What follows belongs to an exercise in optimizing a design on an open flow for small area and a short achievable clock period; a production flow would make more cautious choices.
Not every run is shown, and edits may drop behaviour that the tests do not exercise.
No functional check of the RTL was part of any run shown here.
Power and IR drop assume default switching activity.

`flow/design.v`:
```
`timescale 1ns / 1ps
module fa(input a, b, c, output s, co);
    assign s = a ^ b ^ c;
    assign co = (a & b) | (a & c) | (b & c);
endmodule
module ha(input a, b, output s, co);
    assign s = a ^ b;
    assign co = a & b;
endmodule
module Optimized_Wallace(
    input clk, rst,
    input [15:0] A, B,
    output reg [31:0] PRODUCT
);
    reg [126:0] r1;
    reg [72:0] r2;
    reg [52:0] r3;
    reg v1, v2, v3;
    wire one0 = B[0] ^ 1'b0;
    wire two0 = (B[1] & ~B[0] & ~1'b0) | (~B[1] & B[0] & 1'b0);
    wire neg0 = B[1] & ~(B[0] & 1'b0);
    wire one1 = B[2] ^ B[1];
    wire two1 = (B[3] & ~B[2] & ~B[1]) | (~B[3] & B[2] & B[1]);
    wire neg1 = B[3] & ~(B[2] & B[1]);
    wire one2 = B[4] ^ B[3];
    wire two2 = (B[5] & ~B[4] & ~B[3]) | (~B[5] & B[4] & B[3]);
    wire neg2 = B[5] & ~(B[4] & B[3]);
    wire one3 = B[6] ^ B[5];
    wire two3 = (B[7] & ~B[6] & ~B[5]) | (~B[7] & B[6] & B[5]);
    wire neg3 = B[7] & ~(B[6] & B[5]);
    wire one4 = B[8] ^ B[7];
    wire two4 = (B[9] & ~B[8] & ~B[7]) | (~B[9] & B[8] & B[7]);
    wire neg4 = B[9] & ~(B[8] & B[7]);
    wire one5 = B[10] ^ B[9];
    wire two5 = (B[11] & ~B[10] & ~B[9]) | (~B[11] & B[10] & B[9]);
    wire neg5 = B[11] & ~(B[10] & B[9]);
    wire one6 = B[12] ^ B[11];
    wire two6 = (B[13] & ~B[12] & ~B[11]) | (~B[13] & B[12] & B[11]);
    wire neg6 = B[13] & ~(B[12] & B[11]);
    wire one7 = B[14] ^ B[13];
    wire two7 = (B[15] & ~B[14] & ~B[13]) | (~B[15] & B[14] & B[13]);
    wire neg7 = B[15] & ~(B[14] & B[13]);
    wire pp1 = ((one0 & A[0])) ^ neg0;
    wire pp2 = ((one0 & A[1]) | (two0 & A[0])) ^ neg0;
    wire pp3 = ((one0 & A[2]) | (two0 & A[1])) ^ neg0;
    wire pp4 = ((one0 & A[3]) | (two0 & A[2])) ^ neg0;
    wire pp5 = ((one0 & A[4]) | (two0 & A[3])) ^ neg0;
    wire pp6 = ((one0 & A[5]) | (two0 & A[4])) ^ neg0;
    wire pp7 = ((one0 & A[6]) | (two0 & A[5])) ^ neg0;
    wire pp8 = ((one0 & A[7]) | (two0 & A[6])) ^ neg0;
    wire pp9 = ((one0 & A[8]) | (two0 & A[7])) ^ neg0;
    wire pp10 = ((one0 & A[9]) | (two0 & A[8])) ^ neg0;
    wire pp11 = ((one0 & A[10]) | (two0 & A[9])) ^ neg0;
    wire pp12 = ((one0 & A[11]) | (two0 & A[10])) ^ neg0;
    wire pp13 = ((one0 & A[12]) | (two0 & A[11])) ^ neg0;
    wire pp14 = ((one0 & A[13]) | (two0 & A[12])) ^ neg0;
    wire pp15 = ((one0 & A[14]) | (two0 & A[13])) ^ neg0;
    wire pp16 = ((one0 & A[15]) | (two0 & A[14])) ^ neg0;
    wire pp17 = ((two0 & A[15])) ^ neg0;
    wire ns18 = ~neg0;
    wire pp19 = ((one1 & A[0])) ^ neg1;
    wire pp20 = ((one1 & A[1]) | (two1 & A[0])) ^ neg1;
    wire pp21 = ((one1 & A[2]) | (two1 & A[1])) ^ neg1;
    wire pp22 = ((one1 & A[3]) | (two1 & A[2])) ^ neg1;
    wire pp23 = ((one1 & A[4]) | (two1 & A[3])) ^ neg1;
    wire pp24 = ((one1 & A[5]) | (two1 & A[4])) ^ neg1;
    wire pp25 = ((one1 & A[6]) | (two1 & A[5])) ^ neg1;
    wire pp26 = ((one1 & A[7]) | (two1 & A[6])) ^ neg1;
    wire pp27 = ((one1 & A[8]) | (two1 & A[7])) ^ neg1;
    wire pp28 = ((one1 & A[9]) | (two1 & A[8])) ^ neg1;
    wire pp29 = ((one1 & A[10]) | (two1 & A[9])) ^ neg1;
    wire pp30 = ((one1 & A[11]) | (two1 & A[10])) ^ neg1;
    wire pp31 = ((one1 & A[12]) | (two1 & A[11])) ^ neg1;
    wire pp32 = ((one1 & A[13]) | (two1 & A[12])) ^ neg1;
    wire pp33 = ((one1 & A[14]) | (two1 & A[13])) ^ neg1;
    wire pp34 = ((one1 & A[15]) | (two1 & A[14])) ^ neg1;
    wire pp35 = ((two1 & A[15])) ^ neg1;
    wire ns36 = ~neg1;
    wire pp37 = ((one2 & A[0])) ^ neg2;
    wire pp38 = ((one2 & A[1]) | (two2 & A[0])) ^ neg2;
    wire pp39 = ((one2 & A[2]) | (two2 & A[1])) ^ neg2;
    wire pp40 = ((one2 & A[3]) | (two2 & A[2])) ^ neg2;
    wire pp41 = ((one2 & A[4]) | (two2 & A[3])) ^ neg2;
    wire pp42 = ((one2 & A[5]) | (two2 & A[4])) ^ neg2;
    wire pp43 = ((one2 & A[6]) | (two2 & A[5])) ^ neg2;
    wire pp44 = ((one2 & A[7]) | (two2 & A[6])) ^ neg2;
    wire pp45 = ((one2 & A[8]) | (two2 & A[7])) ^ neg2;
    wire pp46 = ((one2 & A[9]) | (two2 & A[8])) ^ neg2;
    wire pp47 = ((one2 & A[10]) | (two2 & A[9])) ^ neg2;
    wire pp48 = ((one2 & A[11]) | (two2 & A[10])) ^ neg2;
    wire pp49 = ((one2 & A[12]) | (two2 & A[11])) ^ neg2;
    wire pp50 = ((one2 & A[13]) | (two2 & A[12])) ^ neg2;
    wire pp51 = ((one2 & A[14]) | (two2 & A[13])) ^ neg2;
    wire pp52 = ((one2 & A[15]) | (two2 & A[14])) ^ neg2;
    wire pp53 = ((two2 & A[15])) ^ neg2;
    wire ns54 = ~neg2;
    wire pp55 = ((one3 & A[0])) ^ neg3;
    wire pp56 = ((one3 & A[1]) | (two3 & A[0])) ^ neg3;
    wire pp57 = ((one3 & A[2]) | (two3 & A[1])) ^ neg3;
    wire pp58 = ((one3 & A[3]) | (two3 & A[2])) ^ neg3;
    wire pp59 = ((one3 & A[4]) | (two3 & A[3])) ^ neg3;
    wire pp60 = ((one3 & A[5]) | (two3 & A[4])) ^ neg3;
    wire pp61 = ((one3 & A[6]) | (two3 & A[5])) ^ neg3;
    wire pp62 = ((one3 & A[7]) | (two3 & A[6])) ^ neg3;
    wire pp63 = ((one3 & A[8]) | (two3 & A[7])) ^ neg3;
    wire pp64 = ((one3 & A[9]) | (two3 & A[8])) ^ neg3;
    wire pp65 = ((one3 & A[10]) | (two3 & A[9])) ^ neg3;
    wire pp66 = ((one3 & A[11]) | (two3 & A[10])) ^ neg3;
    wire pp67 = ((one3 & A[12]) | (two3 & A[11])) ^ neg3;
    wire pp68 = ((one3 & A[13]) | (two3 & A[12])) ^ neg3;
    wire pp69 = ((one3 & A[14]) | (two3 & A[13])) ^ neg3;
    wire pp70 = ((one3 & A[15]) | (two3 & A[14])) ^ neg3;
    wire pp71 = ((two3 & A[15])) ^ neg3;
    wire ns72 = ~neg3;
    wire pp73 = ((one4 & A[0])) ^ neg4;
    wire pp74 = ((one4 & A[1]) | (two4 & A[0])) ^ neg4;
    wire pp75 = ((one4 & A[2]) | (two4 & A[1])) ^ neg4;
    wire pp76 = ((one4 & A[3]) | (two4 & A[2])) ^ neg4;
    wire pp77 = ((one4 & A[4]) | (two4 & A[3])) ^ neg4;
    wire pp78 = ((one4 & A[5]) | (two4 & A[4])) ^ neg4;
    wire pp79 = ((one4 & A[6]) | (two4 & A[5])) ^ neg4;
    wire pp80 = ((one4 & A[7]) | (two4 & A[6])) ^ neg4;
    wire pp81 = ((one4 & A[8]) | (two4 & A[7])) ^ neg4;
    wire pp82 = ((one4 & A[9]) | (two4 & A[8])) ^ neg4;
    wire pp83 = ((one4 & A[10]) | (two4 & A[9])) ^ neg4;
    wire pp84 = ((one4 & A[11]) | (two4 & A[10])) ^ neg4;
    wire pp85 = ((one4 & A[12]) | (two4 & A[11])) ^ neg4;
    wire pp86 = ((one4 & A[13]) | (two4 & A[12])) ^ neg4;
    wire pp87 = ((one4 & A[14]) | (two4 & A[13])) ^ neg4;
    wire pp88 = ((one4 & A[15]) | (two4 & A[14])) ^ neg4;
    wire pp89 = ((two4 & A[15])) ^ neg4;
    wire ns90 = ~neg4;
    wire pp91 = ((one5 & A[0])) ^ neg5;
    wire pp92 = ((one5 & A[1]) | (two5 & A[0])) ^ neg5;
    wire pp93 = ((one5 & A[2]) | (two5 & A[1])) ^ neg5;
    wire pp94 = ((one5 & A[3]) | (two5 & A[2])) ^ neg5;
    wire pp95 = ((one5 & A[4]) | (two5 & A[3])) ^ neg5;
    wire pp96 = ((one5 & A[5]) | (two5 & A[4])) ^ neg5;
    wire pp97 = ((one5 & A[6]) | (two5 & A[5])) ^ neg5;
    wire pp98 = ((one5 & A[7]) | (two5 & A[6])) ^ neg5;
    wire pp99 = ((one5 & A[8]) | (two5 & A[7])) ^ neg5;
    wire pp100 = ((one5 & A[9]) | (two5 & A[8])) ^ neg5;
    wire pp101 = ((one5 & A[10]) | (two5 & A[9])) ^ neg5;
    wire pp102 = ((one5 & A[11]) | (two5 & A[10])) ^ neg5;
    wire pp103 = ((one5 & A[12]) | (two5 & A[11])) ^ neg5;
    wire pp104 = ((one5 & A[13]) | (two5 & A[12])) ^ neg5;
    wire pp105 = ((one5 & A[14]) | (two5 & A[13])) ^ neg5;
    wire pp106 = ((one5 & A[15]) | (two5 & A[14])) ^ neg5;
    wire pp107 = ((two5 & A[15])) ^ neg5;
    wire ns108 = ~neg5;
    wire pp109 = ((one6 & A[0])) ^ neg6;
    wire pp110 = ((one6 & A[1]) | (two6 & A[0])) ^ neg6;
    wire pp111 = ((one6 & A[2]) | (two6 & A[1])) ^ neg6;
    wire pp112 = ((one6 & A[3]) | (two6 & A[2])) ^ neg6;
    wire pp113 = ((one6 & A[4]) | (two6 & A[3])) ^ neg6;
    wire pp114 = ((one6 & A[5]) | (two6 & A[4])) ^ neg6;
    wire pp115 = ((one6 & A[6]) | (two6 & A[5])) ^ neg6;
    wire pp116 = ((one6 & A[7]) | (two6 & A[6])) ^ neg6;
    wire pp117 = ((one6 & A[8]) | (two6 & A[7])) ^ neg6;
    wire pp118 = ((one6 & A[9]) | (two6 & A[8])) ^ neg6;
    wire pp119 = ((one6 & A[10]) | (two6 & A[9])) ^ neg6;
    wire pp120 = ((one6 & A[11]) | (two6 & A[10])) ^ neg6;
    wire pp121 = ((one6 & A[12]) | (two6 & A[11])) ^ neg6;
    wire pp122 = ((one6 & A[13]) | (two6 & A[12])) ^ neg6;
    wire pp123 = ((one6 & A[14]) | (two6 & A[13])) ^ neg6;
    wire pp124 = ((one6 & A[15]) | (two6 & A[14])) ^ neg6;
    wire pp125 = ((two6 & A[15])) ^ neg6;
    wire ns126 = ~neg6;
    wire pp127 = ((one7 & A[0])) ^ neg7;
    wire pp128 = ((one7 & A[1]) | (two7 & A[0])) ^ neg7;
    wire pp129 = ((one7 & A[2]) | (two7 & A[1])) ^ neg7;
    wire pp130 = ((one7 & A[3]) | (two7 & A[2])) ^ neg7;
    wire pp131 = ((one7 & A[4]) | (two7 & A[3])) ^ neg7;
    wire pp132 = ((one7 & A[5]) | (two7 & A[4])) ^ neg7;
    wire pp133 = ((one7 & A[6]) | (two7 & A[5])) ^ neg7;
    wire pp134 = ((one7 & A[7]) | (two7 & A[6])) ^ neg7;
    wire pp135 = ((one7 & A[8]) | (two7 & A[7])) ^ neg7;
    wire pp136 = ((one7 & A[9]) | (two7 & A[8])) ^ neg7;
    wire pp137 = ((one7 & A[10]) | (two7 & A[9])) ^ neg7;
    wire pp138 = ((one7 & A[11]) | (two7 & A[10])) ^ neg7;
    wire pp139 = ((one7 & A[12]) | (two7 & A[11])) ^ neg7;
    wire pp140 = ((one7 & A[13]) | (two7 & A[12])) ^ neg7;
    wire pp141 = ((one7 & A[14]) | (two7 & A[13])) ^ neg7;
    wire pp142 = ((one7 & A[15]) | (two7 & A[14])) ^ neg7;
    wire pp143 = ((two7 & A[15])) ^ neg7;
    wire ns144 = ~neg7;
    wire pp145 = B[15] & A[0];
    wire pp146 = B[15] & A[1];
    wire pp147 = B[15] & A[2];
    wire pp148 = B[15] & A[3];
    wire pp149 = B[15] & A[4];
    wire pp150 = B[15] & A[5];
    wire pp151 = B[15] & A[6];
    wire pp152 = B[15] & A[7];
    wire pp153 = B[15] & A[8];
    wire pp154 = B[15] & A[9];
    wire pp155 = B[15] & A[10];
    wire pp156 = B[15] & A[11];
    wire pp157 = B[15] & A[12];
    wire pp158 = B[15] & A[13];
    wire pp159 = B[15] & A[14];
    wire pp160 = B[15] & A[15];
    wire s161, c162;
    fa u_s161 (.a(pp3), .b(pp19), .c(neg1), .s(s161), .co(c162));
    wire s163, c164;
    fa u_s163 (.a(pp5), .b(pp21), .c(pp37), .s(s163), .co(c164));
    wire s165, c166;
    fa u_s165 (.a(pp6), .b(pp22), .c(pp38), .s(s165), .co(c166));
    wire s167, c168;
    fa u_s167 (.a(pp7), .b(pp23), .c(pp39), .s(s167), .co(c168));
    wire s169, c170;
    fa u_s169 (.a(pp8), .b(pp24), .c(pp40), .s(s169), .co(c170));
    wire s171, c172;
    fa u_s171 (.a(pp9), .b(pp25), .c(pp41), .s(s171), .co(c172));
    wire s173, c174;
    fa u_s173 (.a(pp57), .b(pp73), .c(neg4), .s(s173), .co(c174));
    wire s175, c176;
    fa u_s175 (.a(pp10), .b(pp26), .c(pp42), .s(s175), .co(c176));
    wire s177, c178;
    fa u_s177 (.a(pp11), .b(pp27), .c(pp43), .s(s177), .co(c178));
    wire s179, c180;
    fa u_s179 (.a(pp59), .b(pp75), .c(pp91), .s(s179), .co(c180));
    wire s181, c182;
    fa u_s181 (.a(pp12), .b(pp28), .c(pp44), .s(s181), .co(c182));
    wire s183, c184;
    fa u_s183 (.a(pp60), .b(pp76), .c(pp92), .s(s183), .co(c184));
    wire s185, c186;
    fa u_s185 (.a(pp13), .b(pp29), .c(pp45), .s(s185), .co(c186));
    wire s187, c188;
    fa u_s187 (.a(pp61), .b(pp77), .c(pp93), .s(s187), .co(c188));
    wire s189, c190;
    fa u_s189 (.a(pp14), .b(pp30), .c(pp46), .s(s189), .co(c190));
    wire s191, c192;
    fa u_s191 (.a(pp62), .b(pp78), .c(pp94), .s(s191), .co(c192));
    wire s193, c194;
    fa u_s193 (.a(pp15), .b(pp31), .c(pp47), .s(s193), .co(c194));
    wire s195, c196;
    fa u_s195 (.a(pp63), .b(pp79), .c(pp95), .s(s195), .co(c196));
    wire s197, c198;
    fa u_s197 (.a(pp111), .b(pp127), .c(neg7), .s(s197), .co(c198));
    wire s199, c200;
    fa u_s199 (.a(pp16), .b(pp32), .c(pp48), .s(s199), .co(c200));
    wire s201, c202;
    fa u_s201 (.a(pp64), .b(pp80), .c(pp96), .s(s201), .co(c202));
    wire s203, c204;
    ha u_s203 (.a(pp112), .b(pp128), .s(s203), .co(c204));
    wire s205, c206;
    fa u_s205 (.a(pp17), .b(pp33), .c(pp49), .s(s205), .co(c206));
    wire s207, c208;
    fa u_s207 (.a(pp65), .b(pp81), .c(pp97), .s(s207), .co(c208));
    wire s209, c210;
    fa u_s209 (.a(pp113), .b(pp129), .c(pp145), .s(s209), .co(c210));
    wire s211, c212;
    fa u_s211 (.a(neg0), .b(pp34), .c(pp50), .s(s211), .co(c212));
    wire s213, c214;
    fa u_s213 (.a(pp66), .b(pp82), .c(pp98), .s(s213), .co(c214));
    wire s215, c216;
    fa u_s215 (.a(pp114), .b(pp130), .c(pp146), .s(s215), .co(c216));
    wire s217, c218;
    fa u_s217 (.a(neg0), .b(pp35), .c(pp51), .s(s217), .co(c218));
    wire s219, c220;
    fa u_s219 (.a(pp67), .b(pp83), .c(pp99), .s(s219), .co(c220));
    wire s221, c222;
    fa u_s221 (.a(pp115), .b(pp131), .c(pp147), .s(s221), .co(c222));
    wire s223, c224;
    fa u_s223 (.a(ns18), .b(ns36), .c(pp52), .s(s223), .co(c224));
    wire s225, c226;
    fa u_s225 (.a(pp68), .b(pp84), .c(pp100), .s(s225), .co(c226));
    wire s227, c228;
    fa u_s227 (.a(pp116), .b(pp132), .c(pp148), .s(s227), .co(c228));
    wire s229 = ~(pp53 ^ pp69);
    wire c230 = pp53 | pp69;
    wire s231, c232;
    fa u_s231 (.a(pp85), .b(pp101), .c(pp117), .s(s231), .co(c232));
    wire s233, c234;
    ha u_s233 (.a(pp133), .b(pp149), .s(s233), .co(c234));
    wire s235, c236;
    fa u_s235 (.a(ns54), .b(pp70), .c(pp86), .s(s235), .co(c236));
    wire s237, c238;
    fa u_s237 (.a(pp102), .b(pp118), .c(pp134), .s(s237), .co(c238));
    wire s239 = ~(pp71 ^ pp87);
    wire c240 = pp71 | pp87;
    wire s241, c242;
    fa u_s241 (.a(pp103), .b(pp119), .c(pp135), .s(s241), .co(c242));
    wire s243, c244;
    fa u_s243 (.a(ns72), .b(pp88), .c(pp104), .s(s243), .co(c244));
    wire s245, c246;
    fa u_s245 (.a(pp120), .b(pp136), .c(pp152), .s(s245), .co(c246));
    wire s247 = ~(pp89 ^ pp105);
    wire c248 = pp89 | pp105;
    wire s249, c250;
    fa u_s249 (.a(pp121), .b(pp137), .c(pp153), .s(s249), .co(c250));
    wire s251, c252;
    fa u_s251 (.a(ns90), .b(pp106), .c(pp122), .s(s251), .co(c252));
    wire s253 = ~(pp107 ^ pp123);
    wire c254 = pp107 | pp123;
    wire s255, c256;
    fa u_s255 (.a(ns108), .b(pp124), .c(pp140), .s(s255), .co(c256));
    wire s257 = ~(pp125 ^ pp141);
    wire c258 = pp125 | pp141;
    wire s259, c260;
    fa u_s259 (.a(ns126), .b(pp142), .c(pp158), .s(s259), .co(c260));
    wire s261 = ~(pp143 ^ pp159);
    wire c262 = pp143 | pp159;
    wire s263, c264;
    fa u_s263 (.a(r1[4]), .b(r1[5]), .c(r1[6]), .s(s263), .co(c264));
    wire s265, c266;
    fa u_s265 (.a(r1[11]), .b(r1[12]), .c(r1[13]), .s(s265), .co(c266));
    wire s267, c268;
    fa u_s267 (.a(r1[15]), .b(r1[16]), .c(r1[17]), .s(s267), .co(c268));
    wire s269, c270;
    fa u_s269 (.a(r1[18]), .b(r1[19]), .c(r1[20]), .s(s269), .co(c270));
    wire s271, c272;
    fa u_s271 (.a(r1[21]), .b(r1[22]), .c(r1[23]), .s(s271), .co(c272));
    wire s273, c274;
    fa u_s273 (.a(r1[26]), .b(r1[27]), .c(r1[28]), .s(s273), .co(c274));
    wire s275, c276;
    fa u_s275 (.a(r1[30]), .b(r1[31]), .c(r1[32]), .s(s275), .co(c276));
    wire s277, c278;
    fa u_s277 (.a(r1[34]), .b(r1[35]), .c(r1[36]), .s(s277), .co(c278));
    wire s279, c280;
    fa u_s279 (.a(r1[37]), .b(r1[38]), .c(r1[39]), .s(s279), .co(c280));
    wire s281, c282;
    fa u_s281 (.a(r1[40]), .b(r1[41]), .c(r1[42]), .s(s281), .co(c282));
    wire s283, c284;
    ha u_s283 (.a(r1[43]), .b(r1[44]), .s(s283), .co(c284));
    wire s285, c286;
    fa u_s285 (.a(r1[45]), .b(r1[46]), .c(r1[47]), .s(s285), .co(c286));
    wire s287, c288;
    ha u_s287 (.a(r1[48]), .b(r1[49]), .s(s287), .co(c288));
    wire s289, c290;
    fa u_s289 (.a(r1[50]), .b(r1[51]), .c(r1[52]), .s(s289), .co(c290));
    wire s291, c292;
    fa u_s291 (.a(r1[53]), .b(r1[54]), .c(r1[55]), .s(s291), .co(c292));
    wire s293, c294;
    fa u_s293 (.a(r1[56]), .b(r1[57]), .c(r1[58]), .s(s293), .co(c294));
    wire s295, c296;
    fa u_s295 (.a(r1[59]), .b(r1[60]), .c(r1[61]), .s(s295), .co(c296));
    wire s297, c298;
    fa u_s297 (.a(r1[62]), .b(r1[63]), .c(r1[64]), .s(s297), .co(c298));
    wire s299, c300;
    fa u_s299 (.a(r1[65]), .b(r1[66]), .c(r1[67]), .s(s299), .co(c300));
    wire s301, c302;
    fa u_s301 (.a(r1[68]), .b(r1[69]), .c(r1[70]), .s(s301), .co(c302));
    wire s303, c304;
    fa u_s303 (.a(r1[71]), .b(r1[72]), .c(r1[73]), .s(s303), .co(c304));
    wire s305, c306;
    fa u_s305 (.a(r1[74]), .b(r1[75]), .c(r1[76]), .s(s305), .co(c306));
    wire s307, c308;
    fa u_s307 (.a(r1[77]), .b(r1[78]), .c(r1[79]), .s(s307), .co(c308));
    wire s309, c310;
    fa u_s309 (.a(r1[80]), .b(r1[81]), .c(r1[82]), .s(s309), .co(c310));
    wire s311, c312;
    fa u_s311 (.a(r1[83]), .b(r1[84]), .c(r1[85]), .s(s311), .co(c312));
    wire s313, c314;
    fa u_s313 (.a(r1[86]), .b(r1[87]), .c(r1[88]), .s(s313), .co(c314));
    wire s315, c316;
    fa u_s315 (.a(r1[89]), .b(r1[90]), .c(r1[91]), .s(s315), .co(c316));
    wire s317, c318;
    fa u_s317 (.a(r1[92]), .b(r1[93]), .c(r1[94]), .s(s317), .co(c318));
    wire s319, c320;
    ha u_s319 (.a(r1[95]), .b(r1[96]), .s(s319), .co(c320));
    wire s321, c322;
    fa u_s321 (.a(r1[97]), .b(r1[98]), .c(r1[99]), .s(s321), .co(c322));
    wire s323, c324;
    fa u_s323 (.a(r1[101]), .b(r1[102]), .c(r1[103]), .s(s323), .co(c324));
    wire s325, c326;
    fa u_s325 (.a(r1[105]), .b(r1[106]), .c(r1[107]), .s(s325), .co(c326));
    wire s327, c328;
    fa u_s327 (.a(r1[110]), .b(r1[111]), .c(r1[112]), .s(s327), .co(c328));
    wire s329, c330;
    fa u_s329 (.a(r1[114]), .b(r1[115]), .c(r1[116]), .s(s329), .co(c330));
    wire s331, c332;
    fa u_s331 (.a(r1[117]), .b(r1[118]), .c(r1[119]), .s(s331), .co(c332));
    wire s333, c334;
    fa u_s333 (.a(r1[124]), .b(r1[125]), .c(r1[126]), .s(s333), .co(c334));
    wire s335, c336;
    fa u_s335 (.a(c264), .b(r1[7]), .c(r1[8]), .s(s335), .co(c336));
    wire s337, c338;
    fa u_s337 (.a(c270), .b(s271), .c(r1[24]), .s(s337), .co(c338));
    wire s339, c340;
    fa u_s339 (.a(c272), .b(s273), .c(r1[29]), .s(s339), .co(c340));
    wire s341, c342;
    fa u_s341 (.a(c274), .b(s275), .c(r1[33]), .s(s341), .co(c342));
    wire s343, c344;
    fa u_s343 (.a(c276), .b(s277), .c(s279), .s(s343), .co(c344));
    wire s345, c346;
    fa u_s345 (.a(c278), .b(c280), .c(s281), .s(s345), .co(c346));
    wire s347, c348;
    fa u_s347 (.a(c282), .b(c284), .c(s285), .s(s347), .co(c348));
    wire s349, c350;
    fa u_s349 (.a(c286), .b(c288), .c(s289), .s(s349), .co(c350));
    wire s351, c352;
    fa u_s351 (.a(c290), .b(c292), .c(s293), .s(s351), .co(c352));
    wire s353, c354;
    fa u_s353 (.a(c294), .b(c296), .c(s297), .s(s353), .co(c354));
    wire s355, c356;
    fa u_s355 (.a(c298), .b(c300), .c(s301), .s(s355), .co(c356));
    wire s357, c358;
    fa u_s357 (.a(c302), .b(c304), .c(s305), .s(s357), .co(c358));
    wire s359, c360;
    fa u_s359 (.a(c306), .b(c308), .c(s309), .s(s359), .co(c360));
    wire s361, c362;
    fa u_s361 (.a(c310), .b(c312), .c(s313), .s(s361), .co(c362));
    wire s363, c364;
    fa u_s363 (.a(c314), .b(c316), .c(s317), .s(s363), .co(c364));
    wire s365, c366;
    fa u_s365 (.a(c318), .b(c320), .c(s321), .s(s365), .co(c366));
    wire s367, c368;
    fa u_s367 (.a(c322), .b(s323), .c(r1[104]), .s(s367), .co(c368));
    wire s369, c370;
    fa u_s369 (.a(c324), .b(s325), .c(r1[108]), .s(s369), .co(c370));
    wire s371, c372;
    fa u_s371 (.a(c326), .b(s327), .c(r1[113]), .s(s371), .co(c372));
    wire s373, c374;
    fa u_s373 (.a(c332), .b(r1[120]), .c(r1[121]), .s(s373), .co(c374));
    wire s375, c376;
    fa u_s375 (.a(r2[6]), .b(r2[7]), .c(r2[8]), .s(s375), .co(c376));
    wire s377, c378;
    ha u_s377 (.a(r2[9]), .b(r2[10]), .s(s377), .co(c378));
    wire s379, c380;
    ha u_s379 (.a(r2[11]), .b(r2[12]), .s(s379), .co(c380));
    wire s381, c382;
    ha u_s381 (.a(r2[13]), .b(r2[14]), .s(s381), .co(c382));
    wire s383, c384;
    ha u_s383 (.a(r2[15]), .b(r2[16]), .s(s383), .co(c384));
    wire s385, c386;
    ha u_s385 (.a(r2[17]), .b(r2[18]), .s(s385), .co(c386));
    wire s387, c388;
    ha u_s387 (.a(r2[19]), .b(r2[20]), .s(s387), .co(c388));
    wire s389, c390;
    ha u_s389 (.a(r2[21]), .b(r2[22]), .s(s389), .co(c390));
    wire s391, c392;
    fa u_s391 (.a(r2[23]), .b(r2[24]), .c(r2[25]), .s(s391), .co(c392));
    wire s393, c394;
    fa u_s393 (.a(r2[26]), .b(r2[27]), .c(r2[28]), .s(s393), .co(c394));
    wire s395, c396;
    fa u_s395 (.a(r2[29]), .b(r2[30]), .c(r2[31]), .s(s395), .co(c396));
    wire s397, c398;
    fa u_s397 (.a(r2[32]), .b(r2[33]), .c(r2[34]), .s(s397), .co(c398));
    wire s399, c400;
    fa u_s399 (.a(r2[35]), .b(r2[36]), .c(r2[37]), .s(s399), .co(c400));
    wire s401, c402;
    fa u_s401 (.a(r2[38]), .b(r2[39]), .c(r2[40]), .s(s401), .co(c402));
    wire s403, c404;
    fa u_s403 (.a(r2[41]), .b(r2[42]), .c(r2[43]), .s(s403), .co(c404));
    wire s405, c406;
    fa u_s405 (.a(r2[44]), .b(r2[45]), .c(r2[46]), .s(s405), .co(c406));
    wire s407, c408;
    fa u_s407 (.a(r2[47]), .b(r2[48]), .c(r2[49]), .s(s407), .co(c408));
    wire s409, c410;
    fa u_s409 (.a(r2[50]), .b(r2[51]), .c(r2[52]), .s(s409), .co(c410));
    wire s411, c412;
    fa u_s411 (.a(r2[53]), .b(r2[54]), .c(r2[55]), .s(s411), .co(c412));
    wire s413, c414;
    ha u_s413 (.a(r2[56]), .b(r2[57]), .s(s413), .co(c414));
    wire s415, c416;
    fa u_s415 (.a(r2[58]), .b(r2[59]), .c(r2[60]), .s(s415), .co(c416));
    wire s417, c418;
    ha u_s417 (.a(r2[61]), .b(r2[62]), .s(s417), .co(c418));
    wire s419, c420;
    fa u_s419 (.a(r2[63]), .b(r2[64]), .c(r2[65]), .s(s419), .co(c420));
    wire s421, c422;
    ha u_s421 (.a(r2[66]), .b(r2[67]), .s(s421), .co(c422));
    wire s423, c424;
    fa u_s423 (.a(r2[69]), .b(r2[70]), .c(r2[71]), .s(s423), .co(c424));
    wire g425, p426;
    ha u_p426 (.a(r2[0]), .b(r2[1]), .s(p426), .co(g425));
    wire g427, p428;
    ha u_p428 (.a(c376), .b(s377), .s(p428), .co(g427));
    wire g429, p430;
    ha u_p430 (.a(c378), .b(s379), .s(p430), .co(g429));
    wire g431, p432;
    ha u_p432 (.a(c380), .b(s381), .s(p432), .co(g431));
    wire g433, p434;
    ha u_p434 (.a(c382), .b(s383), .s(p434), .co(g433));
    wire g435, p436;
    ha u_p436 (.a(c384), .b(s385), .s(p436), .co(g435));
    wire g437, p438;
    ha u_p438 (.a(c386), .b(s387), .s(p438), .co(g437));
    wire g439, p440;
    ha u_p440 (.a(c388), .b(s389), .s(p440), .co(g439));
    wire g441, p442;
    ha u_p442 (.a(c390), .b(s391), .s(p442), .co(g441));
    wire g443, p444;
    ha u_p444 (.a(c392), .b(s393), .s(p444), .co(g443));
    wire g445, p446;
    ha u_p446 (.a(c394), .b(s395), .s(p446), .co(g445));
    wire g447, p448;
    ha u_p448 (.a(c396), .b(s397), .s(p448), .co(g447));
    wire g449, p450;
    ha u_p450 (.a(c398), .b(s399), .s(p450), .co(g449));
    wire g451, p452;
    ha u_p452 (.a(c400), .b(s401), .s(p452), .co(g451));
    wire g453, p454;
    ha u_p454 (.a(c402), .b(s403), .s(p454), .co(g453));
    wire g455, p456;
    ha u_p456 (.a(c404), .b(s405), .s(p456), .co(g455));
    wire g457, p458;
    ha u_p458 (.a(c406), .b(s407), .s(p458), .co(g457));
    wire g459, p460;
    ha u_p460 (.a(c408), .b(s409), .s(p460), .co(g459));
    wire g461, p462;
    ha u_p462 (.a(c410), .b(s411), .s(p462), .co(g461));
    wire g463, p464;
    ha u_p464 (.a(c412), .b(s413), .s(p464), .co(g463));
    wire g465, p466;
    ha u_p466 (.a(c414), .b(s415), .s(p466), .co(g465));
    wire g467, p468;
    ha u_p468 (.a(c416), .b(s417), .s(p468), .co(g467));
    wire g469, p470;
    ha u_p470 (.a(c418), .b(s419), .s(p470), .co(g469));
    wire g471, p472;
    ha u_p472 (.a(c420), .b(s421), .s(p472), .co(g471));
    wire g473, p474;
    ha u_p474 (.a(c422), .b(r2[68]), .s(p474), .co(g473));
    wire g475, p476;
    ha u_p476 (.a(c424), .b(r2[72]), .s(p476), .co(g475));
    wire G477 = 1'b0 | (r2[2] & g425);
    wire P478 = r2[2] & p426;
    wire G479 = 1'b0 | (r2[3] & 1'b0);
    wire P480 = r2[3] & r2[2];
    wire G481 = 1'b0 | (r2[4] & 1'b0);
    wire P482 = r2[4] & r2[3];
    wire G483 = 1'b0 | (r2[5] & 1'b0);
    wire P484 = r2[5] & r2[4];
    wire G485 = 1'b0 | (s375 & 1'b0);
    wire P486 = s375 & r2[5];
    wire G487 = g427 | (p428 & 1'b0);
    wire P488 = p428 & s375;
    wire G489 = g429 | (p430 & g427);
    wire P490 = p430 & p428;
    wire G491 = g431 | (p432 & g429);
    wire P492 = p432 & p430;
    wire G493 = g433 | (p434 & g431);
    wire P494 = p434 & p432;
    wire G495 = g435 | (p436 & g433);
    wire P496 = p436 & p434;
    wire G497 = g437 | (p438 & g435);
    wire P498 = p438 & p436;
    wire G499 = G479 | (P480 & g425);
    wire P500 = P480 & p426;
    wire G501 = G481 | (P482 & G477);
    wire P502 = P482 & P478;
    wire G503 = G483 | (P484 & G479);
    wire P504 = P484 & P480;
    wire G505 = G485 | (P486 & G481);
    wire P506 = P486 & P482;
    wire G507 = G487 | (P488 & G483);
    wire P508 = P488 & P484;
    wire G509 = G489 | (P490 & G485);
    wire P510 = P490 & P486;
    wire G511 = G491 | (P492 & G487);
    wire P512 = P492 & P488;
    wire G513 = G493 | (P494 & G489);
    wire P514 = P494 & P490;
    wire G515 = G495 | (P496 & G491);
    wire P516 = P496 & P492;
    wire G517 = G497 | (P498 & G493);
    wire P518 = P498 & P494;
    wire G519 = G503 | (P504 & g425);
    wire P520 = P504 & p426;
    wire G521 = G505 | (P506 & G477);
    wire P522 = P506 & P478;
    wire G523 = G507 | (P508 & G499);
    wire P524 = P508 & P500;
    wire G525 = G509 | (P510 & G501);
    wire P526 = P510 & P502;
    wire G527 = G511 | (P512 & G503);
    wire P528 = P512 & P504;
    wire G529 = G513 | (P514 & G505);
    wire P530 = P514 & P506;
    wire G531 = G515 | (P516 & G507);
    wire P532 = P516 & P508;
    wire G533 = G517 | (P518 & G509);
    wire P534 = P518 & P510;
    wire G535 = G527 | (P528 & g425);
    wire P536 = P528 & p426;
    wire G537 = G529 | (P530 & G477);
    wire P538 = P530 & P478;
    wire G539 = G531 | (P532 & G499);
    wire P540 = P532 & P500;
    wire G541 = G533 | (P534 & G501);
    wire P542 = P534 & P502;
    wire sum543 = p426;
    wire sum544 = r2[2] ^ g425;
    wire sum545 = r2[3] ^ G477;
    wire sum546 = r2[4] ^ G499;
    wire sum547 = r2[5] ^ G501;
    wire sum548 = s375 ^ G519;
    wire sum549 = p428 ^ G521;
    wire sum550 = p430 ^ G523;
    wire sum551 = p432 ^ G525;
    wire sum552 = p434 ^ G535;
    wire sum553 = p436 ^ G537;
    wire sum554 = p438 ^ G539;
    wire g555 = r3[14] | (r3[13] & r3[12]);
    wire G556 = r3[16] | (r3[15] & g555);
    wire P557 = r3[15] & r3[13];
    wire G558 = r3[18] | (r3[17] & r3[16]);
    wire P559 = r3[17] & r3[15];
    wire G560 = r3[20] | (r3[19] & r3[18]);
    wire P561 = r3[19] & r3[17];
    wire G562 = r3[22] | (r3[21] & r3[20]);
    wire P563 = r3[21] & r3[19];
    wire G564 = r3[24] | (r3[23] & r3[22]);
    wire P565 = r3[23] & r3[21];
    wire G566 = r3[26] | (r3[25] & r3[24]);
    wire P567 = r3[25] & r3[23];
    wire G568 = r3[28] | (r3[27] & r3[26]);
    wire P569 = r3[27] & r3[25];
    wire G570 = r3[30] | (r3[29] & r3[28]);
    wire P571 = r3[29] & r3[27];
    wire G572 = r3[32] | (r3[31] & r3[30]);
    wire P573 = r3[31] & r3[29];
    wire G574 = r3[34] | (r3[33] & r3[32]);
    wire P575 = r3[33] & r3[31];
    wire G576 = r3[36] | (r3[35] & r3[34]);
    wire P577 = r3[35] & r3[33];
    wire G578 = r3[38] | (r3[37] & r3[36]);
    wire P579 = r3[37] & r3[35];
    wire G580 = r3[40] | (r3[39] & r3[38]);
    wire P581 = r3[39] & r3[37];
    wire G582 = r3[42] | (r3[41] & r3[40]);
    wire P583 = r3[41] & r3[39];
    wire G584 = r3[44] | (r3[43] & r3[42]);
    wire P585 = r3[43] & r3[41];
    wire G586 = r3[46] | (r3[45] & r3[44]);
    wire P587 = r3[45] & r3[43];
    wire G588 = r3[48] | (r3[47] & r3[46]);
    wire P589 = r3[47] & r3[45];
    wire G590 = r3[50] | (r3[49] & r3[48]);
    wire P591 = r3[49] & r3[47];
    wire G592 = r3[52] | (r3[51] & r3[50]);
    wire P593 = r3[51] & r3[49];
    wire G594 = G558 | (P559 & g555);
    wire P595 = P559 & r3[13];
    wire G596 = G560 | (P561 & G556);
    wire P597 = P561 & P557;
    wire G598 = G562 | (P563 & G558);
    wire P599 = P563 & P559;
    wire G600 = G564 | (P565 & G560);
    wire P601 = P565 & P561;
    wire G602 = G566 | (P567 & G562);
    wire P603 = P567 & P563;
    wire G604 = G568 | (P569 & G564);
    wire P605 = P569 & P565;
    wire G606 = G570 | (P571 & G566);
    wire P607 = P571 & P567;
    wire G608 = G572 | (P573 & G568);
    wire P609 = P573 & P569;
    wire G610 = G574 | (P575 & G570);
    wire P611 = P575 & P571;
    wire G612 = G576 | (P577 & G572);
    wire P613 = P577 & P573;
    wire G614 = G578 | (P579 & G574);
    wire P615 = P579 & P575;
    wire G616 = G580 | (P581 & G576);
    wire P617 = P581 & P577;
    wire G618 = G582 | (P583 & G578);
    wire P619 = P583 & P579;
    wire G620 = G584 | (P585 & G580);
    wire P621 = P585 & P581;
    wire G622 = G586 | (P587 & G582);
    wire P623 = P587 & P583;
    wire G624 = G588 | (P589 & G584);
    wire P625 = P589 & P585;
    wire G626 = G590 | (P591 & G586);
    wire P627 = P591 & P587;
    wire G628 = G592 | (P593 & G588);
    wire P629 = P593 & P589;
    wire G630 = G598 | (P599 & g555);
    wire P631 = P599 & r3[13];
    wire G632 = G600 | (P601 & G556);
    wire P633 = P601 & P557;
    wire G634 = G602 | (P603 & G594);
    wire P635 = P603 & P595;
    wire G636 = G604 | (P605 & G596);
    wire P637 = P605 & P597;
    wire G638 = G606 | (P607 & G598);
    wire P639 = P607 & P599;
    wire G640 = G608 | (P609 & G600);
    wire P641 = P609 & P601;
    wire G642 = G610 | (P611 & G602);
    wire P643 = P611 & P603;
    wire G644 = G612 | (P613 & G604);
    wire P645 = P613 & P605;
    wire G646 = G614 | (P615 & G606);
    wire P647 = P615 & P607;
    wire G648 = G616 | (P617 & G608);
    wire P649 = P617 & P609;
    wire G650 = G618 | (P619 & G610);
    wire P651 = P619 & P611;
    wire G652 = G620 | (P621 & G612);
    wire P653 = P621 & P613;
    wire G654 = G622 | (P623 & G614);
    wire P655 = P623 & P615;
    wire G656 = G624 | (P625 & G616);
    wire P657 = P625 & P617;
    wire G658 = G626 | (P627 & G618);
    wire P659 = P627 & P619;
    wire G660 = G628 | (P629 & G620);
    wire P661 = P629 & P621;
    wire G662 = G638 | (P639 & g555);
    wire P663 = P639 & r3[13];
    wire G664 = G640 | (P641 & G556);
    wire P665 = P641 & P557;
    wire G666 = G642 | (P643 & G594);
    wire P667 = P643 & P595;
    wire G668 = G644 | (P645 & G596);
    wire P669 = P645 & P597;
    wire G670 = G646 | (P647 & G630);
    wire P671 = P647 & P631;
    wire G672 = G648 | (P649 & G632);
    wire P673 = P649 & P633;
    wire G674 = G650 | (P651 & G634);
    wire P675 = P651 & P635;
    wire G676 = G652 | (P653 & G636);
    wire P677 = P653 & P637;
    wire G678 = G654 | (P655 & G638);
    wire P679 = P655 & P639;
    wire G680 = G656 | (P657 & G640);
    wire P681 = P657 & P641;
    wire G682 = G658 | (P659 & G642);
    wire P683 = P659 & P643;
    wire G684 = G660 | (P661 & G644);
    wire P685 = P661 & P645;
    wire G686 = G678 | (P679 & g555);
    wire P687 = P679 & r3[13];
    wire G688 = G680 | (P681 & G556);
    wire P689 = P681 & P557;
    wire G690 = G682 | (P683 & G594);
    wire P691 = P683 & P595;
    wire G692 = G684 | (P685 & G596);
    wire P693 = P685 & P597;
    wire sum694 = r3[13] ^ r3[12];
    wire sum695 = r3[15] ^ g555;
    wire sum696 = r3[17] ^ G556;
    wire sum697 = r3[19] ^ G594;
    wire sum698 = r3[21] ^ G596;
    wire sum699 = r3[23] ^ G630;
    wire sum700 = r3[25] ^ G632;
    wire sum701 = r3[27] ^ G634;
    wire sum702 = r3[29] ^ G636;
    wire sum703 = r3[31] ^ G662;
    wire sum704 = r3[33] ^ G664;
    wire sum705 = r3[35] ^ G666;
    wire sum706 = r3[37] ^ G668;
    wire sum707 = r3[39] ^ G670;
    wire sum708 = r3[41] ^ G672;
    wire sum709 = r3[43] ^ G674;
    wire sum710 = r3[45] ^ G676;
    wire sum711 = r3[47] ^ G686;
    wire sum712 = r3[49] ^ G688;
    wire sum713 = r3[51] ^ G690;
    wire [31:0] sum = {sum713, sum712, sum711, sum710, sum709, sum708, sum707, sum706, sum705, sum704, sum703, sum702, sum701, sum700, sum699, sum698, sum697, sum696, sum695, sum694, r3[11], r3[10], r3[9], r3[8], r3[7], r3[6], r3[5], r3[4], r3[3], r3[2], r3[1], r3[0]};
    always @(posedge clk or posedge rst) begin
        if (rst) begin
            v1 <= 1'b0; v2 <= 1'b0; v3 <= 1'b0;
            PRODUCT <= 32'd0;
        end else begin
            v1 <= 1'b1; v2 <= v1; v3 <= v2;
            PRODUCT <= sum & {32{v3}};
        end
    end
    always @(posedge clk) begin
        r1 <= {pp160, ns144, c262, s261, c260, s259, c258, pp157, s257, c256, pp156, s255, c254, pp155, pp139, s253, c252, pp154, pp138, s251, c250, c248, s249, s247, c246, c244, s245, s243, c242, c240, pp151, s241, s239, c238, c236, pp150, s237, s235, c234, c232, c230, s233, s231, s229, c228, c226, c224, s227, s225, s223, c222, c220, c218, s221, s219, s217, c216, c214, c212, s215, s213, s211, c210, c208, c206, s209, s207, s205, c204, c202, c200, s203, s201, s199, c198, c196, c194, s197, s195, s193, c192, c190, pp110, s191, s189, c188, c186, neg6, pp109, s187, s185, c184, c182, s183, s181, c180, c178, neg5, s179, s177, c176, pp74, pp58, s175, c174, c172, s173, s171, c170, pp56, s169, c168, neg3, pp55, s167, c166, s165, c164, neg2, s163, pp20, pp4, c162, s161, pp2, neg0, pp1};
        r2 <= {s333, r1[123], r1[122], c374, s373, s331, c330, s329, c328, c372, s371, c370, r1[109], s369, c368, s367, c366, r1[100], s365, c364, s319, s363, c362, s315, s361, c360, s311, s359, c358, s307, s357, c356, s303, s355, c354, s299, s353, c352, s295, s351, c350, s291, s349, c348, s287, s347, c346, s283, s345, c344, s343, c342, s341, c340, s339, c338, r1[25], s337, s269, c268, s267, c266, r1[14], s265, r1[10], r1[9], c336, s335, s263, r1[3], r1[2], r1[1], r1[0]};
        r3 <= {g475, p476, 1'b0, s423, g473, p474, g471, p472, g469, p470, g467, p468, g465, p466, g463, p464, g461, p462, g459, p460, g457, p458, g455, p456, g453, p454, g451, p452, g449, p450, g447, p448, g445, p446, g443, p444, g441, p442, g439, p440, G541, sum554, sum553, sum552, sum551, sum550, sum549, sum548, sum547, sum546, sum545, sum544, sum543};
    end
endmodule
```
`flow/run.sh`:
```
#!/bin/bash
# synth_recipe.tcl (not shown) runs the flow's synth.tcl, then flattens the netlist and writes it again
# the make line also repeats each setting of config.mk as NAME=value (left out here)
make -C /OpenROAD-flow-scripts/flow DESIGN_CONFIG=/design/flow/config.mk WORK_HOME=/design/flow/orfs CLKGATE_MAP_FILE= SYNTH_SCRIPT=/design/flow/synth_recipe.tcl finish
```
`flow/config.mk`:
```
export PLATFORM = sky130hd
export DESIGN_NAME = Optimized_Wallace
export DESIGN_NICKNAME = Optimized_Wallace
export VERILOG_FILES = /design/flow/design.v
export SDC_FILE = /design/flow/constraint.sdc
export NUM_CORES = 4
export LEC_CHECK = 0
export CAP_MARGIN = 20
export CORE_MARGIN = 2
export CORE_UTILIZATION = 40
export SETUP_SLACK_MARGIN = 1.4
export SLEW_MARGIN = 20
export SYNTH_HIERARCHICAL = 1
export SYNTH_MINIMUM_KEEP_SIZE = 0
```
`flow/constraint.sdc`:
```
create_clock -name core_clock -period 3.0 [get_ports {clk}]
set_input_delay 0.6000 -clock core_clock [delete_from_list [all_inputs] [get_ports {clk}]]
set_output_delay 0.6000 -clock core_clock [all_outputs]
set_load 0.01 [all_outputs]
```
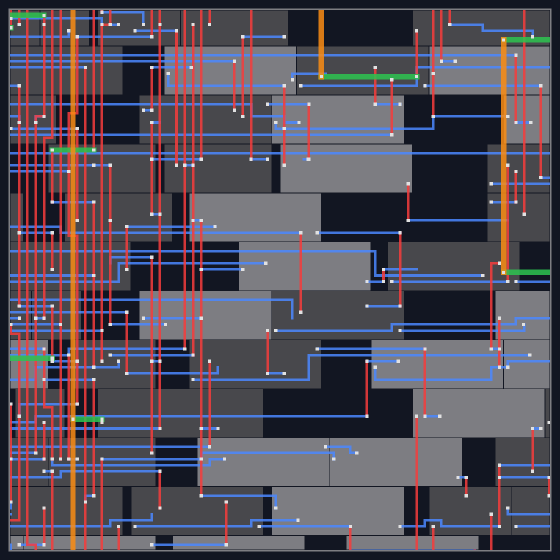
Run 1: zoomed window
Window x 77 to 107, y 40 to 70 um. Cells in grey, sequential cells in the stronger grey; small squares are vias.
[orange] met4
[green] met3
[blue] met1
[red] met2
sequential cells in the window: 12
cells with their middle in the window: 37
netlist names of flops here include: r1 (9), r2 (3)
most frequent: dfxtp_1 (12), fa_1 (8), xnor2_2 (5)

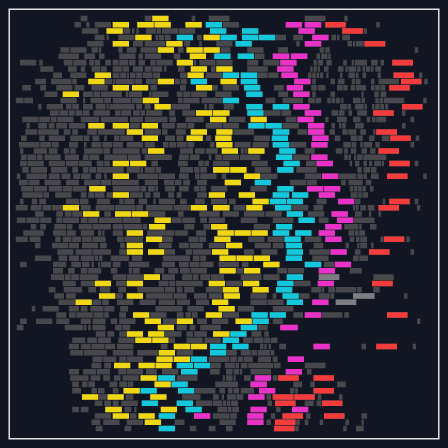
Run 1: sequential cells grouped by signal name
[cyan] r2 | sequential cells: 73
[red] PRODUCT | sequential cells: 32
[yellow] r1 | sequential cells: 127
[magenta] r3 | sequential cells: 51
not coloured: 3
Seq. cell area: 5900 um^2
Seq. pwr: 6240 uW

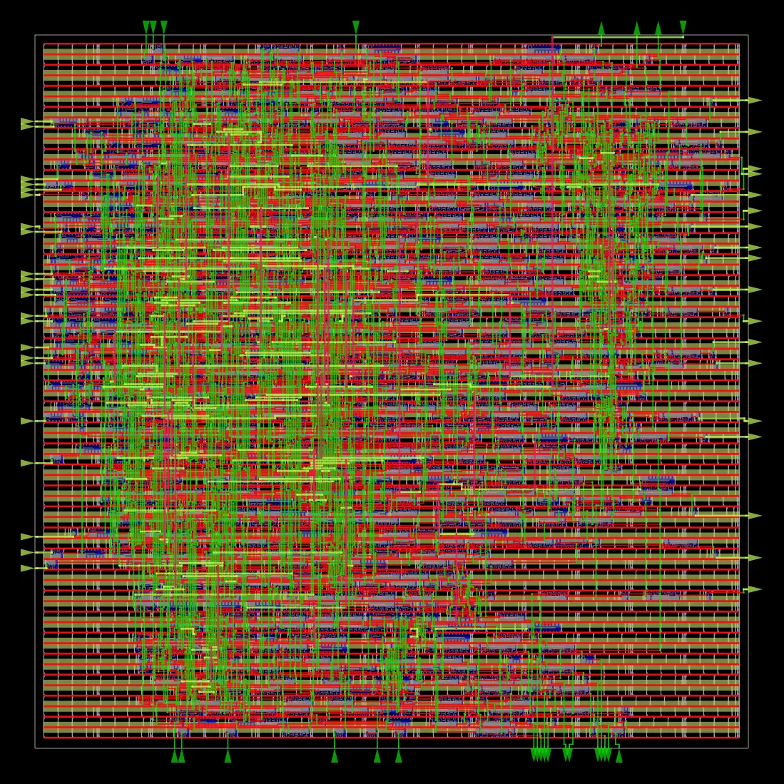
Run 1: routing view
routed via count: 8795
metal3 WL: 2300 um
met2 WL: 16300 um

==> run_results.csv, run 1 <==
group,metric,value,unit
run_status,status,"complete, no violations",
clock_tree,cts_made_buffers,29,
min_path,holdPathEnd,"r2[8]",
timing,max_slew_margin,0.604,
synthesis,synthTopCellsByArea,"dfxtp_1, fa_1, xnor2_1",
cells_and_area,final_common_cell,"dfxtp_1",
clock_tree,max-clock-path-buffers,3,
worst_setup_path,crit_path_end,"PRODUCT[22]",
synthesis,netlist_instances,1091,
worst_setup_path,r2r_cells,8,
global_routing,grt_max_degree,36,
cells_and_area,multi_input_area,8070,um^2
global_routing,grt_util_met1,0.286,
worst_setup_path,cp_cell_sequence,"ha_4, or2_4, ha_4, o211a_4, o211a_4, o31a_1, o21a_1, nor3_2",
floorplan,core,32300,um^2
detailed_routing,routed_wl,35400,um
worst_setup_path,path_depth,8,
timing,max_freq,494,MHz
power,p_total,15700,uW
clock_tree,cts_hold_buffers,0,
floorplan,initial_core_util,0.404,
detailed_routing,drt-met1-wl,15800,um
min_path,hp-class,"reg2reg",
global_routing,grt_usage,0.210,
power,intPower,10300,uW
power,p_leak,0.00767,uW
cells_and_area,nFillCells,2599,
timing,grt_setup_unrepaired,"yes",
power,power_density,861,nW/um^2
placed_design,place_congestion,0.834,
global_routing,grt_overflow,0,
cells_and_area,final_layout_size_suffix_gt1_frac,0.381,
detailed_routing,postRouteAntennaNets,0,
global_routing,busiest_layer,"met2",
synthesis,syn_area,13000,um^2
worst_setup_path,crit_slowest_cell,"dfxtp_2",
placed_design,post-place-ws,0.0301,ns
synthesis,synth_top_cell_area_share,0.385,
worst_setup_path,cp-startpoint,"r3[12]",
synthesis,syn_area_per_cell,11.9,um^2
worst_setup_path,r2r_end,"PRODUCT[22]",
timing,period_share,0.675,
synthesis,netlist-cell-type-count,58,
detailed_routing,top_layer,"met4",
synthesis,yosys_most_used_dff,"dfxtp_1",
worst_setup_path,timing.rr.start,"r3[12]",
cells_and_area,nets,1444,
synthesis,post-synth-top-count-cell,"dfxtp_1",
synthesis,seq_area_frac_synth,0.453,
clock_tree,htree_levels,1,
cells_and_area,diodes,0,
synthesis,ys_warn_count,7,
synthesis,synthesis.nets,1293,
floorplan,design.die.area,34100,um^2
run,max_cap_viol_count,0,
power,p_sw,5330,uW
floorplan,die_h,185,um
power,clkPwrFrac,0.233,
cells_and_area,final_cell_mix,"dfxtp_1, fa_1, a22oi_2",
timing,whs,0.323,ns
cells_and_area,final_util,0.563,
timing,drv_slew,0,
cells_and_area,layout.cells.non_filler,1705,
detailed_routing,avgViaCountPerCell,5.16,
power,irDropWorstVdd,0.000478,V
clock_tree,clock_latency,0.57,ns
global_routing,grt.met3_usage,0.0371,
min_path,hold_depth,0,
timing,fin_crit,2.03,ns
synthesis,yosys-top-cells-count,"dfxtp_1, xnor2_1, fa_1",
cells_and_area,fin_area,18200,um^2
worst_setup_path,critPathMaxStageDelay,0.33,ns
detailed_routing,remaining_drc_errors,0,
timing,setup_violations,0,
clock_tree,root_buffer,"clkbuf_16",
worst_setup_path,crit_buf_inv,0,
worst_setup_path,reg2reg_slack,0.97,ns
worst_setup_path,crit_path_end_kind,"flop",
clock_tree,ctsResizeCount,363,
min_path,hold_start,"r1[10]",
clock_tree,clk_pin_slew,0.06,ns
detailed_routing,first_pass_iters,5,
worst_setup_path,cp_top_family,"compound AO/OA/AOI/OAI gates",
clock_tree,cts_tree,"yes",
synthesis,synth_edf_count,0,
timing,fin_tns_setup,0,ns
power,p_comb_frac,0.368,
timing,timing.final.ws_setup,0.974,ns
worst_setup_path,crit_required,3.48,ns
detailed_routing,drtIter0Drc,572,
synthesis,yosys.area.top_type,"dfxtp_1",
placed_design,port_buffers,65,
timing,hold_violations,0,
run 1: power by group through the flow:
stage | Clock (uW) | Sequential [uW] | Combinational [uW]
5_1_grt | 3880 | 6390 | 6500
3_5_place_dp | 0 | 6310 | 5000
3_3_place_gp | 0 | 6270 | 4910
6_report | 3660 | 6240 | 5770
2_1_floorplan | 0 | 6020 | 3560
4_1_cts | 3730 | 6230 | 5480
run 1: cell type report:
type                       instances  area share
multi-input combinational        693       0.444
inverter                          29     0.00922
tap                              442      0.0304
timing repair buffer             202       0.137
sequential                       286       0.325
clock inverter                    13     0.00764
clock buffer                      39      0.0465
timing repair inverter             1    0.000344
run 1: cell families (layout without fill, tap and decap cells):
| logic type | Yosys count | count (layout) | share of synthesized area |
|---|---|---|---|
| mux | 17 | 17 | 0.0131 |
| flops | 286 | 286 | 0.453 |
| xor+xnor | 134 | 134 | 0.0900 |
| simple gates | 159 | 160 | 0.0652 |
| compound gates | 213 | 213 | 0.119 |
| buf+inv | 113 | 284 | 0.0348 |
| fa+ha+maj | 168 | 168 | 0.225 |
| other cells | 1 | 1 | 0.000288 |
run 1: registers in the layout, summed over array words and instances, names as in the netlist:
register,flops
r1,127
r2,73
r3,51
PRODUCT,32
v1,1
v2,1
v3,1
Run 1, selected gate families:
Bar = 50 um.
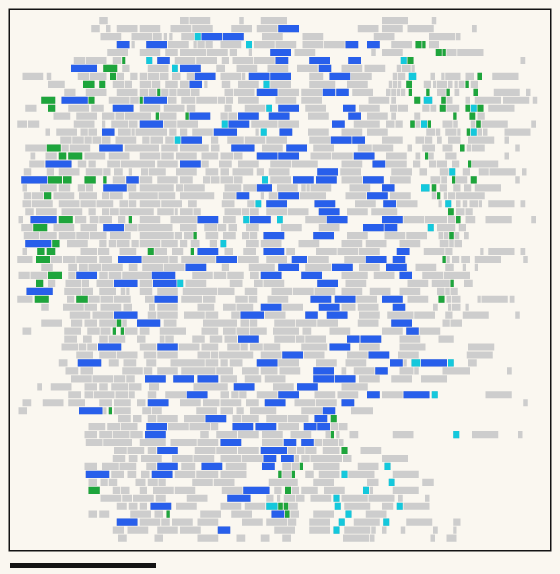

==> run 2: changes to the inputs <==
--- a/flow/design.v
+++ b/flow/design.v
@@ -516,244 +516,271 @@
     ha u_p474 (.a(c422), .b(r2[68]), .s(p474), .co(g473));
     wire g475, p476;
     ha u_p476 (.a(c424), .b(r2[72]), .s(p476), .co(g475));
-    wire G477 = 1'b0 | (r2[2] & g425);
-    wire P478 = r2[2] & p426;
-    wire G479 = 1'b0 | (r2[3] & 1'b0);
-    wire P480 = r2[3] & r2[2];
-    wire G481 = 1'b0 | (r2[4] & 1'b0);
-    wire P482 = r2[4] & r2[3];
-    wire G483 = 1'b0 | (r2[5] & 1'b0);
-    wire P484 = r2[5] & r2[4];
-    wire G485 = 1'b0 | (s375 & 1'b0);
-    wire P486 = s375 & r2[5];
-    wire G487 = g427 | (p428 & 1'b0);
-    wire P488 = p428 & s375;
-    wire G489 = g429 | (p430 & g427);
-    wire P490 = p430 & p428;
-    wire G491 = g431 | (p432 & g429);
-    wire P492 = p432 & p430;
-    wire G493 = g433 | (p434 & g431);
-    wire P494 = p434 & p432;
-    wire G495 = g435 | (p436 & g433);
-    wire P496 = p436 & p434;
-    wire G497 = g437 | (p438 & g435);
-    wire P498 = p438 & p436;
-    wire G499 = G479 | (P480 & g425);
-    wire P500 = P480 & p426;
-    wire G501 = G481 | (P482 & G477);
-    wire P502 = P482 & P478;
-    wire G503 = G483 | (P484 & G479);
-    wire P504 = P484 & P480;
-    wire G505 = G485 | (P486 & G481);
-    wire P506 = P486 & P482;
-    wire G507 = G487 | (P488 & G483);
-    wire P508 = P488 & P484;
-    wire G509 = G489 | (P490 & G485);
-    wire P510 = P490 & P486;
-    wire G511 = G491 | (P492 & G487);
-    wire P512 = P492 & P488;
-    wire G513 = G493 | (P494 & G489);
-    wire P514 = P494 & P490;
-    wire G515 = G495 | (P496 & G491);
-    wire P516 = P496 & P492;
-    wire G517 = G497 | (P498 & G493);
-    wire P518 = P498 & P494;
-    wire G519 = G503 | (P504 & g425);
-    wire P520 = P504 & p426;
-    wire G521 = G505 | (P506 & G477);
-    wire P522 = P506 & P478;
-    wire G523 = G507 | (P508 & G499);
-    wire P524 = P508 & P500;
-    wire G525 = G509 | (P510 & G501);
-    wire P526 = P510 & P502;
-    wire G527 = G511 | (P512 & G503);
-    wire P528 = P512 & P504;
-    wire G529 = G513 | (P514 & G505);
-    wire P530 = P514 & P506;
-    wire G531 = G515 | (P516 & G507);
-    wire P532 = P516 & P508;
-    wire G533 = G517 | (P518 & G509);
-    wire P534 = P518 & P510;
-    wire G535 = G527 | (P528 & g425);
-    wire P536 = P528 & p426;
-    wire G537 = G529 | (P530 & G477);
-    wire P538 = P530 & P478;
-    wire G539 = G531 | (P532 & G499);
-    wire P540 = P532 & P500;
-    wire G541 = G533 | (P534 & G501);
-    wire P542 = P534 & P502;
-    wire sum543 = p426;
-    wire sum544 = r2[2] ^ g425;
-    wire sum545 = r2[3] ^ G477;
-    wire sum546 = r2[4] ^ G499;
-    wire sum547 = r2[5] ^ G501;
-    wire sum548 = s375 ^ G519;
-    wire sum549 = p428 ^ G521;
-    wire sum550 = p430 ^ G523;
-    wire sum551 = p432 ^ G525;
-    wire sum552 = p434 ^ G535;
-    wire sum553 = p436 ^ G537;
-    wire sum554 = p438 ^ G539;
-    wire g555 = r3[14] | (r3[13] & r3[12]);
-    wire G556 = r3[16] | (r3[15] & g555);
-    wire P557 = r3[15] & r3[13];
-    wire G558 = r3[18] | (r3[17] & r3[16]);
-    wire P559 = r3[17] & r3[15];
-    wire G560 = r3[20] | (r3[19] & r3[18]);
-    wire P561 = r3[19] & r3[17];
-    wire G562 = r3[22] | (r3[21] & r3[20]);
-    wire P563 = r3[21] & r3[19];
-    wire G564 = r3[24] | (r3[23] & r3[22]);
-    wire P565 = r3[23] & r3[21];
-    wire G566 = r3[26] | (r3[25] & r3[24]);
-    wire P567 = r3[25] & r3[23];
-    wire G568 = r3[28] | (r3[27] & r3[26]);
-    wire P569 = r3[27] & r3[25];
-    wire G570 = r3[30] | (r3[29] & r3[28]);
-    wire P571 = r3[29] & r3[27];
-    wire G572 = r3[32] | (r3[31] & r3[30]);
-    wire P573 = r3[31] & r3[29];
-    wire G574 = r3[34] | (r3[33] & r3[32]);
-    wire P575 = r3[33] & r3[31];
-    wire G576 = r3[36] | (r3[35] & r3[34]);
-    wire P577 = r3[35] & r3[33];
-    wire G578 = r3[38] | (r3[37] & r3[36]);
-    wire P579 = r3[37] & r3[35];
-    wire G580 = r3[40] | (r3[39] & r3[38]);
-    wire P581 = r3[39] & r3[37];
-    wire G582 = r3[42] | (r3[41] & r3[40]);
-    wire P583 = r3[41] & r3[39];
-    wire G584 = r3[44] | (r3[43] & r3[42]);
-    wire P585 = r3[43] & r3[41];
-    wire G586 = r3[46] | (r3[45] & r3[44]);
-    wire P587 = r3[45] & r3[43];
-    wire G588 = r3[48] | (r3[47] & r3[46]);
-    wire P589 = r3[47] & r3[45];
-    wire G590 = r3[50] | (r3[49] & r3[48]);
-    wire P591 = r3[49] & r3[47];
-    wire G592 = r3[52] | (r3[51] & r3[50]);
-    wire P593 = r3[51] & r3[49];
-    wire G594 = G558 | (P559 & g555);
-    wire P595 = P559 & r3[13];
-    wire G596 = G560 | (P561 & G556);
-    wire P597 = P561 & P557;
-    wire G598 = G562 | (P563 & G558);
-    wire P599 = P563 & P559;
-    wire G600 = G564 | (P565 & G560);
-    wire P601 = P565 & P561;
-    wire G602 = G566 | (P567 & G562);
-    wire P603 = P567 & P563;
-    wire G604 = G568 | (P569 & G564);
-    wire P605 = P569 & P565;
-    wire G606 = G570 | (P571 & G566);
-    wire P607 = P571 & P567;
-    wire G608 = G572 | (P573 & G568);
-    wire P609 = P573 & P569;
-    wire G610 = G574 | (P575 & G570);
-    wire P611 = P575 & P571;
-    wire G612 = G576 | (P577 & G572);
-    wire P613 = P577 & P573;
-    wire G614 = G578 | (P579 & G574);
-    wire P615 = P579 & P575;
-    wire G616 = G580 | (P581 & G576);
-    wire P617 = P581 & P577;
-    wire G618 = G582 | (P583 & G578);
-    wire P619 = P583 & P579;
-    wire G620 = G584 | (P585 & G580);
-    wire P621 = P585 & P581;
-    wire G622 = G586 | (P587 & G582);
-    wire P623 = P587 & P583;
-    wire G624 = G588 | (P589 & G584);
-    wire P625 = P589 & P585;
-    wire G626 = G590 | (P591 & G586);
-    wire P627 = P591 & P587;
-    wire G628 = G592 | (P593 & G588);
-    wire P629 = P593 & P589;
-    wire G630 = G598 | (P599 & g555);
-    wire P631 = P599 & r3[13];
-    wire G632 = G600 | (P601 & G556);
-    wire P633 = P601 & P557;
-    wire G634 = G602 | (P603 & G594);
-    wire P635 = P603 & P595;
-    wire G636 = G604 | (P605 & G596);
-    wire P637 = P605 & P597;
-    wire G638 = G606 | (P607 & G598);
-    wire P639 = P607 & P599;
-    wire G640 = G608 | (P609 & G600);
-    wire P641 = P609 & P601;
-    wire G642 = G610 | (P611 & G602);
-    wire P643 = P611 & P603;
-    wire G644 = G612 | (P613 & G604);
-    wire P645 = P613 & P605;
-    wire G646 = G614 | (P615 & G606);
-    wire P647 = P615 & P607;
-    wire G648 = G616 | (P617 & G608);
-    wire P649 = P617 & P609;
-    wire G650 = G618 | (P619 & G610);
-    wire P651 = P619 & P611;
-    wire G652 = G620 | (P621 & G612);
-    wire P653 = P621 & P613;
-    wire G654 = G622 | (P623 & G614);
-    wire P655 = P623 & P615;
-    wire G656 = G624 | (P625 & G616);
-    wire P657 = P625 & P617;
-    wire G658 = G626 | (P627 & G618);
-    wire P659 = P627 & P619;
-    wire G660 = G628 | (P629 & G620);
-    wire P661 = P629 & P621;
-    wire G662 = G638 | (P639 & g555);
-    wire P663 = P639 & r3[13];
-    wire G664 = G640 | (P641 & G556);
-    wire P665 = P641 & P557;
-    wire G666 = G642 | (P643 & G594);
-    wire P667 = P643 & P595;
-    wire G668 = G644 | (P645 & G596);
-    wire P669 = P645 & P597;
-    wire G670 = G646 | (P647 & G630);
-    wire P671 = P647 & P631;
-    wire G672 = G648 | (P649 & G632);
-    wire P673 = P649 & P633;
-    wire G674 = G650 | (P651 & G634);
-    wire P675 = P651 & P635;
-    wire G676 = G652 | (P653 & G636);
-    wire P677 = P653 & P637;
-    wire G678 = G654 | (P655 & G638);
-    wire P679 = P655 & P639;
-    wire G680 = G656 | (P657 & G640);
-    wire P681 = P657 & P641;
-    wire G682 = G658 | (P659 & G642);
-    wire P683 = P659 & P643;
-    wire G684 = G660 | (P661 & G644);
-    wire P685 = P661 & P645;
-    wire G686 = G678 | (P679 & g555);
-    wire P687 = P679 & r3[13];
-    wire G688 = G680 | (P681 & G556);
-    wire P689 = P681 & P557;
-    wire G690 = G682 | (P683 & G594);
-    wire P691 = P683 & P595;
-    wire G692 = G684 | (P685 & G596);
-    wire P693 = P685 & P597;
-    wire sum694 = r3[13] ^ r3[12];
-    wire sum695 = r3[15] ^ g555;
-    wire sum696 = r3[17] ^ G556;
-    wire sum697 = r3[19] ^ G594;
-    wire sum698 = r3[21] ^ G596;
-    wire sum699 = r3[23] ^ G630;
-    wire sum700 = r3[25] ^ G632;
-    wire sum701 = r3[27] ^ G634;
-    wire sum702 = r3[29] ^ G636;
-    wire sum703 = r3[31] ^ G662;
-    wire sum704 = r3[33] ^ G664;
-    wire sum705 = r3[35] ^ G666;
-    wire sum706 = r3[37] ^ G668;
-    wire sum707 = r3[39] ^ G670;
-    wire sum708 = r3[41] ^ G672;
-    wire sum709 = r3[43] ^ G674;
-    wire sum710 = r3[45] ^ G676;
-    wire sum711 = r3[47] ^ G686;
-    wire sum712 = r3[49] ^ G688;
-    wire sum713 = r3[51] ^ G690;
-    wire [31:0] sum = {sum713, sum712, sum711, sum710, sum709, sum708, sum707, sum706, sum705, sum704, sum703, sum702, sum701, sum700, sum699, sum698, sum697, sum696, sum695, sum694, r3[11], r3[10], r3[9], r3[8], r3[7], r3[6], r3[5], r3[4], r3[3], r3[2], r3[1], r3[0]};
+    wire t477 = p426 | g425;
+    wire t478 = p428 | g427;
+    wire t479 = p430 | g429;
+    wire t480 = p432 | g431;
+    wire t481 = p434 | g433;
+    wire t482 = p436 | g435;
+    wire t483 = p438 | g437;
+    wire G484 = 1'b0 | (r2[2] & g425);
+    wire P485 = r2[2] & t477;
+    wire G486 = 1'b0 | (r2[3] & 1'b0);
+    wire P487 = r2[3] & r2[2];
+    wire G488 = 1'b0 | (r2[4] & 1'b0);
+    wire P489 = r2[4] & r2[3];
+    wire G490 = 1'b0 | (r2[5] & 1'b0);
+    wire P491 = r2[5] & r2[4];
+    wire G492 = 1'b0 | (s375 & 1'b0);
+    wire P493 = s375 & r2[5];
+    wire G494 = g427 | (t478 & 1'b0);
+    wire P495 = t478 & s375;
+    wire G496 = g429 | (t479 & g427);
+    wire P497 = t479 & t478;
+    wire G498 = g431 | (t480 & g429);
+    wire P499 = t480 & t479;
+    wire G500 = g433 | (t481 & g431);
+    wire P501 = t481 & t480;
+    wire G502 = g435 | (t482 & g433);
+    wire P503 = t482 & t481;
+    wire G504 = g437 | (t483 & g435);
+    wire P505 = t483 & t482;
+    wire G506 = G486 | (P487 & g425);
+    wire P507 = P487 & t477;
+    wire G508 = G488 | (P489 & G484);
+    wire P509 = P489 & P485;
+    wire G510 = G490 | (P491 & G486);
+    wire P511 = P491 & P487;
+    wire G512 = G492 | (P493 & G488);
+    wire P513 = P493 & P489;
+    wire G514 = G494 | (P495 & G490);
+    wire P515 = P495 & P491;
+    wire G516 = G496 | (P497 & G492);
+    wire P517 = P497 & P493;
+    wire G518 = G498 | (P499 & G494);
+    wire P519 = P499 & P495;
+    wire G520 = G500 | (P501 & G496);
+    wire P521 = P501 & P497;
+    wire G522 = G502 | (P503 & G498);
+    wire P523 = P503 & P499;
+    wire G524 = G504 | (P505 & G500);
+    wire P525 = P505 & P501;
+    wire G526 = G510 | (P511 & g425);
+    wire P527 = P511 & t477;
+    wire G528 = G512 | (P513 & G484);
+    wire P529 = P513 & P485;
+    wire G530 = G514 | (P515 & G506);
+    wire P531 = P515 & P507;
+    wire G532 = G516 | (P517 & G508);
+    wire P533 = P517 & P509;
+    wire G534 = G518 | (P519 & G510);
+    wire P535 = P519 & P511;
+    wire G536 = G520 | (P521 & G512);
+    wire P537 = P521 & P513;
+    wire G538 = G522 | (P523 & G514);
+    wire P539 = P523 & P515;
+    wire G540 = G524 | (P525 & G516);
+    wire P541 = P525 & P517;
+    wire G542 = G534 | (P535 & g425);
+    wire P543 = P535 & t477;
+    wire G544 = G536 | (P537 & G484);
+    wire P545 = P537 & P485;
+    wire G546 = G538 | (P539 & G506);
+    wire P547 = P539 & P507;
+    wire G548 = G540 | (P541 & G508);
+    wire P549 = P541 & P509;
+    wire sum550 = p426;
+    wire sum551 = r2[2] ^ g425;
+    wire sum552 = r2[3] ^ G484;
+    wire sum553 = r2[4] ^ G506;
+    wire sum554 = r2[5] ^ G508;
+    wire sum555 = s375 ^ G526;
+    wire sum556 = p428 ^ G528;
+    wire sum557 = p430 ^ G530;
+    wire sum558 = p432 ^ G532;
+    wire sum559 = p434 ^ G542;
+    wire sum560 = p436 ^ G544;
+    wire sum561 = p438 ^ G546;
+    wire t562 = r3[13] | r3[14];
+    wire t563 = r3[15] | r3[16];
+    wire t564 = r3[17] | r3[18];
+    wire t565 = r3[19] | r3[20];
+    wire t566 = r3[21] | r3[22];
+    wire t567 = r3[23] | r3[24];
+    wire t568 = r3[25] | r3[26];
+    wire t569 = r3[27] | r3[28];
+    wire t570 = r3[29] | r3[30];
+    wire t571 = r3[31] | r3[32];
+    wire t572 = r3[33] | r3[34];
+    wire t573 = r3[35] | r3[36];
+    wire t574 = r3[37] | r3[38];
+    wire t575 = r3[39] | r3[40];
+    wire t576 = r3[41] | r3[42];
+    wire t577 = r3[43] | r3[44];
+    wire t578 = r3[45] | r3[46];
+    wire t579 = r3[47] | r3[48];
+    wire t580 = r3[49] | r3[50];
+    wire t581 = r3[51] | r3[52];
+    wire g582 = r3[14] | (r3[13] & r3[12]);
+    wire G583 = r3[16] | (t563 & g582);
+    wire P584 = t563 & t562;
+    wire G585 = r3[18] | (t564 & r3[16]);
+    wire P586 = t564 & t563;
+    wire G587 = r3[20] | (t565 & r3[18]);
+    wire P588 = t565 & t564;
+    wire G589 = r3[22] | (t566 & r3[20]);
+    wire P590 = t566 & t565;
+    wire G591 = r3[24] | (t567 & r3[22]);
+    wire P592 = t567 & t566;
+    wire G593 = r3[26] | (t568 & r3[24]);
+    wire P594 = t568 & t567;
+    wire G595 = r3[28] | (t569 & r3[26]);
+    wire P596 = t569 & t568;
+    wire G597 = r3[30] | (t570 & r3[28]);
+    wire P598 = t570 & t569;
+    wire G599 = r3[32] | (t571 & r3[30]);
+    wire P600 = t571 & t570;
+    wire G601 = r3[34] | (t572 & r3[32]);
+    wire P602 = t572 & t571;
+    wire G603 = r3[36] | (t573 & r3[34]);
+    wire P604 = t573 & t572;
+    wire G605 = r3[38] | (t574 & r3[36]);
+    wire P606 = t574 & t573;
+    wire G607 = r3[40] | (t575 & r3[38]);
+    wire P608 = t575 & t574;
+    wire G609 = r3[42] | (t576 & r3[40]);
+    wire P610 = t576 & t575;
+    wire G611 = r3[44] | (t577 & r3[42]);
+    wire P612 = t577 & t576;
+    wire G613 = r3[46] | (t578 & r3[44]);
+    wire P614 = t578 & t577;
+    wire G615 = r3[48] | (t579 & r3[46]);
+    wire P616 = t579 & t578;
+    wire G617 = r3[50] | (t580 & r3[48]);
+    wire P618 = t580 & t579;
+    wire G619 = r3[52] | (t581 & r3[50]);
+    wire P620 = t581 & t580;
+    wire G621 = G585 | (P586 & g582);
+    wire P622 = P586 & t562;
+    wire G623 = G587 | (P588 & G583);
+    wire P624 = P588 & P584;
+    wire G625 = G589 | (P590 & G585);
+    wire P626 = P590 & P586;
+    wire G627 = G591 | (P592 & G587);
+    wire P628 = P592 & P588;
+    wire G629 = G593 | (P594 & G589);
+    wire P630 = P594 & P590;
+    wire G631 = G595 | (P596 & G591);
+    wire P632 = P596 & P592;
+    wire G633 = G597 | (P598 & G593);
+    wire P634 = P598 & P594;
+    wire G635 = G599 | (P600 & G595);
+    wire P636 = P600 & P596;
+    wire G637 = G601 | (P602 & G597);
+    wire P638 = P602 & P598;
+    wire G639 = G603 | (P604 & G599);
+    wire P640 = P604 & P600;
+    wire G641 = G605 | (P606 & G601);
+    wire P642 = P606 & P602;
+    wire G643 = G607 | (P608 & G603);
+    wire P644 = P608 & P604;
+    wire G645 = G609 | (P610 & G605);
+    wire P646 = P610 & P606;
+    wire G647 = G611 | (P612 & G607);
+    wire P648 = P612 & P608;
+    wire G649 = G613 | (P614 & G609);
+    wire P650 = P614 & P610;
+    wire G651 = G615 | (P616 & G611);
+    wire P652 = P616 & P612;
+    wire G653 = G617 | (P618 & G613);
+    wire P654 = P618 & P614;
+    wire G655 = G619 | (P620 & G615);
+    wire P656 = P620 & P616;
+    wire G657 = G625 | (P626 & g582);
+    wire P658 = P626 & t562;
+    wire G659 = G627 | (P628 & G583);
+    wire P660 = P628 & P584;
+    wire G661 = G629 | (P630 & G621);
+    wire P662 = P630 & P622;
+    wire G663 = G631 | (P632 & G623);
+    wire P664 = P632 & P624;
+    wire G665 = G633 | (P634 & G625);
+    wire P666 = P634 & P626;
+    wire G667 = G635 | (P636 & G627);
+    wire P668 = P636 & P628;
+    wire G669 = G637 | (P638 & G629);
+    wire P670 = P638 & P630;
+    wire G671 = G639 | (P640 & G631);
+    wire P672 = P640 & P632;
+    wire G673 = G641 | (P642 & G633);
+    wire P674 = P642 & P634;
+    wire G675 = G643 | (P644 & G635);
+    wire P676 = P644 & P636;
+    wire G677 = G645 | (P646 & G637);
+    wire P678 = P646 & P638;
+    wire G679 = G647 | (P648 & G639);
+    wire P680 = P648 & P640;
+    wire G681 = G649 | (P650 & G641);
+    wire P682 = P650 & P642;
+    wire G683 = G651 | (P652 & G643);
+    wire P684 = P652 & P644;
+    wire G685 = G653 | (P654 & G645);
+    wire P686 = P654 & P646;
+    wire G687 = G655 | (P656 & G647);
+    wire P688 = P656 & P648;
+    wire G689 = G665 | (P666 & g582);
+    wire P690 = P666 & t562;
+    wire G691 = G667 | (P668 & G583);
+    wire P692 = P668 & P584;
+    wire G693 = G669 | (P670 & G621);
+    wire P694 = P670 & P622;
+    wire G695 = G671 | (P672 & G623);
+    wire P696 = P672 & P624;
+    wire G697 = G673 | (P674 & G657);
+    wire P698 = P674 & P658;
+    wire G699 = G675 | (P676 & G659);
+    wire P700 = P676 & P660;
+    wire G701 = G677 | (P678 & G661);
+    wire P702 = P678 & P662;
+    wire G703 = G679 | (P680 & G663);
+    wire P704 = P680 & P664;
+    wire G705 = G681 | (P682 & G665);
+    wire P706 = P682 & P666;
+    wire G707 = G683 | (P684 & G667);
+    wire P708 = P684 & P668;
+    wire G709 = G685 | (P686 & G669);
+    wire P710 = P686 & P670;
+    wire G711 = G687 | (P688 & G671);
+    wire P712 = P688 & P672;
+    wire G713 = G705 | (P706 & g582);
+    wire P714 = P706 & t562;
+    wire G715 = G707 | (P708 & G583);
+    wire P716 = P708 & P584;
+    wire G717 = G709 | (P710 & G621);
+    wire P718 = P710 & P622;
+    wire G719 = G711 | (P712 & G623);
+    wire P720 = P712 & P624;
+    wire sum721 = r3[13] ^ r3[12];
+    wire sum722 = r3[15] ^ g582;
+    wire sum723 = r3[17] ^ G583;
+    wire sum724 = r3[19] ^ G621;
+    wire sum725 = r3[21] ^ G623;
+    wire sum726 = r3[23] ^ G657;
+    wire sum727 = r3[25] ^ G659;
+    wire sum728 = r3[27] ^ G661;
+    wire sum729 = r3[29] ^ G663;
+    wire sum730 = r3[31] ^ G689;
+    wire sum731 = r3[33] ^ G691;
+    wire sum732 = r3[35] ^ G693;
+    wire sum733 = r3[37] ^ G695;
+    wire sum734 = r3[39] ^ G697;
+    wire sum735 = r3[41] ^ G699;
+    wire sum736 = r3[43] ^ G701;
+    wire sum737 = r3[45] ^ G703;
+    wire sum738 = r3[47] ^ G713;
+    wire sum739 = r3[49] ^ G715;
+    wire sum740 = r3[51] ^ G717;
+    wire [31:0] sum = {sum740, sum739, sum738, sum737, sum736, sum735, sum734, sum733, sum732, sum731, sum730, sum729, sum728, sum727, sum726, sum725, sum724, sum723, sum722, sum721, r3[11], r3[10], r3[9], r3[8], r3[7], r3[6], r3[5], r3[4], r3[3], r3[2], r3[1], r3[0]};
     always @(posedge clk or posedge rst) begin
         if (rst) begin
             v1 <= 1'b0; v2 <= 1'b0; v3 <= 1'b0;
@@ -766,6 +793,6 @@
     always @(posedge clk) begin
         r1 <= {pp160, ns144, c262, s261, c260, s259, c258, pp157, s257, c256, pp156, s255, c254, pp155, pp139, s253, c252, pp154, pp138, s251, c250, c248, s249, s247, c246, c244, s245, s243, c242, c240, pp151, s241, s239, c238, c236, pp150, s237, s235, c234, c232, c230, s233, s231, s229, c228, c226, c224, s227, s225, s223, c222, c220, c218, s221, s219, s217, c216, c214, c212, s215, s213, s211, c210, c208, c206, s209, s207, s205, c204, c202, c200, s203, s201, s199, c198, c196, c194, s197, s195, s193, c192, c190, pp110, s191, s189, c188, c186, neg6, pp109, s187, s185, c184, c182, s183, s181, c180, c178, neg5, s179, s177, c176, pp74, pp58, s175, c174, c172, s173, s171, c170, pp56, s169, c168, neg3, pp55, s167, c166, s165, c164, neg2, s163, pp20, pp4, c162, s161, pp2, neg0, pp1};
         r2 <= {s333, r1[123], r1[122], c374, s373, s331, c330, s329, c328, c372, s371, c370, r1[109], s369, c368, s367, c366, r1[100], s365, c364, s319, s363, c362, s315, s361, c360, s311, s359, c358, s307, s357, c356, s303, s355, c354, s299, s353, c352, s295, s351, c350, s291, s349, c348, s287, s347, c346, s283, s345, c344, s343, c342, s341, c340, s339, c338, r1[25], s337, s269, c268, s267, c266, r1[14], s265, r1[10], r1[9], c336, s335, s263, r1[3], r1[2], r1[1], r1[0]};
-        r3 <= {g475, p476, 1'b0, s423, g473, p474, g471, p472, g469, p470, g467, p468, g465, p466, g463, p464, g461, p462, g459, p460, g457, p458, g455, p456, g453, p454, g451, p452, g449, p450, g447, p448, g445, p446, g443, p444, g441, p442, g439, p440, G541, sum554, sum553, sum552, sum551, sum550, sum549, sum548, sum547, sum546, sum545, sum544, sum543};
+        r3 <= {g475, p476, 1'b0, s423, g473, p474, g471, p472, g469, p470, g467, p468, g465, p466, g463, p464, g461, p462, g459, p460, g457, p458, g455, p456, g453, p454, g451, p452, g449, p450, g447, p448, g445, p446, g443, p444, g441, p442, g439, p440, G548, sum561, sum560, sum559, sum558, sum557, sum556, sum555, sum554, sum553, sum552, sum551, sum550};
     end
 endmodule
--- a/flow/config.mk
+++ b/flow/config.mk
@@ -12,3 +12,4 @@
 export SLEW_MARGIN = 20
 export SYNTH_HIERARCHICAL = 1
 export SYNTH_MINIMUM_KEEP_SIZE = 0
+export TNS_END_PERCENT = 0
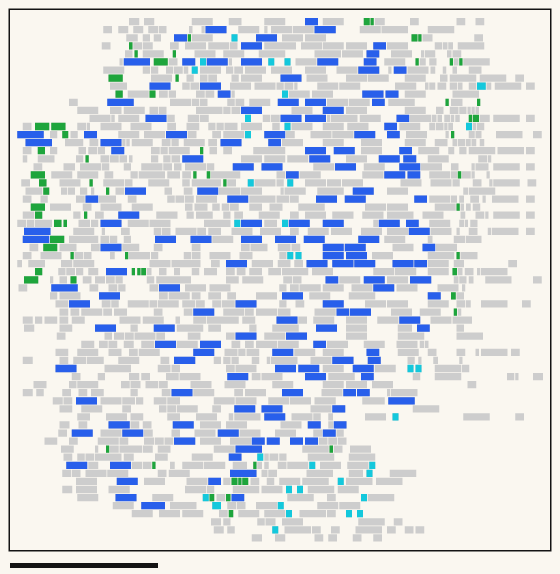
Run 2: selected gate families
Bar = 50 um.
[cyan] AND and OR gates | cells: 35 | most used: and2_1
[blue] adder and majority cells | cells: 167 | most used: fa_1
[green] NAND gates | cells: 66 | most used: nand2_1 | where: widely spread

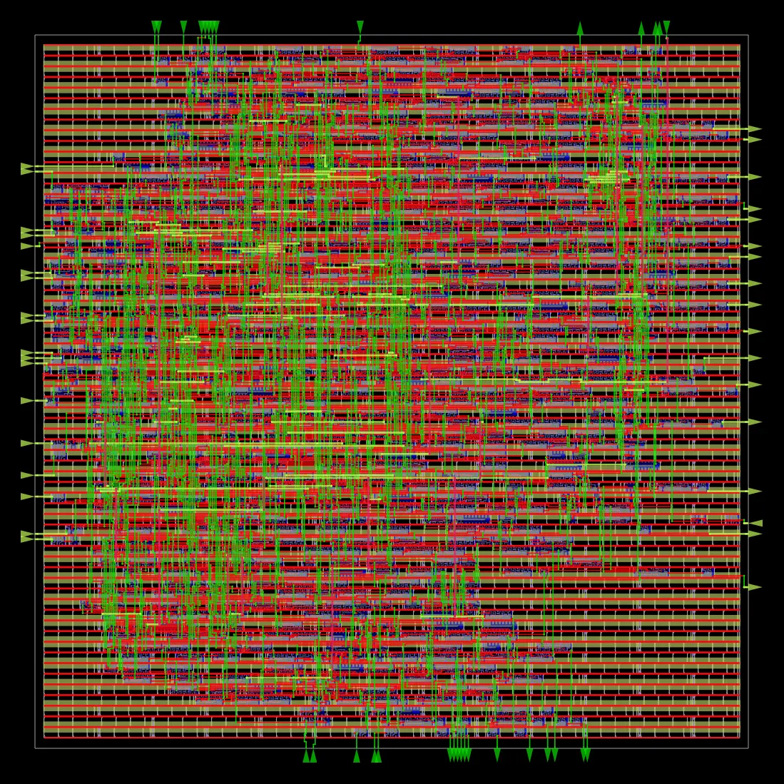
Run 2: routing view
met2 WL: 12900 um
total track usage: 0.180

==> run 2 against run 1 <==
Effect of this change: global-route usage shrank 3.0 points; clock power rose by 2%; critical path type is now in2reg; routed wire length decreased by 17%; utilization decreased by 5.0 points; critical path depth down 1; sequential power decreased by 2%.
==> run_results.csv, run 2 <==
group,metric,value,unit
run_status,status,"complete, no violations",
detailed_routing,drt-met1-wl,14500,um
cells_and_area,layout.cells.non_filler,1563,
power,p_leak,0.00662,uW
cells_and_area,sh_seq_area,0.367,
power,irDropWorstVdd,0.000464,V
cells_and_area,multi_input_cells,657,
synthesis,post-synth-top-count-cell,"dfxtp_1",
synthesis,synthTopCellsByArea,"dfxtp_1, fa_1, xnor2_1",
timing,hold_violations,0,
cells_and_area,final_common_cell,"dfxtp_1",
detailed_routing,routed_wl,29300,um
timing,max_freq,522,MHz
cells_and_area,multi_input_area_share,0.440,
global_routing,grt_util_met1,0.268,
synthesis,ys_warn_count,7,
floorplan,die_h,182,um
detailed_routing,wl_met3,1310,um
placed_design,placed_area,14400,um^2
floorplan,design.die.area,33200,um^2
floorplan,initial_core_util,0.404,
clock_tree,root_buffer,"clkbuf_16",
detailed_routing,avgViaCountPerCell,4.97,
power,top_power_group,"sequential cells",
worst_setup_path,crit_required,3.39,ns
cells_and_area,clockNetworkAreaShare,0.0628,
clock_tree,clock_latency,0.53,ns
synthesis,synth-xor-area-share,0.0953,
clock_tree,cts_made_buffers,29,
synthesis,synth-simple-area-share,0.0586,
synthesis,yosys_most_used_dff,"dfxtp_1",
cells_and_area,nFillCells,2760,
timing,grt_setup_unrepaired,"yes",
cells_and_area,area.sequential,5900,um^2
cells_and_area,seq_cells,286,
cells_and_area,dominant_cells,"multi-input gates",
placed_design,place_congestion,0.802,
worst_setup_path,crit_buf_inv,3,
cells_and_area,regMostFlops,"r1",
floorplan,nWellTaps,402,
detailed_routing,postRouteAntennaNets,0,
synthesis,synth_top_cell_area_share,0.396,
timing,whs,0.323,ns
placed_design,post-place-ws,0.111,ns
detailed_routing,first_pass_iters,5,
power,clkPwrFrac,0.253,
synthesis,syn_area,12700,um^2
synthesis,synthesis.nets,1243,
cells_and_area,nets,1341,
timing,fin_tns_setup,0,ns
floorplan,core,31400,um^2
power,clk-power,3730,uW
global_routing,grt.met3_usage,0.0220,
cells_and_area,diodes,0,
worst_setup_path,crit_slowest_cell,"fa_1",
cells_and_area,buffer_area_frac,0.0902,
timing,max_slew_margin,0.550,
clock_tree,cts_hold_buffers,0,
synthesis,synth_compound_area_frac,0.106,
cells_and_area,fin_area,16100,um^2
synthesis,synthMuxAreaShare,0.0134,
min_path,hp-class,"reg2reg",
detailed_routing,top_layer,"met4",
power,p_seq_frac,0.416,
global_routing,grt_max_degree,36,
cells_and_area,multi_input_area,7080,um^2
worst_setup_path,cp_cell_sequence,"dlygate4sd2_1, buf_4, ha_4, buf_12, a22oi_1, xnor2_1, fa_1",
synthesis,synth_top_family_by_area,"adder cells",
global_routing,grt_overflow,0,
cells_and_area,final_util,0.513,
worst_setup_path,cp_top_family,"adder cells",
placed_design,port_buffers,65,
synthesis,yosys-top-cells-count,"dfxtp_1, xnor2_1, fa_1",
timing,setup_violations,0,
cells_and_area,reg_top3,"r1 (127), r2 (73), r3 (51)",
power,comb_cell_power,4860,uW
detailed_routing,via_count,7765,
detailed_routing,drtIter0Drc,505,
synthesis,synthAdderAreaFrac,0.230,
synthesis,netlist_instances,1042,
placed_design,dp_hpwl,19900,um
worst_setup_path,cp.arrival,2.31,ns
timing,fin_crit,1.91,ns
clock_tree,htree_levels,1,
cells_and_area,final_cell_mix,"dfxtp_1, xnor2_1, fa_1",
power,swShare,0.321,
timing,period_share,0.638,
synthesis,seq_area_frac_synth,0.465,
floorplan,fp-row-count,65,
clock_tree,clk_pin_slew,0.06,ns
cells_and_area,largest_reg_flops,127,
detailed_routing,remaining_drc_errors,0,
clock_tree,cts_tree,"yes",
timing,drv_slew,0,
global_routing,busiest_layer,"met2",
cells_and_area,final_layout_size_suffix_gt1_frac,0.205,
cells_and_area,inv_count,25,
clock_tree,max-clock-path-buffers,3,
worst_setup_path,crit_path_end_kind,"flop",
run,max_cap_viol_count,0,
timing,timing.final.ws_setup,1.09,ns
synthesis,synth_edf_count,0,
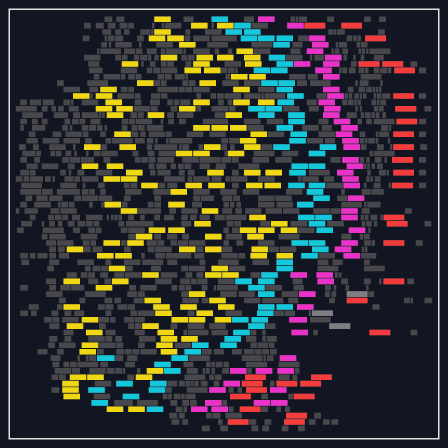
Run 2: sequential cells grouped by signal name
[red] PRODUCT | sequential cells: 32
[magenta] r3 | sequential cells: 51
[cyan] r2 | sequential cells: 73
[yellow] r1 | sequential cells: 127
not coloured: 3

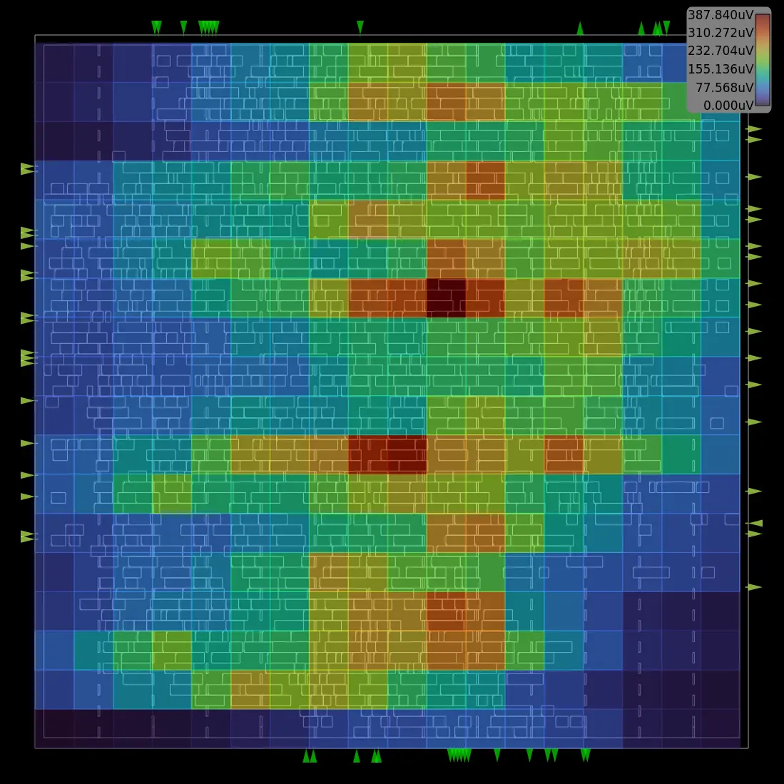
Run 2: IR drop over the die
Power Total: 14700 uW
Sw Pwr: 4720 uW
Internal: 10000 uW
PD cells: 914 nW/um^2

==> run 2: cell types whose count changed after synthesis, sizes merged, moves of 6 or more <==
cell   before  now
a21o       13    4
a21oi      24   17
buf        33   20
inv        29   23
nand3      14    6
nand4       9    2
nor2       15   29
o21ai      23   15
==> run 2: per-module statistics from Yosys, one instance, submodules excluded <==
module | cell area (um^2) | cells
Optimized_Wallace | 9950 | 890
fa | 20.0 | 1
ha | 12.5 | 1
==> run 2: path summary, 6_finish.rpt <==
| check | slack, ns | cells after the start | from | to |
|---|---|---|---|---|
| min in group asynchronous | 0.49 | 3 | rst | v3 |
| hold / removal | 0.32 | 0 | r1[0] | r2[0] |
| max in group asynchronous | 2.20 | 3 | rst | PRODUCT[23] |
| hold reg to reg | 0.32 | 0 | r1[0] | r2[0] |
| setup / recovery | 1.09 | 7 | B[11] | r1[115] |
| setup reg to reg | 1.11 | 7 | r2[8] | r3[11] |
==> run 2: repair_timing <==
item | CTS | global route
setup buffers | 31 | 3
gates cloned | 4 | 0
gates resized for setup | 101 | 15
setup endpoints to repair | 160 | 154
pin swaps | 26 | 9
Run 2, zoomed window:
Window x 76 to 106, y 40 to 70 um. Cells in grey, sequential cells in the stronger grey; small squares are vias.
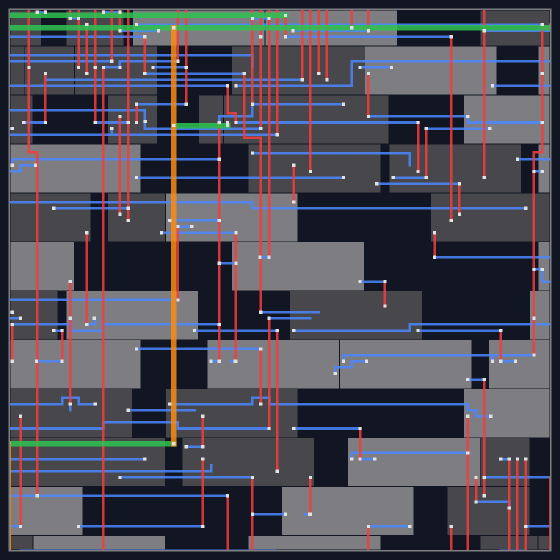

==> run 3: changes to the inputs <==
--- a/flow/config.mk
+++ b/flow/config.mk
@@ -8,6 +8,7 @@
 export CAP_MARGIN = 20
 export CORE_MARGIN = 2
 export CORE_UTILIZATION = 40
+export CTS_BUF_LIST = sky130_fd_sc_hd__clkbuf_4 sky130_fd_sc_hd__clkbuf_8
 export SETUP_SLACK_MARGIN = 1.4
 export SLEW_MARGIN = 20
 export SYNTH_HIERARCHICAL = 1
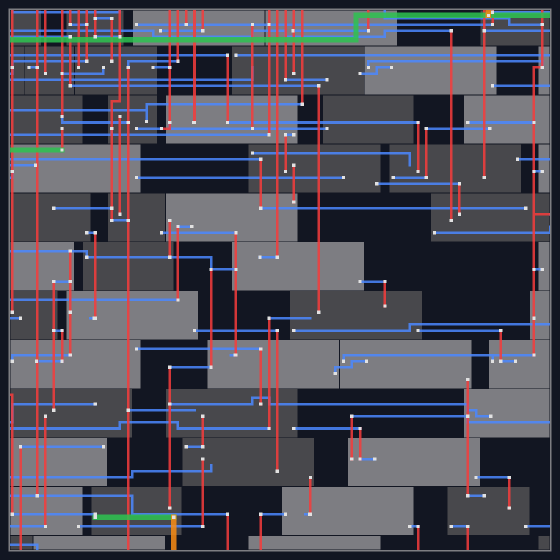
Run 3: zoomed window
Window x 76 to 106, y 40 to 70 um. Cells in grey, sequential cells in the stronger grey; small squares are vias.

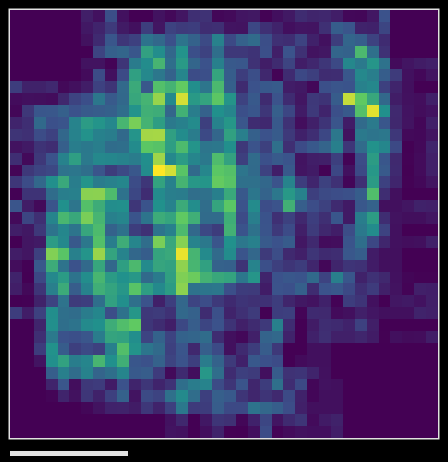
Run 3: wiring heat map
Bar = 50 um. The die is cut into 36 by 36 equal tiles; dark purple is low, yellow is high, scaled to the fullest tile. Values are wire area over tile area, all layers added.
emptiest ninth of the die: lower right
densest ninth of the die: centre
mean over tiles: 0.14
nearly empty tiles: 18%
fullest tile: 0.59
total track usage: 0.179
Routed WL: 28600 um
drt wl/cell: 18.0 um

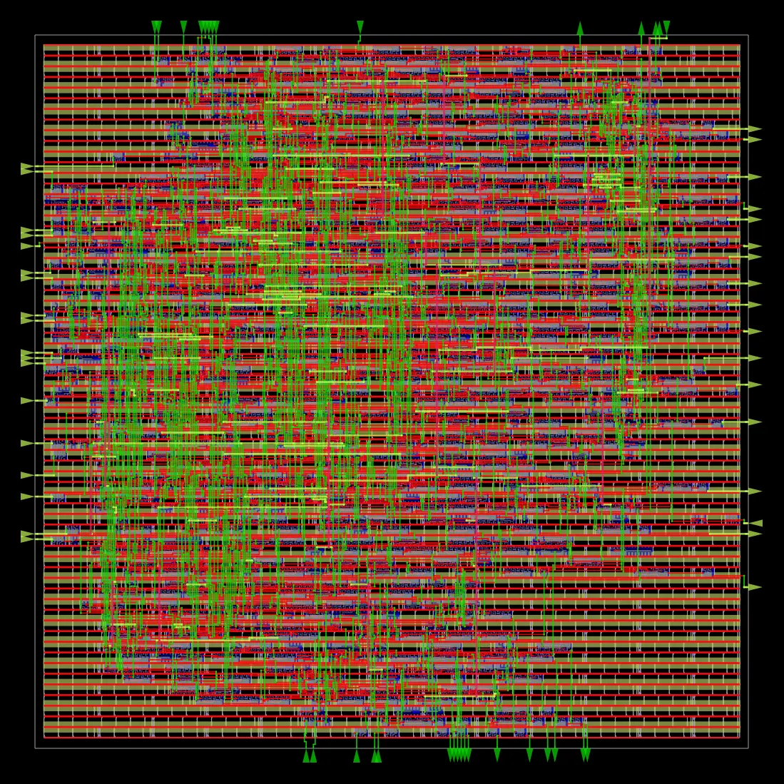
Run 3: routing view
Metal-1 WL: 13900 um
met2 WL: 12700 um
routed via count: 7828
metal3 WL: 1470 um

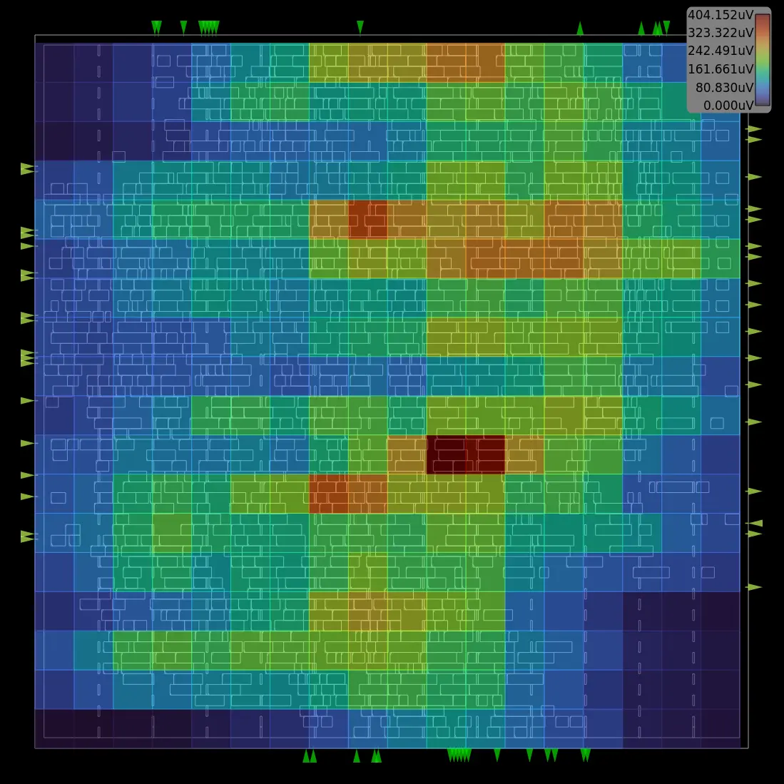
Run 3: IR drop over the die
Internal: 9860 uW
Power Total: 14600 uW
PD cells: 908 nW/um^2
Sw Pwr: 4740 uW

==> run 3 against run 2 <==
Effect of this change: largest cell class unchanged; synthesized cell count unchanged; sequential power about the same; die area stayed put; synthesized area unchanged; final cell count up 2.0%; critical endpoint is now r1[32]; sequential share of layout area up 0.053 points; clock power down 1%; flip-flop and latch count unchanged; utilization decreased by 0.052 points; largest power group unchanged.
==> run_results.csv, run 3 <==
group,metric,value,unit
run_status,status,"complete, no violations",
floorplan,die_h,182,um
clock_tree,max-clock-path-buffers,3,
cells_and_area,regMostFlops,"r1",
timing,fin_crit,1.91,ns
power,p_seq_frac,0.419,
synthesis,synth-simple-area-share,0.0586,
detailed_routing,remaining_drc_errors,0,
cells_and_area,reg_top3,"r1 (127), r2 (73), r3 (51)",
global_routing,grt_max_degree,36,
detailed_routing,avgViaCountPerCell,4.91,
synthesis,yosys_most_used_dff,"dfxtp_1",
synthesis,synth_edf_count,0,
floorplan,fp-row-count,65,
synthesis,yosys-top-cells-count,"dfxtp_1, xnor2_1, fa_1",
min_path,hold_start,"r1[123]",
cells_and_area,final_cell_mix,"dfxtp_1, xnor2_1, fa_1",
synthesis,synth-xor-area-share,0.0953,
synthesis,synthMuxAreaShare,0.0134,
synthesis,synth_top_family_by_area,"adder cells",
cells_and_area,multi_input_area,7040,um^2
min_path,hold_depth,0,
min_path,holdPathEnd,"r2[71]",
floorplan,design.die.area,33200,um^2
synthesis,synthesis.nets,1243,
worst_setup_path,cp-startpoint,"B[3]",
worst_setup_path,crit_slowest_cell,"ha_4",
run,max_cap_viol_count,0,
floorplan,core,31400,um^2
synthesis,synthTopCellsByArea,"dfxtp_1, fa_1, xnor2_1",
clock_tree,clk_pin_slew,0.06,ns
detailed_routing,postRouteAntennaNets,0,
worst_setup_path,crit_path_end,"r1[32]",
worst_setup_path,crit_buf_inv,2,
worst_setup_path,crit_path_end_kind,"flop",
power,swShare,0.325,
placed_design,place_congestion,0.802,
synthesis,seq_area_frac_synth,0.465,
cells_and_area,final_common_cell,"dfxtp_1",
timing,grt_setup_unrepaired,"yes",
power,top_power_group,"sequential cells",
timing,drv_slew,0,
cells_and_area,largest_reg_flops,127,
clock_tree,clock_latency,0.57,ns
synthesis,syn_area_per_cell,12.2,um^2
clock_tree,cts_made_buffers,47,
detailed_routing,first_pass_iters,5,
cells_and_area,area.sequential,5910,um^2
synthesis,netlist-cell-type-count,48,
synthesis,syn_area,12700,um^2
power,p_leak,0.00666,uW
power,p_comb_frac,0.329,
clock_tree,root_buffer,"clkbuf_8",
clock_tree,cts_hold_buffers,0,
worst_setup_path,r2r_cells,7,
synthesis,synth_compound_area_frac,0.106,
worst_setup_path,cp_top_family,"adder cells",
synthesis,post-synth-top-count-cell,"dfxtp_1",
synthesis,ys_warn_count,7,
cells_and_area,nets,1356,
timing,whs,0.298,ns
## run 3: metrics by stage
stage / area [um^2] / utilization / cells / setup WS (ns)
3_5_place_dp: 14400 / 0.458 / 1473 / 0.111
3_3_place_gp: 14400 / 0.458 / 1473 / 0.136
5_1_grt: 16100 / 0.512 / 1595 / 1.01
2_1_floorplan: 13500 / - / 1042 / 1.02
4_1_cts: 16100 / 0.512 / 1594 / 1.07
6_report: 16100 / 0.512 / 1595 / 1.09
## run 3: final cells by class
type,instances,area share
repair inverters,1,0.000544
multi-input cells,657,0.438
clock buffers,75,0.0579
well taps,402,0.0313
inverters,23,0.00863
repair buffers,139,0.0886
clock inverters,12,0.00801
flip-flops and latches,286,0.367
## run 3: timing repair
| action | CTS | global route |
|---|---|---|
| pin swaps | 27 | 9 |
| setup buffers | 32 | 1 |
| setup endpoints to repair | 157 | 154 |
| resized for setup | 92 | 12 |
| endpoints found under the hold margin | 0 | 0 |
| gates cloned | 2 | 0 |
## run 3: metal layers
layer,vias up,track usage,wire length [um]
met5,-,0,0
met4,0,0.0494,559
met3,46,0.0273,1470
met2,244,0.277,12700
met1,3798,0.261,13900
li1,3740,-,-
Run 3, sequential cells grouped by signal name:
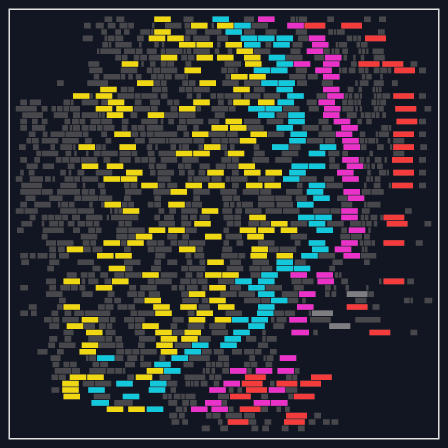

==> run 4: changes to the inputs <==
--- a/flow/config.mk
+++ b/flow/config.mk
@@ -8,7 +8,8 @@
 export CAP_MARGIN = 20
 export CORE_MARGIN = 2
 export CORE_UTILIZATION = 40
-export CTS_BUF_LIST = sky130_fd_sc_hd__clkbuf_4 sky130_fd_sc_hd__clkbuf_8
+export CTS_BUF_LIST = sky130_fd_sc_hd__clkbuf_8
+export CTS_CLUSTER_SIZE = 20
 export SETUP_SLACK_MARGIN = 1.4
 export SLEW_MARGIN = 20
 export SYNTH_HIERARCHICAL = 1
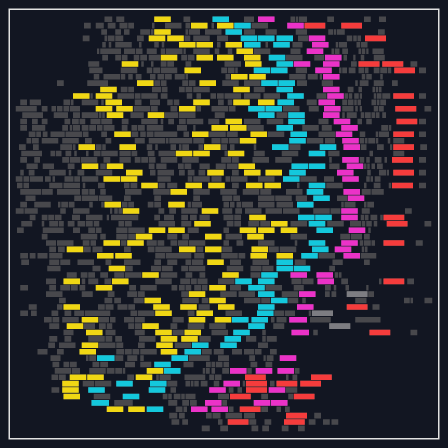
Run 4: sequential cells grouped by signal name
utilization after layout: 0.512
Seq. pwr: 6120 uW

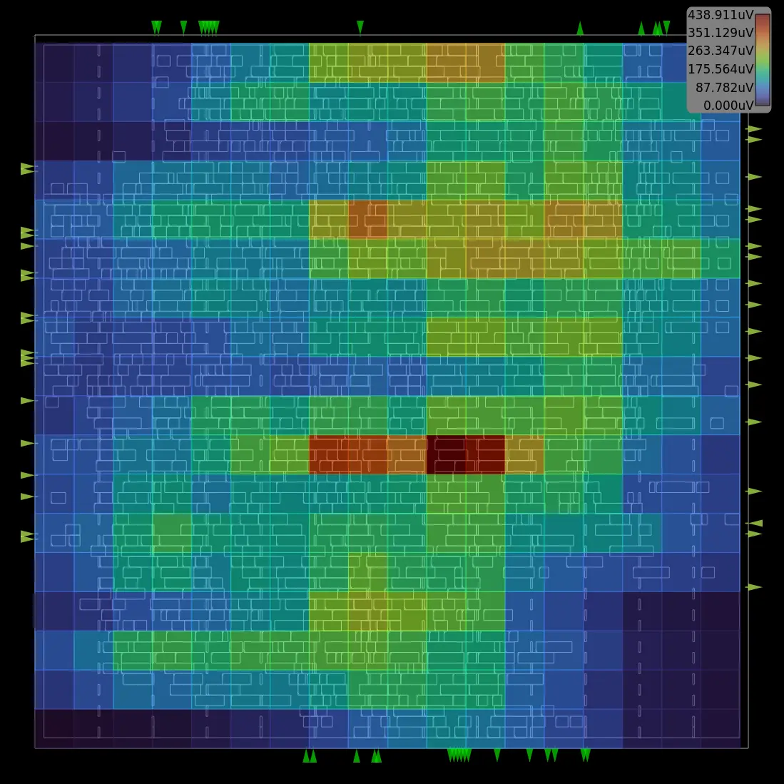
Run 4: IR drop over the die
Power Total: 14500 uW
Internal: 9750 uW
PD cells: 902 nW/um^2
Sw Pwr: 4750 uW

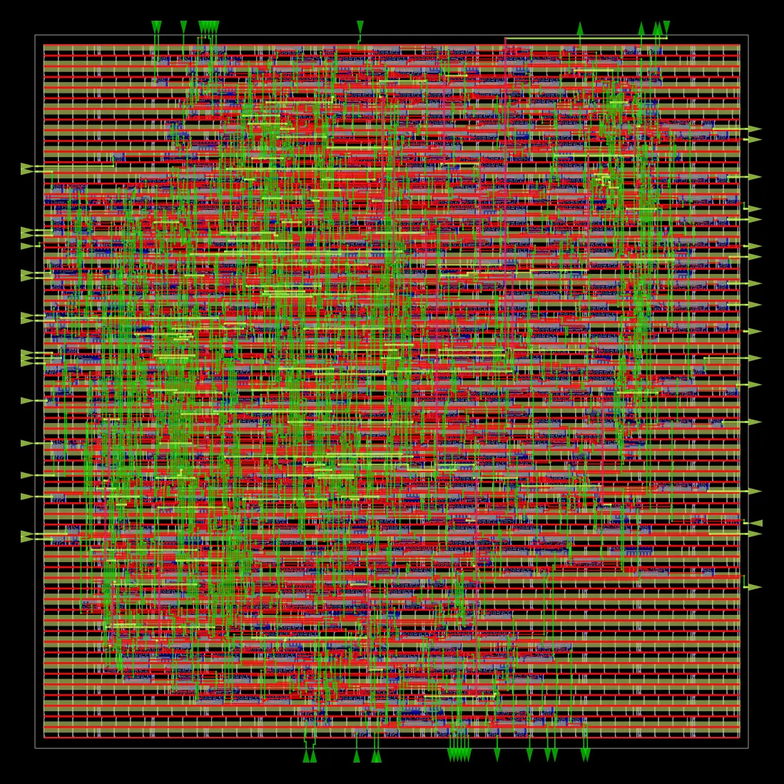
Run 4: routing view
total track usage: 0.180
Top Layer Used: met4
met2 WL: 12900 um
Metal-1 WL: 14000 um
drt wl/cell: 18.1 um

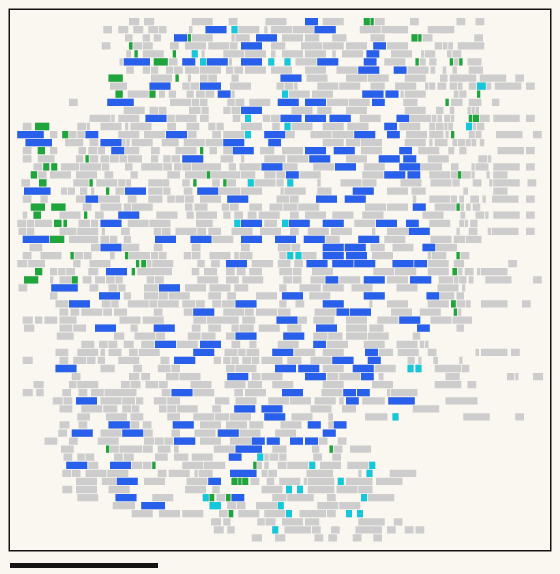
Run 4: selected gate families
Bar = 50 um.
[blue] adder and majority cells | cells: 167 | most used: fa_1
[green] NAND gates | cells: 66 | most used: nand2_1 | where: widely spread
[cyan] AND and OR gates | cells: 35 | most used: and2_1
most common cell after layout, fill and taps aside: dfxtp_1
multi-input logic portion of the cell area: 0.439

==> run 4 against run 3 <==
Effect of this change: first-iteration DRC count up 26%; hold slack better by 0.0050 ns; setup slack worse by 0.017 ns; global-route usage up 0.097 points; critical endpoint is now r1[47]; largest power group unchanged.
==> run_results.csv, run 4 <==
group,metric,value,unit
floorplan,die_h,182,um
cells_and_area,fin_area,16100,um^2
detailed_routing,avgViaCountPerCell,4.93,
synthesis,synth_top_cell_area_share,0.396,
global_routing,busiest_layer,"met2",
worst_setup_path,cp.arrival,2.37,ns
worst_setup_path,crit_buf_inv,2,
detailed_routing,routed_wl,28900,um
timing,fin_tns_setup,0,ns
synthesis,synth-xor-area-share,0.0953,
worst_setup_path,crit_slowest_cell,"fa_1",
power,comb_cell_power,4820,uW
global_routing,grt_util_met1,0.263,
power,top_power_group,"sequential cells",
clock_tree,cts_hold_buffers,0,
detailed_routing,wl_met3,1580,um
detailed_routing,remaining_drc_errors,0,
synthesis,netlist-cell-type-count,48,
timing,hold_violations,0,
worst_setup_path,crit_path_end_kind,"flop",
synthesis,synth_top_family_by_area,"adder cells",
synthesis,synthesis.nets,1243,
clock_tree,cts_setup_buffers,35,
detailed_routing,postRouteAntennaNets,0,
clock_tree,clock_latency,0.57,ns
synthesis,yosys.area.top_type,"dfxtp_1",
global_routing,grt_overflow,0,
timing,grt_setup_unrepaired,"yes",
cells_and_area,final_cell_mix,"dfxtp_1, xnor2_1, fa_1",
clock_tree,htree_levels,2,
synthesis,post-synth-top-count-cell,"dfxtp_1",
run_status,status,"complete, no violations",
synthesis,yosys_most_used_dff,"dfxtp_1",
global_routing,grt_max_degree,36,
cells_and_area,nFillCells,2754,
timing,period_share,0.643,
synthesis,synth-simple-area-share,0.0586,
placed_design,placed_area,14400,um^2
synthesis,synth_compound_area_frac,0.106,
global_routing,use_met2,0.279,
synthesis,ys_warn_count,7,
worst_setup_path,cp_top_family,"adder cells",
cells_and_area,diodes,0,
power,swShare,0.328,
floorplan,design.die.area,33200,um^2
detailed_routing,drtIter0Drc,445,
detailed_routing,first_pass_iters,5,
cells_and_area,nets,1361,
cells_and_area,multi_input_area,7060,um^2
timing,fin_crit,1.93,ns
power,p_comb_frac,0.332,
synthesis,synthAdderAreaFrac,0.230,
timing,max_slew_margin,0.563,
power,clkPwrFrac,0.246,
placed_design,dp_hpwl,19900,um
timing,drv_slew,0,
clock_tree,max-clock-path-buffers,3,
power,irDropWorstVdd,0.000388,V
cells_and_area,reg_top3,"r1 (127), r2 (73), r3 (51)",
synthesis,yosys-top-cells-count,"dfxtp_1, xnor2_1, fa_1",
cells_and_area,largest_reg_flops,127,
timing,whs,0.303,ns
clock_tree,cts_made_buffers,47,
placed_design,place_congestion,0.802,
cells_and_area,final_layout_size_suffix_gt1_frac,0.220,
placed_design,port_buffers,65,
floorplan,core,31400,um^2
clock_tree,clk_pin_slew,0.06,ns
synthesis,synthTopCellsByArea,"dfxtp_1, fa_1, xnor2_1",
run,max_cap_viol_count,0,
synthesis,synth_edf_count,0,
worst_setup_path,crit_required,3.44,ns
floorplan,fp-row-count,65,
clock_tree,root_buffer,"clkbuf_8",
run 4: cell counts after synthesis:
Identical to the previous run, type by type.
run 4: metrics by stage:
stage                     worst slack, ns  std cells  total power [uW]
after floorplan                      1.02       1042              9170
after CTS                            1.07       1597             14600
after global placement              0.136       1473             10700
after global routing                 1.00       1600             15700
after detailed placement            0.111       1473             10800
final                                1.07       1600             14500
run 4: final timing paths:
kind,startpoint,endpoint,slack [ns],cells past startpoint
max reg2reg,r2[6],r3[11],1.10,7
min in group asynchronous,rst,PRODUCT[4],0.46,3
min reg2reg,r1[123],r2[71],0.30,0
max in group asynchronous,rst,PRODUCT[3],2.21,3
max,B[3],r1[47],1.07,6
min,r1[123],r2[71],0.30,0
run 4: final cells by class:
| class | instances | share of cell area |
|---|---|---|
| Tap cell | 402 | 0.0313 |
| Multi-Input combinational cell | 657 | 0.439 |
| Clock buffer | 59 | 0.0505 |
| Timing Repair Buffer | 144 | 0.0896 |
| Sequential cell | 286 | 0.367 |
| Clock inverter | 28 | 0.0132 |
| Inverter | 23 | 0.00864 |
| Timing Repair inverter | 1 | 0.000545 |
run 4: modules after synthesis, one instance, submodules excluded:
module,cell area [um^2],times used
Optimized_Wallace,9950,1
fa,20.0,111
ha,12.5,41
Run 4, wiring heat map:
Bar = 50 um. The die is cut into 36 by 36 equal tiles; dark purple is low, yellow is high, scaled to the fullest tile. Values are wire area over tile area, all layers added.
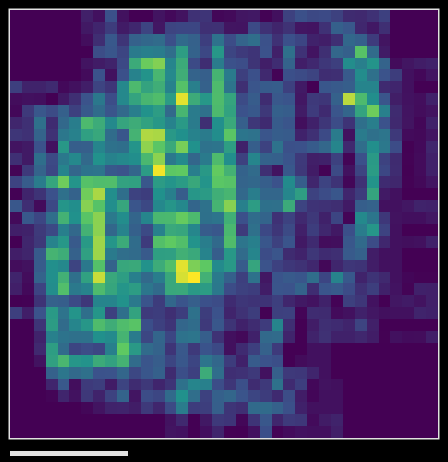

==> run 5: changes to the inputs <==
--- a/flow/design.v
+++ b/flow/design.v
@@ -14,7 +14,7 @@
 );
     reg [126:0] r1;
     reg [72:0] r2;
-    reg [52:0] r3;
+    reg [48:0] r3;
     reg v1, v2, v3;
     wire one0 = B[0] ^ 1'b0;
     wire two0 = (B[1] & ~B[0] & ~1'b0) | (~B[1] & B[0] & 1'b0);
@@ -523,264 +523,256 @@
     wire t481 = p434 | g433;
     wire t482 = p436 | g435;
     wire t483 = p438 | g437;
-    wire G484 = 1'b0 | (r2[2] & g425);
-    wire P485 = r2[2] & t477;
-    wire G486 = 1'b0 | (r2[3] & 1'b0);
-    wire P487 = r2[3] & r2[2];
-    wire G488 = 1'b0 | (r2[4] & 1'b0);
-    wire P489 = r2[4] & r2[3];
-    wire G490 = 1'b0 | (r2[5] & 1'b0);
-    wire P491 = r2[5] & r2[4];
-    wire G492 = 1'b0 | (s375 & 1'b0);
-    wire P493 = s375 & r2[5];
-    wire G494 = g427 | (t478 & 1'b0);
-    wire P495 = t478 & s375;
-    wire G496 = g429 | (t479 & g427);
-    wire P497 = t479 & t478;
-    wire G498 = g431 | (t480 & g429);
-    wire P499 = t480 & t479;
-    wire G500 = g433 | (t481 & g431);
-    wire P501 = t481 & t480;
-    wire G502 = g435 | (t482 & g433);
-    wire P503 = t482 & t481;
-    wire G504 = g437 | (t483 & g435);
-    wire P505 = t483 & t482;
-    wire G506 = G486 | (P487 & g425);
-    wire P507 = P487 & t477;
-    wire G508 = G488 | (P489 & G484);
-    wire P509 = P489 & P485;
-    wire G510 = G490 | (P491 & G486);
-    wire P511 = P491 & P487;
-    wire G512 = G492 | (P493 & G488);
-    wire P513 = P493 & P489;
-    wire G514 = G494 | (P495 & G490);
-    wire P515 = P495 & P491;
-    wire G516 = G496 | (P497 & G492);
-    wire P517 = P497 & P493;
-    wire G518 = G498 | (P499 & G494);
-    wire P519 = P499 & P495;
-    wire G520 = G500 | (P501 & G496);
-    wire P521 = P501 & P497;
-    wire G522 = G502 | (P503 & G498);
-    wire P523 = P503 & P499;
-    wire G524 = G504 | (P505 & G500);
-    wire P525 = P505 & P501;
-    wire G526 = G510 | (P511 & g425);
-    wire P527 = P511 & t477;
-    wire G528 = G512 | (P513 & G484);
-    wire P529 = P513 & P485;
-    wire G530 = G514 | (P515 & G506);
-    wire P531 = P515 & P507;
-    wire G532 = G516 | (P517 & G508);
-    wire P533 = P517 & P509;
-    wire G534 = G518 | (P519 & G510);
-    wire P535 = P519 & P511;
-    wire G536 = G520 | (P521 & G512);
-    wire P537 = P521 & P513;
-    wire G538 = G522 | (P523 & G514);
-    wire P539 = P523 & P515;
-    wire G540 = G524 | (P525 & G516);
-    wire P541 = P525 & P517;
-    wire G542 = G534 | (P535 & g425);
-    wire P543 = P535 & t477;
-    wire G544 = G536 | (P537 & G484);
-    wire P545 = P537 & P485;
-    wire G546 = G538 | (P539 & G506);
-    wire P547 = P539 & P507;
-    wire G548 = G540 | (P541 & G508);
-    wire P549 = P541 & P509;
-    wire sum550 = p426;
-    wire sum551 = r2[2] ^ g425;
-    wire sum552 = r2[3] ^ G484;
-    wire sum553 = r2[4] ^ G506;
-    wire sum554 = r2[5] ^ G508;
-    wire sum555 = s375 ^ G526;
-    wire sum556 = p428 ^ G528;
-    wire sum557 = p430 ^ G530;
-    wire sum558 = p432 ^ G532;
-    wire sum559 = p434 ^ G542;
-    wire sum560 = p436 ^ G544;
-    wire sum561 = p438 ^ G546;
-    wire t562 = r3[13] | r3[14];
-    wire t563 = r3[15] | r3[16];
-    wire t564 = r3[17] | r3[18];
-    wire t565 = r3[19] | r3[20];
-    wire t566 = r3[21] | r3[22];
-    wire t567 = r3[23] | r3[24];
-    wire t568 = r3[25] | r3[26];
-    wire t569 = r3[27] | r3[28];
-    wire t570 = r3[29] | r3[30];
-    wire t571 = r3[31] | r3[32];
-    wire t572 = r3[33] | r3[34];
-    wire t573 = r3[35] | r3[36];
-    wire t574 = r3[37] | r3[38];
-    wire t575 = r3[39] | r3[40];
-    wire t576 = r3[41] | r3[42];
-    wire t577 = r3[43] | r3[44];
-    wire t578 = r3[45] | r3[46];
-    wire t579 = r3[47] | r3[48];
-    wire t580 = r3[49] | r3[50];
-    wire t581 = r3[51] | r3[52];
-    wire g582 = r3[14] | (r3[13] & r3[12]);
-    wire G583 = r3[16] | (t563 & g582);
-    wire P584 = t563 & t562;
-    wire G585 = r3[18] | (t564 & r3[16]);
-    wire P586 = t564 & t563;
-    wire G587 = r3[20] | (t565 & r3[18]);
-    wire P588 = t565 & t564;
-    wire G589 = r3[22] | (t566 & r3[20]);
-    wire P590 = t566 & t565;
-    wire G591 = r3[24] | (t567 & r3[22]);
-    wire P592 = t567 & t566;
-    wire G593 = r3[26] | (t568 & r3[24]);
-    wire P594 = t568 & t567;
-    wire G595 = r3[28] | (t569 & r3[26]);
-    wire P596 = t569 & t568;
-    wire G597 = r3[30] | (t570 & r3[28]);
-    wire P598 = t570 & t569;
-    wire G599 = r3[32] | (t571 & r3[30]);
-    wire P600 = t571 & t570;
-    wire G601 = r3[34] | (t572 & r3[32]);
-    wire P602 = t572 & t571;
-    wire G603 = r3[36] | (t573 & r3[34]);
-    wire P604 = t573 & t572;
-    wire G605 = r3[38] | (t574 & r3[36]);
-    wire P606 = t574 & t573;
-    wire G607 = r3[40] | (t575 & r3[38]);
-    wire P608 = t575 & t574;
-    wire G609 = r3[42] | (t576 & r3[40]);
-    wire P610 = t576 & t575;
-    wire G611 = r3[44] | (t577 & r3[42]);
-    wire P612 = t577 & t576;
-    wire G613 = r3[46] | (t578 & r3[44]);
-    wire P614 = t578 & t577;
-    wire G615 = r3[48] | (t579 & r3[46]);
-    wire P616 = t579 & t578;
-    wire G617 = r3[50] | (t580 & r3[48]);
-    wire P618 = t580 & t579;
-    wire G619 = r3[52] | (t581 & r3[50]);
-    wire P620 = t581 & t580;
-    wire G621 = G585 | (P586 & g582);
-    wire P622 = P586 & t562;
-    wire G623 = G587 | (P588 & G583);
-    wire P624 = P588 & P584;
-    wire G625 = G589 | (P590 & G585);
-    wire P626 = P590 & P586;
-    wire G627 = G591 | (P592 & G587);
-    wire P628 = P592 & P588;
-    wire G629 = G593 | (P594 & G589);
-    wire P630 = P594 & P590;
-    wire G631 = G595 | (P596 & G591);
-    wire P632 = P596 & P592;
-    wire G633 = G597 | (P598 & G593);
-    wire P634 = P598 & P594;
-    wire G635 = G599 | (P600 & G595);
-    wire P636 = P600 & P596;
-    wire G637 = G601 | (P602 & G597);
-    wire P638 = P602 & P598;
-    wire G639 = G603 | (P604 & G599);
-    wire P640 = P604 & P600;
-    wire G641 = G605 | (P606 & G601);
-    wire P642 = P606 & P602;
-    wire G643 = G607 | (P608 & G603);
-    wire P644 = P608 & P604;
-    wire G645 = G609 | (P610 & G605);
-    wire P646 = P610 & P606;
-    wire G647 = G611 | (P612 & G607);
-    wire P648 = P612 & P608;
-    wire G649 = G613 | (P614 & G609);
-    wire P650 = P614 & P610;
-    wire G651 = G615 | (P616 & G611);
-    wire P652 = P616 & P612;
-    wire G653 = G617 | (P618 & G613);
-    wire P654 = P618 & P614;
-    wire G655 = G619 | (P620 & G615);
-    wire P656 = P620 & P616;
-    wire G657 = G625 | (P626 & g582);
-    wire P658 = P626 & t562;
-    wire G659 = G627 | (P628 & G583);
-    wire P660 = P628 & P584;
-    wire G661 = G629 | (P630 & G621);
-    wire P662 = P630 & P622;
-    wire G663 = G631 | (P632 & G623);
-    wire P664 = P632 & P624;
-    wire G665 = G633 | (P634 & G625);
-    wire P666 = P634 & P626;
-    wire G667 = G635 | (P636 & G627);
-    wire P668 = P636 & P628;
-    wire G669 = G637 | (P638 & G629);
-    wire P670 = P638 & P630;
-    wire G671 = G639 | (P640 & G631);
-    wire P672 = P640 & P632;
-    wire G673 = G641 | (P642 & G633);
-    wire P674 = P642 & P634;
-    wire G675 = G643 | (P644 & G635);
-    wire P676 = P644 & P636;
-    wire G677 = G645 | (P646 & G637);
-    wire P678 = P646 & P638;
-    wire G679 = G647 | (P648 & G639);
-    wire P680 = P648 & P640;
-    wire G681 = G649 | (P650 & G641);
-    wire P682 = P650 & P642;
-    wire G683 = G651 | (P652 & G643);
-    wire P684 = P652 & P644;
-    wire G685 = G653 | (P654 & G645);
-    wire P686 = P654 & P646;
-    wire G687 = G655 | (P656 & G647);
-    wire P688 = P656 & P648;
-    wire G689 = G665 | (P666 & g582);
-    wire P690 = P666 & t562;
-    wire G691 = G667 | (P668 & G583);
-    wire P692 = P668 & P584;
-    wire G693 = G669 | (P670 & G621);
-    wire P694 = P670 & P622;
-    wire G695 = G671 | (P672 & G623);
-    wire P696 = P672 & P624;
-    wire G697 = G673 | (P674 & G657);
-    wire P698 = P674 & P658;
-    wire G699 = G675 | (P676 & G659);
-    wire P700 = P676 & P660;
-    wire G701 = G677 | (P678 & G661);
-    wire P702 = P678 & P662;
-    wire G703 = G679 | (P680 & G663);
-    wire P704 = P680 & P664;
-    wire G705 = G681 | (P682 & G665);
-    wire P706 = P682 & P666;
-    wire G707 = G683 | (P684 & G667);
-    wire P708 = P684 & P668;
-    wire G709 = G685 | (P686 & G669);
-    wire P710 = P686 & P670;
-    wire G711 = G687 | (P688 & G671);
-    wire P712 = P688 & P672;
-    wire G713 = G705 | (P706 & g582);
-    wire P714 = P706 & t562;
-    wire G715 = G707 | (P708 & G583);
-    wire P716 = P708 & P584;
-    wire G717 = G709 | (P710 & G621);
-    wire P718 = P710 & P622;
-    wire G719 = G711 | (P712 & G623);
-    wire P720 = P712 & P624;
-    wire sum721 = r3[13] ^ r3[12];
-    wire sum722 = r3[15] ^ g582;
-    wire sum723 = r3[17] ^ G583;
-    wire sum724 = r3[19] ^ G621;
-    wire sum725 = r3[21] ^ G623;
-    wire sum726 = r3[23] ^ G657;
-    wire sum727 = r3[25] ^ G659;
-    wire sum728 = r3[27] ^ G661;
-    wire sum729 = r3[29] ^ G663;
-    wire sum730 = r3[31] ^ G689;
-    wire sum731 = r3[33] ^ G691;
-    wire sum732 = r3[35] ^ G693;
-    wire sum733 = r3[37] ^ G695;
-    wire sum734 = r3[39] ^ G697;
-    wire sum735 = r3[41] ^ G699;
-    wire sum736 = r3[43] ^ G701;
-    wire sum737 = r3[45] ^ G703;
-    wire sum738 = r3[47] ^ G713;
-    wire sum739 = r3[49] ^ G715;
-    wire sum740 = r3[51] ^ G717;
-    wire [31:0] sum = {sum740, sum739, sum738, sum737, sum736, sum735, sum734, sum733, sum732, sum731, sum730, sum729, sum728, sum727, sum726, sum725, sum724, sum723, sum722, sum721, r3[11], r3[10], r3[9], r3[8], r3[7], r3[6], r3[5], r3[4], r3[3], r3[2], r3[1], r3[0]};
+    wire t484 = p440 | g439;
+    wire t485 = p442 | g441;
+    wire t486 = p444 | g443;
+    wire t487 = p446 | g445;
+    wire G488 = 1'b0 | (r2[2] & g425);
+    wire P489 = r2[2] & t477;
+    wire G490 = 1'b0 | (r2[3] & 1'b0);
+    wire P491 = r2[3] & r2[2];
+    wire G492 = 1'b0 | (r2[4] & 1'b0);
+    wire P493 = r2[4] & r2[3];
+    wire G494 = 1'b0 | (r2[5] & 1'b0);
+    wire P495 = r2[5] & r2[4];
+    wire G496 = 1'b0 | (s375 & 1'b0);
+    wire P497 = s375 & r2[5];
+    wire G498 = g427 | (t478 & 1'b0);
+    wire P499 = t478 & s375;
+    wire G500 = g429 | (t479 & g427);
+    wire P501 = t479 & t478;
+    wire G502 = g431 | (t480 & g429);
+    wire P503 = t480 & t479;
+    wire G504 = g433 | (t481 & g431);
+    wire P505 = t481 & t480;
+    wire G506 = g435 | (t482 & g433);
+    wire P507 = t482 & t481;
+    wire G508 = g437 | (t483 & g435);
+    wire P509 = t483 & t482;
+    wire G510 = g439 | (t484 & g437);
+    wire P511 = t484 & t483;
+    wire G512 = g441 | (t485 & g439);
+    wire P513 = t485 & t484;
+    wire G514 = g443 | (t486 & g441);
+    wire P515 = t486 & t485;
+    wire G516 = g445 | (t487 & g443);
+    wire P517 = t487 & t486;
+    wire G518 = G490 | (P491 & g425);
+    wire P519 = P491 & t477;
+    wire G520 = G492 | (P493 & G488);
+    wire P521 = P493 & P489;
+    wire G522 = G494 | (P495 & G490);
+    wire P523 = P495 & P491;
+    wire G524 = G496 | (P497 & G492);
+    wire P525 = P497 & P493;
+    wire G526 = G498 | (P499 & G494);
+    wire P527 = P499 & P495;
+    wire G528 = G500 | (P501 & G496);
+    wire P529 = P501 & P497;
+    wire G530 = G502 | (P503 & G498);
+    wire P531 = P503 & P499;
+    wire G532 = G504 | (P505 & G500);
+    wire P533 = P505 & P501;
+    wire G534 = G506 | (P507 & G502);
+    wire P535 = P507 & P503;
+    wire G536 = G508 | (P509 & G504);
+    wire P537 = P509 & P505;
+    wire G538 = G510 | (P511 & G506);
+    wire P539 = P511 & P507;
+    wire G540 = G512 | (P513 & G508);
+    wire P541 = P513 & P509;
+    wire G542 = G514 | (P515 & G510);
+    wire P543 = P515 & P511;
+    wire G544 = G516 | (P517 & G512);
+    wire P545 = P517 & P513;
+    wire G546 = G522 | (P523 & g425);
+    wire P547 = P523 & t477;
+    wire G548 = G524 | (P525 & G488);
+    wire P549 = P525 & P489;
+    wire G550 = G526 | (P527 & G518);
+    wire P551 = P527 & P519;
+    wire G552 = G528 | (P529 & G520);
+    wire P553 = P529 & P521;
+    wire G554 = G530 | (P531 & G522);
+    wire P555 = P531 & P523;
+    wire G556 = G532 | (P533 & G524);
+    wire P557 = P533 & P525;
+    wire G558 = G534 | (P535 & G526);
+    wire P559 = P535 & P527;
+    wire G560 = G536 | (P537 & G528);
+    wire P561 = P537 & P529;
+    wire G562 = G538 | (P539 & G530);
+    wire P563 = P539 & P531;
+    wire G564 = G540 | (P541 & G532);
+    wire P565 = P541 & P533;
+    wire G566 = G542 | (P543 & G534);
+    wire P567 = P543 & P535;
+    wire G568 = G544 | (P545 & G536);
+    wire P569 = P545 & P537;
+    wire G570 = G554 | (P555 & g425);
+    wire P571 = P555 & t477;
+    wire G572 = G556 | (P557 & G488);
+    wire P573 = P557 & P489;
+    wire G574 = G558 | (P559 & G518);
+    wire P575 = P559 & P519;
+    wire G576 = G560 | (P561 & G520);
+    wire P577 = P561 & P521;
+    wire G578 = G562 | (P563 & G546);
+    wire P579 = P563 & P547;
+    wire G580 = G564 | (P565 & G548);
+    wire P581 = P565 & P549;
+    wire G582 = G566 | (P567 & G550);
+    wire P583 = P567 & P551;
+    wire G584 = G568 | (P569 & G552);
+    wire P585 = P569 & P553;
+    wire sum586 = p426;
+    wire sum587 = r2[2] ^ g425;
+    wire sum588 = r2[3] ^ G488;
+    wire sum589 = r2[4] ^ G518;
+    wire sum590 = r2[5] ^ G520;
+    wire sum591 = s375 ^ G546;
+    wire sum592 = p428 ^ G548;
+    wire sum593 = p430 ^ G550;
+    wire sum594 = p432 ^ G552;
+    wire sum595 = p434 ^ G570;
+    wire sum596 = p436 ^ G572;
+    wire sum597 = p438 ^ G574;
+    wire sum598 = p440 ^ G576;
+    wire sum599 = p442 ^ G578;
+    wire sum600 = p444 ^ G580;
+    wire sum601 = p446 ^ G582;
+    wire t602 = r3[17] | r3[18];
+    wire t603 = r3[19] | r3[20];
+    wire t604 = r3[21] | r3[22];
+    wire t605 = r3[23] | r3[24];
+    wire t606 = r3[25] | r3[26];
+    wire t607 = r3[27] | r3[28];
+    wire t608 = r3[29] | r3[30];
+    wire t609 = r3[31] | r3[32];
+    wire t610 = r3[33] | r3[34];
+    wire t611 = r3[35] | r3[36];
+    wire t612 = r3[37] | r3[38];
+    wire t613 = r3[39] | r3[40];
+    wire t614 = r3[41] | r3[42];
+    wire t615 = r3[43] | r3[44];
+    wire t616 = r3[45] | r3[46];
+    wire t617 = r3[47] | r3[48];
+    wire g618 = r3[18] | (r3[17] & r3[16]);
+    wire G619 = r3[20] | (t603 & g618);
+    wire P620 = t603 & t602;
+    wire G621 = r3[22] | (t604 & r3[20]);
+    wire P622 = t604 & t603;
+    wire G623 = r3[24] | (t605 & r3[22]);
+    wire P624 = t605 & t604;
+    wire G625 = r3[26] | (t606 & r3[24]);
+    wire P626 = t606 & t605;
+    wire G627 = r3[28] | (t607 & r3[26]);
+    wire P628 = t607 & t606;
+    wire G629 = r3[30] | (t608 & r3[28]);
+    wire P630 = t608 & t607;
+    wire G631 = r3[32] | (t609 & r3[30]);
+    wire P632 = t609 & t608;
+    wire G633 = r3[34] | (t610 & r3[32]);
+    wire P634 = t610 & t609;
+    wire G635 = r3[36] | (t611 & r3[34]);
+    wire P636 = t611 & t610;
+    wire G637 = r3[38] | (t612 & r3[36]);
+    wire P638 = t612 & t611;
+    wire G639 = r3[40] | (t613 & r3[38]);
+    wire P640 = t613 & t612;
+    wire G641 = r3[42] | (t614 & r3[40]);
+    wire P642 = t614 & t613;
+    wire G643 = r3[44] | (t615 & r3[42]);
+    wire P644 = t615 & t614;
+    wire G645 = r3[46] | (t616 & r3[44]);
+    wire P646 = t616 & t615;
+    wire G647 = r3[48] | (t617 & r3[46]);
+    wire P648 = t617 & t616;
+    wire G649 = G621 | (P622 & g618);
+    wire P650 = P622 & t602;
+    wire G651 = G623 | (P624 & G619);
+    wire P652 = P624 & P620;
+    wire G653 = G625 | (P626 & G621);
+    wire P654 = P626 & P622;
+    wire G655 = G627 | (P628 & G623);
+    wire P656 = P628 & P624;
+    wire G657 = G629 | (P630 & G625);
+    wire P658 = P630 & P626;
+    wire G659 = G631 | (P632 & G627);
+    wire P660 = P632 & P628;
+    wire G661 = G633 | (P634 & G629);
+    wire P662 = P634 & P630;
+    wire G663 = G635 | (P636 & G631);
+    wire P664 = P636 & P632;
+    wire G665 = G637 | (P638 & G633);
+    wire P666 = P638 & P634;
+    wire G667 = G639 | (P640 & G635);
+    wire P668 = P640 & P636;
+    wire G669 = G641 | (P642 & G637);
+    wire P670 = P642 & P638;
+    wire G671 = G643 | (P644 & G639);
+    wire P672 = P644 & P640;
+    wire G673 = G645 | (P646 & G641);
+    wire P674 = P646 & P642;
+    wire G675 = G647 | (P648 & G643);
+    wire P676 = P648 & P644;
+    wire G677 = G653 | (P654 & g618);
+    wire P678 = P654 & t602;
+    wire G679 = G655 | (P656 & G619);
+    wire P680 = P656 & P620;
+    wire G681 = G657 | (P658 & G649);
+    wire P682 = P658 & P650;
+    wire G683 = G659 | (P660 & G651);
+    wire P684 = P660 & P652;
+    wire G685 = G661 | (P662 & G653);
+    wire P686 = P662 & P654;
+    wire G687 = G663 | (P664 & G655);
+    wire P688 = P664 & P656;
+    wire G689 = G665 | (P666 & G657);
+    wire P690 = P666 & P658;
+    wire G691 = G667 | (P668 & G659);
+    wire P692 = P668 & P660;
+    wire G693 = G669 | (P670 & G661);
+    wire P694 = P670 & P662;
+    wire G695 = G671 | (P672 & G663);
+    wire P696 = P672 & P664;
+    wire G697 = G673 | (P674 & G665);
+    wire P698 = P674 & P666;
+    wire G699 = G675 | (P676 & G667);
+    wire P700 = P676 & P668;
+    wire G701 = G685 | (P686 & g618);
+    wire P702 = P686 & t602;
+    wire G703 = G687 | (P688 & G619);
+    wire P704 = P688 & P620;
+    wire G705 = G689 | (P690 & G649);
+    wire P706 = P690 & P650;
+    wire G707 = G691 | (P692 & G651);
+    wire P708 = P692 & P652;
+    wire G709 = G693 | (P694 & G677);
+    wire P710 = P694 & P678;
+    wire G711 = G695 | (P696 & G679);
+    wire P712 = P696 & P680;
+    wire G713 = G697 | (P698 & G681);
+    wire P714 = P698 & P682;
+    wire G715 = G699 | (P700 & G683);
+    wire P716 = P700 & P684;
+    wire sum717 = r3[17] ^ r3[16];
+    wire sum718 = r3[19] ^ g618;
+    wire sum719 = r3[21] ^ G619;
+    wire sum720 = r3[23] ^ G649;
+    wire sum721 = r3[25] ^ G651;
+    wire sum722 = r3[27] ^ G677;
+    wire sum723 = r3[29] ^ G679;
+    wire sum724 = r3[31] ^ G681;
+    wire sum725 = r3[33] ^ G683;
+    wire sum726 = r3[35] ^ G701;
+    wire sum727 = r3[37] ^ G703;
+    wire sum728 = r3[39] ^ G705;
+    wire sum729 = r3[41] ^ G707;
+    wire sum730 = r3[43] ^ G709;
+    wire sum731 = r3[45] ^ G711;
+    wire sum732 = r3[47] ^ G713;
+    wire [31:0] sum = {sum732, sum731, sum730, sum729, sum728, sum727, sum726, sum725, sum724, sum723, sum722, sum721, sum720, sum719, sum718, sum717, r3[15], r3[14], r3[13], r3[12], r3[11], r3[10], r3[9], r3[8], r3[7], r3[6], r3[5], r3[4], r3[3], r3[2], r3[1], r3[0]};
     always @(posedge clk or posedge rst) begin
         if (rst) begin
             v1 <= 1'b0; v2 <= 1'b0; v3 <= 1'b0;
@@ -793,6 +785,6 @@
     always @(posedge clk) begin
         r1 <= {pp160, ns144, c262, s261, c260, s259, c258, pp157, s257, c256, pp156, s255, c254, pp155, pp139, s253, c252, pp154, pp138, s251, c250, c248, s249, s247, c246, c244, s245, s243, c242, c240, pp151, s241, s239, c238, c236, pp150, s237, s235, c234, c232, c230, s233, s231, s229, c228, c226, c224, s227, s225, s223, c222, c220, c218, s221, s219, s217, c216, c214, c212, s215, s213, s211, c210, c208, c206, s209, s207, s205, c204, c202, c200, s203, s201, s199, c198, c196, c194, s197, s195, s193, c192, c190, pp110, s191, s189, c188, c186, neg6, pp109, s187, s185, c184, c182, s183, s181, c180, c178, neg5, s179, s177, c176, pp74, pp58, s175, c174, c172, s173, s171, c170, pp56, s169, c168, neg3, pp55, s167, c166, s165, c164, neg2, s163, pp20, pp4, c162, s161, pp2, neg0, pp1};
         r2 <= {s333, r1[123], r1[122], c374, s373, s331, c330, s329, c328, c372, s371, c370, r1[109], s369, c368, s367, c366, r1[100], s365, c364, s319, s363, c362, s315, s361, c360, s311, s359, c358, s307, s357, c356, s303, s355, c354, s299, s353, c352, s295, s351, c350, s291, s349, c348, s287, s347, c346, s283, s345, c344, s343, c342, s341, c340, s339, c338, r1[25], s337, s269, c268, s267, c266, r1[14], s265, r1[10], r1[9], c336, s335, s263, r1[3], r1[2], r1[1], r1[0]};
-        r3 <= {g475, p476, 1'b0, s423, g473, p474, g471, p472, g469, p470, g467, p468, g465, p466, g463, p464, g461, p462, g459, p460, g457, p458, g455, p456, g453, p454, g451, p452, g449, p450, g447, p448, g445, p446, g443, p444, g441, p442, g439, p440, G548, sum561, sum560, sum559, sum558, sum557, sum556, sum555, sum554, sum553, sum552, sum551, sum550};
+        r3 <= {g475, p476, 1'b0, s423, g473, p474, g471, p472, g469, p470, g467, p468, g465, p466, g463, p464, g461, p462, g459, p460, g457, p458, g455, p456, g453, p454, g451, p452, g449, p450, g447, p448, G584, sum601, sum600, sum599, sum598, sum597, sum596, sum595, sum594, sum593, sum592, sum591, sum590, sum589, sum588, sum587, sum586};
     end
 endmodule
--- a/flow/config.mk
+++ b/flow/config.mk
@@ -8,8 +8,6 @@
 export CAP_MARGIN = 20
 export CORE_MARGIN = 2
 export CORE_UTILIZATION = 40
-export CTS_BUF_LIST = sky130_fd_sc_hd__clkbuf_8
-export CTS_CLUSTER_SIZE = 20
 export SETUP_SLACK_MARGIN = 1.4
 export SLEW_MARGIN = 20
 export SYNTH_HIERARCHICAL = 1
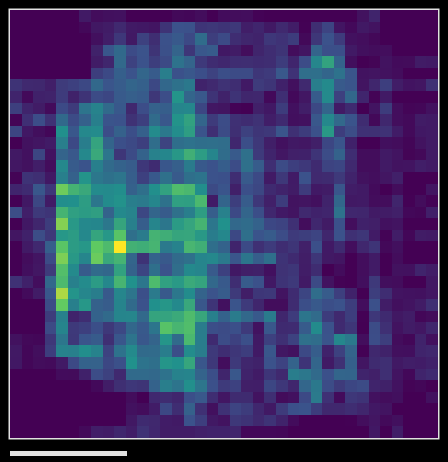
Run 5: wiring heat map
Bar = 50 um. The die is cut into 37 by 37 equal tiles; dark purple is low, yellow is high, scaled to the fullest tile. Values are wire area over tile area, all layers added.
emptiest ninth of the die: middle right
densest ninth of the die: middle left
tiles over half the peak: 6.6%
routed via count: 8008
drt wl/cell: 18.9 um
Routed WL: 29600 um
total track usage: 0.181

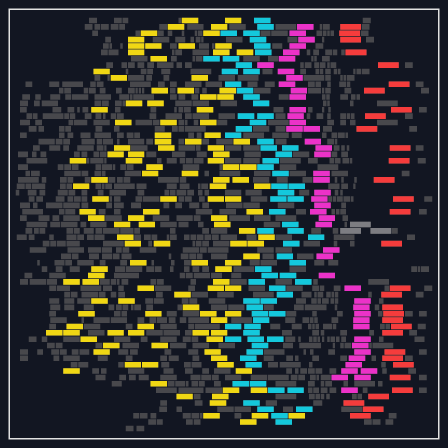
Run 5: sequential cells grouped by signal name
[yellow] r1 | sequential cells: 127
[cyan] r2 | sequential cells: 73 | where: a column down the middle
[red] PRODUCT | sequential cells: 32 | where: a column on the right
[magenta] r3 | sequential cells: 47 | where: a column on the right
Seq. cell area: 5820 um^2
sequential cell area share: 0.364
Seq. pwr: 6010 uW
utilization after layout: 0.507

==> run 5 against run 4 <==
Effect of this change: synthesized area up 0.64%; clock skew down 0.011 ns; combinational power up 22%; critical path type unchanged; critical endpoint is now r1[54]; largest cell class unchanged; largest power group unchanged; highest routed layer unchanged.
==> run_results.csv, run 5 <==
group,metric,value,unit
clock_tree,numClockSinks,282,
placed_design,port_buffers,65,
timing,period_share,0.673,
cells_and_area,largest_reg_flops,127,
worst_setup_path,critPathMaxStageDelay,0.43,ns
floorplan,core,31500,um^2
power,power_density,975,nW/um^2
floorplan,die_h,183,um
timing,grt_setup_unrepaired,"yes",
power,clkPwrFrac,0.237,
floorplan,design.die.area,33400,um^2
power,swShare,0.335,
global_routing,antenna_found_initial,0,
power,p_leak,0.00651,uW
clock_tree,cts_hold_buffers,0,
clock_tree,cts_tree,"yes",
clock_tree,max-clock-path-buffers,3,
synthesis,post-synth-top-count-cell,"dfxtp_1",
run,max_cap_viol_count,0,
power,clk-power,3700,uW
clock_tree,cts_setup_buffers,19,
worst_setup_path,cp_cell_sequence,"clkdlybuf4s50_1, buf_4, nand3b_1, o21ai_4, buf_12, a22oi_2, xnor2_2, fa_1",
synthesis,synthMuxAreaShare,0.0125,
placed_design,placed_area,14400,um^2
synthesis,yosys_most_used_dff,"dfxtp_1",
timing,setup_violations,0,
synthesis,synthAdderAreaFrac,0.229,
power,irDropWorstVdd,0.000483,V
cells_and_area,reg_top3,"r1 (127), r2 (73), r3 (47)",
clock_tree,cts_made_buffers,29,
cells_and_area,final_cell_mix,"dfxtp_1, xnor2_1, fa_1",
power,comb_cell_power,5860,uW
cells_and_area,nets,1346,
global_routing,grt_overflow,0,
power,p_sw,5220,uW
placed_design,post-place-ws,0.0987,ns
synthesis,yosys.area.top_type,"dfxtp_1",
synthesis,synth-simple-area-share,0.0603,
run_status,status,"complete, no violations",
cells_and_area,final_common_cell,"dfxtp_1",
detailed_routing,first_pass_iters,5,
floorplan,fp-row-count,65,
synthesis,netlist_instances,1050,
worst_setup_path,cp.arrival,2.44,ns
cells_and_area,final_layout_size_suffix_gt1_frac,0.191,
power,p_comb_frac,0.377,
timing,fin_crit,2.02,ns
detailed_routing,remaining_drc_errors,0,
global_routing,grt_pass1_wl,47200,um
synthesis,syn_area_per_cell,12.2,um^2
worst_setup_path,cp_top_family,"buffers and inverters",
placed_design,placed_cells,1483,
placed_design,place_congestion,0.803,
synthesis,synth_compound_area_frac,0.116,
worst_setup_path,path_class,"in2reg",
power,p_total,15600,uW
synthesis,synth_top_family_by_area,"adder cells",
cells_and_area,regMostFlops,"r1",
synthesis,synth_top_cell_area_share,0.387,
global_routing,grt_max_degree,36,
placed_design,dp_hpwl,20100,um
synthesis,synth-xor-area-share,0.0940,
timing,drv_slew,0,
synthesis,netlist-cell-type-count,57,
worst_setup_path,crit_buf_inv,3,
timing,timing.final.ws_setup,0.981,ns
synthesis,synthesis.nets,1251,
clock_tree,clock_latency,0.54,ns
timing,whs,0.326,ns
worst_setup_path,crit_required,3.42,ns
clock_tree,clk_pin_slew,0.07,ns
cells_and_area,fin_area,16000,um^2
power,p_seq_frac,0.386,
cells_and_area,diodes,0,
clock_tree,ctsResizeCount,29,
synthesis,synth_edf_count,0,
detailed_routing,avgViaCountPerCell,5.11,
timing,hold_violations,0,
timing,max_freq,495,MHz
timing,fin_tns_setup,0,ns
timing,max_slew_margin,0.643,
synthesis,synthTopCellsByArea,"dfxtp_1, fa_1, xnor2_1",
synthesis,syn_area,12800,um^2
detailed_routing,drtIter0Drc,399,
power,intPower,10400,uW
floorplan,initial_core_util,0.406,
cells_and_area,nFillCells,2696,
cells_and_area,multi_input_area,7110,um^2
worst_setup_path,crit_path_end_kind,"flop",
clock_tree,root_buffer,"clkbuf_16",
worst_setup_path,crit_slowest_cell,"fa_1",
min_path,hp-class,"reg2reg",
power,top_power_group,"sequential cells",
synthesis,ys_warn_count,7,
synthesis,yosys-top-cells-count,"dfxtp_1, xnor2_1, fa_1",
global_routing,grt_pass1_vias,8456,
clock_tree,htree_levels,1,
detailed_routing,postRouteAntennaNets,0,
synthesis,seq_area_frac_synth,0.456,
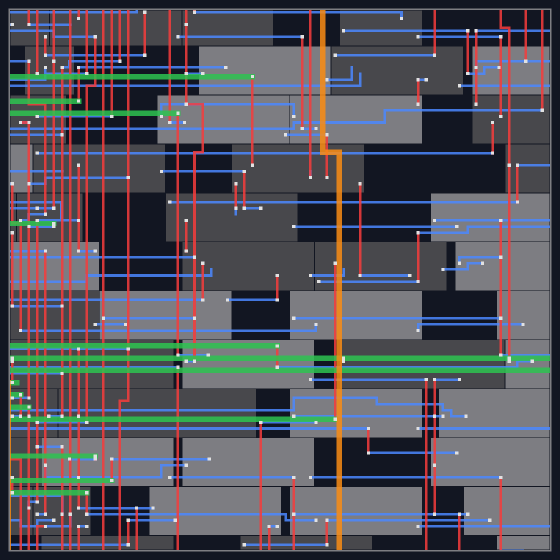
Run 5: zoomed window
Window x 76 to 106, y 40 to 70 um. Cells in grey, sequential cells in the stronger grey; small squares are vias.
[green] met3
[blue] met1
[orange] met4
[red] met2
cells with their middle in the window: 39
sequential cells in the window: 18
netlist names of flops here include: r1 (10), r2 (8)
most frequent: dfxtp_1 (18), fa_1 (9), xnor2_1 (3)

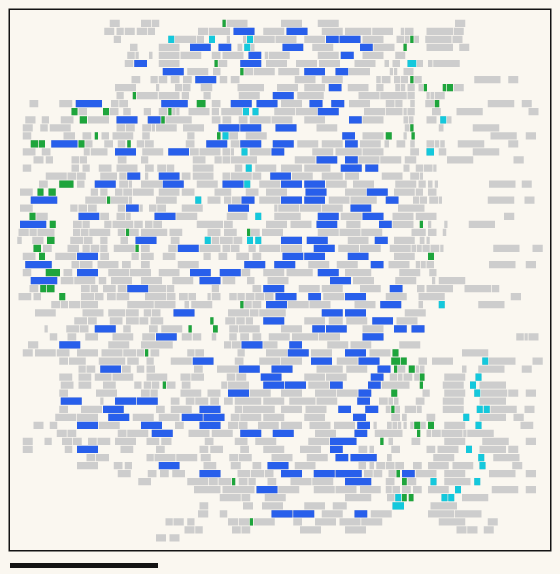
Run 5: selected gate families
Bar = 50 um.
[cyan] AND and OR gates | cells: 37 | most used: and2_1
[blue] adder and majority cells | cells: 167 | most used: fa_1
[green] NAND gates | cells: 69 | most used: nand2_1 | where: widely spread
Final Non-Filler Cells: 1567
multi-input logic portion of the cell area: 0.445

## run 5: cell types whose count changed after synthesis, sizes merged, moves of 4 or more
cell	previous run	this run
dfxtp	251	247
buf	20	26
inv	23	27
clkbuf	56	50
a21o	4	8
o22ai	7	3
o21ai	15	20
nor2	29	18
xor2	15	11
nor3b	0	4
## run 5: final timing paths
kind	start	endpoint	slack, ns	depth (start not counted)
setup / recovery	B[6]	r1[54]	0.98	8
hold / removal	r1[109]	r2[60]	0.33	0
setup reg to reg	r2[8]	r3[12]	1.02	6
hold reg to reg	r1[109]	r2[60]	0.33	0
max in group asynchronous	rst	PRODUCT[31]	2.22	3
min in group asynchronous	rst	PRODUCT[15]	0.46	3
## run 5: metal layers
layer	GRT usage	wire length, um	up-vias
met2	0.281	12700	246
met5	0	0	-
met4	0.0474	641	0
met3	0.0317	1990	42
met1	0.263	14200	3938
li1	-	-	3782
## run 5: area by class of cell
cell class,instances,area share
timing repair buffer,138,0.0875
multi-input combinational,666,0.445
clock inverter,9,0.00768
tap,402,0.0315
sequential,282,0.364
clock buffer,42,0.0549
timing repair inverter,1,0.000392
inverter,27,0.00869
Run 5, routing view:
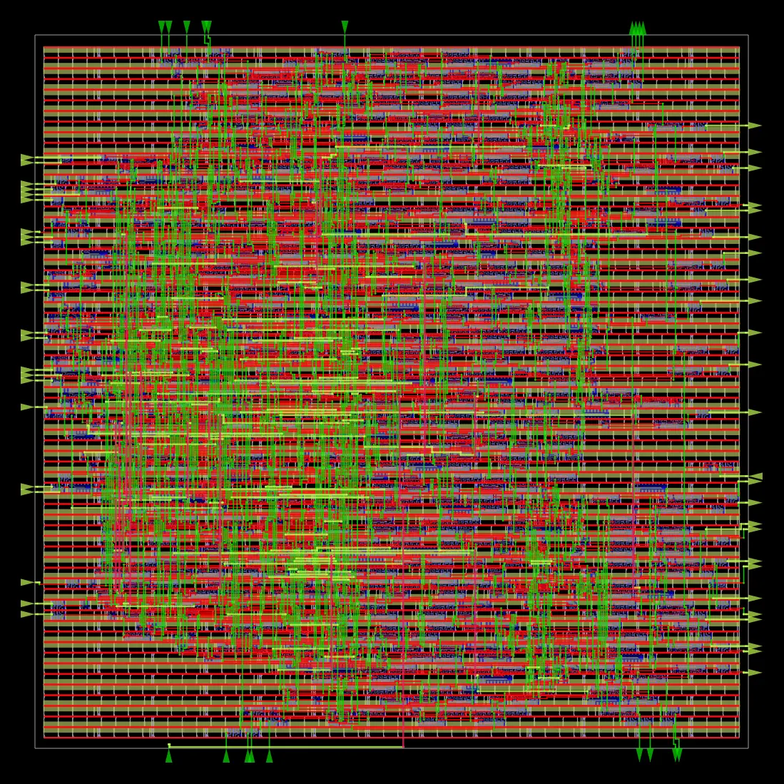

==> run 6: changes to the inputs <==
--- a/flow/design.v
+++ b/flow/design.v
@@ -14,7 +14,7 @@
 );
     reg [126:0] r1;
     reg [72:0] r2;
-    reg [48:0] r3;
+    reg [56:0] r3;
     reg v1, v2, v3;
     wire one0 = B[0] ^ 1'b0;
     wire two0 = (B[1] & ~B[0] & ~1'b0) | (~B[1] & B[0] & 1'b0);
@@ -519,260 +519,266 @@
     wire t477 = p426 | g425;
     wire t478 = p428 | g427;
     wire t479 = p430 | g429;
-    wire t480 = p432 | g431;
-    wire t481 = p434 | g433;
-    wire t482 = p436 | g435;
-    wire t483 = p438 | g437;
-    wire t484 = p440 | g439;
-    wire t485 = p442 | g441;
-    wire t486 = p444 | g443;
-    wire t487 = p446 | g445;
-    wire G488 = 1'b0 | (r2[2] & g425);
-    wire P489 = r2[2] & t477;
-    wire G490 = 1'b0 | (r2[3] & 1'b0);
-    wire P491 = r2[3] & r2[2];
-    wire G492 = 1'b0 | (r2[4] & 1'b0);
-    wire P493 = r2[4] & r2[3];
-    wire G494 = 1'b0 | (r2[5] & 1'b0);
-    wire P495 = r2[5] & r2[4];
-    wire G496 = 1'b0 | (s375 & 1'b0);
-    wire P497 = s375 & r2[5];
-    wire G498 = g427 | (t478 & 1'b0);
-    wire P499 = t478 & s375;
-    wire G500 = g429 | (t479 & g427);
-    wire P501 = t479 & t478;
-    wire G502 = g431 | (t480 & g429);
-    wire P503 = t480 & t479;
-    wire G504 = g433 | (t481 & g431);
-    wire P505 = t481 & t480;
-    wire G506 = g435 | (t482 & g433);
-    wire P507 = t482 & t481;
-    wire G508 = g437 | (t483 & g435);
-    wire P509 = t483 & t482;
-    wire G510 = g439 | (t484 & g437);
-    wire P511 = t484 & t483;
-    wire G512 = g441 | (t485 & g439);
-    wire P513 = t485 & t484;
-    wire G514 = g443 | (t486 & g441);
-    wire P515 = t486 & t485;
-    wire G516 = g445 | (t487 & g443);
-    wire P517 = t487 & t486;
-    wire G518 = G490 | (P491 & g425);
-    wire P519 = P491 & t477;
-    wire G520 = G492 | (P493 & G488);
-    wire P521 = P493 & P489;
-    wire G522 = G494 | (P495 & G490);
-    wire P523 = P495 & P491;
-    wire G524 = G496 | (P497 & G492);
-    wire P525 = P497 & P493;
-    wire G526 = G498 | (P499 & G494);
-    wire P527 = P499 & P495;
-    wire G528 = G500 | (P501 & G496);
-    wire P529 = P501 & P497;
-    wire G530 = G502 | (P503 & G498);
-    wire P531 = P503 & P499;
-    wire G532 = G504 | (P505 & G500);
-    wire P533 = P505 & P501;
-    wire G534 = G506 | (P507 & G502);
-    wire P535 = P507 & P503;
-    wire G536 = G508 | (P509 & G504);
-    wire P537 = P509 & P505;
-    wire G538 = G510 | (P511 & G506);
-    wire P539 = P511 & P507;
-    wire G540 = G512 | (P513 & G508);
-    wire P541 = P513 & P509;
-    wire G542 = G514 | (P515 & G510);
-    wire P543 = P515 & P511;
-    wire G544 = G516 | (P517 & G512);
-    wire P545 = P517 & P513;
-    wire G546 = G522 | (P523 & g425);
-    wire P547 = P523 & t477;
-    wire G548 = G524 | (P525 & G488);
-    wire P549 = P525 & P489;
-    wire G550 = G526 | (P527 & G518);
-    wire P551 = P527 & P519;
-    wire G552 = G528 | (P529 & G520);
-    wire P553 = P529 & P521;
-    wire G554 = G530 | (P531 & G522);
-    wire P555 = P531 & P523;
-    wire G556 = G532 | (P533 & G524);
-    wire P557 = P533 & P525;
-    wire G558 = G534 | (P535 & G526);
-    wire P559 = P535 & P527;
-    wire G560 = G536 | (P537 & G528);
-    wire P561 = P537 & P529;
-    wire G562 = G538 | (P539 & G530);
-    wire P563 = P539 & P531;
-    wire G564 = G540 | (P541 & G532);
-    wire P565 = P541 & P533;
-    wire G566 = G542 | (P543 & G534);
-    wire P567 = P543 & P535;
-    wire G568 = G544 | (P545 & G536);
-    wire P569 = P545 & P537;
-    wire G570 = G554 | (P555 & g425);
-    wire P571 = P555 & t477;
-    wire G572 = G556 | (P557 & G488);
-    wire P573 = P557 & P489;
-    wire G574 = G558 | (P559 & G518);
-    wire P575 = P559 & P519;
-    wire G576 = G560 | (P561 & G520);
-    wire P577 = P561 & P521;
-    wire G578 = G562 | (P563 & G546);
-    wire P579 = P563 & P547;
-    wire G580 = G564 | (P565 & G548);
-    wire P581 = P565 & P549;
-    wire G582 = G566 | (P567 & G550);
-    wire P583 = P567 & P551;
-    wire G584 = G568 | (P569 & G552);
-    wire P585 = P569 & P553;
-    wire sum586 = p426;
-    wire sum587 = r2[2] ^ g425;
-    wire sum588 = r2[3] ^ G488;
-    wire sum589 = r2[4] ^ G518;
-    wire sum590 = r2[5] ^ G520;
-    wire sum591 = s375 ^ G546;
-    wire sum592 = p428 ^ G548;
-    wire sum593 = p430 ^ G550;
-    wire sum594 = p432 ^ G552;
-    wire sum595 = p434 ^ G570;
-    wire sum596 = p436 ^ G572;
-    wire sum597 = p438 ^ G574;
-    wire sum598 = p440 ^ G576;
-    wire sum599 = p442 ^ G578;
-    wire sum600 = p444 ^ G580;
-    wire sum601 = p446 ^ G582;
-    wire t602 = r3[17] | r3[18];
-    wire t603 = r3[19] | r3[20];
-    wire t604 = r3[21] | r3[22];
-    wire t605 = r3[23] | r3[24];
-    wire t606 = r3[25] | r3[26];
-    wire t607 = r3[27] | r3[28];
-    wire t608 = r3[29] | r3[30];
-    wire t609 = r3[31] | r3[32];
-    wire t610 = r3[33] | r3[34];
-    wire t611 = r3[35] | r3[36];
-    wire t612 = r3[37] | r3[38];
-    wire t613 = r3[39] | r3[40];
-    wire t614 = r3[41] | r3[42];
-    wire t615 = r3[43] | r3[44];
-    wire t616 = r3[45] | r3[46];
-    wire t617 = r3[47] | r3[48];
-    wire g618 = r3[18] | (r3[17] & r3[16]);
-    wire G619 = r3[20] | (t603 & g618);
-    wire P620 = t603 & t602;
-    wire G621 = r3[22] | (t604 & r3[20]);
-    wire P622 = t604 & t603;
-    wire G623 = r3[24] | (t605 & r3[22]);
-    wire P624 = t605 & t604;
-    wire G625 = r3[26] | (t606 & r3[24]);
-    wire P626 = t606 & t605;
-    wire G627 = r3[28] | (t607 & r3[26]);
-    wire P628 = t607 & t606;
-    wire G629 = r3[30] | (t608 & r3[28]);
-    wire P630 = t608 & t607;
-    wire G631 = r3[32] | (t609 & r3[30]);
-    wire P632 = t609 & t608;
-    wire G633 = r3[34] | (t610 & r3[32]);
-    wire P634 = t610 & t609;
-    wire G635 = r3[36] | (t611 & r3[34]);
-    wire P636 = t611 & t610;
-    wire G637 = r3[38] | (t612 & r3[36]);
-    wire P638 = t612 & t611;
-    wire G639 = r3[40] | (t613 & r3[38]);
-    wire P640 = t613 & t612;
-    wire G641 = r3[42] | (t614 & r3[40]);
-    wire P642 = t614 & t613;
-    wire G643 = r3[44] | (t615 & r3[42]);
-    wire P644 = t615 & t614;
-    wire G645 = r3[46] | (t616 & r3[44]);
-    wire P646 = t616 & t615;
-    wire G647 = r3[48] | (t617 & r3[46]);
-    wire P648 = t617 & t616;
-    wire G649 = G621 | (P622 & g618);
-    wire P650 = P622 & t602;
-    wire G651 = G623 | (P624 & G619);
-    wire P652 = P624 & P620;
-    wire G653 = G625 | (P626 & G621);
-    wire P654 = P626 & P622;
-    wire G655 = G627 | (P628 & G623);
-    wire P656 = P628 & P624;
-    wire G657 = G629 | (P630 & G625);
-    wire P658 = P630 & P626;
-    wire G659 = G631 | (P632 & G627);
-    wire P660 = P632 & P628;
-    wire G661 = G633 | (P634 & G629);
-    wire P662 = P634 & P630;
-    wire G663 = G635 | (P636 & G631);
-    wire P664 = P636 & P632;
-    wire G665 = G637 | (P638 & G633);
-    wire P666 = P638 & P634;
-    wire G667 = G639 | (P640 & G635);
-    wire P668 = P640 & P636;
-    wire G669 = G641 | (P642 & G637);
-    wire P670 = P642 & P638;
-    wire G671 = G643 | (P644 & G639);
-    wire P672 = P644 & P640;
-    wire G673 = G645 | (P646 & G641);
-    wire P674 = P646 & P642;
-    wire G675 = G647 | (P648 & G643);
-    wire P676 = P648 & P644;
-    wire G677 = G653 | (P654 & g618);
-    wire P678 = P654 & t602;
-    wire G679 = G655 | (P656 & G619);
-    wire P680 = P656 & P620;
-    wire G681 = G657 | (P658 & G649);
-    wire P682 = P658 & P650;
-    wire G683 = G659 | (P660 & G651);
-    wire P684 = P660 & P652;
-    wire G685 = G661 | (P662 & G653);
-    wire P686 = P662 & P654;
-    wire G687 = G663 | (P664 & G655);
-    wire P688 = P664 & P656;
-    wire G689 = G665 | (P666 & G657);
-    wire P690 = P666 & P658;
-    wire G691 = G667 | (P668 & G659);
-    wire P692 = P668 & P660;
-    wire G693 = G669 | (P670 & G661);
-    wire P694 = P670 & P662;
-    wire G695 = G671 | (P672 & G663);
-    wire P696 = P672 & P664;
-    wire G697 = G673 | (P674 & G665);
-    wire P698 = P674 & P666;
-    wire G699 = G675 | (P676 & G667);
-    wire P700 = P676 & P668;
-    wire G701 = G685 | (P686 & g618);
-    wire P702 = P686 & t602;
-    wire G703 = G687 | (P688 & G619);
-    wire P704 = P688 & P620;
-    wire G705 = G689 | (P690 & G649);
-    wire P706 = P690 & P650;
-    wire G707 = G691 | (P692 & G651);
-    wire P708 = P692 & P652;
-    wire G709 = G693 | (P694 & G677);
-    wire P710 = P694 & P678;
-    wire G711 = G695 | (P696 & G679);
-    wire P712 = P696 & P680;
-    wire G713 = G697 | (P698 & G681);
-    wire P714 = P698 & P682;
-    wire G715 = G699 | (P700 & G683);
-    wire P716 = P700 & P684;
-    wire sum717 = r3[17] ^ r3[16];
-    wire sum718 = r3[19] ^ g618;
-    wire sum719 = r3[21] ^ G619;
-    wire sum720 = r3[23] ^ G649;
-    wire sum721 = r3[25] ^ G651;
-    wire sum722 = r3[27] ^ G677;
-    wire sum723 = r3[29] ^ G679;
-    wire sum724 = r3[31] ^ G681;
-    wire sum725 = r3[33] ^ G683;
-    wire sum726 = r3[35] ^ G701;
-    wire sum727 = r3[37] ^ G703;
-    wire sum728 = r3[39] ^ G705;
-    wire sum729 = r3[41] ^ G707;
-    wire sum730 = r3[43] ^ G709;
-    wire sum731 = r3[45] ^ G711;
-    wire sum732 = r3[47] ^ G713;
-    wire [31:0] sum = {sum732, sum731, sum730, sum729, sum728, sum727, sum726, sum725, sum724, sum723, sum722, sum721, sum720, sum719, sum718, sum717, r3[15], r3[14], r3[13], r3[12], r3[11], r3[10], r3[9], r3[8], r3[7], r3[6], r3[5], r3[4], r3[3], r3[2], r3[1], r3[0]};
+    wire G480 = 1'b0 | (r2[2] & g425);
+    wire P481 = r2[2] & t477;
+    wire G482 = 1'b0 | (r2[4] & 1'b0);
+    wire P483 = r2[4] & r2[3];
+    wire G484 = 1'b0 | (s375 & 1'b0);
+    wire P485 = s375 & r2[5];
+    wire G486 = g429 | (t479 & g427);
+    wire P487 = t479 & t478;
+    wire G488 = 1'b0 | (r2[3] & G480);
+    wire P489 = r2[3] & P481;
+    wire G490 = G482 | (P483 & G480);
+    wire P491 = P483 & P481;
+    wire G492 = g427 | (t478 & G484);
+    wire P493 = t478 & P485;
+    wire G494 = G486 | (P487 & G484);
+    wire P495 = P487 & P485;
+    wire G496 = 1'b0 | (r2[5] & G490);
+    wire P497 = r2[5] & P491;
+    wire G498 = G484 | (P485 & G490);
+    wire P499 = P485 & P491;
+    wire G500 = G492 | (P493 & G490);
+    wire P501 = P493 & P491;
+    wire G502 = G494 | (P495 & G490);
+    wire P503 = P495 & P491;
+    wire sum504 = p426;
+    wire sum505 = r2[2] ^ g425;
+    wire sum506 = r2[3] ^ G480;
+    wire sum507 = r2[4] ^ G488;
+    wire sum508 = r2[5] ^ G490;
+    wire sum509 = s375 ^ G496;
+    wire sum510 = p428 ^ G498;
+    wire sum511 = p430 ^ G500;
+    wire t512 = r3[9] | r3[10];
+    wire t513 = r3[11] | r3[12];
+    wire t514 = r3[13] | r3[14];
+    wire t515 = r3[15] | r3[16];
+    wire t516 = r3[17] | r3[18];
+    wire t517 = r3[19] | r3[20];
+    wire t518 = r3[21] | r3[22];
+    wire t519 = r3[23] | r3[24];
+    wire t520 = r3[25] | r3[26];
+    wire t521 = r3[27] | r3[28];
+    wire t522 = r3[29] | r3[30];
+    wire t523 = r3[31] | r3[32];
+    wire t524 = r3[33] | r3[34];
+    wire t525 = r3[35] | r3[36];
+    wire t526 = r3[37] | r3[38];
+    wire t527 = r3[39] | r3[40];
+    wire t528 = r3[41] | r3[42];
+    wire t529 = r3[43] | r3[44];
+    wire t530 = r3[45] | r3[46];
+    wire t531 = r3[47] | r3[48];
+    wire t532 = r3[49] | r3[50];
+    wire t533 = r3[51] | r3[52];
+    wire t534 = r3[53] | r3[54];
+    wire t535 = r3[55] | r3[56];
+    wire g536 = r3[10] | (r3[9] & r3[8]);
+    wire G537 = r3[12] | (t513 & g536);
+    wire P538 = t513 & t512;
+    wire G539 = r3[14] | (t514 & r3[12]);
+    wire P540 = t514 & t513;
+    wire G541 = r3[16] | (t515 & r3[14]);
+    wire P542 = t515 & t514;
+    wire G543 = r3[18] | (t516 & r3[16]);
+    wire P544 = t516 & t515;
+    wire G545 = r3[20] | (t517 & r3[18]);
+    wire P546 = t517 & t516;
+    wire G547 = r3[22] | (t518 & r3[20]);
+    wire P548 = t518 & t517;
+    wire G549 = r3[24] | (t519 & r3[22]);
+    wire P550 = t519 & t518;
+    wire G551 = r3[26] | (t520 & r3[24]);
+    wire P552 = t520 & t519;
+    wire G553 = r3[28] | (t521 & r3[26]);
+    wire P554 = t521 & t520;
+    wire G555 = r3[30] | (t522 & r3[28]);
+    wire P556 = t522 & t521;
+    wire G557 = r3[32] | (t523 & r3[30]);
+    wire P558 = t523 & t522;
+    wire G559 = r3[34] | (t524 & r3[32]);
+    wire P560 = t524 & t523;
+    wire G561 = r3[36] | (t525 & r3[34]);
+    wire P562 = t525 & t524;
+    wire G563 = r3[38] | (t526 & r3[36]);
+    wire P564 = t526 & t525;
+    wire G565 = r3[40] | (t527 & r3[38]);
+    wire P566 = t527 & t526;
+    wire G567 = r3[42] | (t528 & r3[40]);
+    wire P568 = t528 & t527;
+    wire G569 = r3[44] | (t529 & r3[42]);
+    wire P570 = t529 & t528;
+    wire G571 = r3[46] | (t530 & r3[44]);
+    wire P572 = t530 & t529;
+    wire G573 = r3[48] | (t531 & r3[46]);
+    wire P574 = t531 & t530;
+    wire G575 = r3[50] | (t532 & r3[48]);
+    wire P576 = t532 & t531;
+    wire G577 = r3[52] | (t533 & r3[50]);
+    wire P578 = t533 & t532;
+    wire G579 = r3[54] | (t534 & r3[52]);
+    wire P580 = t534 & t533;
+    wire G581 = r3[56] | (t535 & r3[54]);
+    wire P582 = t535 & t534;
+    wire G583 = G539 | (P540 & g536);
+    wire P584 = P540 & t512;
+    wire G585 = G541 | (P542 & G537);
+    wire P586 = P542 & P538;
+    wire G587 = G543 | (P544 & G539);
+    wire P588 = P544 & P540;
+    wire G589 = G545 | (P546 & G541);
+    wire P590 = P546 & P542;
+    wire G591 = G547 | (P548 & G543);
+    wire P592 = P548 & P544;
+    wire G593 = G549 | (P550 & G545);
+    wire P594 = P550 & P546;
+    wire G595 = G551 | (P552 & G547);
+    wire P596 = P552 & P548;
+    wire G597 = G553 | (P554 & G549);
+    wire P598 = P554 & P550;
+    wire G599 = G555 | (P556 & G551);
+    wire P600 = P556 & P552;
+    wire G601 = G557 | (P558 & G553);
+    wire P602 = P558 & P554;
+    wire G603 = G559 | (P560 & G555);
+    wire P604 = P560 & P556;
+    wire G605 = G561 | (P562 & G557);
+    wire P606 = P562 & P558;
+    wire G607 = G563 | (P564 & G559);
+    wire P608 = P564 & P560;
+    wire G609 = G565 | (P566 & G561);
+    wire P610 = P566 & P562;
+    wire G611 = G567 | (P568 & G563);
+    wire P612 = P568 & P564;
+    wire G613 = G569 | (P570 & G565);
+    wire P614 = P570 & P566;
+    wire G615 = G571 | (P572 & G567);
+    wire P616 = P572 & P568;
+    wire G617 = G573 | (P574 & G569);
+    wire P618 = P574 & P570;
+    wire G619 = G575 | (P576 & G571);
+    wire P620 = P576 & P572;
+    wire G621 = G577 | (P578 & G573);
+    wire P622 = P578 & P574;
+    wire G623 = G579 | (P580 & G575);
+    wire P624 = P580 & P576;
+    wire G625 = G581 | (P582 & G577);
+    wire P626 = P582 & P578;
+    wire G627 = G587 | (P588 & g536);
+    wire P628 = P588 & t512;
+    wire G629 = G589 | (P590 & G537);
+    wire P630 = P590 & P538;
+    wire G631 = G591 | (P592 & G583);
+    wire P632 = P592 & P584;
+    wire G633 = G593 | (P594 & G585);
+    wire P634 = P594 & P586;
+    wire G635 = G595 | (P596 & G587);
+    wire P636 = P596 & P588;
+    wire G637 = G597 | (P598 & G589);
+    wire P638 = P598 & P590;
+    wire G639 = G599 | (P600 & G591);
+    wire P640 = P600 & P592;
+    wire G641 = G601 | (P602 & G593);
+    wire P642 = P602 & P594;
+    wire G643 = G603 | (P604 & G595);
+    wire P644 = P604 & P596;
+    wire G645 = G605 | (P606 & G597);
+    wire P646 = P606 & P598;
+    wire G647 = G607 | (P608 & G599);
+    wire P648 = P608 & P600;
+    wire G649 = G609 | (P610 & G601);
+    wire P650 = P610 & P602;
+    wire G651 = G611 | (P612 & G603);
+    wire P652 = P612 & P604;
+    wire G653 = G613 | (P614 & G605);
+    wire P654 = P614 & P606;
+    wire G655 = G615 | (P616 & G607);
+    wire P656 = P616 & P608;
+    wire G657 = G617 | (P618 & G609);
+    wire P658 = P618 & P610;
+    wire G659 = G619 | (P620 & G611);
+    wire P660 = P620 & P612;
+    wire G661 = G621 | (P622 & G613);
+    wire P662 = P622 & P614;
+    wire G663 = G623 | (P624 & G615);
+    wire P664 = P624 & P616;
+    wire G665 = G625 | (P626 & G617);
+    wire P666 = P626 & P618;
+    wire G667 = G635 | (P636 & g536);
+    wire P668 = P636 & t512;
+    wire G669 = G637 | (P638 & G537);
+    wire P670 = P638 & P538;
+    wire G671 = G639 | (P640 & G583);
+    wire P672 = P640 & P584;
+    wire G673 = G641 | (P642 & G585);
+    wire P674 = P642 & P586;
+    wire G675 = G643 | (P644 & G627);
+    wire P676 = P644 & P628;
+    wire G677 = G645 | (P646 & G629);
+    wire P678 = P646 & P630;
+    wire G679 = G647 | (P648 & G631);
+    wire P680 = P648 & P632;
+    wire G681 = G649 | (P650 & G633);
+    wire P682 = P650 & P634;
+    wire G683 = G651 | (P652 & G635);
+    wire P684 = P652 & P636;
+    wire G685 = G653 | (P654 & G637);
+    wire P686 = P654 & P638;
+    wire G687 = G655 | (P656 & G639);
+    wire P688 = P656 & P640;
+    wire G689 = G657 | (P658 & G641);
+    wire P690 = P658 & P642;
+    wire G691 = G659 | (P660 & G643);
+    wire P692 = P660 & P644;
+    wire G693 = G661 | (P662 & G645);
+    wire P694 = P662 & P646;
+    wire G695 = G663 | (P664 & G647);
+    wire P696 = P664 & P648;
+    wire G697 = G665 | (P666 & G649);
+    wire P698 = P666 & P650;
+    wire G699 = G683 | (P684 & g536);
+    wire P700 = P684 & t512;
+    wire G701 = G685 | (P686 & G537);
+    wire P702 = P686 & P538;
+    wire G703 = G687 | (P688 & G583);
+    wire P704 = P688 & P584;
+    wire G705 = G689 | (P690 & G585);
+    wire P706 = P690 & P586;
+    wire G707 = G691 | (P692 & G627);
+    wire P708 = P692 & P628;
+    wire G709 = G693 | (P694 & G629);
+    wire P710 = P694 & P630;
+    wire G711 = G695 | (P696 & G631);
+    wire P712 = P696 & P632;
+    wire G713 = G697 | (P698 & G633);
+    wire P714 = P698 & P634;
+    wire sum715 = r3[9] ^ r3[8];
+    wire sum716 = r3[11] ^ g536;
+    wire sum717 = r3[13] ^ G537;
+    wire sum718 = r3[15] ^ G583;
+    wire sum719 = r3[17] ^ G585;
+    wire sum720 = r3[19] ^ G627;
+    wire sum721 = r3[21] ^ G629;
+    wire sum722 = r3[23] ^ G631;
+    wire sum723 = r3[25] ^ G633;
+    wire sum724 = r3[27] ^ G667;
+    wire sum725 = r3[29] ^ G669;
+    wire sum726 = r3[31] ^ G671;
+    wire sum727 = r3[33] ^ G673;
+    wire sum728 = r3[35] ^ G675;
+    wire sum729 = r3[37] ^ G677;
+    wire sum730 = r3[39] ^ G679;
+    wire sum731 = r3[41] ^ G681;
+    wire sum732 = r3[43] ^ G699;
+    wire sum733 = r3[45] ^ G701;
+    wire sum734 = r3[47] ^ G703;
+    wire sum735 = r3[49] ^ G705;
+    wire sum736 = r3[51] ^ G707;
+    wire sum737 = r3[53] ^ G709;
+    wire sum738 = r3[55] ^ G711;
+    wire [31:0] sum = {sum738, sum737, sum736, sum735, sum734, sum733, sum732, sum731, sum730, sum729, sum728, sum727, sum726, sum725, sum724, sum723, sum722, sum721, sum720, sum719, sum718, sum717, sum716, sum715, r3[7], r3[6], r3[5], r3[4], r3[3], r3[2], r3[1], r3[0]};
     always @(posedge clk or posedge rst) begin
         if (rst) begin
             v1 <= 1'b0; v2 <= 1'b0; v3 <= 1'b0;
@@ -785,6 +791,6 @@
     always @(posedge clk) begin
         r1 <= {pp160, ns144, c262, s261, c260, s259, c258, pp157, s257, c256, pp156, s255, c254, pp155, pp139, s253, c252, pp154, pp138, s251, c250, c248, s249, s247, c246, c244, s245, s243, c242, c240, pp151, s241, s239, c238, c236, pp150, s237, s235, c234, c232, c230, s233, s231, s229, c228, c226, c224, s227, s225, s223, c222, c220, c218, s221, s219, s217, c216, c214, c212, s215, s213, s211, c210, c208, c206, s209, s207, s205, c204, c202, c200, s203, s201, s199, c198, c196, c194, s197, s195, s193, c192, c190, pp110, s191, s189, c188, c186, neg6, pp109, s187, s185, c184, c182, s183, s181, c180, c178, neg5, s179, s177, c176, pp74, pp58, s175, c174, c172, s173, s171, c170, pp56, s169, c168, neg3, pp55, s167, c166, s165, c164, neg2, s163, pp20, pp4, c162, s161, pp2, neg0, pp1};
         r2 <= {s333, r1[123], r1[122], c374, s373, s331, c330, s329, c328, c372, s371, c370, r1[109], s369, c368, s367, c366, r1[100], s365, c364, s319, s363, c362, s315, s361, c360, s311, s359, c358, s307, s357, c356, s303, s355, c354, s299, s353, c352, s295, s351, c350, s291, s349, c348, s287, s347, c346, s283, s345, c344, s343, c342, s341, c340, s339, c338, r1[25], s337, s269, c268, s267, c266, r1[14], s265, r1[10], r1[9], c336, s335, s263, r1[3], r1[2], r1[1], r1[0]};
-        r3 <= {g475, p476, 1'b0, s423, g473, p474, g471, p472, g469, p470, g467, p468, g465, p466, g463, p464, g461, p462, g459, p460, g457, p458, g455, p456, g453, p454, g451, p452, g449, p450, g447, p448, G584, sum601, sum600, sum599, sum598, sum597, sum596, sum595, sum594, sum593, sum592, sum591, sum590, sum589, sum588, sum587, sum586};
+        r3 <= {g475, p476, 1'b0, s423, g473, p474, g471, p472, g469, p470, g467, p468, g465, p466, g463, p464, g461, p462, g459, p460, g457, p458, g455, p456, g453, p454, g451, p452, g449, p450, g447, p448, g445, p446, g443, p444, g441, p442, g439, p440, g437, p438, g435, p436, g433, p434, g431, p432, G502, sum511, sum510, sum509, sum508, sum507, sum506, sum505, sum504};
     end
 endmodule
==> flow/flow/run.sh (new file) <==
#!/bin/bash
# The standard layout (standard.sh: ORFS synthesis through finish),
# with the port buffers made of sky130_fd_sc_hd__buf_1 instead of the
# resizer's default pick.  Every tool's output goes to a log in this folder
# (make's own output to flow_make.log, ORFS's per-step logs under orfs/logs).
set -euo pipefail
export BUFFER_PORTS_ARGS="-buffer_cell sky130_fd_sc_hd__buf_1"
bash standard.sh finish > flow_make.log 2>&1
==> flow/standard.sh (new file) <==
#!/bin/bash
# synth_recipe.tcl (not shown) runs the flow's synth.tcl, then flattens the netlist and writes it again
# the make line also repeats each setting of config.mk as NAME=value (left out here)
make -C /OpenROAD-flow-scripts/flow DESIGN_CONFIG=/design/flow/config.mk WORK_HOME=/design/flow/orfs CLKGATE_MAP_FILE= SYNTH_SCRIPT=/design/flow/synth_recipe.tcl "${@:-finish}"
--- a/flow/config.mk
+++ b/flow/config.mk
@@ -7,7 +7,10 @@
 export LEC_CHECK = 0
 export CAP_MARGIN = 20
 export CORE_MARGIN = 2
-export CORE_UTILIZATION = 40
+export CORE_UTILIZATION = 60
+export CTS_BUF_LIST = sky130_fd_sc_hd__clkbuf_16
+export CTS_CLUSTER_DIAMETER = 100
+export CTS_CLUSTER_SIZE = 25
 export SETUP_SLACK_MARGIN = 1.4
 export SLEW_MARGIN = 20
 export SYNTH_HIERARCHICAL = 1
removed: flow/run.sh
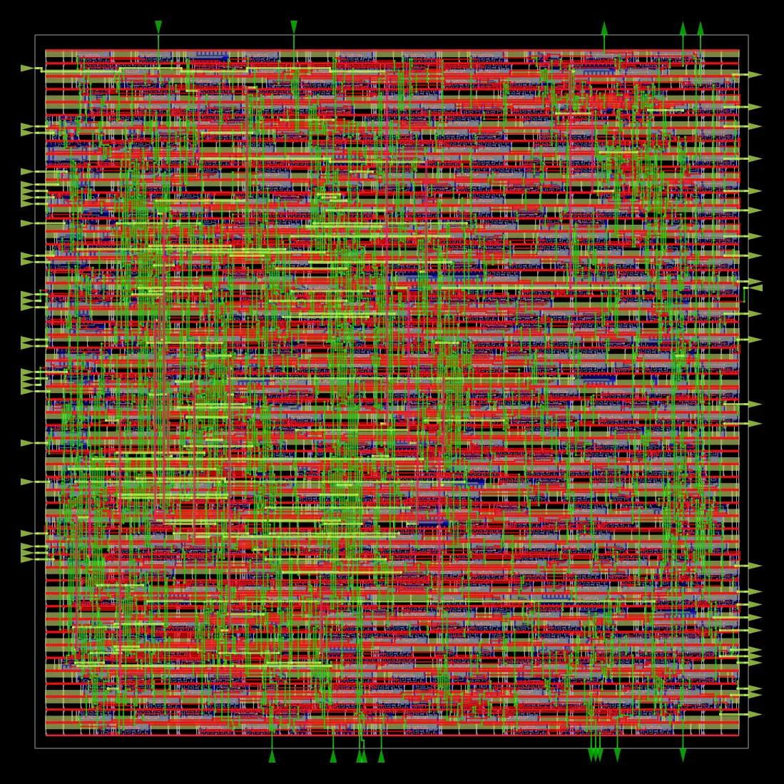
Run 6: routing view
metal3 WL: 1750 um
Metal-1 WL: 12400 um
drt wl/cell: 19.2 um
met2 WL: 11200 um

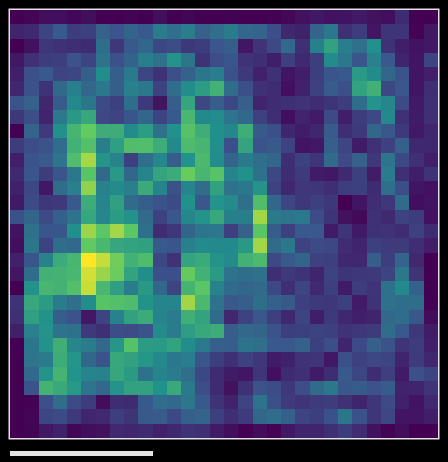
Run 6: wiring heat map
Bar = 50 um. The die is cut into 30 by 30 equal tiles; dark purple is low, yellow is high, scaled to the fullest tile. Values are wire area over tile area, all layers added.
fullest tile: 0.64
densest ninth of the die: middle left
mean over tiles: 0.19
nearly empty tiles: 4.7%
tiles over half the peak: 16%
routed via count: 7485
total track usage: 0.241
Routed WL: 26000 um

==> run 6 against run 5 <==
Effect of this change: still clean; register-to-register slack got worse by 0.11 ns; hold slack got worse by 0.25 ns; flip-flop and latch count increased by 8; routed wire length decreased by 12%; cell area decreased by 10%; setup slack got worse by 0.073 ns; synthesized cell count decreased by 1.2%; highest routed layer unchanged.
==> run_results.csv, run 6 <==
group,metric,value,unit
timing,fin_crit,2.09,ns
worst_setup_path,reg2reg_slack,0.91,ns
detailed_routing,avgViaCountPerCell,5.53,
global_routing,grt_pass1_wl,41400,um
synthesis,synthTopCellsByArea,"dfxtp_1, fa_1, xnor2_1",
synthesis,syn_area,12800,um^2
worst_setup_path,cp.arrival,2.47,ns
power,p_leak,0.00582,uW
power,seq_cell_power,6230,uW
timing,max_slew_margin,0.469,
synthesis,netlist-cell-type-count,52,
power,irDropWorstVdd,0.000386,V
clock_tree,clock_latency,0.50,ns
worst_setup_path,timing.rr.start,"r3[9]",
cells_and_area,final_common_cell,"dfxtp_1",
worst_setup_path,crit_required,3.37,ns
cells_and_area,final_layout_size_suffix_gt1_frac,0.139,
cells_and_area,final_util,0.681,
placed_design,placed_area,13800,um^2
power,p_seq_frac,0.485,
min_path,hp-class,"in2async",
power,swShare,0.341,
global_routing,grt_max_degree,27,
clock_tree,cts_tree,"yes",
placed_design,post-place-ws,0.439,ns
worst_setup_path,path_class,"reg2reg",
power,p_sw,4380,uW
clock_tree,root_buffer,"clkbuf_16",
detailed_routing,drtIter0Drc,339,
global_routing,busiest_layer,"met1",
power,top_power_group,"sequential cells",
worst_setup_path,crit_path_end,"PRODUCT[25]",
placed_design,place_congestion,0.858,
worst_setup_path,crit_slowest_cell,"or3_4",
floorplan,fp-row-count,53,
synthesis,yosys-top-cells-count,"dfxtp_1, xnor2_1, fa_1",
floorplan,core,21000,um^2
power,power_density,896,nW/um^2
detailed_routing,postRouteAntennaNets,0,
timing,period_share,0.697,
synthesis,synth_top_cell_area_share,0.398,
clock_tree,max-clock-path-buffers,3,
worst_setup_path,crit_buf_inv,0,
worst_setup_path,cp_top_family,"compound AO/OA/AOI/OAI gates",
clock_tree,numClockSinks,290,
cells_and_area,reg_top3,"r1 (127), r2 (73), r3 (55)",
placed_design,port_buffers,65,
clock_tree,cts_hold_buffers,0,
cells_and_area,regMostFlops,"r1",
worst_setup_path,r2r_end,"PRODUCT[25]",
synthesis,netlist_instances,1037,
run_status,status,"complete, no violations",
worst_setup_path,cp-startpoint,"r3[9]",
timing,whs,0.0772,ns
timing,grt_setup_unrepaired,"yes",
timing,setup_violations,0,
global_routing,grt.met3_usage,0.0364,
floorplan,die_h,150,um
placed_design,dp_hpwl,18600,um
floorplan,design.die.area,22500,um^2
power,p_comb_frac,0.350,
synthesis,synthesis.nets,1240,
global_routing,antenna_found_initial,0,
timing,drv_slew,0,
cells_and_area,fin_area,14300,um^2
worst_setup_path,r2r_cells,8,
run,max_cap_viol_count,0,
cells_and_area,layout.cells.non_filler,1353,
timing,hold_violations,0,
clock_tree,htree_levels,1,
synthesis,synth_edf_count,0,
synthesis,syn_area_per_cell,12.4,um^2
timing,fin_tns_setup,0,ns
power,comb_cell_power,4500,uW
worst_setup_path,path_depth,8,
synthesis,yosys_most_used_dff,"dfxtp_1",
cells_and_area,nets,1277,
synthesis,post-synth-top-count-cell,"dfxtp_1",
worst_setup_path,critPathMaxStageDelay,0.44,ns
clock_tree,cts_made_buffers,15,
timing,timing.final.ws_setup,0.908,ns
detailed_routing,top_layer,"met4",
worst_setup_path,cp_cell_sequence,"ha_4, o21a_4, o22ai_4, or3_4, a31oi_4, a211oi_2, o31a_1, mux2i_1",
worst_setup_path,crit_path_end_kind,"flop",
timing,max_freq,478,MHz
clock_tree,clk_pin_slew,0.09,ns
detailed_routing,remaining_drc_errors,0,
synthesis,yosys.area.top_type,"dfxtp_1",
global_routing,grt_overflow,0,
clock_tree,ctsResizeCount,3,
floorplan,initial_core_util,0.610,
cells_and_area,largest_reg_flops,127,
power,clk-power,2110,uW
cells_and_area,diodes,0,
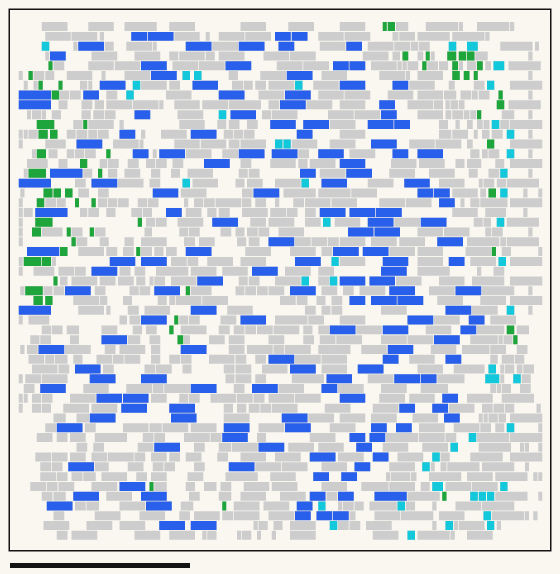
Run 6: selected gate families
Bar = 50 um.
[green] NAND gates | cells: 62 | most used: nand2_1
[blue] adder and majority cells | cells: 169 | most used: fa_1 | where: widely spread
[cyan] AND and OR gates | cells: 47 | most used: and2_1

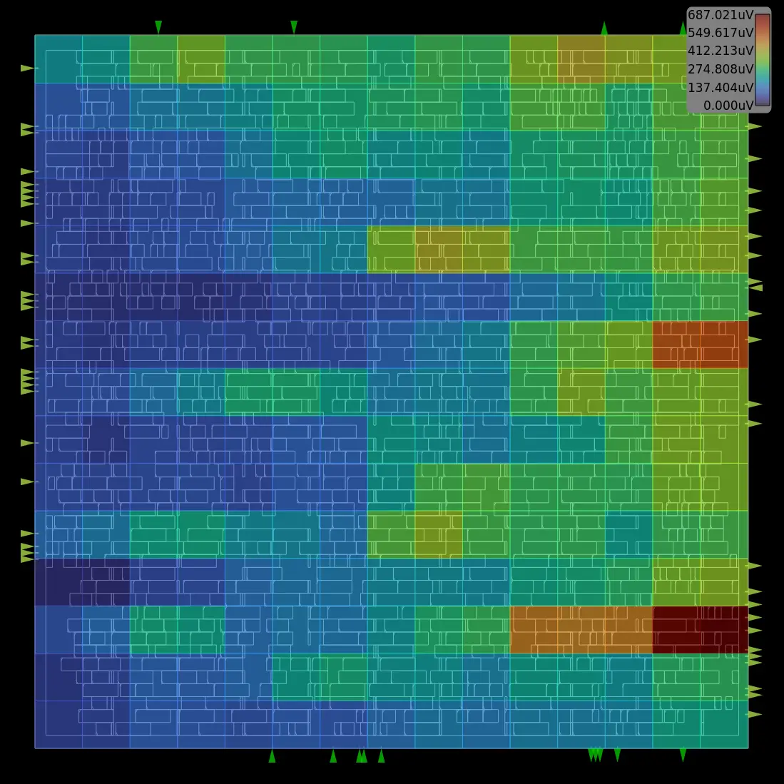
Run 6: IR drop over the die
Internal: 8460 uW
Power Total: 12800 uW

run 6: changes by cell type after synthesis, moves of 5 or more:
cell      change
nor2_1        -7
and2_1        +5
nor3_1       -13
dfxtp_1       +8
clkbuf_1     +12
buf_2        -15
nand2_1       -5
run 6: modules after synthesis, one instance, submodules excluded:
module	flops+latches	cell area [um^2]
ha	0	12.5
fa	0	20.0
Optimized_Wallace	290	10100
run 6: final cells by class:
cell class / count / area, um^2
multi-input combinational: 642 / 6970
fill: 1606 / 6700
sequential: 290 / 5990
timing repair buffer: 97 / 484
clock buffer: 15 / 375
tap: 275 / 344
inverter: 28 / 123
clock inverter: 6 / 35.0
run 6: cells by family (layout without fill, tap and decap cells):
| logic type | count (synthesis) | count (layout) | synth area share |
|---|---|---|---|
| AO/OA/AOI/OAI | 188 | 188 | 0.108 |
| XOR/XNOR | 138 | 138 | 0.0943 |
| adder cells (fa/ha/maj) | 169 | 169 | 0.230 |
| buffers and inverters | 105 | 146 | 0.0309 |
| flip-flops | 290 | 290 | 0.467 |
| multiplexers | 18 | 18 | 0.0141 |
| other | 1 | 1 | 0.000293 |
| AND/OR/NAND/NOR | 128 | 128 | 0.0560 |
Run 6, zoomed window:
Window x 60 to 90, y 30 to 60 um. Cells in grey, sequential cells in the stronger grey; small squares are vias.
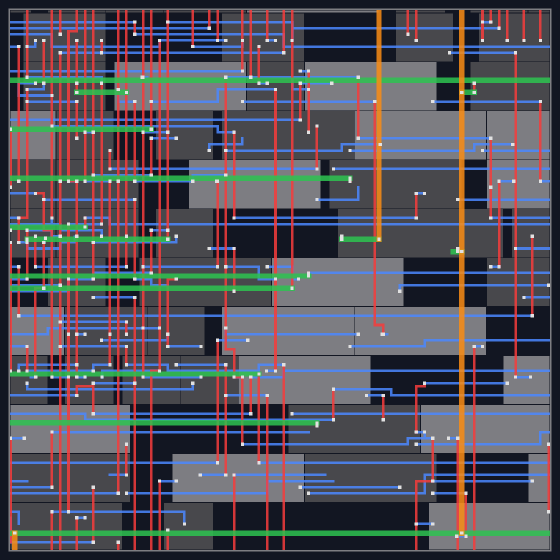

==> run 7: a larger rewrite; changed files in full <==
removed: flow/flow/run.sh
removed: flow/standard.sh
==> flow/design.v <==
`timescale 1ns / 1ps
module fa(input a, b, c, output s, co);
    assign s = a ^ b ^ c;
    assign co = (a & b) | (a & c) | (b & c);
endmodule
module fx(input a, b, c, output s, co);
    wire t = a ^ b;
    assign s = t ^ c;
    assign co = t ? c : a;
endmodule
module ha(input a, b, output s, co);
    assign s = a ^ b;
    assign co = a & b;
endmodule
module Optimized_Wallace(
    input clk, rst,
    input [15:0] A, B,
    output reg [31:0] PRODUCT
);
    reg [15:0] ra;
    reg rb15;
    reg one0;
    reg two0;
    reg neg0;
    reg one1;
    reg two1;
    reg neg1;
    reg one2;
    reg two2;
    reg neg2;
    reg one3;
    reg two3;
    reg neg3;
    reg one4;
    reg two4;
    reg neg4;
    reg one5;
    reg two5;
    reg neg5;
    reg one6;
    reg two6;
    reg neg6;
    reg one7;
    reg two7;
    reg neg7;
    reg [126:0] r2;
    reg [72:0] r3;
    reg v1, v2, v3;
    wire pp1 = ((one0 & ra[0])) ^ neg0;
    wire pp2 = ((one0 & ra[1]) | (two0 & ra[0])) ^ neg0;
    wire pp3 = ((one0 & ra[2]) | (two0 & ra[1])) ^ neg0;
    wire pp4 = ((one0 & ra[3]) | (two0 & ra[2])) ^ neg0;
    wire pp5 = ((one0 & ra[4]) | (two0 & ra[3])) ^ neg0;
    wire pp6 = ((one0 & ra[5]) | (two0 & ra[4])) ^ neg0;
    wire pp7 = ((one0 & ra[6]) | (two0 & ra[5])) ^ neg0;
    wire pp8 = ((one0 & ra[7]) | (two0 & ra[6])) ^ neg0;
    wire pp9 = ((one0 & ra[8]) | (two0 & ra[7])) ^ neg0;
    wire pp10 = ((one0 & ra[9]) | (two0 & ra[8])) ^ neg0;
    wire pp11 = ((one0 & ra[10]) | (two0 & ra[9])) ^ neg0;
    wire pp12 = ((one0 & ra[11]) | (two0 & ra[10])) ^ neg0;
    wire pp13 = ((one0 & ra[12]) | (two0 & ra[11])) ^ neg0;
    wire pp14 = ((one0 & ra[13]) | (two0 & ra[12])) ^ neg0;
    wire pp15 = ((one0 & ra[14]) | (two0 & ra[13])) ^ neg0;
    wire pp16 = ((one0 & ra[15]) | (two0 & ra[14])) ^ neg0;
    wire pp17 = ((two0 & ra[15])) ^ neg0;
    wire ns18 = ~neg0;
    wire pp19 = ((one1 & ra[0])) ^ neg1;
    wire pp20 = ((one1 & ra[1]) | (two1 & ra[0])) ^ neg1;
    wire pp21 = ((one1 & ra[2]) | (two1 & ra[1])) ^ neg1;
    wire pp22 = ((one1 & ra[3]) | (two1 & ra[2])) ^ neg1;
    wire pp23 = ((one1 & ra[4]) | (two1 & ra[3])) ^ neg1;
    wire pp24 = ((one1 & ra[5]) | (two1 & ra[4])) ^ neg1;
    wire pp25 = ((one1 & ra[6]) | (two1 & ra[5])) ^ neg1;
    wire pp26 = ((one1 & ra[7]) | (two1 & ra[6])) ^ neg1;
    wire pp27 = ((one1 & ra[8]) | (two1 & ra[7])) ^ neg1;
    wire pp28 = ((one1 & ra[9]) | (two1 & ra[8])) ^ neg1;
    wire pp29 = ((one1 & ra[10]) | (two1 & ra[9])) ^ neg1;
    wire pp30 = ((one1 & ra[11]) | (two1 & ra[10])) ^ neg1;
    wire pp31 = ((one1 & ra[12]) | (two1 & ra[11])) ^ neg1;
    wire pp32 = ((one1 & ra[13]) | (two1 & ra[12])) ^ neg1;
    wire pp33 = ((one1 & ra[14]) | (two1 & ra[13])) ^ neg1;
    wire pp34 = ((one1 & ra[15]) | (two1 & ra[14])) ^ neg1;
    wire pp35 = ((two1 & ra[15])) ^ neg1;
    wire ns36 = ~neg1;
    wire pp37 = ((one2 & ra[0])) ^ neg2;
    wire pp38 = ((one2 & ra[1]) | (two2 & ra[0])) ^ neg2;
    wire pp39 = ((one2 & ra[2]) | (two2 & ra[1])) ^ neg2;
    wire pp40 = ((one2 & ra[3]) | (two2 & ra[2])) ^ neg2;
    wire pp41 = ((one2 & ra[4]) | (two2 & ra[3])) ^ neg2;
    wire pp42 = ((one2 & ra[5]) | (two2 & ra[4])) ^ neg2;
    wire pp43 = ((one2 & ra[6]) | (two2 & ra[5])) ^ neg2;
    wire pp44 = ((one2 & ra[7]) | (two2 & ra[6])) ^ neg2;
    wire pp45 = ((one2 & ra[8]) | (two2 & ra[7])) ^ neg2;
    wire pp46 = ((one2 & ra[9]) | (two2 & ra[8])) ^ neg2;
    wire pp47 = ((one2 & ra[10]) | (two2 & ra[9])) ^ neg2;
    wire pp48 = ((one2 & ra[11]) | (two2 & ra[10])) ^ neg2;
    wire pp49 = ((one2 & ra[12]) | (two2 & ra[11])) ^ neg2;
    wire pp50 = ((one2 & ra[13]) | (two2 & ra[12])) ^ neg2;
    wire pp51 = ((one2 & ra[14]) | (two2 & ra[13])) ^ neg2;
    wire pp52 = ((one2 & ra[15]) | (two2 & ra[14])) ^ neg2;
    wire pp53 = ((two2 & ra[15])) ^ neg2;
    wire ns54 = ~neg2;
    wire pp55 = ((one3 & ra[0])) ^ neg3;
    wire pp56 = ((one3 & ra[1]) | (two3 & ra[0])) ^ neg3;
    wire pp57 = ((one3 & ra[2]) | (two3 & ra[1])) ^ neg3;
    wire pp58 = ((one3 & ra[3]) | (two3 & ra[2])) ^ neg3;
    wire pp59 = ((one3 & ra[4]) | (two3 & ra[3])) ^ neg3;
    wire pp60 = ((one3 & ra[5]) | (two3 & ra[4])) ^ neg3;
    wire pp61 = ((one3 & ra[6]) | (two3 & ra[5])) ^ neg3;
    wire pp62 = ((one3 & ra[7]) | (two3 & ra[6])) ^ neg3;
    wire pp63 = ((one3 & ra[8]) | (two3 & ra[7])) ^ neg3;
    wire pp64 = ((one3 & ra[9]) | (two3 & ra[8])) ^ neg3;
    wire pp65 = ((one3 & ra[10]) | (two3 & ra[9])) ^ neg3;
    wire pp66 = ((one3 & ra[11]) | (two3 & ra[10])) ^ neg3;
    wire pp67 = ((one3 & ra[12]) | (two3 & ra[11])) ^ neg3;
    wire pp68 = ((one3 & ra[13]) | (two3 & ra[12])) ^ neg3;
    wire pp69 = ((one3 & ra[14]) | (two3 & ra[13])) ^ neg3;
    wire pp70 = ((one3 & ra[15]) | (two3 & ra[14])) ^ neg3;
    wire pp71 = ((two3 & ra[15])) ^ neg3;
    wire ns72 = ~neg3;
    wire pp73 = ((one4 & ra[0])) ^ neg4;
    wire pp74 = ((one4 & ra[1]) | (two4 & ra[0])) ^ neg4;
    wire pp75 = ((one4 & ra[2]) | (two4 & ra[1])) ^ neg4;
    wire pp76 = ((one4 & ra[3]) | (two4 & ra[2])) ^ neg4;
    wire pp77 = ((one4 & ra[4]) | (two4 & ra[3])) ^ neg4;
    wire pp78 = ((one4 & ra[5]) | (two4 & ra[4])) ^ neg4;
    wire pp79 = ((one4 & ra[6]) | (two4 & ra[5])) ^ neg4;
    wire pp80 = ((one4 & ra[7]) | (two4 & ra[6])) ^ neg4;
    wire pp81 = ((one4 & ra[8]) | (two4 & ra[7])) ^ neg4;
    wire pp82 = ((one4 & ra[9]) | (two4 & ra[8])) ^ neg4;
    wire pp83 = ((one4 & ra[10]) | (two4 & ra[9])) ^ neg4;
    wire pp84 = ((one4 & ra[11]) | (two4 & ra[10])) ^ neg4;
    wire pp85 = ((one4 & ra[12]) | (two4 & ra[11])) ^ neg4;
    wire pp86 = ((one4 & ra[13]) | (two4 & ra[12])) ^ neg4;
    wire pp87 = ((one4 & ra[14]) | (two4 & ra[13])) ^ neg4;
    wire pp88 = ((one4 & ra[15]) | (two4 & ra[14])) ^ neg4;
    wire pp89 = ((two4 & ra[15])) ^ neg4;
    wire ns90 = ~neg4;
    wire pp91 = ((one5 & ra[0])) ^ neg5;
    wire pp92 = ((one5 & ra[1]) | (two5 & ra[0])) ^ neg5;
    wire pp93 = ((one5 & ra[2]) | (two5 & ra[1])) ^ neg5;
    wire pp94 = ((one5 & ra[3]) | (two5 & ra[2])) ^ neg5;
    wire pp95 = ((one5 & ra[4]) | (two5 & ra[3])) ^ neg5;
    wire pp96 = ((one5 & ra[5]) | (two5 & ra[4])) ^ neg5;
    wire pp97 = ((one5 & ra[6]) | (two5 & ra[5])) ^ neg5;
    wire pp98 = ((one5 & ra[7]) | (two5 & ra[6])) ^ neg5;
    wire pp99 = ((one5 & ra[8]) | (two5 & ra[7])) ^ neg5;
    wire pp100 = ((one5 & ra[9]) | (two5 & ra[8])) ^ neg5;
    wire pp101 = ((one5 & ra[10]) | (two5 & ra[9])) ^ neg5;
    wire pp102 = ((one5 & ra[11]) | (two5 & ra[10])) ^ neg5;
    wire pp103 = ((one5 & ra[12]) | (two5 & ra[11])) ^ neg5;
    wire pp104 = ((one5 & ra[13]) | (two5 & ra[12])) ^ neg5;
    wire pp105 = ((one5 & ra[14]) | (two5 & ra[13])) ^ neg5;
    wire pp106 = ((one5 & ra[15]) | (two5 & ra[14])) ^ neg5;
    wire pp107 = ((two5 & ra[15])) ^ neg5;
    wire ns108 = ~neg5;
    wire pp109 = ((one6 & ra[0])) ^ neg6;
    wire pp110 = ((one6 & ra[1]) | (two6 & ra[0])) ^ neg6;
    wire pp111 = ((one6 & ra[2]) | (two6 & ra[1])) ^ neg6;
    wire pp112 = ((one6 & ra[3]) | (two6 & ra[2])) ^ neg6;
    wire pp113 = ((one6 & ra[4]) | (two6 & ra[3])) ^ neg6;
    wire pp114 = ((one6 & ra[5]) | (two6 & ra[4])) ^ neg6;
    wire pp115 = ((one6 & ra[6]) | (two6 & ra[5])) ^ neg6;
    wire pp116 = ((one6 & ra[7]) | (two6 & ra[6])) ^ neg6;
    wire pp117 = ((one6 & ra[8]) | (two6 & ra[7])) ^ neg6;
    wire pp118 = ((one6 & ra[9]) | (two6 & ra[8])) ^ neg6;
    wire pp119 = ((one6 & ra[10]) | (two6 & ra[9])) ^ neg6;
    wire pp120 = ((one6 & ra[11]) | (two6 & ra[10])) ^ neg6;
    wire pp121 = ((one6 & ra[12]) | (two6 & ra[11])) ^ neg6;
    wire pp122 = ((one6 & ra[13]) | (two6 & ra[12])) ^ neg6;
    wire pp123 = ((one6 & ra[14]) | (two6 & ra[13])) ^ neg6;
    wire pp124 = ((one6 & ra[15]) | (two6 & ra[14])) ^ neg6;
    wire pp125 = ((two6 & ra[15])) ^ neg6;
    wire ns126 = ~neg6;
    wire pp127 = ((one7 & ra[0])) ^ neg7;
    wire pp128 = ((one7 & ra[1]) | (two7 & ra[0])) ^ neg7;
    wire pp129 = ((one7 & ra[2]) | (two7 & ra[1])) ^ neg7;
    wire pp130 = ((one7 & ra[3]) | (two7 & ra[2])) ^ neg7;
    wire pp131 = ((one7 & ra[4]) | (two7 & ra[3])) ^ neg7;
    wire pp132 = ((one7 & ra[5]) | (two7 & ra[4])) ^ neg7;
    wire pp133 = ((one7 & ra[6]) | (two7 & ra[5])) ^ neg7;
    wire pp134 = ((one7 & ra[7]) | (two7 & ra[6])) ^ neg7;
    wire pp135 = ((one7 & ra[8]) | (two7 & ra[7])) ^ neg7;
    wire pp136 = ((one7 & ra[9]) | (two7 & ra[8])) ^ neg7;
    wire pp137 = ((one7 & ra[10]) | (two7 & ra[9])) ^ neg7;
    wire pp138 = ((one7 & ra[11]) | (two7 & ra[10])) ^ neg7;
    wire pp139 = ((one7 & ra[12]) | (two7 & ra[11])) ^ neg7;
    wire pp140 = ((one7 & ra[13]) | (two7 & ra[12])) ^ neg7;
    wire pp141 = ((one7 & ra[14]) | (two7 & ra[13])) ^ neg7;
    wire pp142 = ((one7 & ra[15]) | (two7 & ra[14])) ^ neg7;
    wire pp143 = ((two7 & ra[15])) ^ neg7;
    wire ns144 = ~neg7;
    wire pp145 = rb15 & ra[0];
    wire pp146 = rb15 & ra[1];
    wire pp147 = rb15 & ra[2];
    wire pp148 = rb15 & ra[3];
    wire pp149 = rb15 & ra[4];
    wire pp150 = rb15 & ra[5];
    wire pp151 = rb15 & ra[6];
    wire pp152 = rb15 & ra[7];
    wire pp153 = rb15 & ra[8];
    wire pp154 = rb15 & ra[9];
    wire pp155 = rb15 & ra[10];
    wire pp156 = rb15 & ra[11];
    wire pp157 = rb15 & ra[12];
    wire pp158 = rb15 & ra[13];
    wire pp159 = rb15 & ra[14];
    wire pp160 = rb15 & ra[15];
    wire s161, c162;
    fa u_s161 (.a(pp3), .b(pp19), .c(neg1), .s(s161), .co(c162));
    wire s163, c164;
    fa u_s163 (.a(pp5), .b(pp21), .c(pp37), .s(s163), .co(c164));
    wire s165, c166;
    fa u_s165 (.a(pp6), .b(pp22), .c(pp38), .s(s165), .co(c166));
    wire s167, c168;
    fa u_s167 (.a(pp7), .b(pp23), .c(pp39), .s(s167), .co(c168));
    wire s169, c170;
    fa u_s169 (.a(pp8), .b(pp24), .c(pp40), .s(s169), .co(c170));
    wire s171, c172;
    fa u_s171 (.a(pp9), .b(pp25), .c(pp41), .s(s171), .co(c172));
    wire s173, c174;
    fa u_s173 (.a(pp57), .b(pp73), .c(neg4), .s(s173), .co(c174));
    wire s175, c176;
    fa u_s175 (.a(pp10), .b(pp26), .c(pp42), .s(s175), .co(c176));
    wire s177, c178;
    fa u_s177 (.a(pp11), .b(pp27), .c(pp43), .s(s177), .co(c178));
    wire s179, c180;
    fa u_s179 (.a(pp59), .b(pp75), .c(pp91), .s(s179), .co(c180));
    wire s181, c182;
    fa u_s181 (.a(pp12), .b(pp28), .c(pp44), .s(s181), .co(c182));
    wire s183, c184;
    fa u_s183 (.a(pp60), .b(pp76), .c(pp92), .s(s183), .co(c184));
    wire s185, c186;
    fa u_s185 (.a(pp13), .b(pp29), .c(pp45), .s(s185), .co(c186));
    wire s187, c188;
    fa u_s187 (.a(pp61), .b(pp77), .c(pp93), .s(s187), .co(c188));
    wire s189, c190;
    fa u_s189 (.a(pp14), .b(pp30), .c(pp46), .s(s189), .co(c190));
    wire s191, c192;
    fa u_s191 (.a(pp62), .b(pp78), .c(pp94), .s(s191), .co(c192));
    wire s193, c194;
    fa u_s193 (.a(pp15), .b(pp31), .c(pp47), .s(s193), .co(c194));
    wire s195, c196;
    fa u_s195 (.a(pp63), .b(pp79), .c(pp95), .s(s195), .co(c196));
    wire s197, c198;
    fa u_s197 (.a(pp111), .b(pp127), .c(neg7), .s(s197), .co(c198));
    wire s199, c200;
    fa u_s199 (.a(pp16), .b(pp32), .c(pp48), .s(s199), .co(c200));
    wire s201, c202;
    fa u_s201 (.a(pp64), .b(pp80), .c(pp96), .s(s201), .co(c202));
    wire s203, c204;
    ha u_s203 (.a(pp112), .b(pp128), .s(s203), .co(c204));
    wire s205, c206;
    fa u_s205 (.a(pp17), .b(pp33), .c(pp49), .s(s205), .co(c206));
    wire s207, c208;
    fa u_s207 (.a(pp65), .b(pp81), .c(pp97), .s(s207), .co(c208));
    wire s209, c210;
    fa u_s209 (.a(pp113), .b(pp129), .c(pp145), .s(s209), .co(c210));
    wire s211, c212;
    fa u_s211 (.a(neg0), .b(pp34), .c(pp50), .s(s211), .co(c212));
    wire s213, c214;
    fa u_s213 (.a(pp66), .b(pp82), .c(pp98), .s(s213), .co(c214));
    wire s215, c216;
    fa u_s215 (.a(pp114), .b(pp130), .c(pp146), .s(s215), .co(c216));
    wire s217, c218;
    fa u_s217 (.a(neg0), .b(pp35), .c(pp51), .s(s217), .co(c218));
    wire s219, c220;
    fa u_s219 (.a(pp67), .b(pp83), .c(pp99), .s(s219), .co(c220));
    wire s221, c222;
    fa u_s221 (.a(pp115), .b(pp131), .c(pp147), .s(s221), .co(c222));
    wire s223, c224;
    fa u_s223 (.a(ns18), .b(ns36), .c(pp52), .s(s223), .co(c224));
    wire s225, c226;
    fa u_s225 (.a(pp68), .b(pp84), .c(pp100), .s(s225), .co(c226));
    wire s227, c228;
    fa u_s227 (.a(pp116), .b(pp132), .c(pp148), .s(s227), .co(c228));
    wire s229 = ~(pp53 ^ pp69);
    wire c230 = pp53 | pp69;
    wire s231, c232;
    fa u_s231 (.a(pp85), .b(pp101), .c(pp117), .s(s231), .co(c232));
    wire s233, c234;
    ha u_s233 (.a(pp133), .b(pp149), .s(s233), .co(c234));
    wire s235, c236;
    fa u_s235 (.a(ns54), .b(pp70), .c(pp86), .s(s235), .co(c236));
    wire s237, c238;
    fa u_s237 (.a(pp102), .b(pp118), .c(pp134), .s(s237), .co(c238));
    wire s239 = ~(pp71 ^ pp87);
    wire c240 = pp71 | pp87;
    wire s241, c242;
    fa u_s241 (.a(pp103), .b(pp119), .c(pp135), .s(s241), .co(c242));
    wire s243, c244;
    fa u_s243 (.a(ns72), .b(pp88), .c(pp104), .s(s243), .co(c244));
    wire s245, c246;
    fa u_s245 (.a(pp120), .b(pp136), .c(pp152), .s(s245), .co(c246));
    wire s247 = ~(pp89 ^ pp105);
    wire c248 = pp89 | pp105;
    wire s249, c250;
    fa u_s249 (.a(pp121), .b(pp137), .c(pp153), .s(s249), .co(c250));
    wire s251, c252;
    fa u_s251 (.a(ns90), .b(pp106), .c(pp122), .s(s251), .co(c252));
    wire s253 = ~(pp107 ^ pp123);
    wire c254 = pp107 | pp123;
    wire s255, c256;
    fa u_s255 (.a(ns108), .b(pp124), .c(pp140), .s(s255), .co(c256));
    wire s257 = ~(pp125 ^ pp141);
    wire c258 = pp125 | pp141;
    wire s259, c260;
    fa u_s259 (.a(ns126), .b(pp142), .c(pp158), .s(s259), .co(c260));
    wire s261 = ~(pp143 ^ pp159);
    wire c262 = pp143 | pp159;
    wire s263, c264;
    fa u_s263 (.a(r2[4]), .b(r2[5]), .c(r2[6]), .s(s263), .co(c264));
    wire s265, c266;
    fa u_s265 (.a(r2[11]), .b(r2[12]), .c(r2[13]), .s(s265), .co(c266));
    wire s267, c268;
    fa u_s267 (.a(r2[15]), .b(r2[16]), .c(r2[17]), .s(s267), .co(c268));
    wire s269, c270;
    fa u_s269 (.a(r2[18]), .b(r2[19]), .c(r2[20]), .s(s269), .co(c270));
    wire s271, c272;
    fa u_s271 (.a(r2[21]), .b(r2[22]), .c(r2[23]), .s(s271), .co(c272));
    wire s273, c274;
    fa u_s273 (.a(r2[26]), .b(r2[27]), .c(r2[28]), .s(s273), .co(c274));
    wire s275, c276;
    fa u_s275 (.a(r2[30]), .b(r2[31]), .c(r2[32]), .s(s275), .co(c276));
    wire s277, c278;
    fa u_s277 (.a(r2[34]), .b(r2[35]), .c(r2[36]), .s(s277), .co(c278));
    wire s279, c280;
    fa u_s279 (.a(r2[37]), .b(r2[38]), .c(r2[39]), .s(s279), .co(c280));
    wire s281, c282;
    fa u_s281 (.a(r2[40]), .b(r2[41]), .c(r2[42]), .s(s281), .co(c282));
    wire s283, c284;
    ha u_s283 (.a(r2[43]), .b(r2[44]), .s(s283), .co(c284));
    wire s285, c286;
    fa u_s285 (.a(r2[45]), .b(r2[46]), .c(r2[47]), .s(s285), .co(c286));
    wire s287, c288;
    ha u_s287 (.a(r2[48]), .b(r2[49]), .s(s287), .co(c288));
    wire s289, c290;
    fa u_s289 (.a(r2[50]), .b(r2[51]), .c(r2[52]), .s(s289), .co(c290));
    wire s291, c292;
    fa u_s291 (.a(r2[53]), .b(r2[54]), .c(r2[55]), .s(s291), .co(c292));
    wire s293, c294;
    fa u_s293 (.a(r2[56]), .b(r2[57]), .c(r2[58]), .s(s293), .co(c294));
    wire s295, c296;
    fa u_s295 (.a(r2[59]), .b(r2[60]), .c(r2[61]), .s(s295), .co(c296));
    wire s297, c298;
    fa u_s297 (.a(r2[62]), .b(r2[63]), .c(r2[64]), .s(s297), .co(c298));
    wire s299, c300;
    fa u_s299 (.a(r2[65]), .b(r2[66]), .c(r2[67]), .s(s299), .co(c300));
    wire s301, c302;
    fa u_s301 (.a(r2[68]), .b(r2[69]), .c(r2[70]), .s(s301), .co(c302));
    wire s303, c304;
    fa u_s303 (.a(r2[71]), .b(r2[72]), .c(r2[73]), .s(s303), .co(c304));
    wire s305, c306;
    fa u_s305 (.a(r2[74]), .b(r2[75]), .c(r2[76]), .s(s305), .co(c306));
    wire s307, c308;
    fa u_s307 (.a(r2[77]), .b(r2[78]), .c(r2[79]), .s(s307), .co(c308));
    wire s309, c310;
    fa u_s309 (.a(r2[80]), .b(r2[81]), .c(r2[82]), .s(s309), .co(c310));
    wire s311, c312;
    fa u_s311 (.a(r2[83]), .b(r2[84]), .c(r2[85]), .s(s311), .co(c312));
    wire s313, c314;
    fa u_s313 (.a(r2[86]), .b(r2[87]), .c(r2[88]), .s(s313), .co(c314));
    wire s315, c316;
    fa u_s315 (.a(r2[89]), .b(r2[90]), .c(r2[91]), .s(s315), .co(c316));
    wire s317, c318;
    fa u_s317 (.a(r2[92]), .b(r2[93]), .c(r2[94]), .s(s317), .co(c318));
    wire s319, c320;
    ha u_s319 (.a(r2[95]), .b(r2[96]), .s(s319), .co(c320));
    wire s321, c322;
    fa u_s321 (.a(r2[97]), .b(r2[98]), .c(r2[99]), .s(s321), .co(c322));
    wire s323, c324;
    fa u_s323 (.a(r2[101]), .b(r2[102]), .c(r2[103]), .s(s323), .co(c324));
    wire s325, c326;
    fa u_s325 (.a(r2[105]), .b(r2[106]), .c(r2[107]), .s(s325), .co(c326));
    wire s327, c328;
    fa u_s327 (.a(r2[110]), .b(r2[111]), .c(r2[112]), .s(s327), .co(c328));
    wire s329, c330;
    fa u_s329 (.a(r2[114]), .b(r2[115]), .c(r2[116]), .s(s329), .co(c330));
    wire s331, c332;
    fa u_s331 (.a(r2[117]), .b(r2[118]), .c(r2[119]), .s(s331), .co(c332));
    wire s333, c334;
    fa u_s333 (.a(r2[124]), .b(r2[125]), .c(r2[126]), .s(s333), .co(c334));
    wire s335, c336;
    fa u_s335 (.a(c264), .b(r2[7]), .c(r2[8]), .s(s335), .co(c336));
    wire s337, c338;
    fa u_s337 (.a(c270), .b(s271), .c(r2[24]), .s(s337), .co(c338));
    wire s339, c340;
    fa u_s339 (.a(c272), .b(s273), .c(r2[29]), .s(s339), .co(c340));
    wire s341, c342;
    fa u_s341 (.a(c274), .b(s275), .c(r2[33]), .s(s341), .co(c342));
    wire s343, c344;
    fa u_s343 (.a(c276), .b(s277), .c(s279), .s(s343), .co(c344));
    wire s345, c346;
    fa u_s345 (.a(c278), .b(c280), .c(s281), .s(s345), .co(c346));
    wire s347, c348;
    fa u_s347 (.a(c282), .b(c284), .c(s285), .s(s347), .co(c348));
    wire s349, c350;
    fa u_s349 (.a(c286), .b(c288), .c(s289), .s(s349), .co(c350));
    wire s351, c352;
    fa u_s351 (.a(c290), .b(c292), .c(s293), .s(s351), .co(c352));
    wire s353, c354;
    fa u_s353 (.a(c294), .b(c296), .c(s297), .s(s353), .co(c354));
    wire s355, c356;
    fa u_s355 (.a(c298), .b(c300), .c(s301), .s(s355), .co(c356));
    wire s357, c358;
    fa u_s357 (.a(c302), .b(c304), .c(s305), .s(s357), .co(c358));
    wire s359, c360;
    fa u_s359 (.a(c306), .b(c308), .c(s309), .s(s359), .co(c360));
    wire s361, c362;
    fa u_s361 (.a(c310), .b(c312), .c(s313), .s(s361), .co(c362));
    wire s363, c364;
    fa u_s363 (.a(c314), .b(c316), .c(s317), .s(s363), .co(c364));
    wire s365, c366;
    fa u_s365 (.a(c318), .b(c320), .c(s321), .s(s365), .co(c366));
    wire s367, c368;
    fa u_s367 (.a(c322), .b(s323), .c(r2[104]), .s(s367), .co(c368));
    wire s369, c370;
    fa u_s369 (.a(c324), .b(s325), .c(r2[108]), .s(s369), .co(c370));
    wire s371, c372;
    fa u_s371 (.a(c326), .b(s327), .c(r2[113]), .s(s371), .co(c372));
    wire s373, c374;
    fa u_s373 (.a(c332), .b(r2[120]), .c(r2[121]), .s(s373), .co(c374));
    wire s375, c376;
    fa u_s375 (.a(r3[6]), .b(r3[7]), .c(r3[8]), .s(s375), .co(c376));
    wire s377, c378;
    ha u_s377 (.a(r3[9]), .b(r3[10]), .s(s377), .co(c378));
    wire s379, c380;
    ha u_s379 (.a(r3[11]), .b(r3[12]), .s(s379), .co(c380));
    wire s381, c382;
    ha u_s381 (.a(r3[13]), .b(r3[14]), .s(s381), .co(c382));
    wire s383, c384;
    ha u_s383 (.a(r3[15]), .b(r3[16]), .s(s383), .co(c384));
    wire s385, c386;
    ha u_s385 (.a(r3[17]), .b(r3[18]), .s(s385), .co(c386));
    wire s387, c388;
    ha u_s387 (.a(r3[19]), .b(r3[20]), .s(s387), .co(c388));
    wire s389, c390;
    ha u_s389 (.a(r3[21]), .b(r3[22]), .s(s389), .co(c390));
    wire s391, c392;
    fa u_s391 (.a(r3[23]), .b(r3[24]), .c(r3[25]), .s(s391), .co(c392));
    wire s393, c394;
    fa u_s393 (.a(r3[26]), .b(r3[27]), .c(r3[28]), .s(s393), .co(c394));
    wire s395, c396;
    fa u_s395 (.a(r3[29]), .b(r3[30]), .c(r3[31]), .s(s395), .co(c396));
    wire s397, c398;
    fa u_s397 (.a(r3[32]), .b(r3[33]), .c(r3[34]), .s(s397), .co(c398));
    wire s399, c400;
    fa u_s399 (.a(r3[35]), .b(r3[36]), .c(r3[37]), .s(s399), .co(c400));
    wire s401, c402;
    fa u_s401 (.a(r3[38]), .b(r3[39]), .c(r3[40]), .s(s401), .co(c402));
    wire s403, c404;
    fa u_s403 (.a(r3[41]), .b(r3[42]), .c(r3[43]), .s(s403), .co(c404));
    wire s405, c406;
    fa u_s405 (.a(r3[44]), .b(r3[45]), .c(r3[46]), .s(s405), .co(c406));
    wire s407, c408;
    fa u_s407 (.a(r3[47]), .b(r3[48]), .c(r3[49]), .s(s407), .co(c408));
    wire s409, c410;
    fa u_s409 (.a(r3[50]), .b(r3[51]), .c(r3[52]), .s(s409), .co(c410));
    wire s411, c412;
    fa u_s411 (.a(r3[53]), .b(r3[54]), .c(r3[55]), .s(s411), .co(c412));
    wire s413, c414;
    ha u_s413 (.a(r3[56]), .b(r3[57]), .s(s413), .co(c414));
    wire s415, c416;
    fa u_s415 (.a(r3[58]), .b(r3[59]), .c(r3[60]), .s(s415), .co(c416));
    wire s417, c418;
    ha u_s417 (.a(r3[61]), .b(r3[62]), .s(s417), .co(c418));
    wire s419, c420;
    fa u_s419 (.a(r3[63]), .b(r3[64]), .c(r3[65]), .s(s419), .co(c420));
    wire s421, c422;
    ha u_s421 (.a(r3[66]), .b(r3[67]), .s(s421), .co(c422));
    wire s423, c424;
    fa u_s423 (.a(r3[69]), .b(r3[70]), .c(r3[71]), .s(s423), .co(c424));
    wire g425 = r3[0] & r3[1];
    wire p426 = r3[0] ^ r3[1];
    wire g427 = r3[2] & 1'b0;
    wire p428 = r3[2] ^ 1'b0;
    wire g429 = r3[3] & 1'b0;
    wire p430 = r3[3] ^ 1'b0;
    wire g431 = r3[4] & 1'b0;
    wire p432 = r3[4] ^ 1'b0;
    wire g433 = r3[5] & 1'b0;
    wire p434 = r3[5] ^ 1'b0;
    wire g435 = s375 & 1'b0;
    wire p436 = s375 ^ 1'b0;
    wire g437 = c376 & s377;
    wire p438 = c376 ^ s377;
    wire g439 = c378 & s379;
    wire p440 = c378 ^ s379;
    wire g441 = c380 & s381;
    wire p442 = c380 ^ s381;
    wire g443 = c382 & s383;
    wire p444 = c382 ^ s383;
    wire g445 = c384 & s385;
    wire p446 = c384 ^ s385;
    wire g447 = c386 & s387;
    wire p448 = c386 ^ s387;
    wire g449 = c388 & s389;
    wire p450 = c388 ^ s389;
    wire g451 = c390 & s391;
    wire p452 = c390 ^ s391;
    wire g453 = c392 & s393;
    wire p454 = c392 ^ s393;
    wire g455 = c394 & s395;
    wire p456 = c394 ^ s395;
    wire g457 = c396 & s397;
    wire p458 = c396 ^ s397;
    wire g459 = c398 & s399;
    wire p460 = c398 ^ s399;
    wire g461 = c400 & s401;
    wire p462 = c400 ^ s401;
    wire g463 = c402 & s403;
    wire p464 = c402 ^ s403;
    wire g465 = c404 & s405;
    wire p466 = c404 ^ s405;
    wire g467 = c406 & s407;
    wire p468 = c406 ^ s407;
    wire g469 = c408 & s409;
    wire p470 = c408 ^ s409;
    wire g471 = c410 & s411;
    wire p472 = c410 ^ s411;
    wire g473 = c412 & s413;
    wire p474 = c412 ^ s413;
    wire g475 = c414 & s415;
    wire p476 = c414 ^ s415;
    wire g477 = c416 & s417;
    wire p478 = c416 ^ s417;
    wire g479 = c418 & s419;
    wire p480 = c418 ^ s419;
    wire g481 = c420 & s421;
    wire p482 = c420 ^ s421;
    wire g483 = c422 & r3[68];
    wire p484 = c422 ^ r3[68];
    wire g485 = s423 & 1'b0;
    wire p486 = s423 ^ 1'b0;
    wire g487 = c424 & r3[72];
    wire p488 = c424 ^ r3[72];
    wire G489 = g427 | (p428 & g425);
    wire P490 = p428 & p426;
    wire G491 = g431 | (p432 & g429);
    wire P492 = p432 & p430;
    wire G493 = g435 | (p436 & g433);
    wire P494 = p436 & p434;
    wire G495 = g439 | (p440 & g437);
    wire P496 = p440 & p438;
    wire G497 = g443 | (p444 & g441);
    wire P498 = p444 & p442;
    wire G499 = g447 | (p448 & g445);
    wire P500 = p448 & p446;
    wire G501 = g451 | (p452 & g449);
    wire P502 = p452 & p450;
    wire G503 = g455 | (p456 & g453);
    wire P504 = p456 & p454;
    wire G505 = g459 | (p460 & g457);
    wire P506 = p460 & p458;
    wire G507 = g463 | (p464 & g461);
    wire P508 = p464 & p462;
    wire G509 = g467 | (p468 & g465);
    wire P510 = p468 & p466;
    wire G511 = g471 | (p472 & g469);
    wire P512 = p472 & p470;
    wire G513 = g475 | (p476 & g473);
    wire P514 = p476 & p474;
    wire G515 = g479 | (p480 & g477);
    wire P516 = p480 & p478;
    wire G517 = g483 | (p484 & g481);
    wire P518 = p484 & p482;
    wire G519 = g487 | (p488 & g485);
    wire P520 = p488 & p486;
    wire G521 = g429 | (p430 & G489);
    wire P522 = p430 & P490;
    wire G523 = G491 | (P492 & G489);
    wire P524 = P492 & P490;
    wire G525 = g437 | (p438 & G493);
    wire P526 = p438 & P494;
    wire G527 = G495 | (P496 & G493);
    wire P528 = P496 & P494;
    wire G529 = g445 | (p446 & G497);
    wire P530 = p446 & P498;
    wire G531 = G499 | (P500 & G497);
    wire P532 = P500 & P498;
    wire G533 = g453 | (p454 & G501);
    wire P534 = p454 & P502;
    wire G535 = G503 | (P504 & G501);
    wire P536 = P504 & P502;
    wire G537 = g461 | (p462 & G505);
    wire P538 = p462 & P506;
    wire G539 = G507 | (P508 & G505);
    wire P540 = P508 & P506;
    wire G541 = g469 | (p470 & G509);
    wire P542 = p470 & P510;
    wire G543 = G511 | (P512 & G509);
    wire P544 = P512 & P510;
    wire G545 = g477 | (p478 & G513);
    wire P546 = p478 & P514;
    wire G547 = G515 | (P516 & G513);
    wire P548 = P516 & P514;
    wire G549 = g485 | (p486 & G517);
    wire P550 = p486 & P518;
    wire G551 = G519 | (P520 & G517);
    wire P552 = P520 & P518;
    wire G553 = g433 | (p434 & G523);
    wire P554 = p434 & P524;
    wire G555 = G493 | (P494 & G523);
    wire P556 = P494 & P524;
    wire G557 = G525 | (P526 & G523);
    wire P558 = P526 & P524;
    wire G559 = G527 | (P528 & G523);
    wire P560 = P528 & P524;
    wire G561 = g449 | (p450 & G531);
    wire P562 = p450 & P532;
    wire G563 = G501 | (P502 & G531);
    wire P564 = P502 & P532;
    wire G565 = G533 | (P534 & G531);
    wire P566 = P534 & P532;
    wire G567 = G535 | (P536 & G531);
    wire P568 = P536 & P532;
    wire G569 = g465 | (p466 & G539);
    wire P570 = p466 & P540;
    wire G571 = G509 | (P510 & G539);
    wire P572 = P510 & P540;
    wire G573 = G541 | (P542 & G539);
    wire P574 = P542 & P540;
    wire G575 = G543 | (P544 & G539);
    wire P576 = P544 & P540;
    wire G577 = g481 | (p482 & G547);
    wire P578 = p482 & P548;
    wire G579 = G517 | (P518 & G547);
    wire P580 = P518 & P548;
    wire G581 = G549 | (P550 & G547);
    wire P582 = P550 & P548;
    wire G583 = G551 | (P552 & G547);
    wire P584 = P552 & P548;
    wire G585 = g441 | (p442 & G559);
    wire P586 = p442 & P560;
    wire G587 = G497 | (P498 & G559);
    wire P588 = P498 & P560;
    wire G589 = G529 | (P530 & G559);
    wire P590 = P530 & P560;
    wire G591 = G531 | (P532 & G559);
    wire P592 = P532 & P560;
    wire G593 = G561 | (P562 & G559);
    wire P594 = P562 & P560;
    wire G595 = G563 | (P564 & G559);
    wire P596 = P564 & P560;
    wire G597 = G565 | (P566 & G559);
    wire P598 = P566 & P560;
    wire G599 = G567 | (P568 & G559);
    wire P600 = P568 & P560;
    wire G601 = g473 | (p474 & G575);
    wire P602 = p474 & P576;
    wire G603 = G513 | (P514 & G575);
    wire P604 = P514 & P576;
    wire G605 = G545 | (P546 & G575);
    wire P606 = P546 & P576;
    wire G607 = G547 | (P548 & G575);
    wire P608 = P548 & P576;
    wire G609 = G577 | (P578 & G575);
    wire P610 = P578 & P576;
    wire G611 = G579 | (P580 & G575);
    wire P612 = P580 & P576;
    wire G613 = G581 | (P582 & G575);
    wire P614 = P582 & P576;
    wire G615 = G583 | (P584 & G575);
    wire P616 = P584 & P576;
    wire G617 = g457 | (p458 & G599);
    wire P618 = p458 & P600;
    wire G619 = G505 | (P506 & G599);
    wire P620 = P506 & P600;
    wire G621 = G537 | (P538 & G599);
    wire P622 = P538 & P600;
    wire G623 = G539 | (P540 & G599);
    wire P624 = P540 & P600;
    wire G625 = G569 | (P570 & G599);
    wire P626 = P570 & P600;
    wire G627 = G571 | (P572 & G599);
    wire P628 = P572 & P600;
    wire G629 = G573 | (P574 & G599);
    wire P630 = P574 & P600;
    wire G631 = G575 | (P576 & G599);
    wire P632 = P576 & P600;
    wire G633 = G601 | (P602 & G599);
    wire P634 = P602 & P600;
    wire G635 = G603 | (P604 & G599);
    wire P636 = P604 & P600;
    wire G637 = G605 | (P606 & G599);
    wire P638 = P606 & P600;
    wire G639 = G607 | (P608 & G599);
    wire P640 = P608 & P600;
    wire G641 = G609 | (P610 & G599);
    wire P642 = P610 & P600;
    wire G643 = G611 | (P612 & G599);
    wire P644 = P612 & P600;
    wire G645 = G613 | (P614 & G599);
    wire P646 = P614 & P600;
    wire G647 = G615 | (P616 & G599);
    wire P648 = P616 & P600;
    wire sum649 = p426;
    wire sum650 = p428 ^ g425;
    wire sum651 = p430 ^ G489;
    wire sum652 = p432 ^ G521;
    wire sum653 = p434 ^ G523;
    wire sum654 = p436 ^ G553;
    wire sum655 = p438 ^ G555;
    wire sum656 = p440 ^ G557;
    wire sum657 = p442 ^ G559;
    wire sum658 = p444 ^ G585;
    wire sum659 = p446 ^ G587;
    wire sum660 = p448 ^ G589;
    wire sum661 = p450 ^ G591;
    wire sum662 = p452 ^ G593;
    wire sum663 = p454 ^ G595;
    wire sum664 = p456 ^ G597;
    wire sum665 = p458 ^ G599;
    wire sum666 = p460 ^ G617;
    wire sum667 = p462 ^ G619;
    wire sum668 = p464 ^ G621;
    wire sum669 = p466 ^ G623;
    wire sum670 = p468 ^ G625;
    wire sum671 = p470 ^ G627;
    wire sum672 = p472 ^ G629;
    wire sum673 = p474 ^ G631;
    wire sum674 = p476 ^ G633;
    wire sum675 = p478 ^ G635;
    wire sum676 = p480 ^ G637;
    wire sum677 = p482 ^ G639;
    wire sum678 = p484 ^ G641;
    wire sum679 = p486 ^ G643;
    wire sum680 = p488 ^ G645;
    wire [31:0] sum = {sum680, sum679, sum678, sum677, sum676, sum675, sum674, sum673, sum672, sum671, sum670, sum669, sum668, sum667, sum666, sum665, sum664, sum663, sum662, sum661, sum660, sum659, sum658, sum657, sum656, sum655, sum654, sum653, sum652, sum651, sum650, sum649};
    always @(posedge clk or posedge rst) begin
        if (rst) begin
            v1 <= 1'b0; v2 <= 1'b0; v3 <= 1'b0;
            PRODUCT <= 32'd0;
        end else begin
            v1 <= 1'b1; v2 <= v1; v3 <= v2;
            PRODUCT <= sum & {32{v3}};
        end
    end
    always @(posedge clk) begin
        ra <= A;
        rb15 <= B[15];
        one0 <= B[0] ^ 1'b0;
        two0 <= (B[1] & ~B[0] & ~1'b0) | (~B[1] & B[0] & 1'b0);
        neg0 <= B[1] & ~(B[0] & 1'b0);
        one1 <= B[2] ^ B[1];
        two1 <= (B[3] & ~B[2] & ~B[1]) | (~B[3] & B[2] & B[1]);
        neg1 <= B[3] & ~(B[2] & B[1]);
        one2 <= B[4] ^ B[3];
        two2 <= (B[5] & ~B[4] & ~B[3]) | (~B[5] & B[4] & B[3]);
        neg2 <= B[5] & ~(B[4] & B[3]);
        one3 <= B[6] ^ B[5];
        two3 <= (B[7] & ~B[6] & ~B[5]) | (~B[7] & B[6] & B[5]);
        neg3 <= B[7] & ~(B[6] & B[5]);
        one4 <= B[8] ^ B[7];
        two4 <= (B[9] & ~B[8] & ~B[7]) | (~B[9] & B[8] & B[7]);
        neg4 <= B[9] & ~(B[8] & B[7]);
        one5 <= B[10] ^ B[9];
        two5 <= (B[11] & ~B[10] & ~B[9]) | (~B[11] & B[10] & B[9]);
        neg5 <= B[11] & ~(B[10] & B[9]);
        one6 <= B[12] ^ B[11];
        two6 <= (B[13] & ~B[12] & ~B[11]) | (~B[13] & B[12] & B[11]);
        neg6 <= B[13] & ~(B[12] & B[11]);
        one7 <= B[14] ^ B[13];
        two7 <= (B[15] & ~B[14] & ~B[13]) | (~B[15] & B[14] & B[13]);
        neg7 <= B[15] & ~(B[14] & B[13]);
        r2 <= {pp160, ns144, c262, s261, c260, s259, c258, pp157, s257, c256, pp156, s255, c254, pp155, pp139, s253, c252, pp154, pp138, s251, c250, c248, s249, s247, c246, c244, s245, s243, c242, c240, pp151, s241, s239, c238, c236, pp150, s237, s235, c234, c232, c230, s233, s231, s229, c228, c226, c224, s227, s225, s223, c222, c220, c218, s221, s219, s217, c216, c214, c212, s215, s213, s211, c210, c208, c206, s209, s207, s205, c204, c202, c200, s203, s201, s199, c198, c196, c194, s197, s195, s193, c192, c190, pp110, s191, s189, c188, c186, neg6, pp109, s187, s185, c184, c182, s183, s181, c180, c178, neg5, s179, s177, c176, pp74, pp58, s175, c174, c172, s173, s171, c170, pp56, s169, c168, neg3, pp55, s167, c166, s165, c164, neg2, s163, pp20, pp4, c162, s161, pp2, neg0, pp1};
        r3 <= {s333, r2[123], r2[122], c374, s373, s331, c330, s329, c328, c372, s371, c370, r2[109], s369, c368, s367, c366, r2[100], s365, c364, s319, s363, c362, s315, s361, c360, s311, s359, c358, s307, s357, c356, s303, s355, c354, s299, s353, c352, s295, s351, c350, s291, s349, c348, s287, s347, c346, s283, s345, c344, s343, c342, s341, c340, s339, c338, r2[25], s337, s269, c268, s267, c266, r2[14], s265, r2[10], r2[9], c336, s335, s263, r2[3], r2[2], r2[1], r2[0]};
    end
endmodule
==> flow/run.sh <==
#!/bin/bash
# synth_recipe.tcl (not shown) runs the flow's synth.tcl, then flattens the netlist and writes it again
# the make line also repeats each setting of config.mk as NAME=value (left out here)
make -C /OpenROAD-flow-scripts/flow DESIGN_CONFIG=/design/flow/config.mk WORK_HOME=/design/flow/orfs CLKGATE_MAP_FILE= SYNTH_SCRIPT=/design/flow/synth_recipe.tcl finish
==> flow/config.mk <==
export PLATFORM = sky130hd
export DESIGN_NAME = Optimized_Wallace
export DESIGN_NICKNAME = Optimized_Wallace
export VERILOG_FILES = /design/flow/design.v
export SDC_FILE = /design/flow/constraint.sdc
export NUM_CORES = 4
export LEC_CHECK = 0
export CAP_MARGIN = 20
export CORE_MARGIN = 2
export CORE_UTILIZATION = 40
export SLEW_MARGIN = 20
export SYNTH_HIERARCHICAL = 1
export SYNTH_MINIMUM_KEEP_SIZE = 0
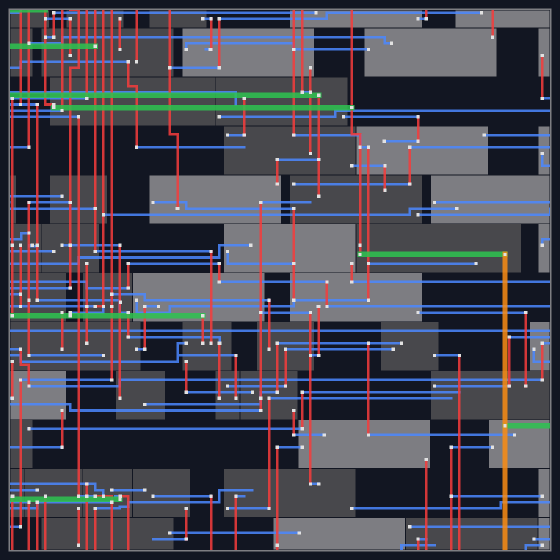
Run 7: zoomed window
Window x 76 to 106, y 39 to 69 um. Cells in grey, sequential cells in the stronger grey; small squares are vias.

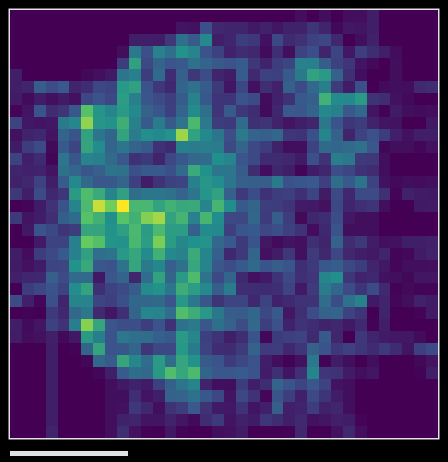
Run 7: wiring heat map
Bar = 50 um. The die is cut into 36 by 36 equal tiles; dark purple is low, yellow is high, scaled to the fullest tile. Values are wire area over tile area, all layers added.
nearly empty tiles: 21%
mean over tiles: 0.13
emptiest ninth of the die: lower right
tiles over half the peak: 8.0%
fullest tile: 0.65

==> run 7 against run 6 <==
Effect of this change: still clean on timing, DRC and antenna; register-to-register slack worse by 0.78 ns; clock-buffer cell count up 23; routed wire length up 0.79%; synthesized cell count up 0.19%; clock power up 74%; sequential share of layout area down 2.6 points; global-route usage down 8.0 points; maximum frequency down 27%; final cell count up 9.6%; sequential power down about 10%; critical endpoint is now PRODUCT[17]; highest routed layer unchanged.
==> run_results.csv, run 7 <==
group,metric,value,unit
floorplan,initial_core_util,0.409,
power,p_seq_frac,0.340,
power,clk-power,3670,uW
detailed_routing,via_count,7432,
min_path,hold_start,"r2[10]",
synthesis,seq_area_frac_synth,0.453,
worst_setup_path,crit_path_end_kind,"flop",
cells_and_area,regMostFlops,"r2",
floorplan,core,30800,um^2
detailed_routing,drt-met1-wl,13200,um
clock_tree,root_buffer,"clkbuf_16",
detailed_routing,postRouteAntennaNets,0,
clock_tree,ctsResizeCount,0,
power,clkPwrFrac,0.223,
run_status,status,"complete, no violations",
min_path,holdPathEnd,"r3[8]",
timing,hold_violations,0,
placed_design,placed_area,13500,um^2
clock_tree,clock_latency,0.54,ns
synthesis,synthAdderAreaFrac,0.235,
synthesis,syn_area,12600,um^2
min_path,hp-class,"reg2reg",
run,max_cap_viol_count,0,
power,top_power_group,"combinational cells",
global_routing,grt_max_degree,36,
timing,timing.final.ws_setup,0.129,ns
cells_and_area,diodes,0,
synthesis,yosys-top-cells-count,"dfxtp_1, xnor2_1, a22oi_1",
placed_design,dp_hpwl,18500,um
power,swShare,0.354,
global_routing,grt_pass1_wl,42600,um
synthesis,post-synth-top-count-cell,"dfxtp_1",
floorplan,fp-row-count,64,
synthesis,synthesis.nets,1242,
synthesis,synth_top_family_by_area,"adder cells",
min_path,hold_depth,0,
clock_tree,cts_tree,"yes",
synthesis,yosys_most_used_dff,"dfxtp_1",
cells_and_area,final_cell_mix,"dfxtp_1, xnor2_1, a22oi_1",
detailed_routing,wire_per_inst,17.6,um
detailed_routing,routed-wl-met2,11100,um
global_routing,busiest_layer,"met2",
worst_setup_path,r2r_end,"PRODUCT[17]",
synthesis,synth-simple-area-share,0.0583,
worst_setup_path,path_class,"reg2reg",
synthesis,ys_warn_count,7,
clock_tree,cts_hold_buffers,0,
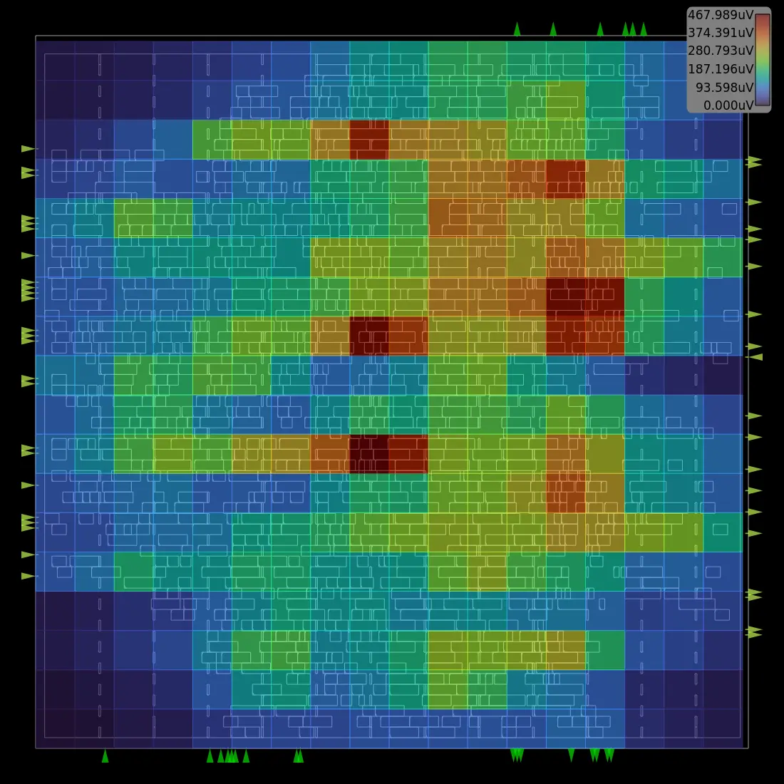
Run 7: IR drop over the die
Internal: 10600 uW
PD cells: 1130 nW/um^2
Sw Pwr: 5840 uW
Power Total: 16500 uW

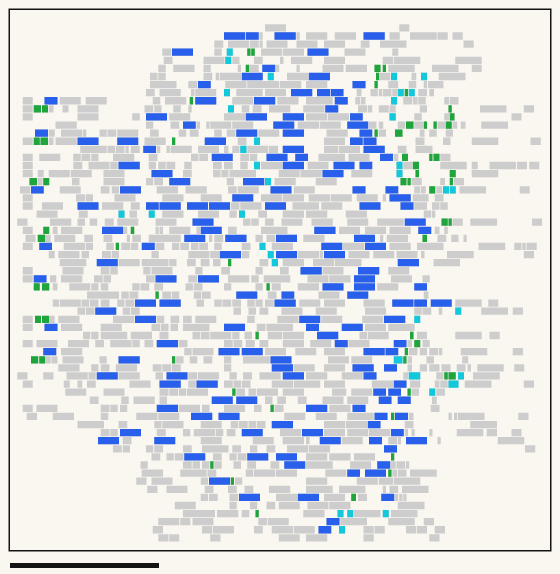
Run 7: selected gate families
Bar = 50 um.
[blue] adder and majority cells | cells: 169 | most used: fa_1
[cyan] AND and OR gates | cells: 36 | most used: and2_1
[green] NAND gates | cells: 68 | most used: nand2_1

## run 7: cell types whose count changed after synthesis, sizes merged, moves of 11 or more
cell    delta
mux2i     -11
clkbuf    +20
and2      -12
xor2      -11
xnor2     +21
a22oi     +15
dfxtp     -14
a22o      -13
## run 7: worst max-delay path by stage
stage	from	to	slack, ns	cells after the start
floorplan	r3[41]	PRODUCT[31]	0.11	10
global placement	r3[6]	PRODUCT[17]	0.15	11
global route	r3[6]	PRODUCT[17]	0.006	11
detailed placement	r3[6]	PRODUCT[17]	0.15	11
CTS	r3[6]	PRODUCT[17]	0.11	11
finish	r3[6]	PRODUCT[17]	0.13	11
## run 7: area by class of cell
type                            count  area (um^2)  area share
Clock inverter                     14          185      0.0127
Clock buffer                       38          800      0.0550
Multi-Input combinational cell    647         6450       0.444
Timing Repair Buffer               84          793      0.0546
Sequential cell                   276         5700       0.392
Inverter                           28          105     0.00724
Tap cell                          396          495      0.0341
## run 7: per-stage QoR
stage,util,hold slack (ns),cells,power (uW)
detailed placement,0.439,0.312,1431,12900
floorplan,-,0.310,1039,10700
global route,0.471,0.327,1483,17800
global placement,0.439,0.312,1431,12800
CTS,0.471,0.321,1483,16600
finish,0.471,0.325,1483,16500
Run 7, sequential cells grouped by signal name:
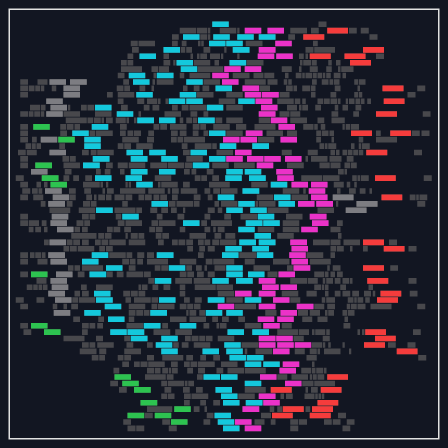

==> run 8: changes to the inputs <==
--- a/flow/config.mk
+++ b/flow/config.mk
@@ -8,6 +8,7 @@
 export CAP_MARGIN = 20
 export CORE_MARGIN = 2
 export CORE_UTILIZATION = 40
+export SETUP_SLACK_MARGIN = 1.4
 export SLEW_MARGIN = 20
 export SYNTH_HIERARCHICAL = 1
 export SYNTH_MINIMUM_KEEP_SIZE = 0
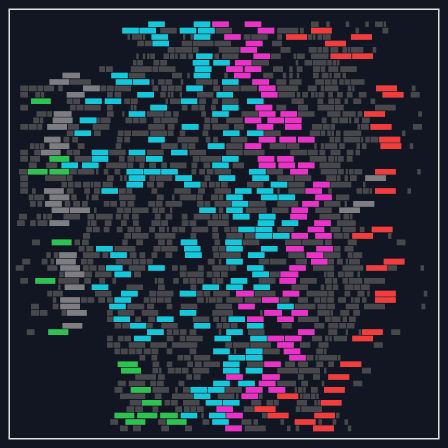
Run 8: sequential cells grouped by signal name
[cyan] r2 | sequential cells: 127
[red] PRODUCT | sequential cells: 32 | where: a column on the right
[magenta] r3 | sequential cells: 73
[green] ra | sequential cells: 16
not coloured: 28

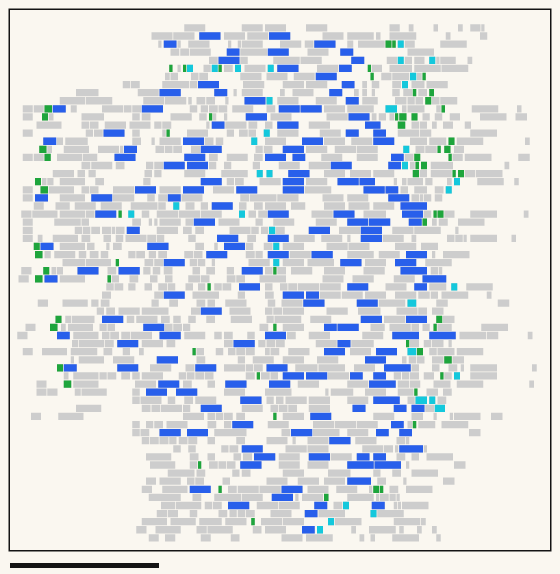
Run 8: selected gate families
Bar = 50 um.
Final Non-Filler Cells: 1518
multi-input logic portion of the cell area: 0.446

==> run 8 against run 7 <==
Effect of this change: critical path depth is 3 lower; setup slack better by 0.12 ns; hold slack worse by 0.0026 ns.
==> run_results.csv, run 8 <==
group,metric,value,unit
power,p_comb_frac,0.508,
synthesis,ys_warn_count,7,
cells_and_area,sh_seq_area,0.384,
worst_setup_path,cp.arrival,3.18,ns
cells_and_area,final_cell_mix,"dfxtp_1, xnor2_1, a22oi_1",
worst_setup_path,reg2reg_slack,0.25,ns
detailed_routing,drtIter0Drc,568,
synthesis,seq_area_frac_synth,0.453,
cells_and_area,buffers,117,
min_path,hp-class,"reg2reg",
detailed_routing,remaining_drc_errors,0,
worst_setup_path,crit_buf_inv,0,
power,power_density,1230,nW/um^2
placed_design,place_congestion,0.809,
synthesis,syn_area_per_cell,12.1,um^2
timing,fin_tns_setup,0,ns
placed_design,dp_hpwl,18700,um
synthesis,yosys.area.top_type,"dfxtp_1",
timing,fin_crit,2.75,ns
cells_and_area,reg_top3,"r2 (127), r3 (73), PRODUCT (32)",
power,top_power_group,"combinational cells",
clock_tree,htree_levels,1,
cells_and_area,final_util,0.493,
synthesis,netlist-cell-type-count,56,
cells_and_area,regMostFlops,"r2",
run_status,status,"complete, no violations",
cells_and_area,nets,1302,
timing,max_freq,364,MHz
cells_and_area,area.sequential,5840,um^2
cells_and_area,multi_input_cells,647,
floorplan,initial_core_util,0.409,
clock_tree,clock_latency,0.55,ns
cells_and_area,fin_area,15200,um^2
worst_setup_path,cp_cell_sequence,"fa_1, ha_4, a211oi_2, o221ai_2, o31a_1, a211o_1, a22o_1, mux2_4",
detailed_routing,postRouteAntennaNets,0,
power,swShare,0.362,
detailed_routing,first_pass_iters,7,
global_routing,grt_pass1_wl,44200,um
global_routing,grt_pass1_vias,8092,
clock_tree,cts_tree,"yes",
synthesis,synthTopCellsByArea,"dfxtp_1, fa_1, xnor2_1",
floorplan,fp-row-count,64,
placed_design,post-place-ws,0.0864,ns
power,p_leak,0.00612,uW
floorplan,core,30800,um^2
clock_tree,ctsResizeCount,223,
power,p_seq_frac,0.300,
global_routing,grt_max_degree,36,
cells_and_area,seq_cells,276,
worst_setup_path,critPathMaxStageDelay,0.57,ns
cells_and_area,n_clock_buffer,40,
power,seq_cell_power,5620,uW
worst_setup_path,path_class,"reg2reg",
cells_and_area,final_layout_size_suffix_gt1_frac,0.205,
worst_setup_path,crit_required,3.44,ns
run,max_cap_viol_count,0,
clock_tree,max-clock-path-buffers,3,
worst_setup_path,cp_top_family,"compound AO/OA/AOI/OAI gates",
global_routing,antenna_found_initial,1,
clock_tree,numClockSinks,276,
cells_and_area,final_common_cell,"dfxtp_1",
cells_and_area,clockNetworkAreaShare,0.0638,
synthesis,synth_edf_count,0,
cells_and_area,multi_input_area,6790,um^2
worst_setup_path,crit_path_end_kind,"flop",
timing,grt_setup_unrepaired,"yes",
clock_tree,root_buffer,"clkbuf_16",
timing,period_share,0.916,
clock_tree,cts_hold_buffers,0,
placed_design,port_buffers,65,
power,intPower,12000,uW
cells_and_area,inv_count,28,
placed_design,placed_cells,1432,
synthesis,yosys-top-cells-count,"dfxtp_1, xnor2_1, a22oi_1",
floorplan,nWellTaps,396,
floorplan,design.die.area,32900,um^2
synthesis,yosys_most_used_dff,"dfxtp_1",
synthesis,synth_top_cell_area_share,0.383,
power,clkPwrFrac,0.191,
synthesis,netlist_instances,1039,
placed_design,placed_area,13600,um^2
power,p_total,18700,uW
power,irDropWorstVdd,0.000554,V
clock_tree,cts_made_buffers,29,
detailed_routing,avgViaCountPerCell,5.08,
timing,max_slew_margin,0.622,
cells_and_area,dominant_cells,"multi-input gates",
timing,timing.final.ws_setup,0.251,ns
timing,whs,0.322,ns
synthesis,syn_area,12600,um^2
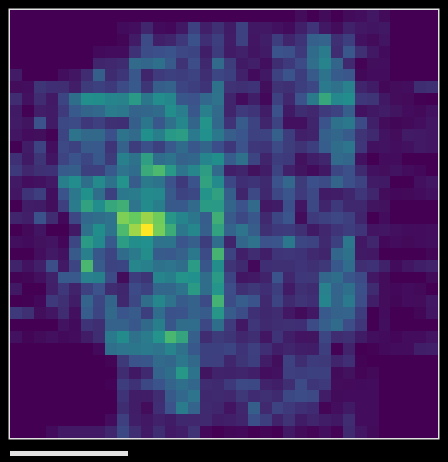
Run 8: wiring heat map
Bar = 50 um. The die is cut into 36 by 36 equal tiles; dark purple is low, yellow is high, scaled to the fullest tile. Values are wire area over tile area, all layers added.
Routed WL: 27400 um
routed via count: 7710
total track usage: 0.168
drt wl/cell: 18.0 um

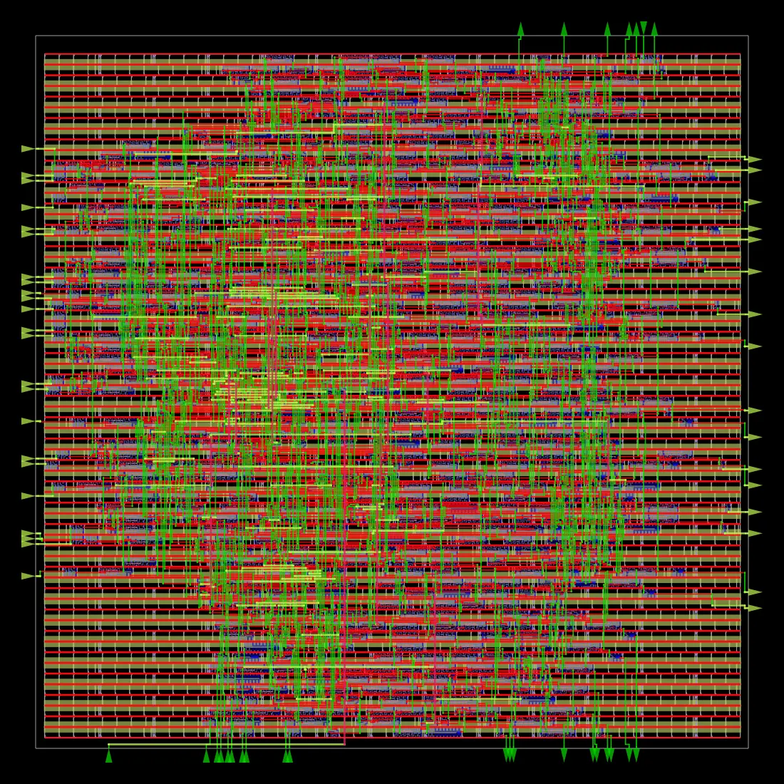
Run 8: routing view
Metal-1 WL: 12800 um
met2 WL: 12200 um

==> run 8: cells by family after synthesis <==
logic type               Yosys count  synth area share
other                              1          0.000298
buffers and inverters            116            0.0358
flip-flops                       276             0.453
multiplexers                       8           0.00675
adder cells (fa/ha/maj)          169             0.235
AND/OR/NAND/NOR                  136            0.0583
AO/OA/AOI/OAI                    185             0.108
XOR/XNOR                         148             0.103
==> run 8: path summary, 6_finish.rpt <==
path | depth (start not counted) | startpoint | end
max in group asynchronous | 3 | rst | PRODUCT[8]
hold / removal | 0 | r2[10] | r3[8]
hold reg to reg | 0 | r2[10] | r3[8]
min in group asynchronous | 3 | rst | PRODUCT[26]
setup / recovery | 8 | r3[41] | PRODUCT[31]
setup reg to reg | 8 | r3[41] | PRODUCT[31]
==> run 8: modules after synthesis, one instance, submodules excluded <==
module / cells inside / flip-flops and latches / area (um^2) / times used
Optimized_Wallace: 913 / 276 / 10200 / 1
fa: 1 / 0 / 20.0 / 111
ha: 1 / 0 / 12.5 / 15
==> run 8: per-layer routing <==
metal	up-vias	wire (um)	global-route usage
li1	3606	-	-
met1	3788	12800	0.240
met2	272	12200	0.260
met3	44	1880	0.0333
met4	0	544	0.0468
met5	-	0	0
Run 8, IR drop over the die:
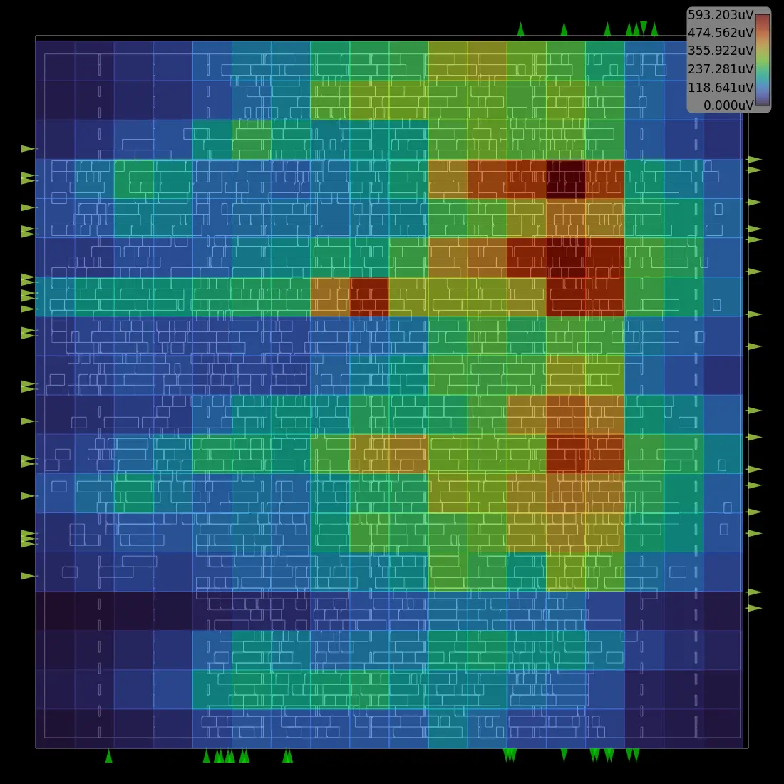

==> run 9: changes to the inputs <==
--- a/flow/design.v
+++ b/flow/design.v
@@ -44,7 +44,7 @@
     reg two7;
     reg neg7;
     reg [126:0] r2;
-    reg [72:0] r3;
+    reg [57:0] r3;
     reg v1, v2, v3;
     wire pp1 = ((one0 & ra[0])) ^ neg0;
     wire pp2 = ((one0 & ra[1]) | (two0 & ra[0])) ^ neg0;
@@ -421,55 +421,55 @@
     wire s373, c374;
     fa u_s373 (.a(c332), .b(r2[120]), .c(r2[121]), .s(s373), .co(c374));
     wire s375, c376;
-    fa u_s375 (.a(r3[6]), .b(r3[7]), .c(r3[8]), .s(s375), .co(c376));
+    fa u_s375 (.a(c336), .b(r2[9]), .c(r2[10]), .s(s375), .co(c376));
     wire s377, c378;
-    ha u_s377 (.a(r3[9]), .b(r3[10]), .s(s377), .co(c378));
+    ha u_s377 (.a(s265), .b(r2[14]), .s(s377), .co(c378));
     wire s379, c380;
-    ha u_s379 (.a(r3[11]), .b(r3[12]), .s(s379), .co(c380));
+    ha u_s379 (.a(c266), .b(s267), .s(s379), .co(c380));
     wire s381, c382;
-    ha u_s381 (.a(r3[13]), .b(r3[14]), .s(s381), .co(c382));
+    ha u_s381 (.a(c268), .b(s269), .s(s381), .co(c382));
     wire s383, c384;
-    ha u_s383 (.a(r3[15]), .b(r3[16]), .s(s383), .co(c384));
+    ha u_s383 (.a(s337), .b(r2[25]), .s(s383), .co(c384));
     wire s385, c386;
-    ha u_s385 (.a(r3[17]), .b(r3[18]), .s(s385), .co(c386));
+    ha u_s385 (.a(c338), .b(s339), .s(s385), .co(c386));
     wire s387, c388;
-    ha u_s387 (.a(r3[19]), .b(r3[20]), .s(s387), .co(c388));
+    ha u_s387 (.a(c340), .b(s341), .s(s387), .co(c388));
     wire s389, c390;
-    ha u_s389 (.a(r3[21]), .b(r3[22]), .s(s389), .co(c390));
+    ha u_s389 (.a(c342), .b(s343), .s(s389), .co(c390));
     wire s391, c392;
-    fa u_s391 (.a(r3[23]), .b(r3[24]), .c(r3[25]), .s(s391), .co(c392));
+    fa u_s391 (.a(c344), .b(s345), .c(s283), .s(s391), .co(c392));
     wire s393, c394;
-    fa u_s393 (.a(r3[26]), .b(r3[27]), .c(r3[28]), .s(s393), .co(c394));
+    fa u_s393 (.a(c346), .b(s347), .c(s287), .s(s393), .co(c394));
     wire s395, c396;
-    fa u_s395 (.a(r3[29]), .b(r3[30]), .c(r3[31]), .s(s395), .co(c396));
+    fa u_s395 (.a(c348), .b(s349), .c(s291), .s(s395), .co(c396));
     wire s397, c398;
-    fa u_s397 (.a(r3[32]), .b(r3[33]), .c(r3[34]), .s(s397), .co(c398));
+    fa u_s397 (.a(c350), .b(s351), .c(s295), .s(s397), .co(c398));
     wire s399, c400;
-    fa u_s399 (.a(r3[35]), .b(r3[36]), .c(r3[37]), .s(s399), .co(c400));
+    fa u_s399 (.a(c352), .b(s353), .c(s299), .s(s399), .co(c400));
     wire s401, c402;
-    fa u_s401 (.a(r3[38]), .b(r3[39]), .c(r3[40]), .s(s401), .co(c402));
+    fa u_s401 (.a(c354), .b(s355), .c(s303), .s(s401), .co(c402));
     wire s403, c404;
-    fa u_s403 (.a(r3[41]), .b(r3[42]), .c(r3[43]), .s(s403), .co(c404));
+    fa u_s403 (.a(c356), .b(s357), .c(s307), .s(s403), .co(c404));
     wire s405, c406;
-    fa u_s405 (.a(r3[44]), .b(r3[45]), .c(r3[46]), .s(s405), .co(c406));
+    fa u_s405 (.a(c358), .b(s359), .c(s311), .s(s405), .co(c406));
     wire s407, c408;
-    fa u_s407 (.a(r3[47]), .b(r3[48]), .c(r3[49]), .s(s407), .co(c408));
+    fa u_s407 (.a(c360), .b(s361), .c(s315), .s(s407), .co(c408));
     wire s409, c410;
-    fa u_s409 (.a(r3[50]), .b(r3[51]), .c(r3[52]), .s(s409), .co(c410));
+    fa u_s409 (.a(c362), .b(s363), .c(s319), .s(s409), .co(c410));
     wire s411, c412;
-    fa u_s411 (.a(r3[53]), .b(r3[54]), .c(r3[55]), .s(s411), .co(c412));
+    fa u_s411 (.a(c364), .b(s365), .c(r2[100]), .s(s411), .co(c412));
     wire s413, c414;
-    ha u_s413 (.a(r3[56]), .b(r3[57]), .s(s413), .co(c414));
+    ha u_s413 (.a(c366), .b(s367), .s(s413), .co(c414));
     wire s415, c416;
-    fa u_s415 (.a(r3[58]), .b(r3[59]), .c(r3[60]), .s(s415), .co(c416));
+    fa u_s415 (.a(c368), .b(s369), .c(r2[109]), .s(s415), .co(c416));
     wire s417, c418;
-    ha u_s417 (.a(r3[61]), .b(r3[62]), .s(s417), .co(c418));
+    ha u_s417 (.a(c370), .b(s371), .s(s417), .co(c418));
     wire s419, c420;
-    fa u_s419 (.a(r3[63]), .b(r3[64]), .c(r3[65]), .s(s419), .co(c420));
+    fa u_s419 (.a(c372), .b(c328), .c(s329), .s(s419), .co(c420));
     wire s421, c422;
-    ha u_s421 (.a(r3[66]), .b(r3[67]), .s(s421), .co(c422));
+    ha u_s421 (.a(c330), .b(s331), .s(s421), .co(c422));
     wire s423, c424;
-    fa u_s423 (.a(r3[69]), .b(r3[70]), .c(r3[71]), .s(s423), .co(c424));
+    fa u_s423 (.a(c374), .b(r2[122]), .c(r2[123]), .s(s423), .co(c424));
     wire g425 = r3[0] & r3[1];
     wire p426 = r3[0] ^ r3[1];
     wire g427 = r3[2] & 1'b0;
@@ -480,60 +480,60 @@
     wire p432 = r3[4] ^ 1'b0;
     wire g433 = r3[5] & 1'b0;
     wire p434 = r3[5] ^ 1'b0;
-    wire g435 = s375 & 1'b0;
-    wire p436 = s375 ^ 1'b0;
-    wire g437 = c376 & s377;
-    wire p438 = c376 ^ s377;
-    wire g439 = c378 & s379;
-    wire p440 = c378 ^ s379;
-    wire g441 = c380 & s381;
-    wire p442 = c380 ^ s381;
-    wire g443 = c382 & s383;
-    wire p444 = c382 ^ s383;
-    wire g445 = c384 & s385;
-    wire p446 = c384 ^ s385;
-    wire g447 = c386 & s387;
-    wire p448 = c386 ^ s387;
-    wire g449 = c388 & s389;
-    wire p450 = c388 ^ s389;
-    wire g451 = c390 & s391;
-    wire p452 = c390 ^ s391;
-    wire g453 = c392 & s393;
-    wire p454 = c392 ^ s393;
-    wire g455 = c394 & s395;
-    wire p456 = c394 ^ s395;
-    wire g457 = c396 & s397;
-    wire p458 = c396 ^ s397;
-    wire g459 = c398 & s399;
-    wire p460 = c398 ^ s399;
-    wire g461 = c400 & s401;
-    wire p462 = c400 ^ s401;
-    wire g463 = c402 & s403;
-    wire p464 = c402 ^ s403;
-    wire g465 = c404 & s405;
-    wire p466 = c404 ^ s405;
-    wire g467 = c406 & s407;
-    wire p468 = c406 ^ s407;
-    wire g469 = c408 & s409;
-    wire p470 = c408 ^ s409;
-    wire g471 = c410 & s411;
-    wire p472 = c410 ^ s411;
-    wire g473 = c412 & s413;
-    wire p474 = c412 ^ s413;
-    wire g475 = c414 & s415;
-    wire p476 = c414 ^ s415;
-    wire g477 = c416 & s417;
-    wire p478 = c416 ^ s417;
-    wire g479 = c418 & s419;
-    wire p480 = c418 ^ s419;
-    wire g481 = c420 & s421;
-    wire p482 = c420 ^ s421;
-    wire g483 = c422 & r3[68];
-    wire p484 = c422 ^ r3[68];
-    wire g485 = s423 & 1'b0;
-    wire p486 = s423 ^ 1'b0;
-    wire g487 = c424 & r3[72];
-    wire p488 = c424 ^ r3[72];
+    wire g435 = r3[6] & 1'b0;
+    wire p436 = r3[6] ^ 1'b0;
+    wire g437 = r3[7] & r3[8];
+    wire p438 = r3[7] ^ r3[8];
+    wire g439 = r3[9] & r3[10];
+    wire p440 = r3[9] ^ r3[10];
+    wire g441 = r3[11] & r3[12];
+    wire p442 = r3[11] ^ r3[12];
+    wire g443 = r3[13] & r3[14];
+    wire p444 = r3[13] ^ r3[14];
+    wire g445 = r3[15] & r3[16];
+    wire p446 = r3[15] ^ r3[16];
+    wire g447 = r3[17] & r3[18];
+    wire p448 = r3[17] ^ r3[18];
+    wire g449 = r3[19] & r3[20];
+    wire p450 = r3[19] ^ r3[20];
+    wire g451 = r3[21] & r3[22];
+    wire p452 = r3[21] ^ r3[22];
+    wire g453 = r3[23] & r3[24];
+    wire p454 = r3[23] ^ r3[24];
+    wire g455 = r3[25] & r3[26];
+    wire p456 = r3[25] ^ r3[26];
+    wire g457 = r3[27] & r3[28];
+    wire p458 = r3[27] ^ r3[28];
+    wire g459 = r3[29] & r3[30];
+    wire p460 = r3[29] ^ r3[30];
+    wire g461 = r3[31] & r3[32];
+    wire p462 = r3[31] ^ r3[32];
+    wire g463 = r3[33] & r3[34];
+    wire p464 = r3[33] ^ r3[34];
+    wire g465 = r3[35] & r3[36];
+    wire p466 = r3[35] ^ r3[36];
+    wire g467 = r3[37] & r3[38];
+    wire p468 = r3[37] ^ r3[38];
+    wire g469 = r3[39] & r3[40];
+    wire p470 = r3[39] ^ r3[40];
+    wire g471 = r3[41] & r3[42];
+    wire p472 = r3[41] ^ r3[42];
+    wire g473 = r3[43] & r3[44];
+    wire p474 = r3[43] ^ r3[44];
+    wire g475 = r3[45] & r3[46];
+    wire p476 = r3[45] ^ r3[46];
+    wire g477 = r3[47] & r3[48];
+    wire p478 = r3[47] ^ r3[48];
+    wire g479 = r3[49] & r3[50];
+    wire p480 = r3[49] ^ r3[50];
+    wire g481 = r3[51] & r3[52];
+    wire p482 = r3[51] ^ r3[52];
+    wire g483 = r3[53] & r3[54];
+    wire p484 = r3[53] ^ r3[54];
+    wire g485 = r3[55] & 1'b0;
+    wire p486 = r3[55] ^ 1'b0;
+    wire g487 = r3[56] & r3[57];
+    wire p488 = r3[56] ^ r3[57];
     wire G489 = g427 | (p428 & g425);
     wire P490 = p428 & p426;
     wire G491 = g431 | (p432 & g429);
@@ -764,6 +764,6 @@
         two7 <= (B[15] & ~B[14] & ~B[13]) | (~B[15] & B[14] & B[13]);
         neg7 <= B[15] & ~(B[14] & B[13]);
         r2 <= {pp160, ns144, c262, s261, c260, s259, c258, pp157, s257, c256, pp156, s255, c254, pp155, pp139, s253, c252, pp154, pp138, s251, c250, c248, s249, s247, c246, c244, s245, s243, c242, c240, pp151, s241, s239, c238, c236, pp150, s237, s235, c234, c232, c230, s233, s231, s229, c228, c226, c224, s227, s225, s223, c222, c220, c218, s221, s219, s217, c216, c214, c212, s215, s213, s211, c210, c208, c206, s209, s207, s205, c204, c202, c200, s203, s201, s199, c198, c196, c194, s197, s195, s193, c192, c190, pp110, s191, s189, c188, c186, neg6, pp109, s187, s185, c184, c182, s183, s181, c180, c178, neg5, s179, s177, c176, pp74, pp58, s175, c174, c172, s173, s171, c170, pp56, s169, c168, neg3, pp55, s167, c166, s165, c164, neg2, s163, pp20, pp4, c162, s161, pp2, neg0, pp1};
-        r3 <= {s333, r2[123], r2[122], c374, s373, s331, c330, s329, c328, c372, s371, c370, r2[109], s369, c368, s367, c366, r2[100], s365, c364, s319, s363, c362, s315, s361, c360, s311, s359, c358, s307, s357, c356, s303, s355, c354, s299, s353, c352, s295, s351, c350, s291, s349, c348, s287, s347, c346, s283, s345, c344, s343, c342, s341, c340, s339, c338, r2[25], s337, s269, c268, s267, c266, r2[14], s265, r2[10], r2[9], c336, s335, s263, r2[3], r2[2], r2[1], r2[0]};
+        r3 <= {s333, c424, s423, s373, c422, s421, c420, s419, c418, s417, c416, s415, c414, s413, c412, s411, c410, s409, c408, s407, c406, s405, c404, s403, c402, s401, c400, s399, c398, s397, c396, s395, c394, s393, c392, s391, c390, s389, c388, s387, c386, s385, c384, s383, c382, s381, c380, s379, c378, s377, c376, s375, s335, s263, r2[3], r2[2], r2[1], r2[0]};
     end
 endmodule
--- a/flow/config.mk
+++ b/flow/config.mk
@@ -8,7 +8,6 @@
 export CAP_MARGIN = 20
 export CORE_MARGIN = 2
 export CORE_UTILIZATION = 40
-export SETUP_SLACK_MARGIN = 1.4
 export SLEW_MARGIN = 20
 export SYNTH_HIERARCHICAL = 1
 export SYNTH_MINIMUM_KEEP_SIZE = 0
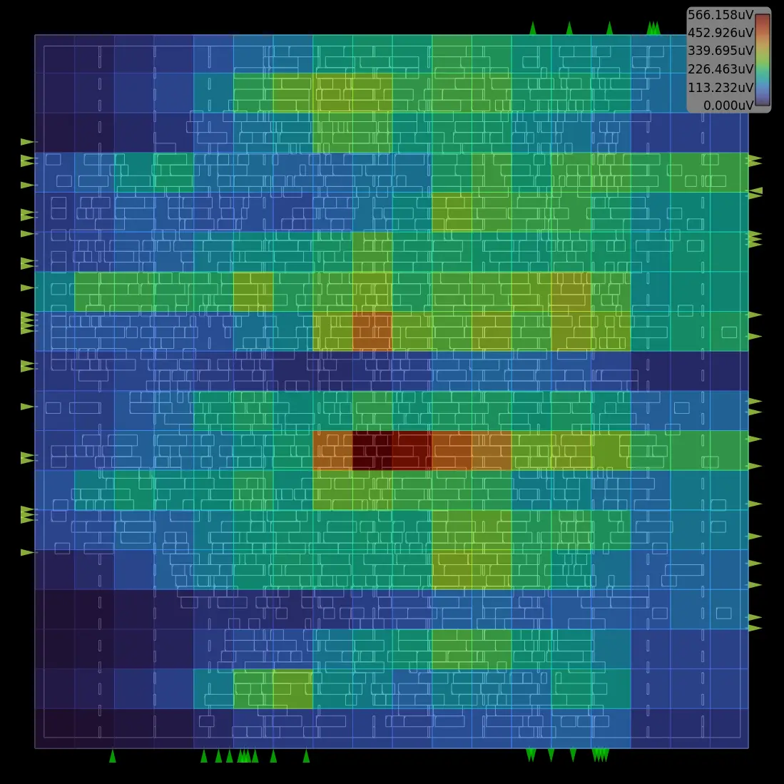
Run 9: IR drop over the die
PD cells: 1040 nW/um^2
Power Total: 14900 uW
Sw Pwr: 4940 uW
Internal: 9970 uW

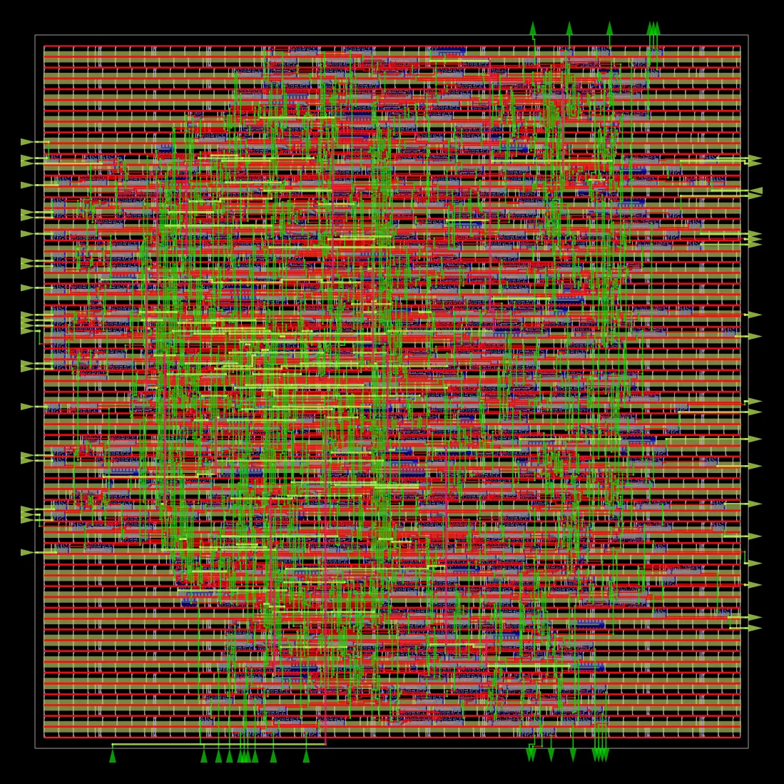
Run 9: routing view
met2 WL: 11300 um
Metal-1 WL: 12400 um
total track usage: 0.162

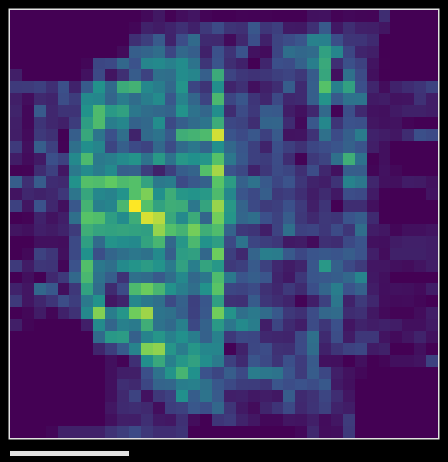
Run 9: wiring heat map
Bar = 50 um. The die is cut into 36 by 36 equal tiles; dark purple is low, yellow is high, scaled to the fullest tile. Values are wire area over tile area, all layers added.
nearly empty tiles: 22%
emptiest ninth of the die: lower right
fullest tile: 0.62

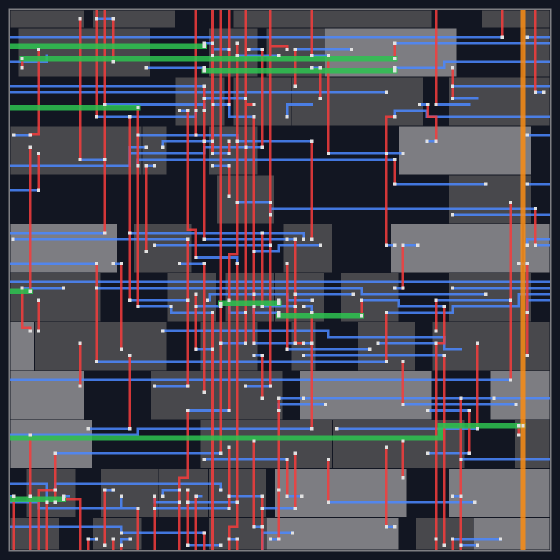
Run 9: zoomed window
Window x 75 to 105, y 39 to 69 um. Cells in grey, sequential cells in the stronger grey; small squares are vias.
[orange] met4
[green] met3
[red] met2
[blue] met1
netlist names of flops here include: r2 (11)
cells with their middle in the window: 46
sequential cells in the window: 11
most frequent: xnor2_1 (11), dfxtp_1 (11), fa_1 (10)

==> run 9 against run 8 <==
Effect of this change: still clean; routed wire length shrank 5.6%; sequential share of layout area fell by 0.79 points; clock power is about 10% higher; synthesized cell count shrank 1.4%; cell area fell by 5.5%; flip-flop and latch count is 15 lower; critical endpoint is now PRODUCT[17].
==> run_results.csv, run 9 <==
group,metric,value,unit
clock_tree,numClockSinks,261,
clock_tree,root_buffer,"clkbuf_16",
worst_setup_path,cp.arrival,3.08,ns
run_status,status,"complete, no violations",
worst_setup_path,path_class,"reg2reg",
synthesis,synth_compound_area_frac,0.113,
global_routing,grt_overflow,0,
detailed_routing,avgViaCountPerCell,5.03,
detailed_routing,first_pass_iters,5,
global_routing,antenna_found_initial,1,
power,swShare,0.331,
placed_design,port_buffers,65,
worst_setup_path,cp-startpoint,"r3[0]",
global_routing,grt_max_degree,36,
synthesis,synthAdderAreaFrac,0.240,
power,irDropWorstVdd,0.000453,V
timing,setup_violations,0,
cells_and_area,fin_area,14400,um^2
placed_design,dp_hpwl,18200,um
cells_and_area,final_layout_size_suffix_gt1_frac,0.0748,
placed_design,placed_cells,1414,
worst_setup_path,r2r_end,"PRODUCT[17]",
power,p_seq_frac,0.354,
worst_setup_path,path_depth,11,
timing,max_freq,375,MHz
placed_design,placed_area,13300,um^2
clock_tree,cts_setup_buffers,0,
synthesis,yosys.area.top_type,"dfxtp_1",
power,clkPwrFrac,0.265,
synthesis,synthMuxAreaShare,0.00771,
synthesis,synth-xor-area-share,0.105,
floorplan,design.die.area,32300,um^2
synthesis,synth_edf_count,0,
detailed_routing,drtIter0Drc,420,
detailed_routing,routed_wl,25900,um
synthesis,syn_area,12300,um^2
power,comb_cell_power,5680,uW
synthesis,seq_area_frac_synth,0.438,
timing,grt_setup_unrepaired,"no",
timing,fin_tns_setup,0,ns
power,clk-power,3950,uW
floorplan,initial_core_util,0.404,
synthesis,post-synth-top-count-cell,"dfxtp_1",
min_path,hp-class,"reg2reg",
clock_tree,max-clock-path-buffers,3,
synthesis,ys_warn_count,7,
timing,whs,0.326,ns
cells_and_area,final_cell_mix,"dfxtp_1, xnor2_1, a22oi_1",
worst_setup_path,crit_slowest_cell,"fa_1",
cells_and_area,diodes,0,
synthesis,yosys-top-cells-count,"dfxtp_1, xnor2_1, a22oi_1",
timing,max_slew_margin,0.329,
worst_setup_path,crit_required,3.41,ns
## run 9: changes by cell type after synthesis, sizes merged, moves of 2 or more
cell / delta
dfxtp: -15
clkbuf: +5
and3: -2
buf: -5
a21oi: -2
nand3: +2
## run 9: cells by family (layout without fill, tap and decap cells)
kind of cell / count (synthesis) / count (layout)
and+or+nand+nor: 137 / 137
muxes: 9 / 9
adders and majority gates: 169 / 169
xor gates and xnor gates: 148 / 148
DFF: 261 / 261
buffers and inverters: 115 / 161
AOI/OAI and AO/OA: 184 / 184
other: 1 / 1
## run 9: cell type report
class / instances / area (um^2)
Tap cell: 396 / 495
Fill cell: 2722 / 16100
Clock buffer: 35 / 821
Sequential cell: 261 / 5400
Multi-Input combinational cell: 648 / 6490
Timing Repair Buffer: 82 / 778
Inverter: 27 / 101
Clock inverter: 17 / 278
## run 9: metal layers
metal / vias to the layer above / routed length, um / track usage
li1: 3490 / - / -
met1: 3605 / 12400 / 0.240
met2: 234 / 11300 / 0.244
met3: 41 / 1700 / 0.0292
met4: 0 / 498 / 0.0465
met5: - / 0 / 0

[what the ideal ports hide]
The results above use ideal ports. As a check the final layouts listed here were re-extracted and re-timed, cells and wires unchanged.
Step 1, drivers: a clkbuf_16 drives clk and a buf_2 each remaining input, both assumed.
Step 2 also shifts input and output timing later by t, the mid clock arrival at the registers, as if the neighbouring blocks saw the same clock.
a / b / c = no drivers / after step 1 / after step 2; a / b = the first two.
run | t (ns) | setup slack, ns | hold WS [ns] | worst data-port slew with drivers (ns) | pins driven straight from the clock port
run 1 | 0.595 | 0.974 / 0.974 / 0.622 | 0.323 / 0.323 / 0.323 | 0.06 | 1
run 2 | 0.575 | 1.086 / 1.109 / 0.539 | 0.323 / 0.323 / 0.323 | 0.03 | 1
run 3 | 0.595 | 1.087 / 1.105 / 0.516 | 0.298 / 0.298 / 0.298 | 0.03 | 1
run 4 | 0.590 | 1.070 / 1.089 / 0.499 | 0.303 / 0.303 / 0.303 | 0.03 | 1
run 5 | 0.576 | 0.981 / 0.962 / 0.429 | 0.326 / 0.326 / 0.326 | 0.04 | 1
run 6 | 0.541 | 0.908 / 0.908 / 0.452 | 0.077 / 0.048 / 0.333 | 0.03 | 1
run 7 | 0.581 | 0.129 / 0.129 / 0.129 | 0.325 / 0.325 / 0.325 | 0.03 | 1
run 8 | 0.587 | 0.251 / 0.251 / 0.251 | 0.322 / 0.322 / 0.322 | 0.04 | 1
run 9 | 0.571 | 0.334 / 0.334 / 0.334 | 0.326 / 0.326 / 0.326 | 0.04 | 1
After both steps setup and hold are still met in every run listed.
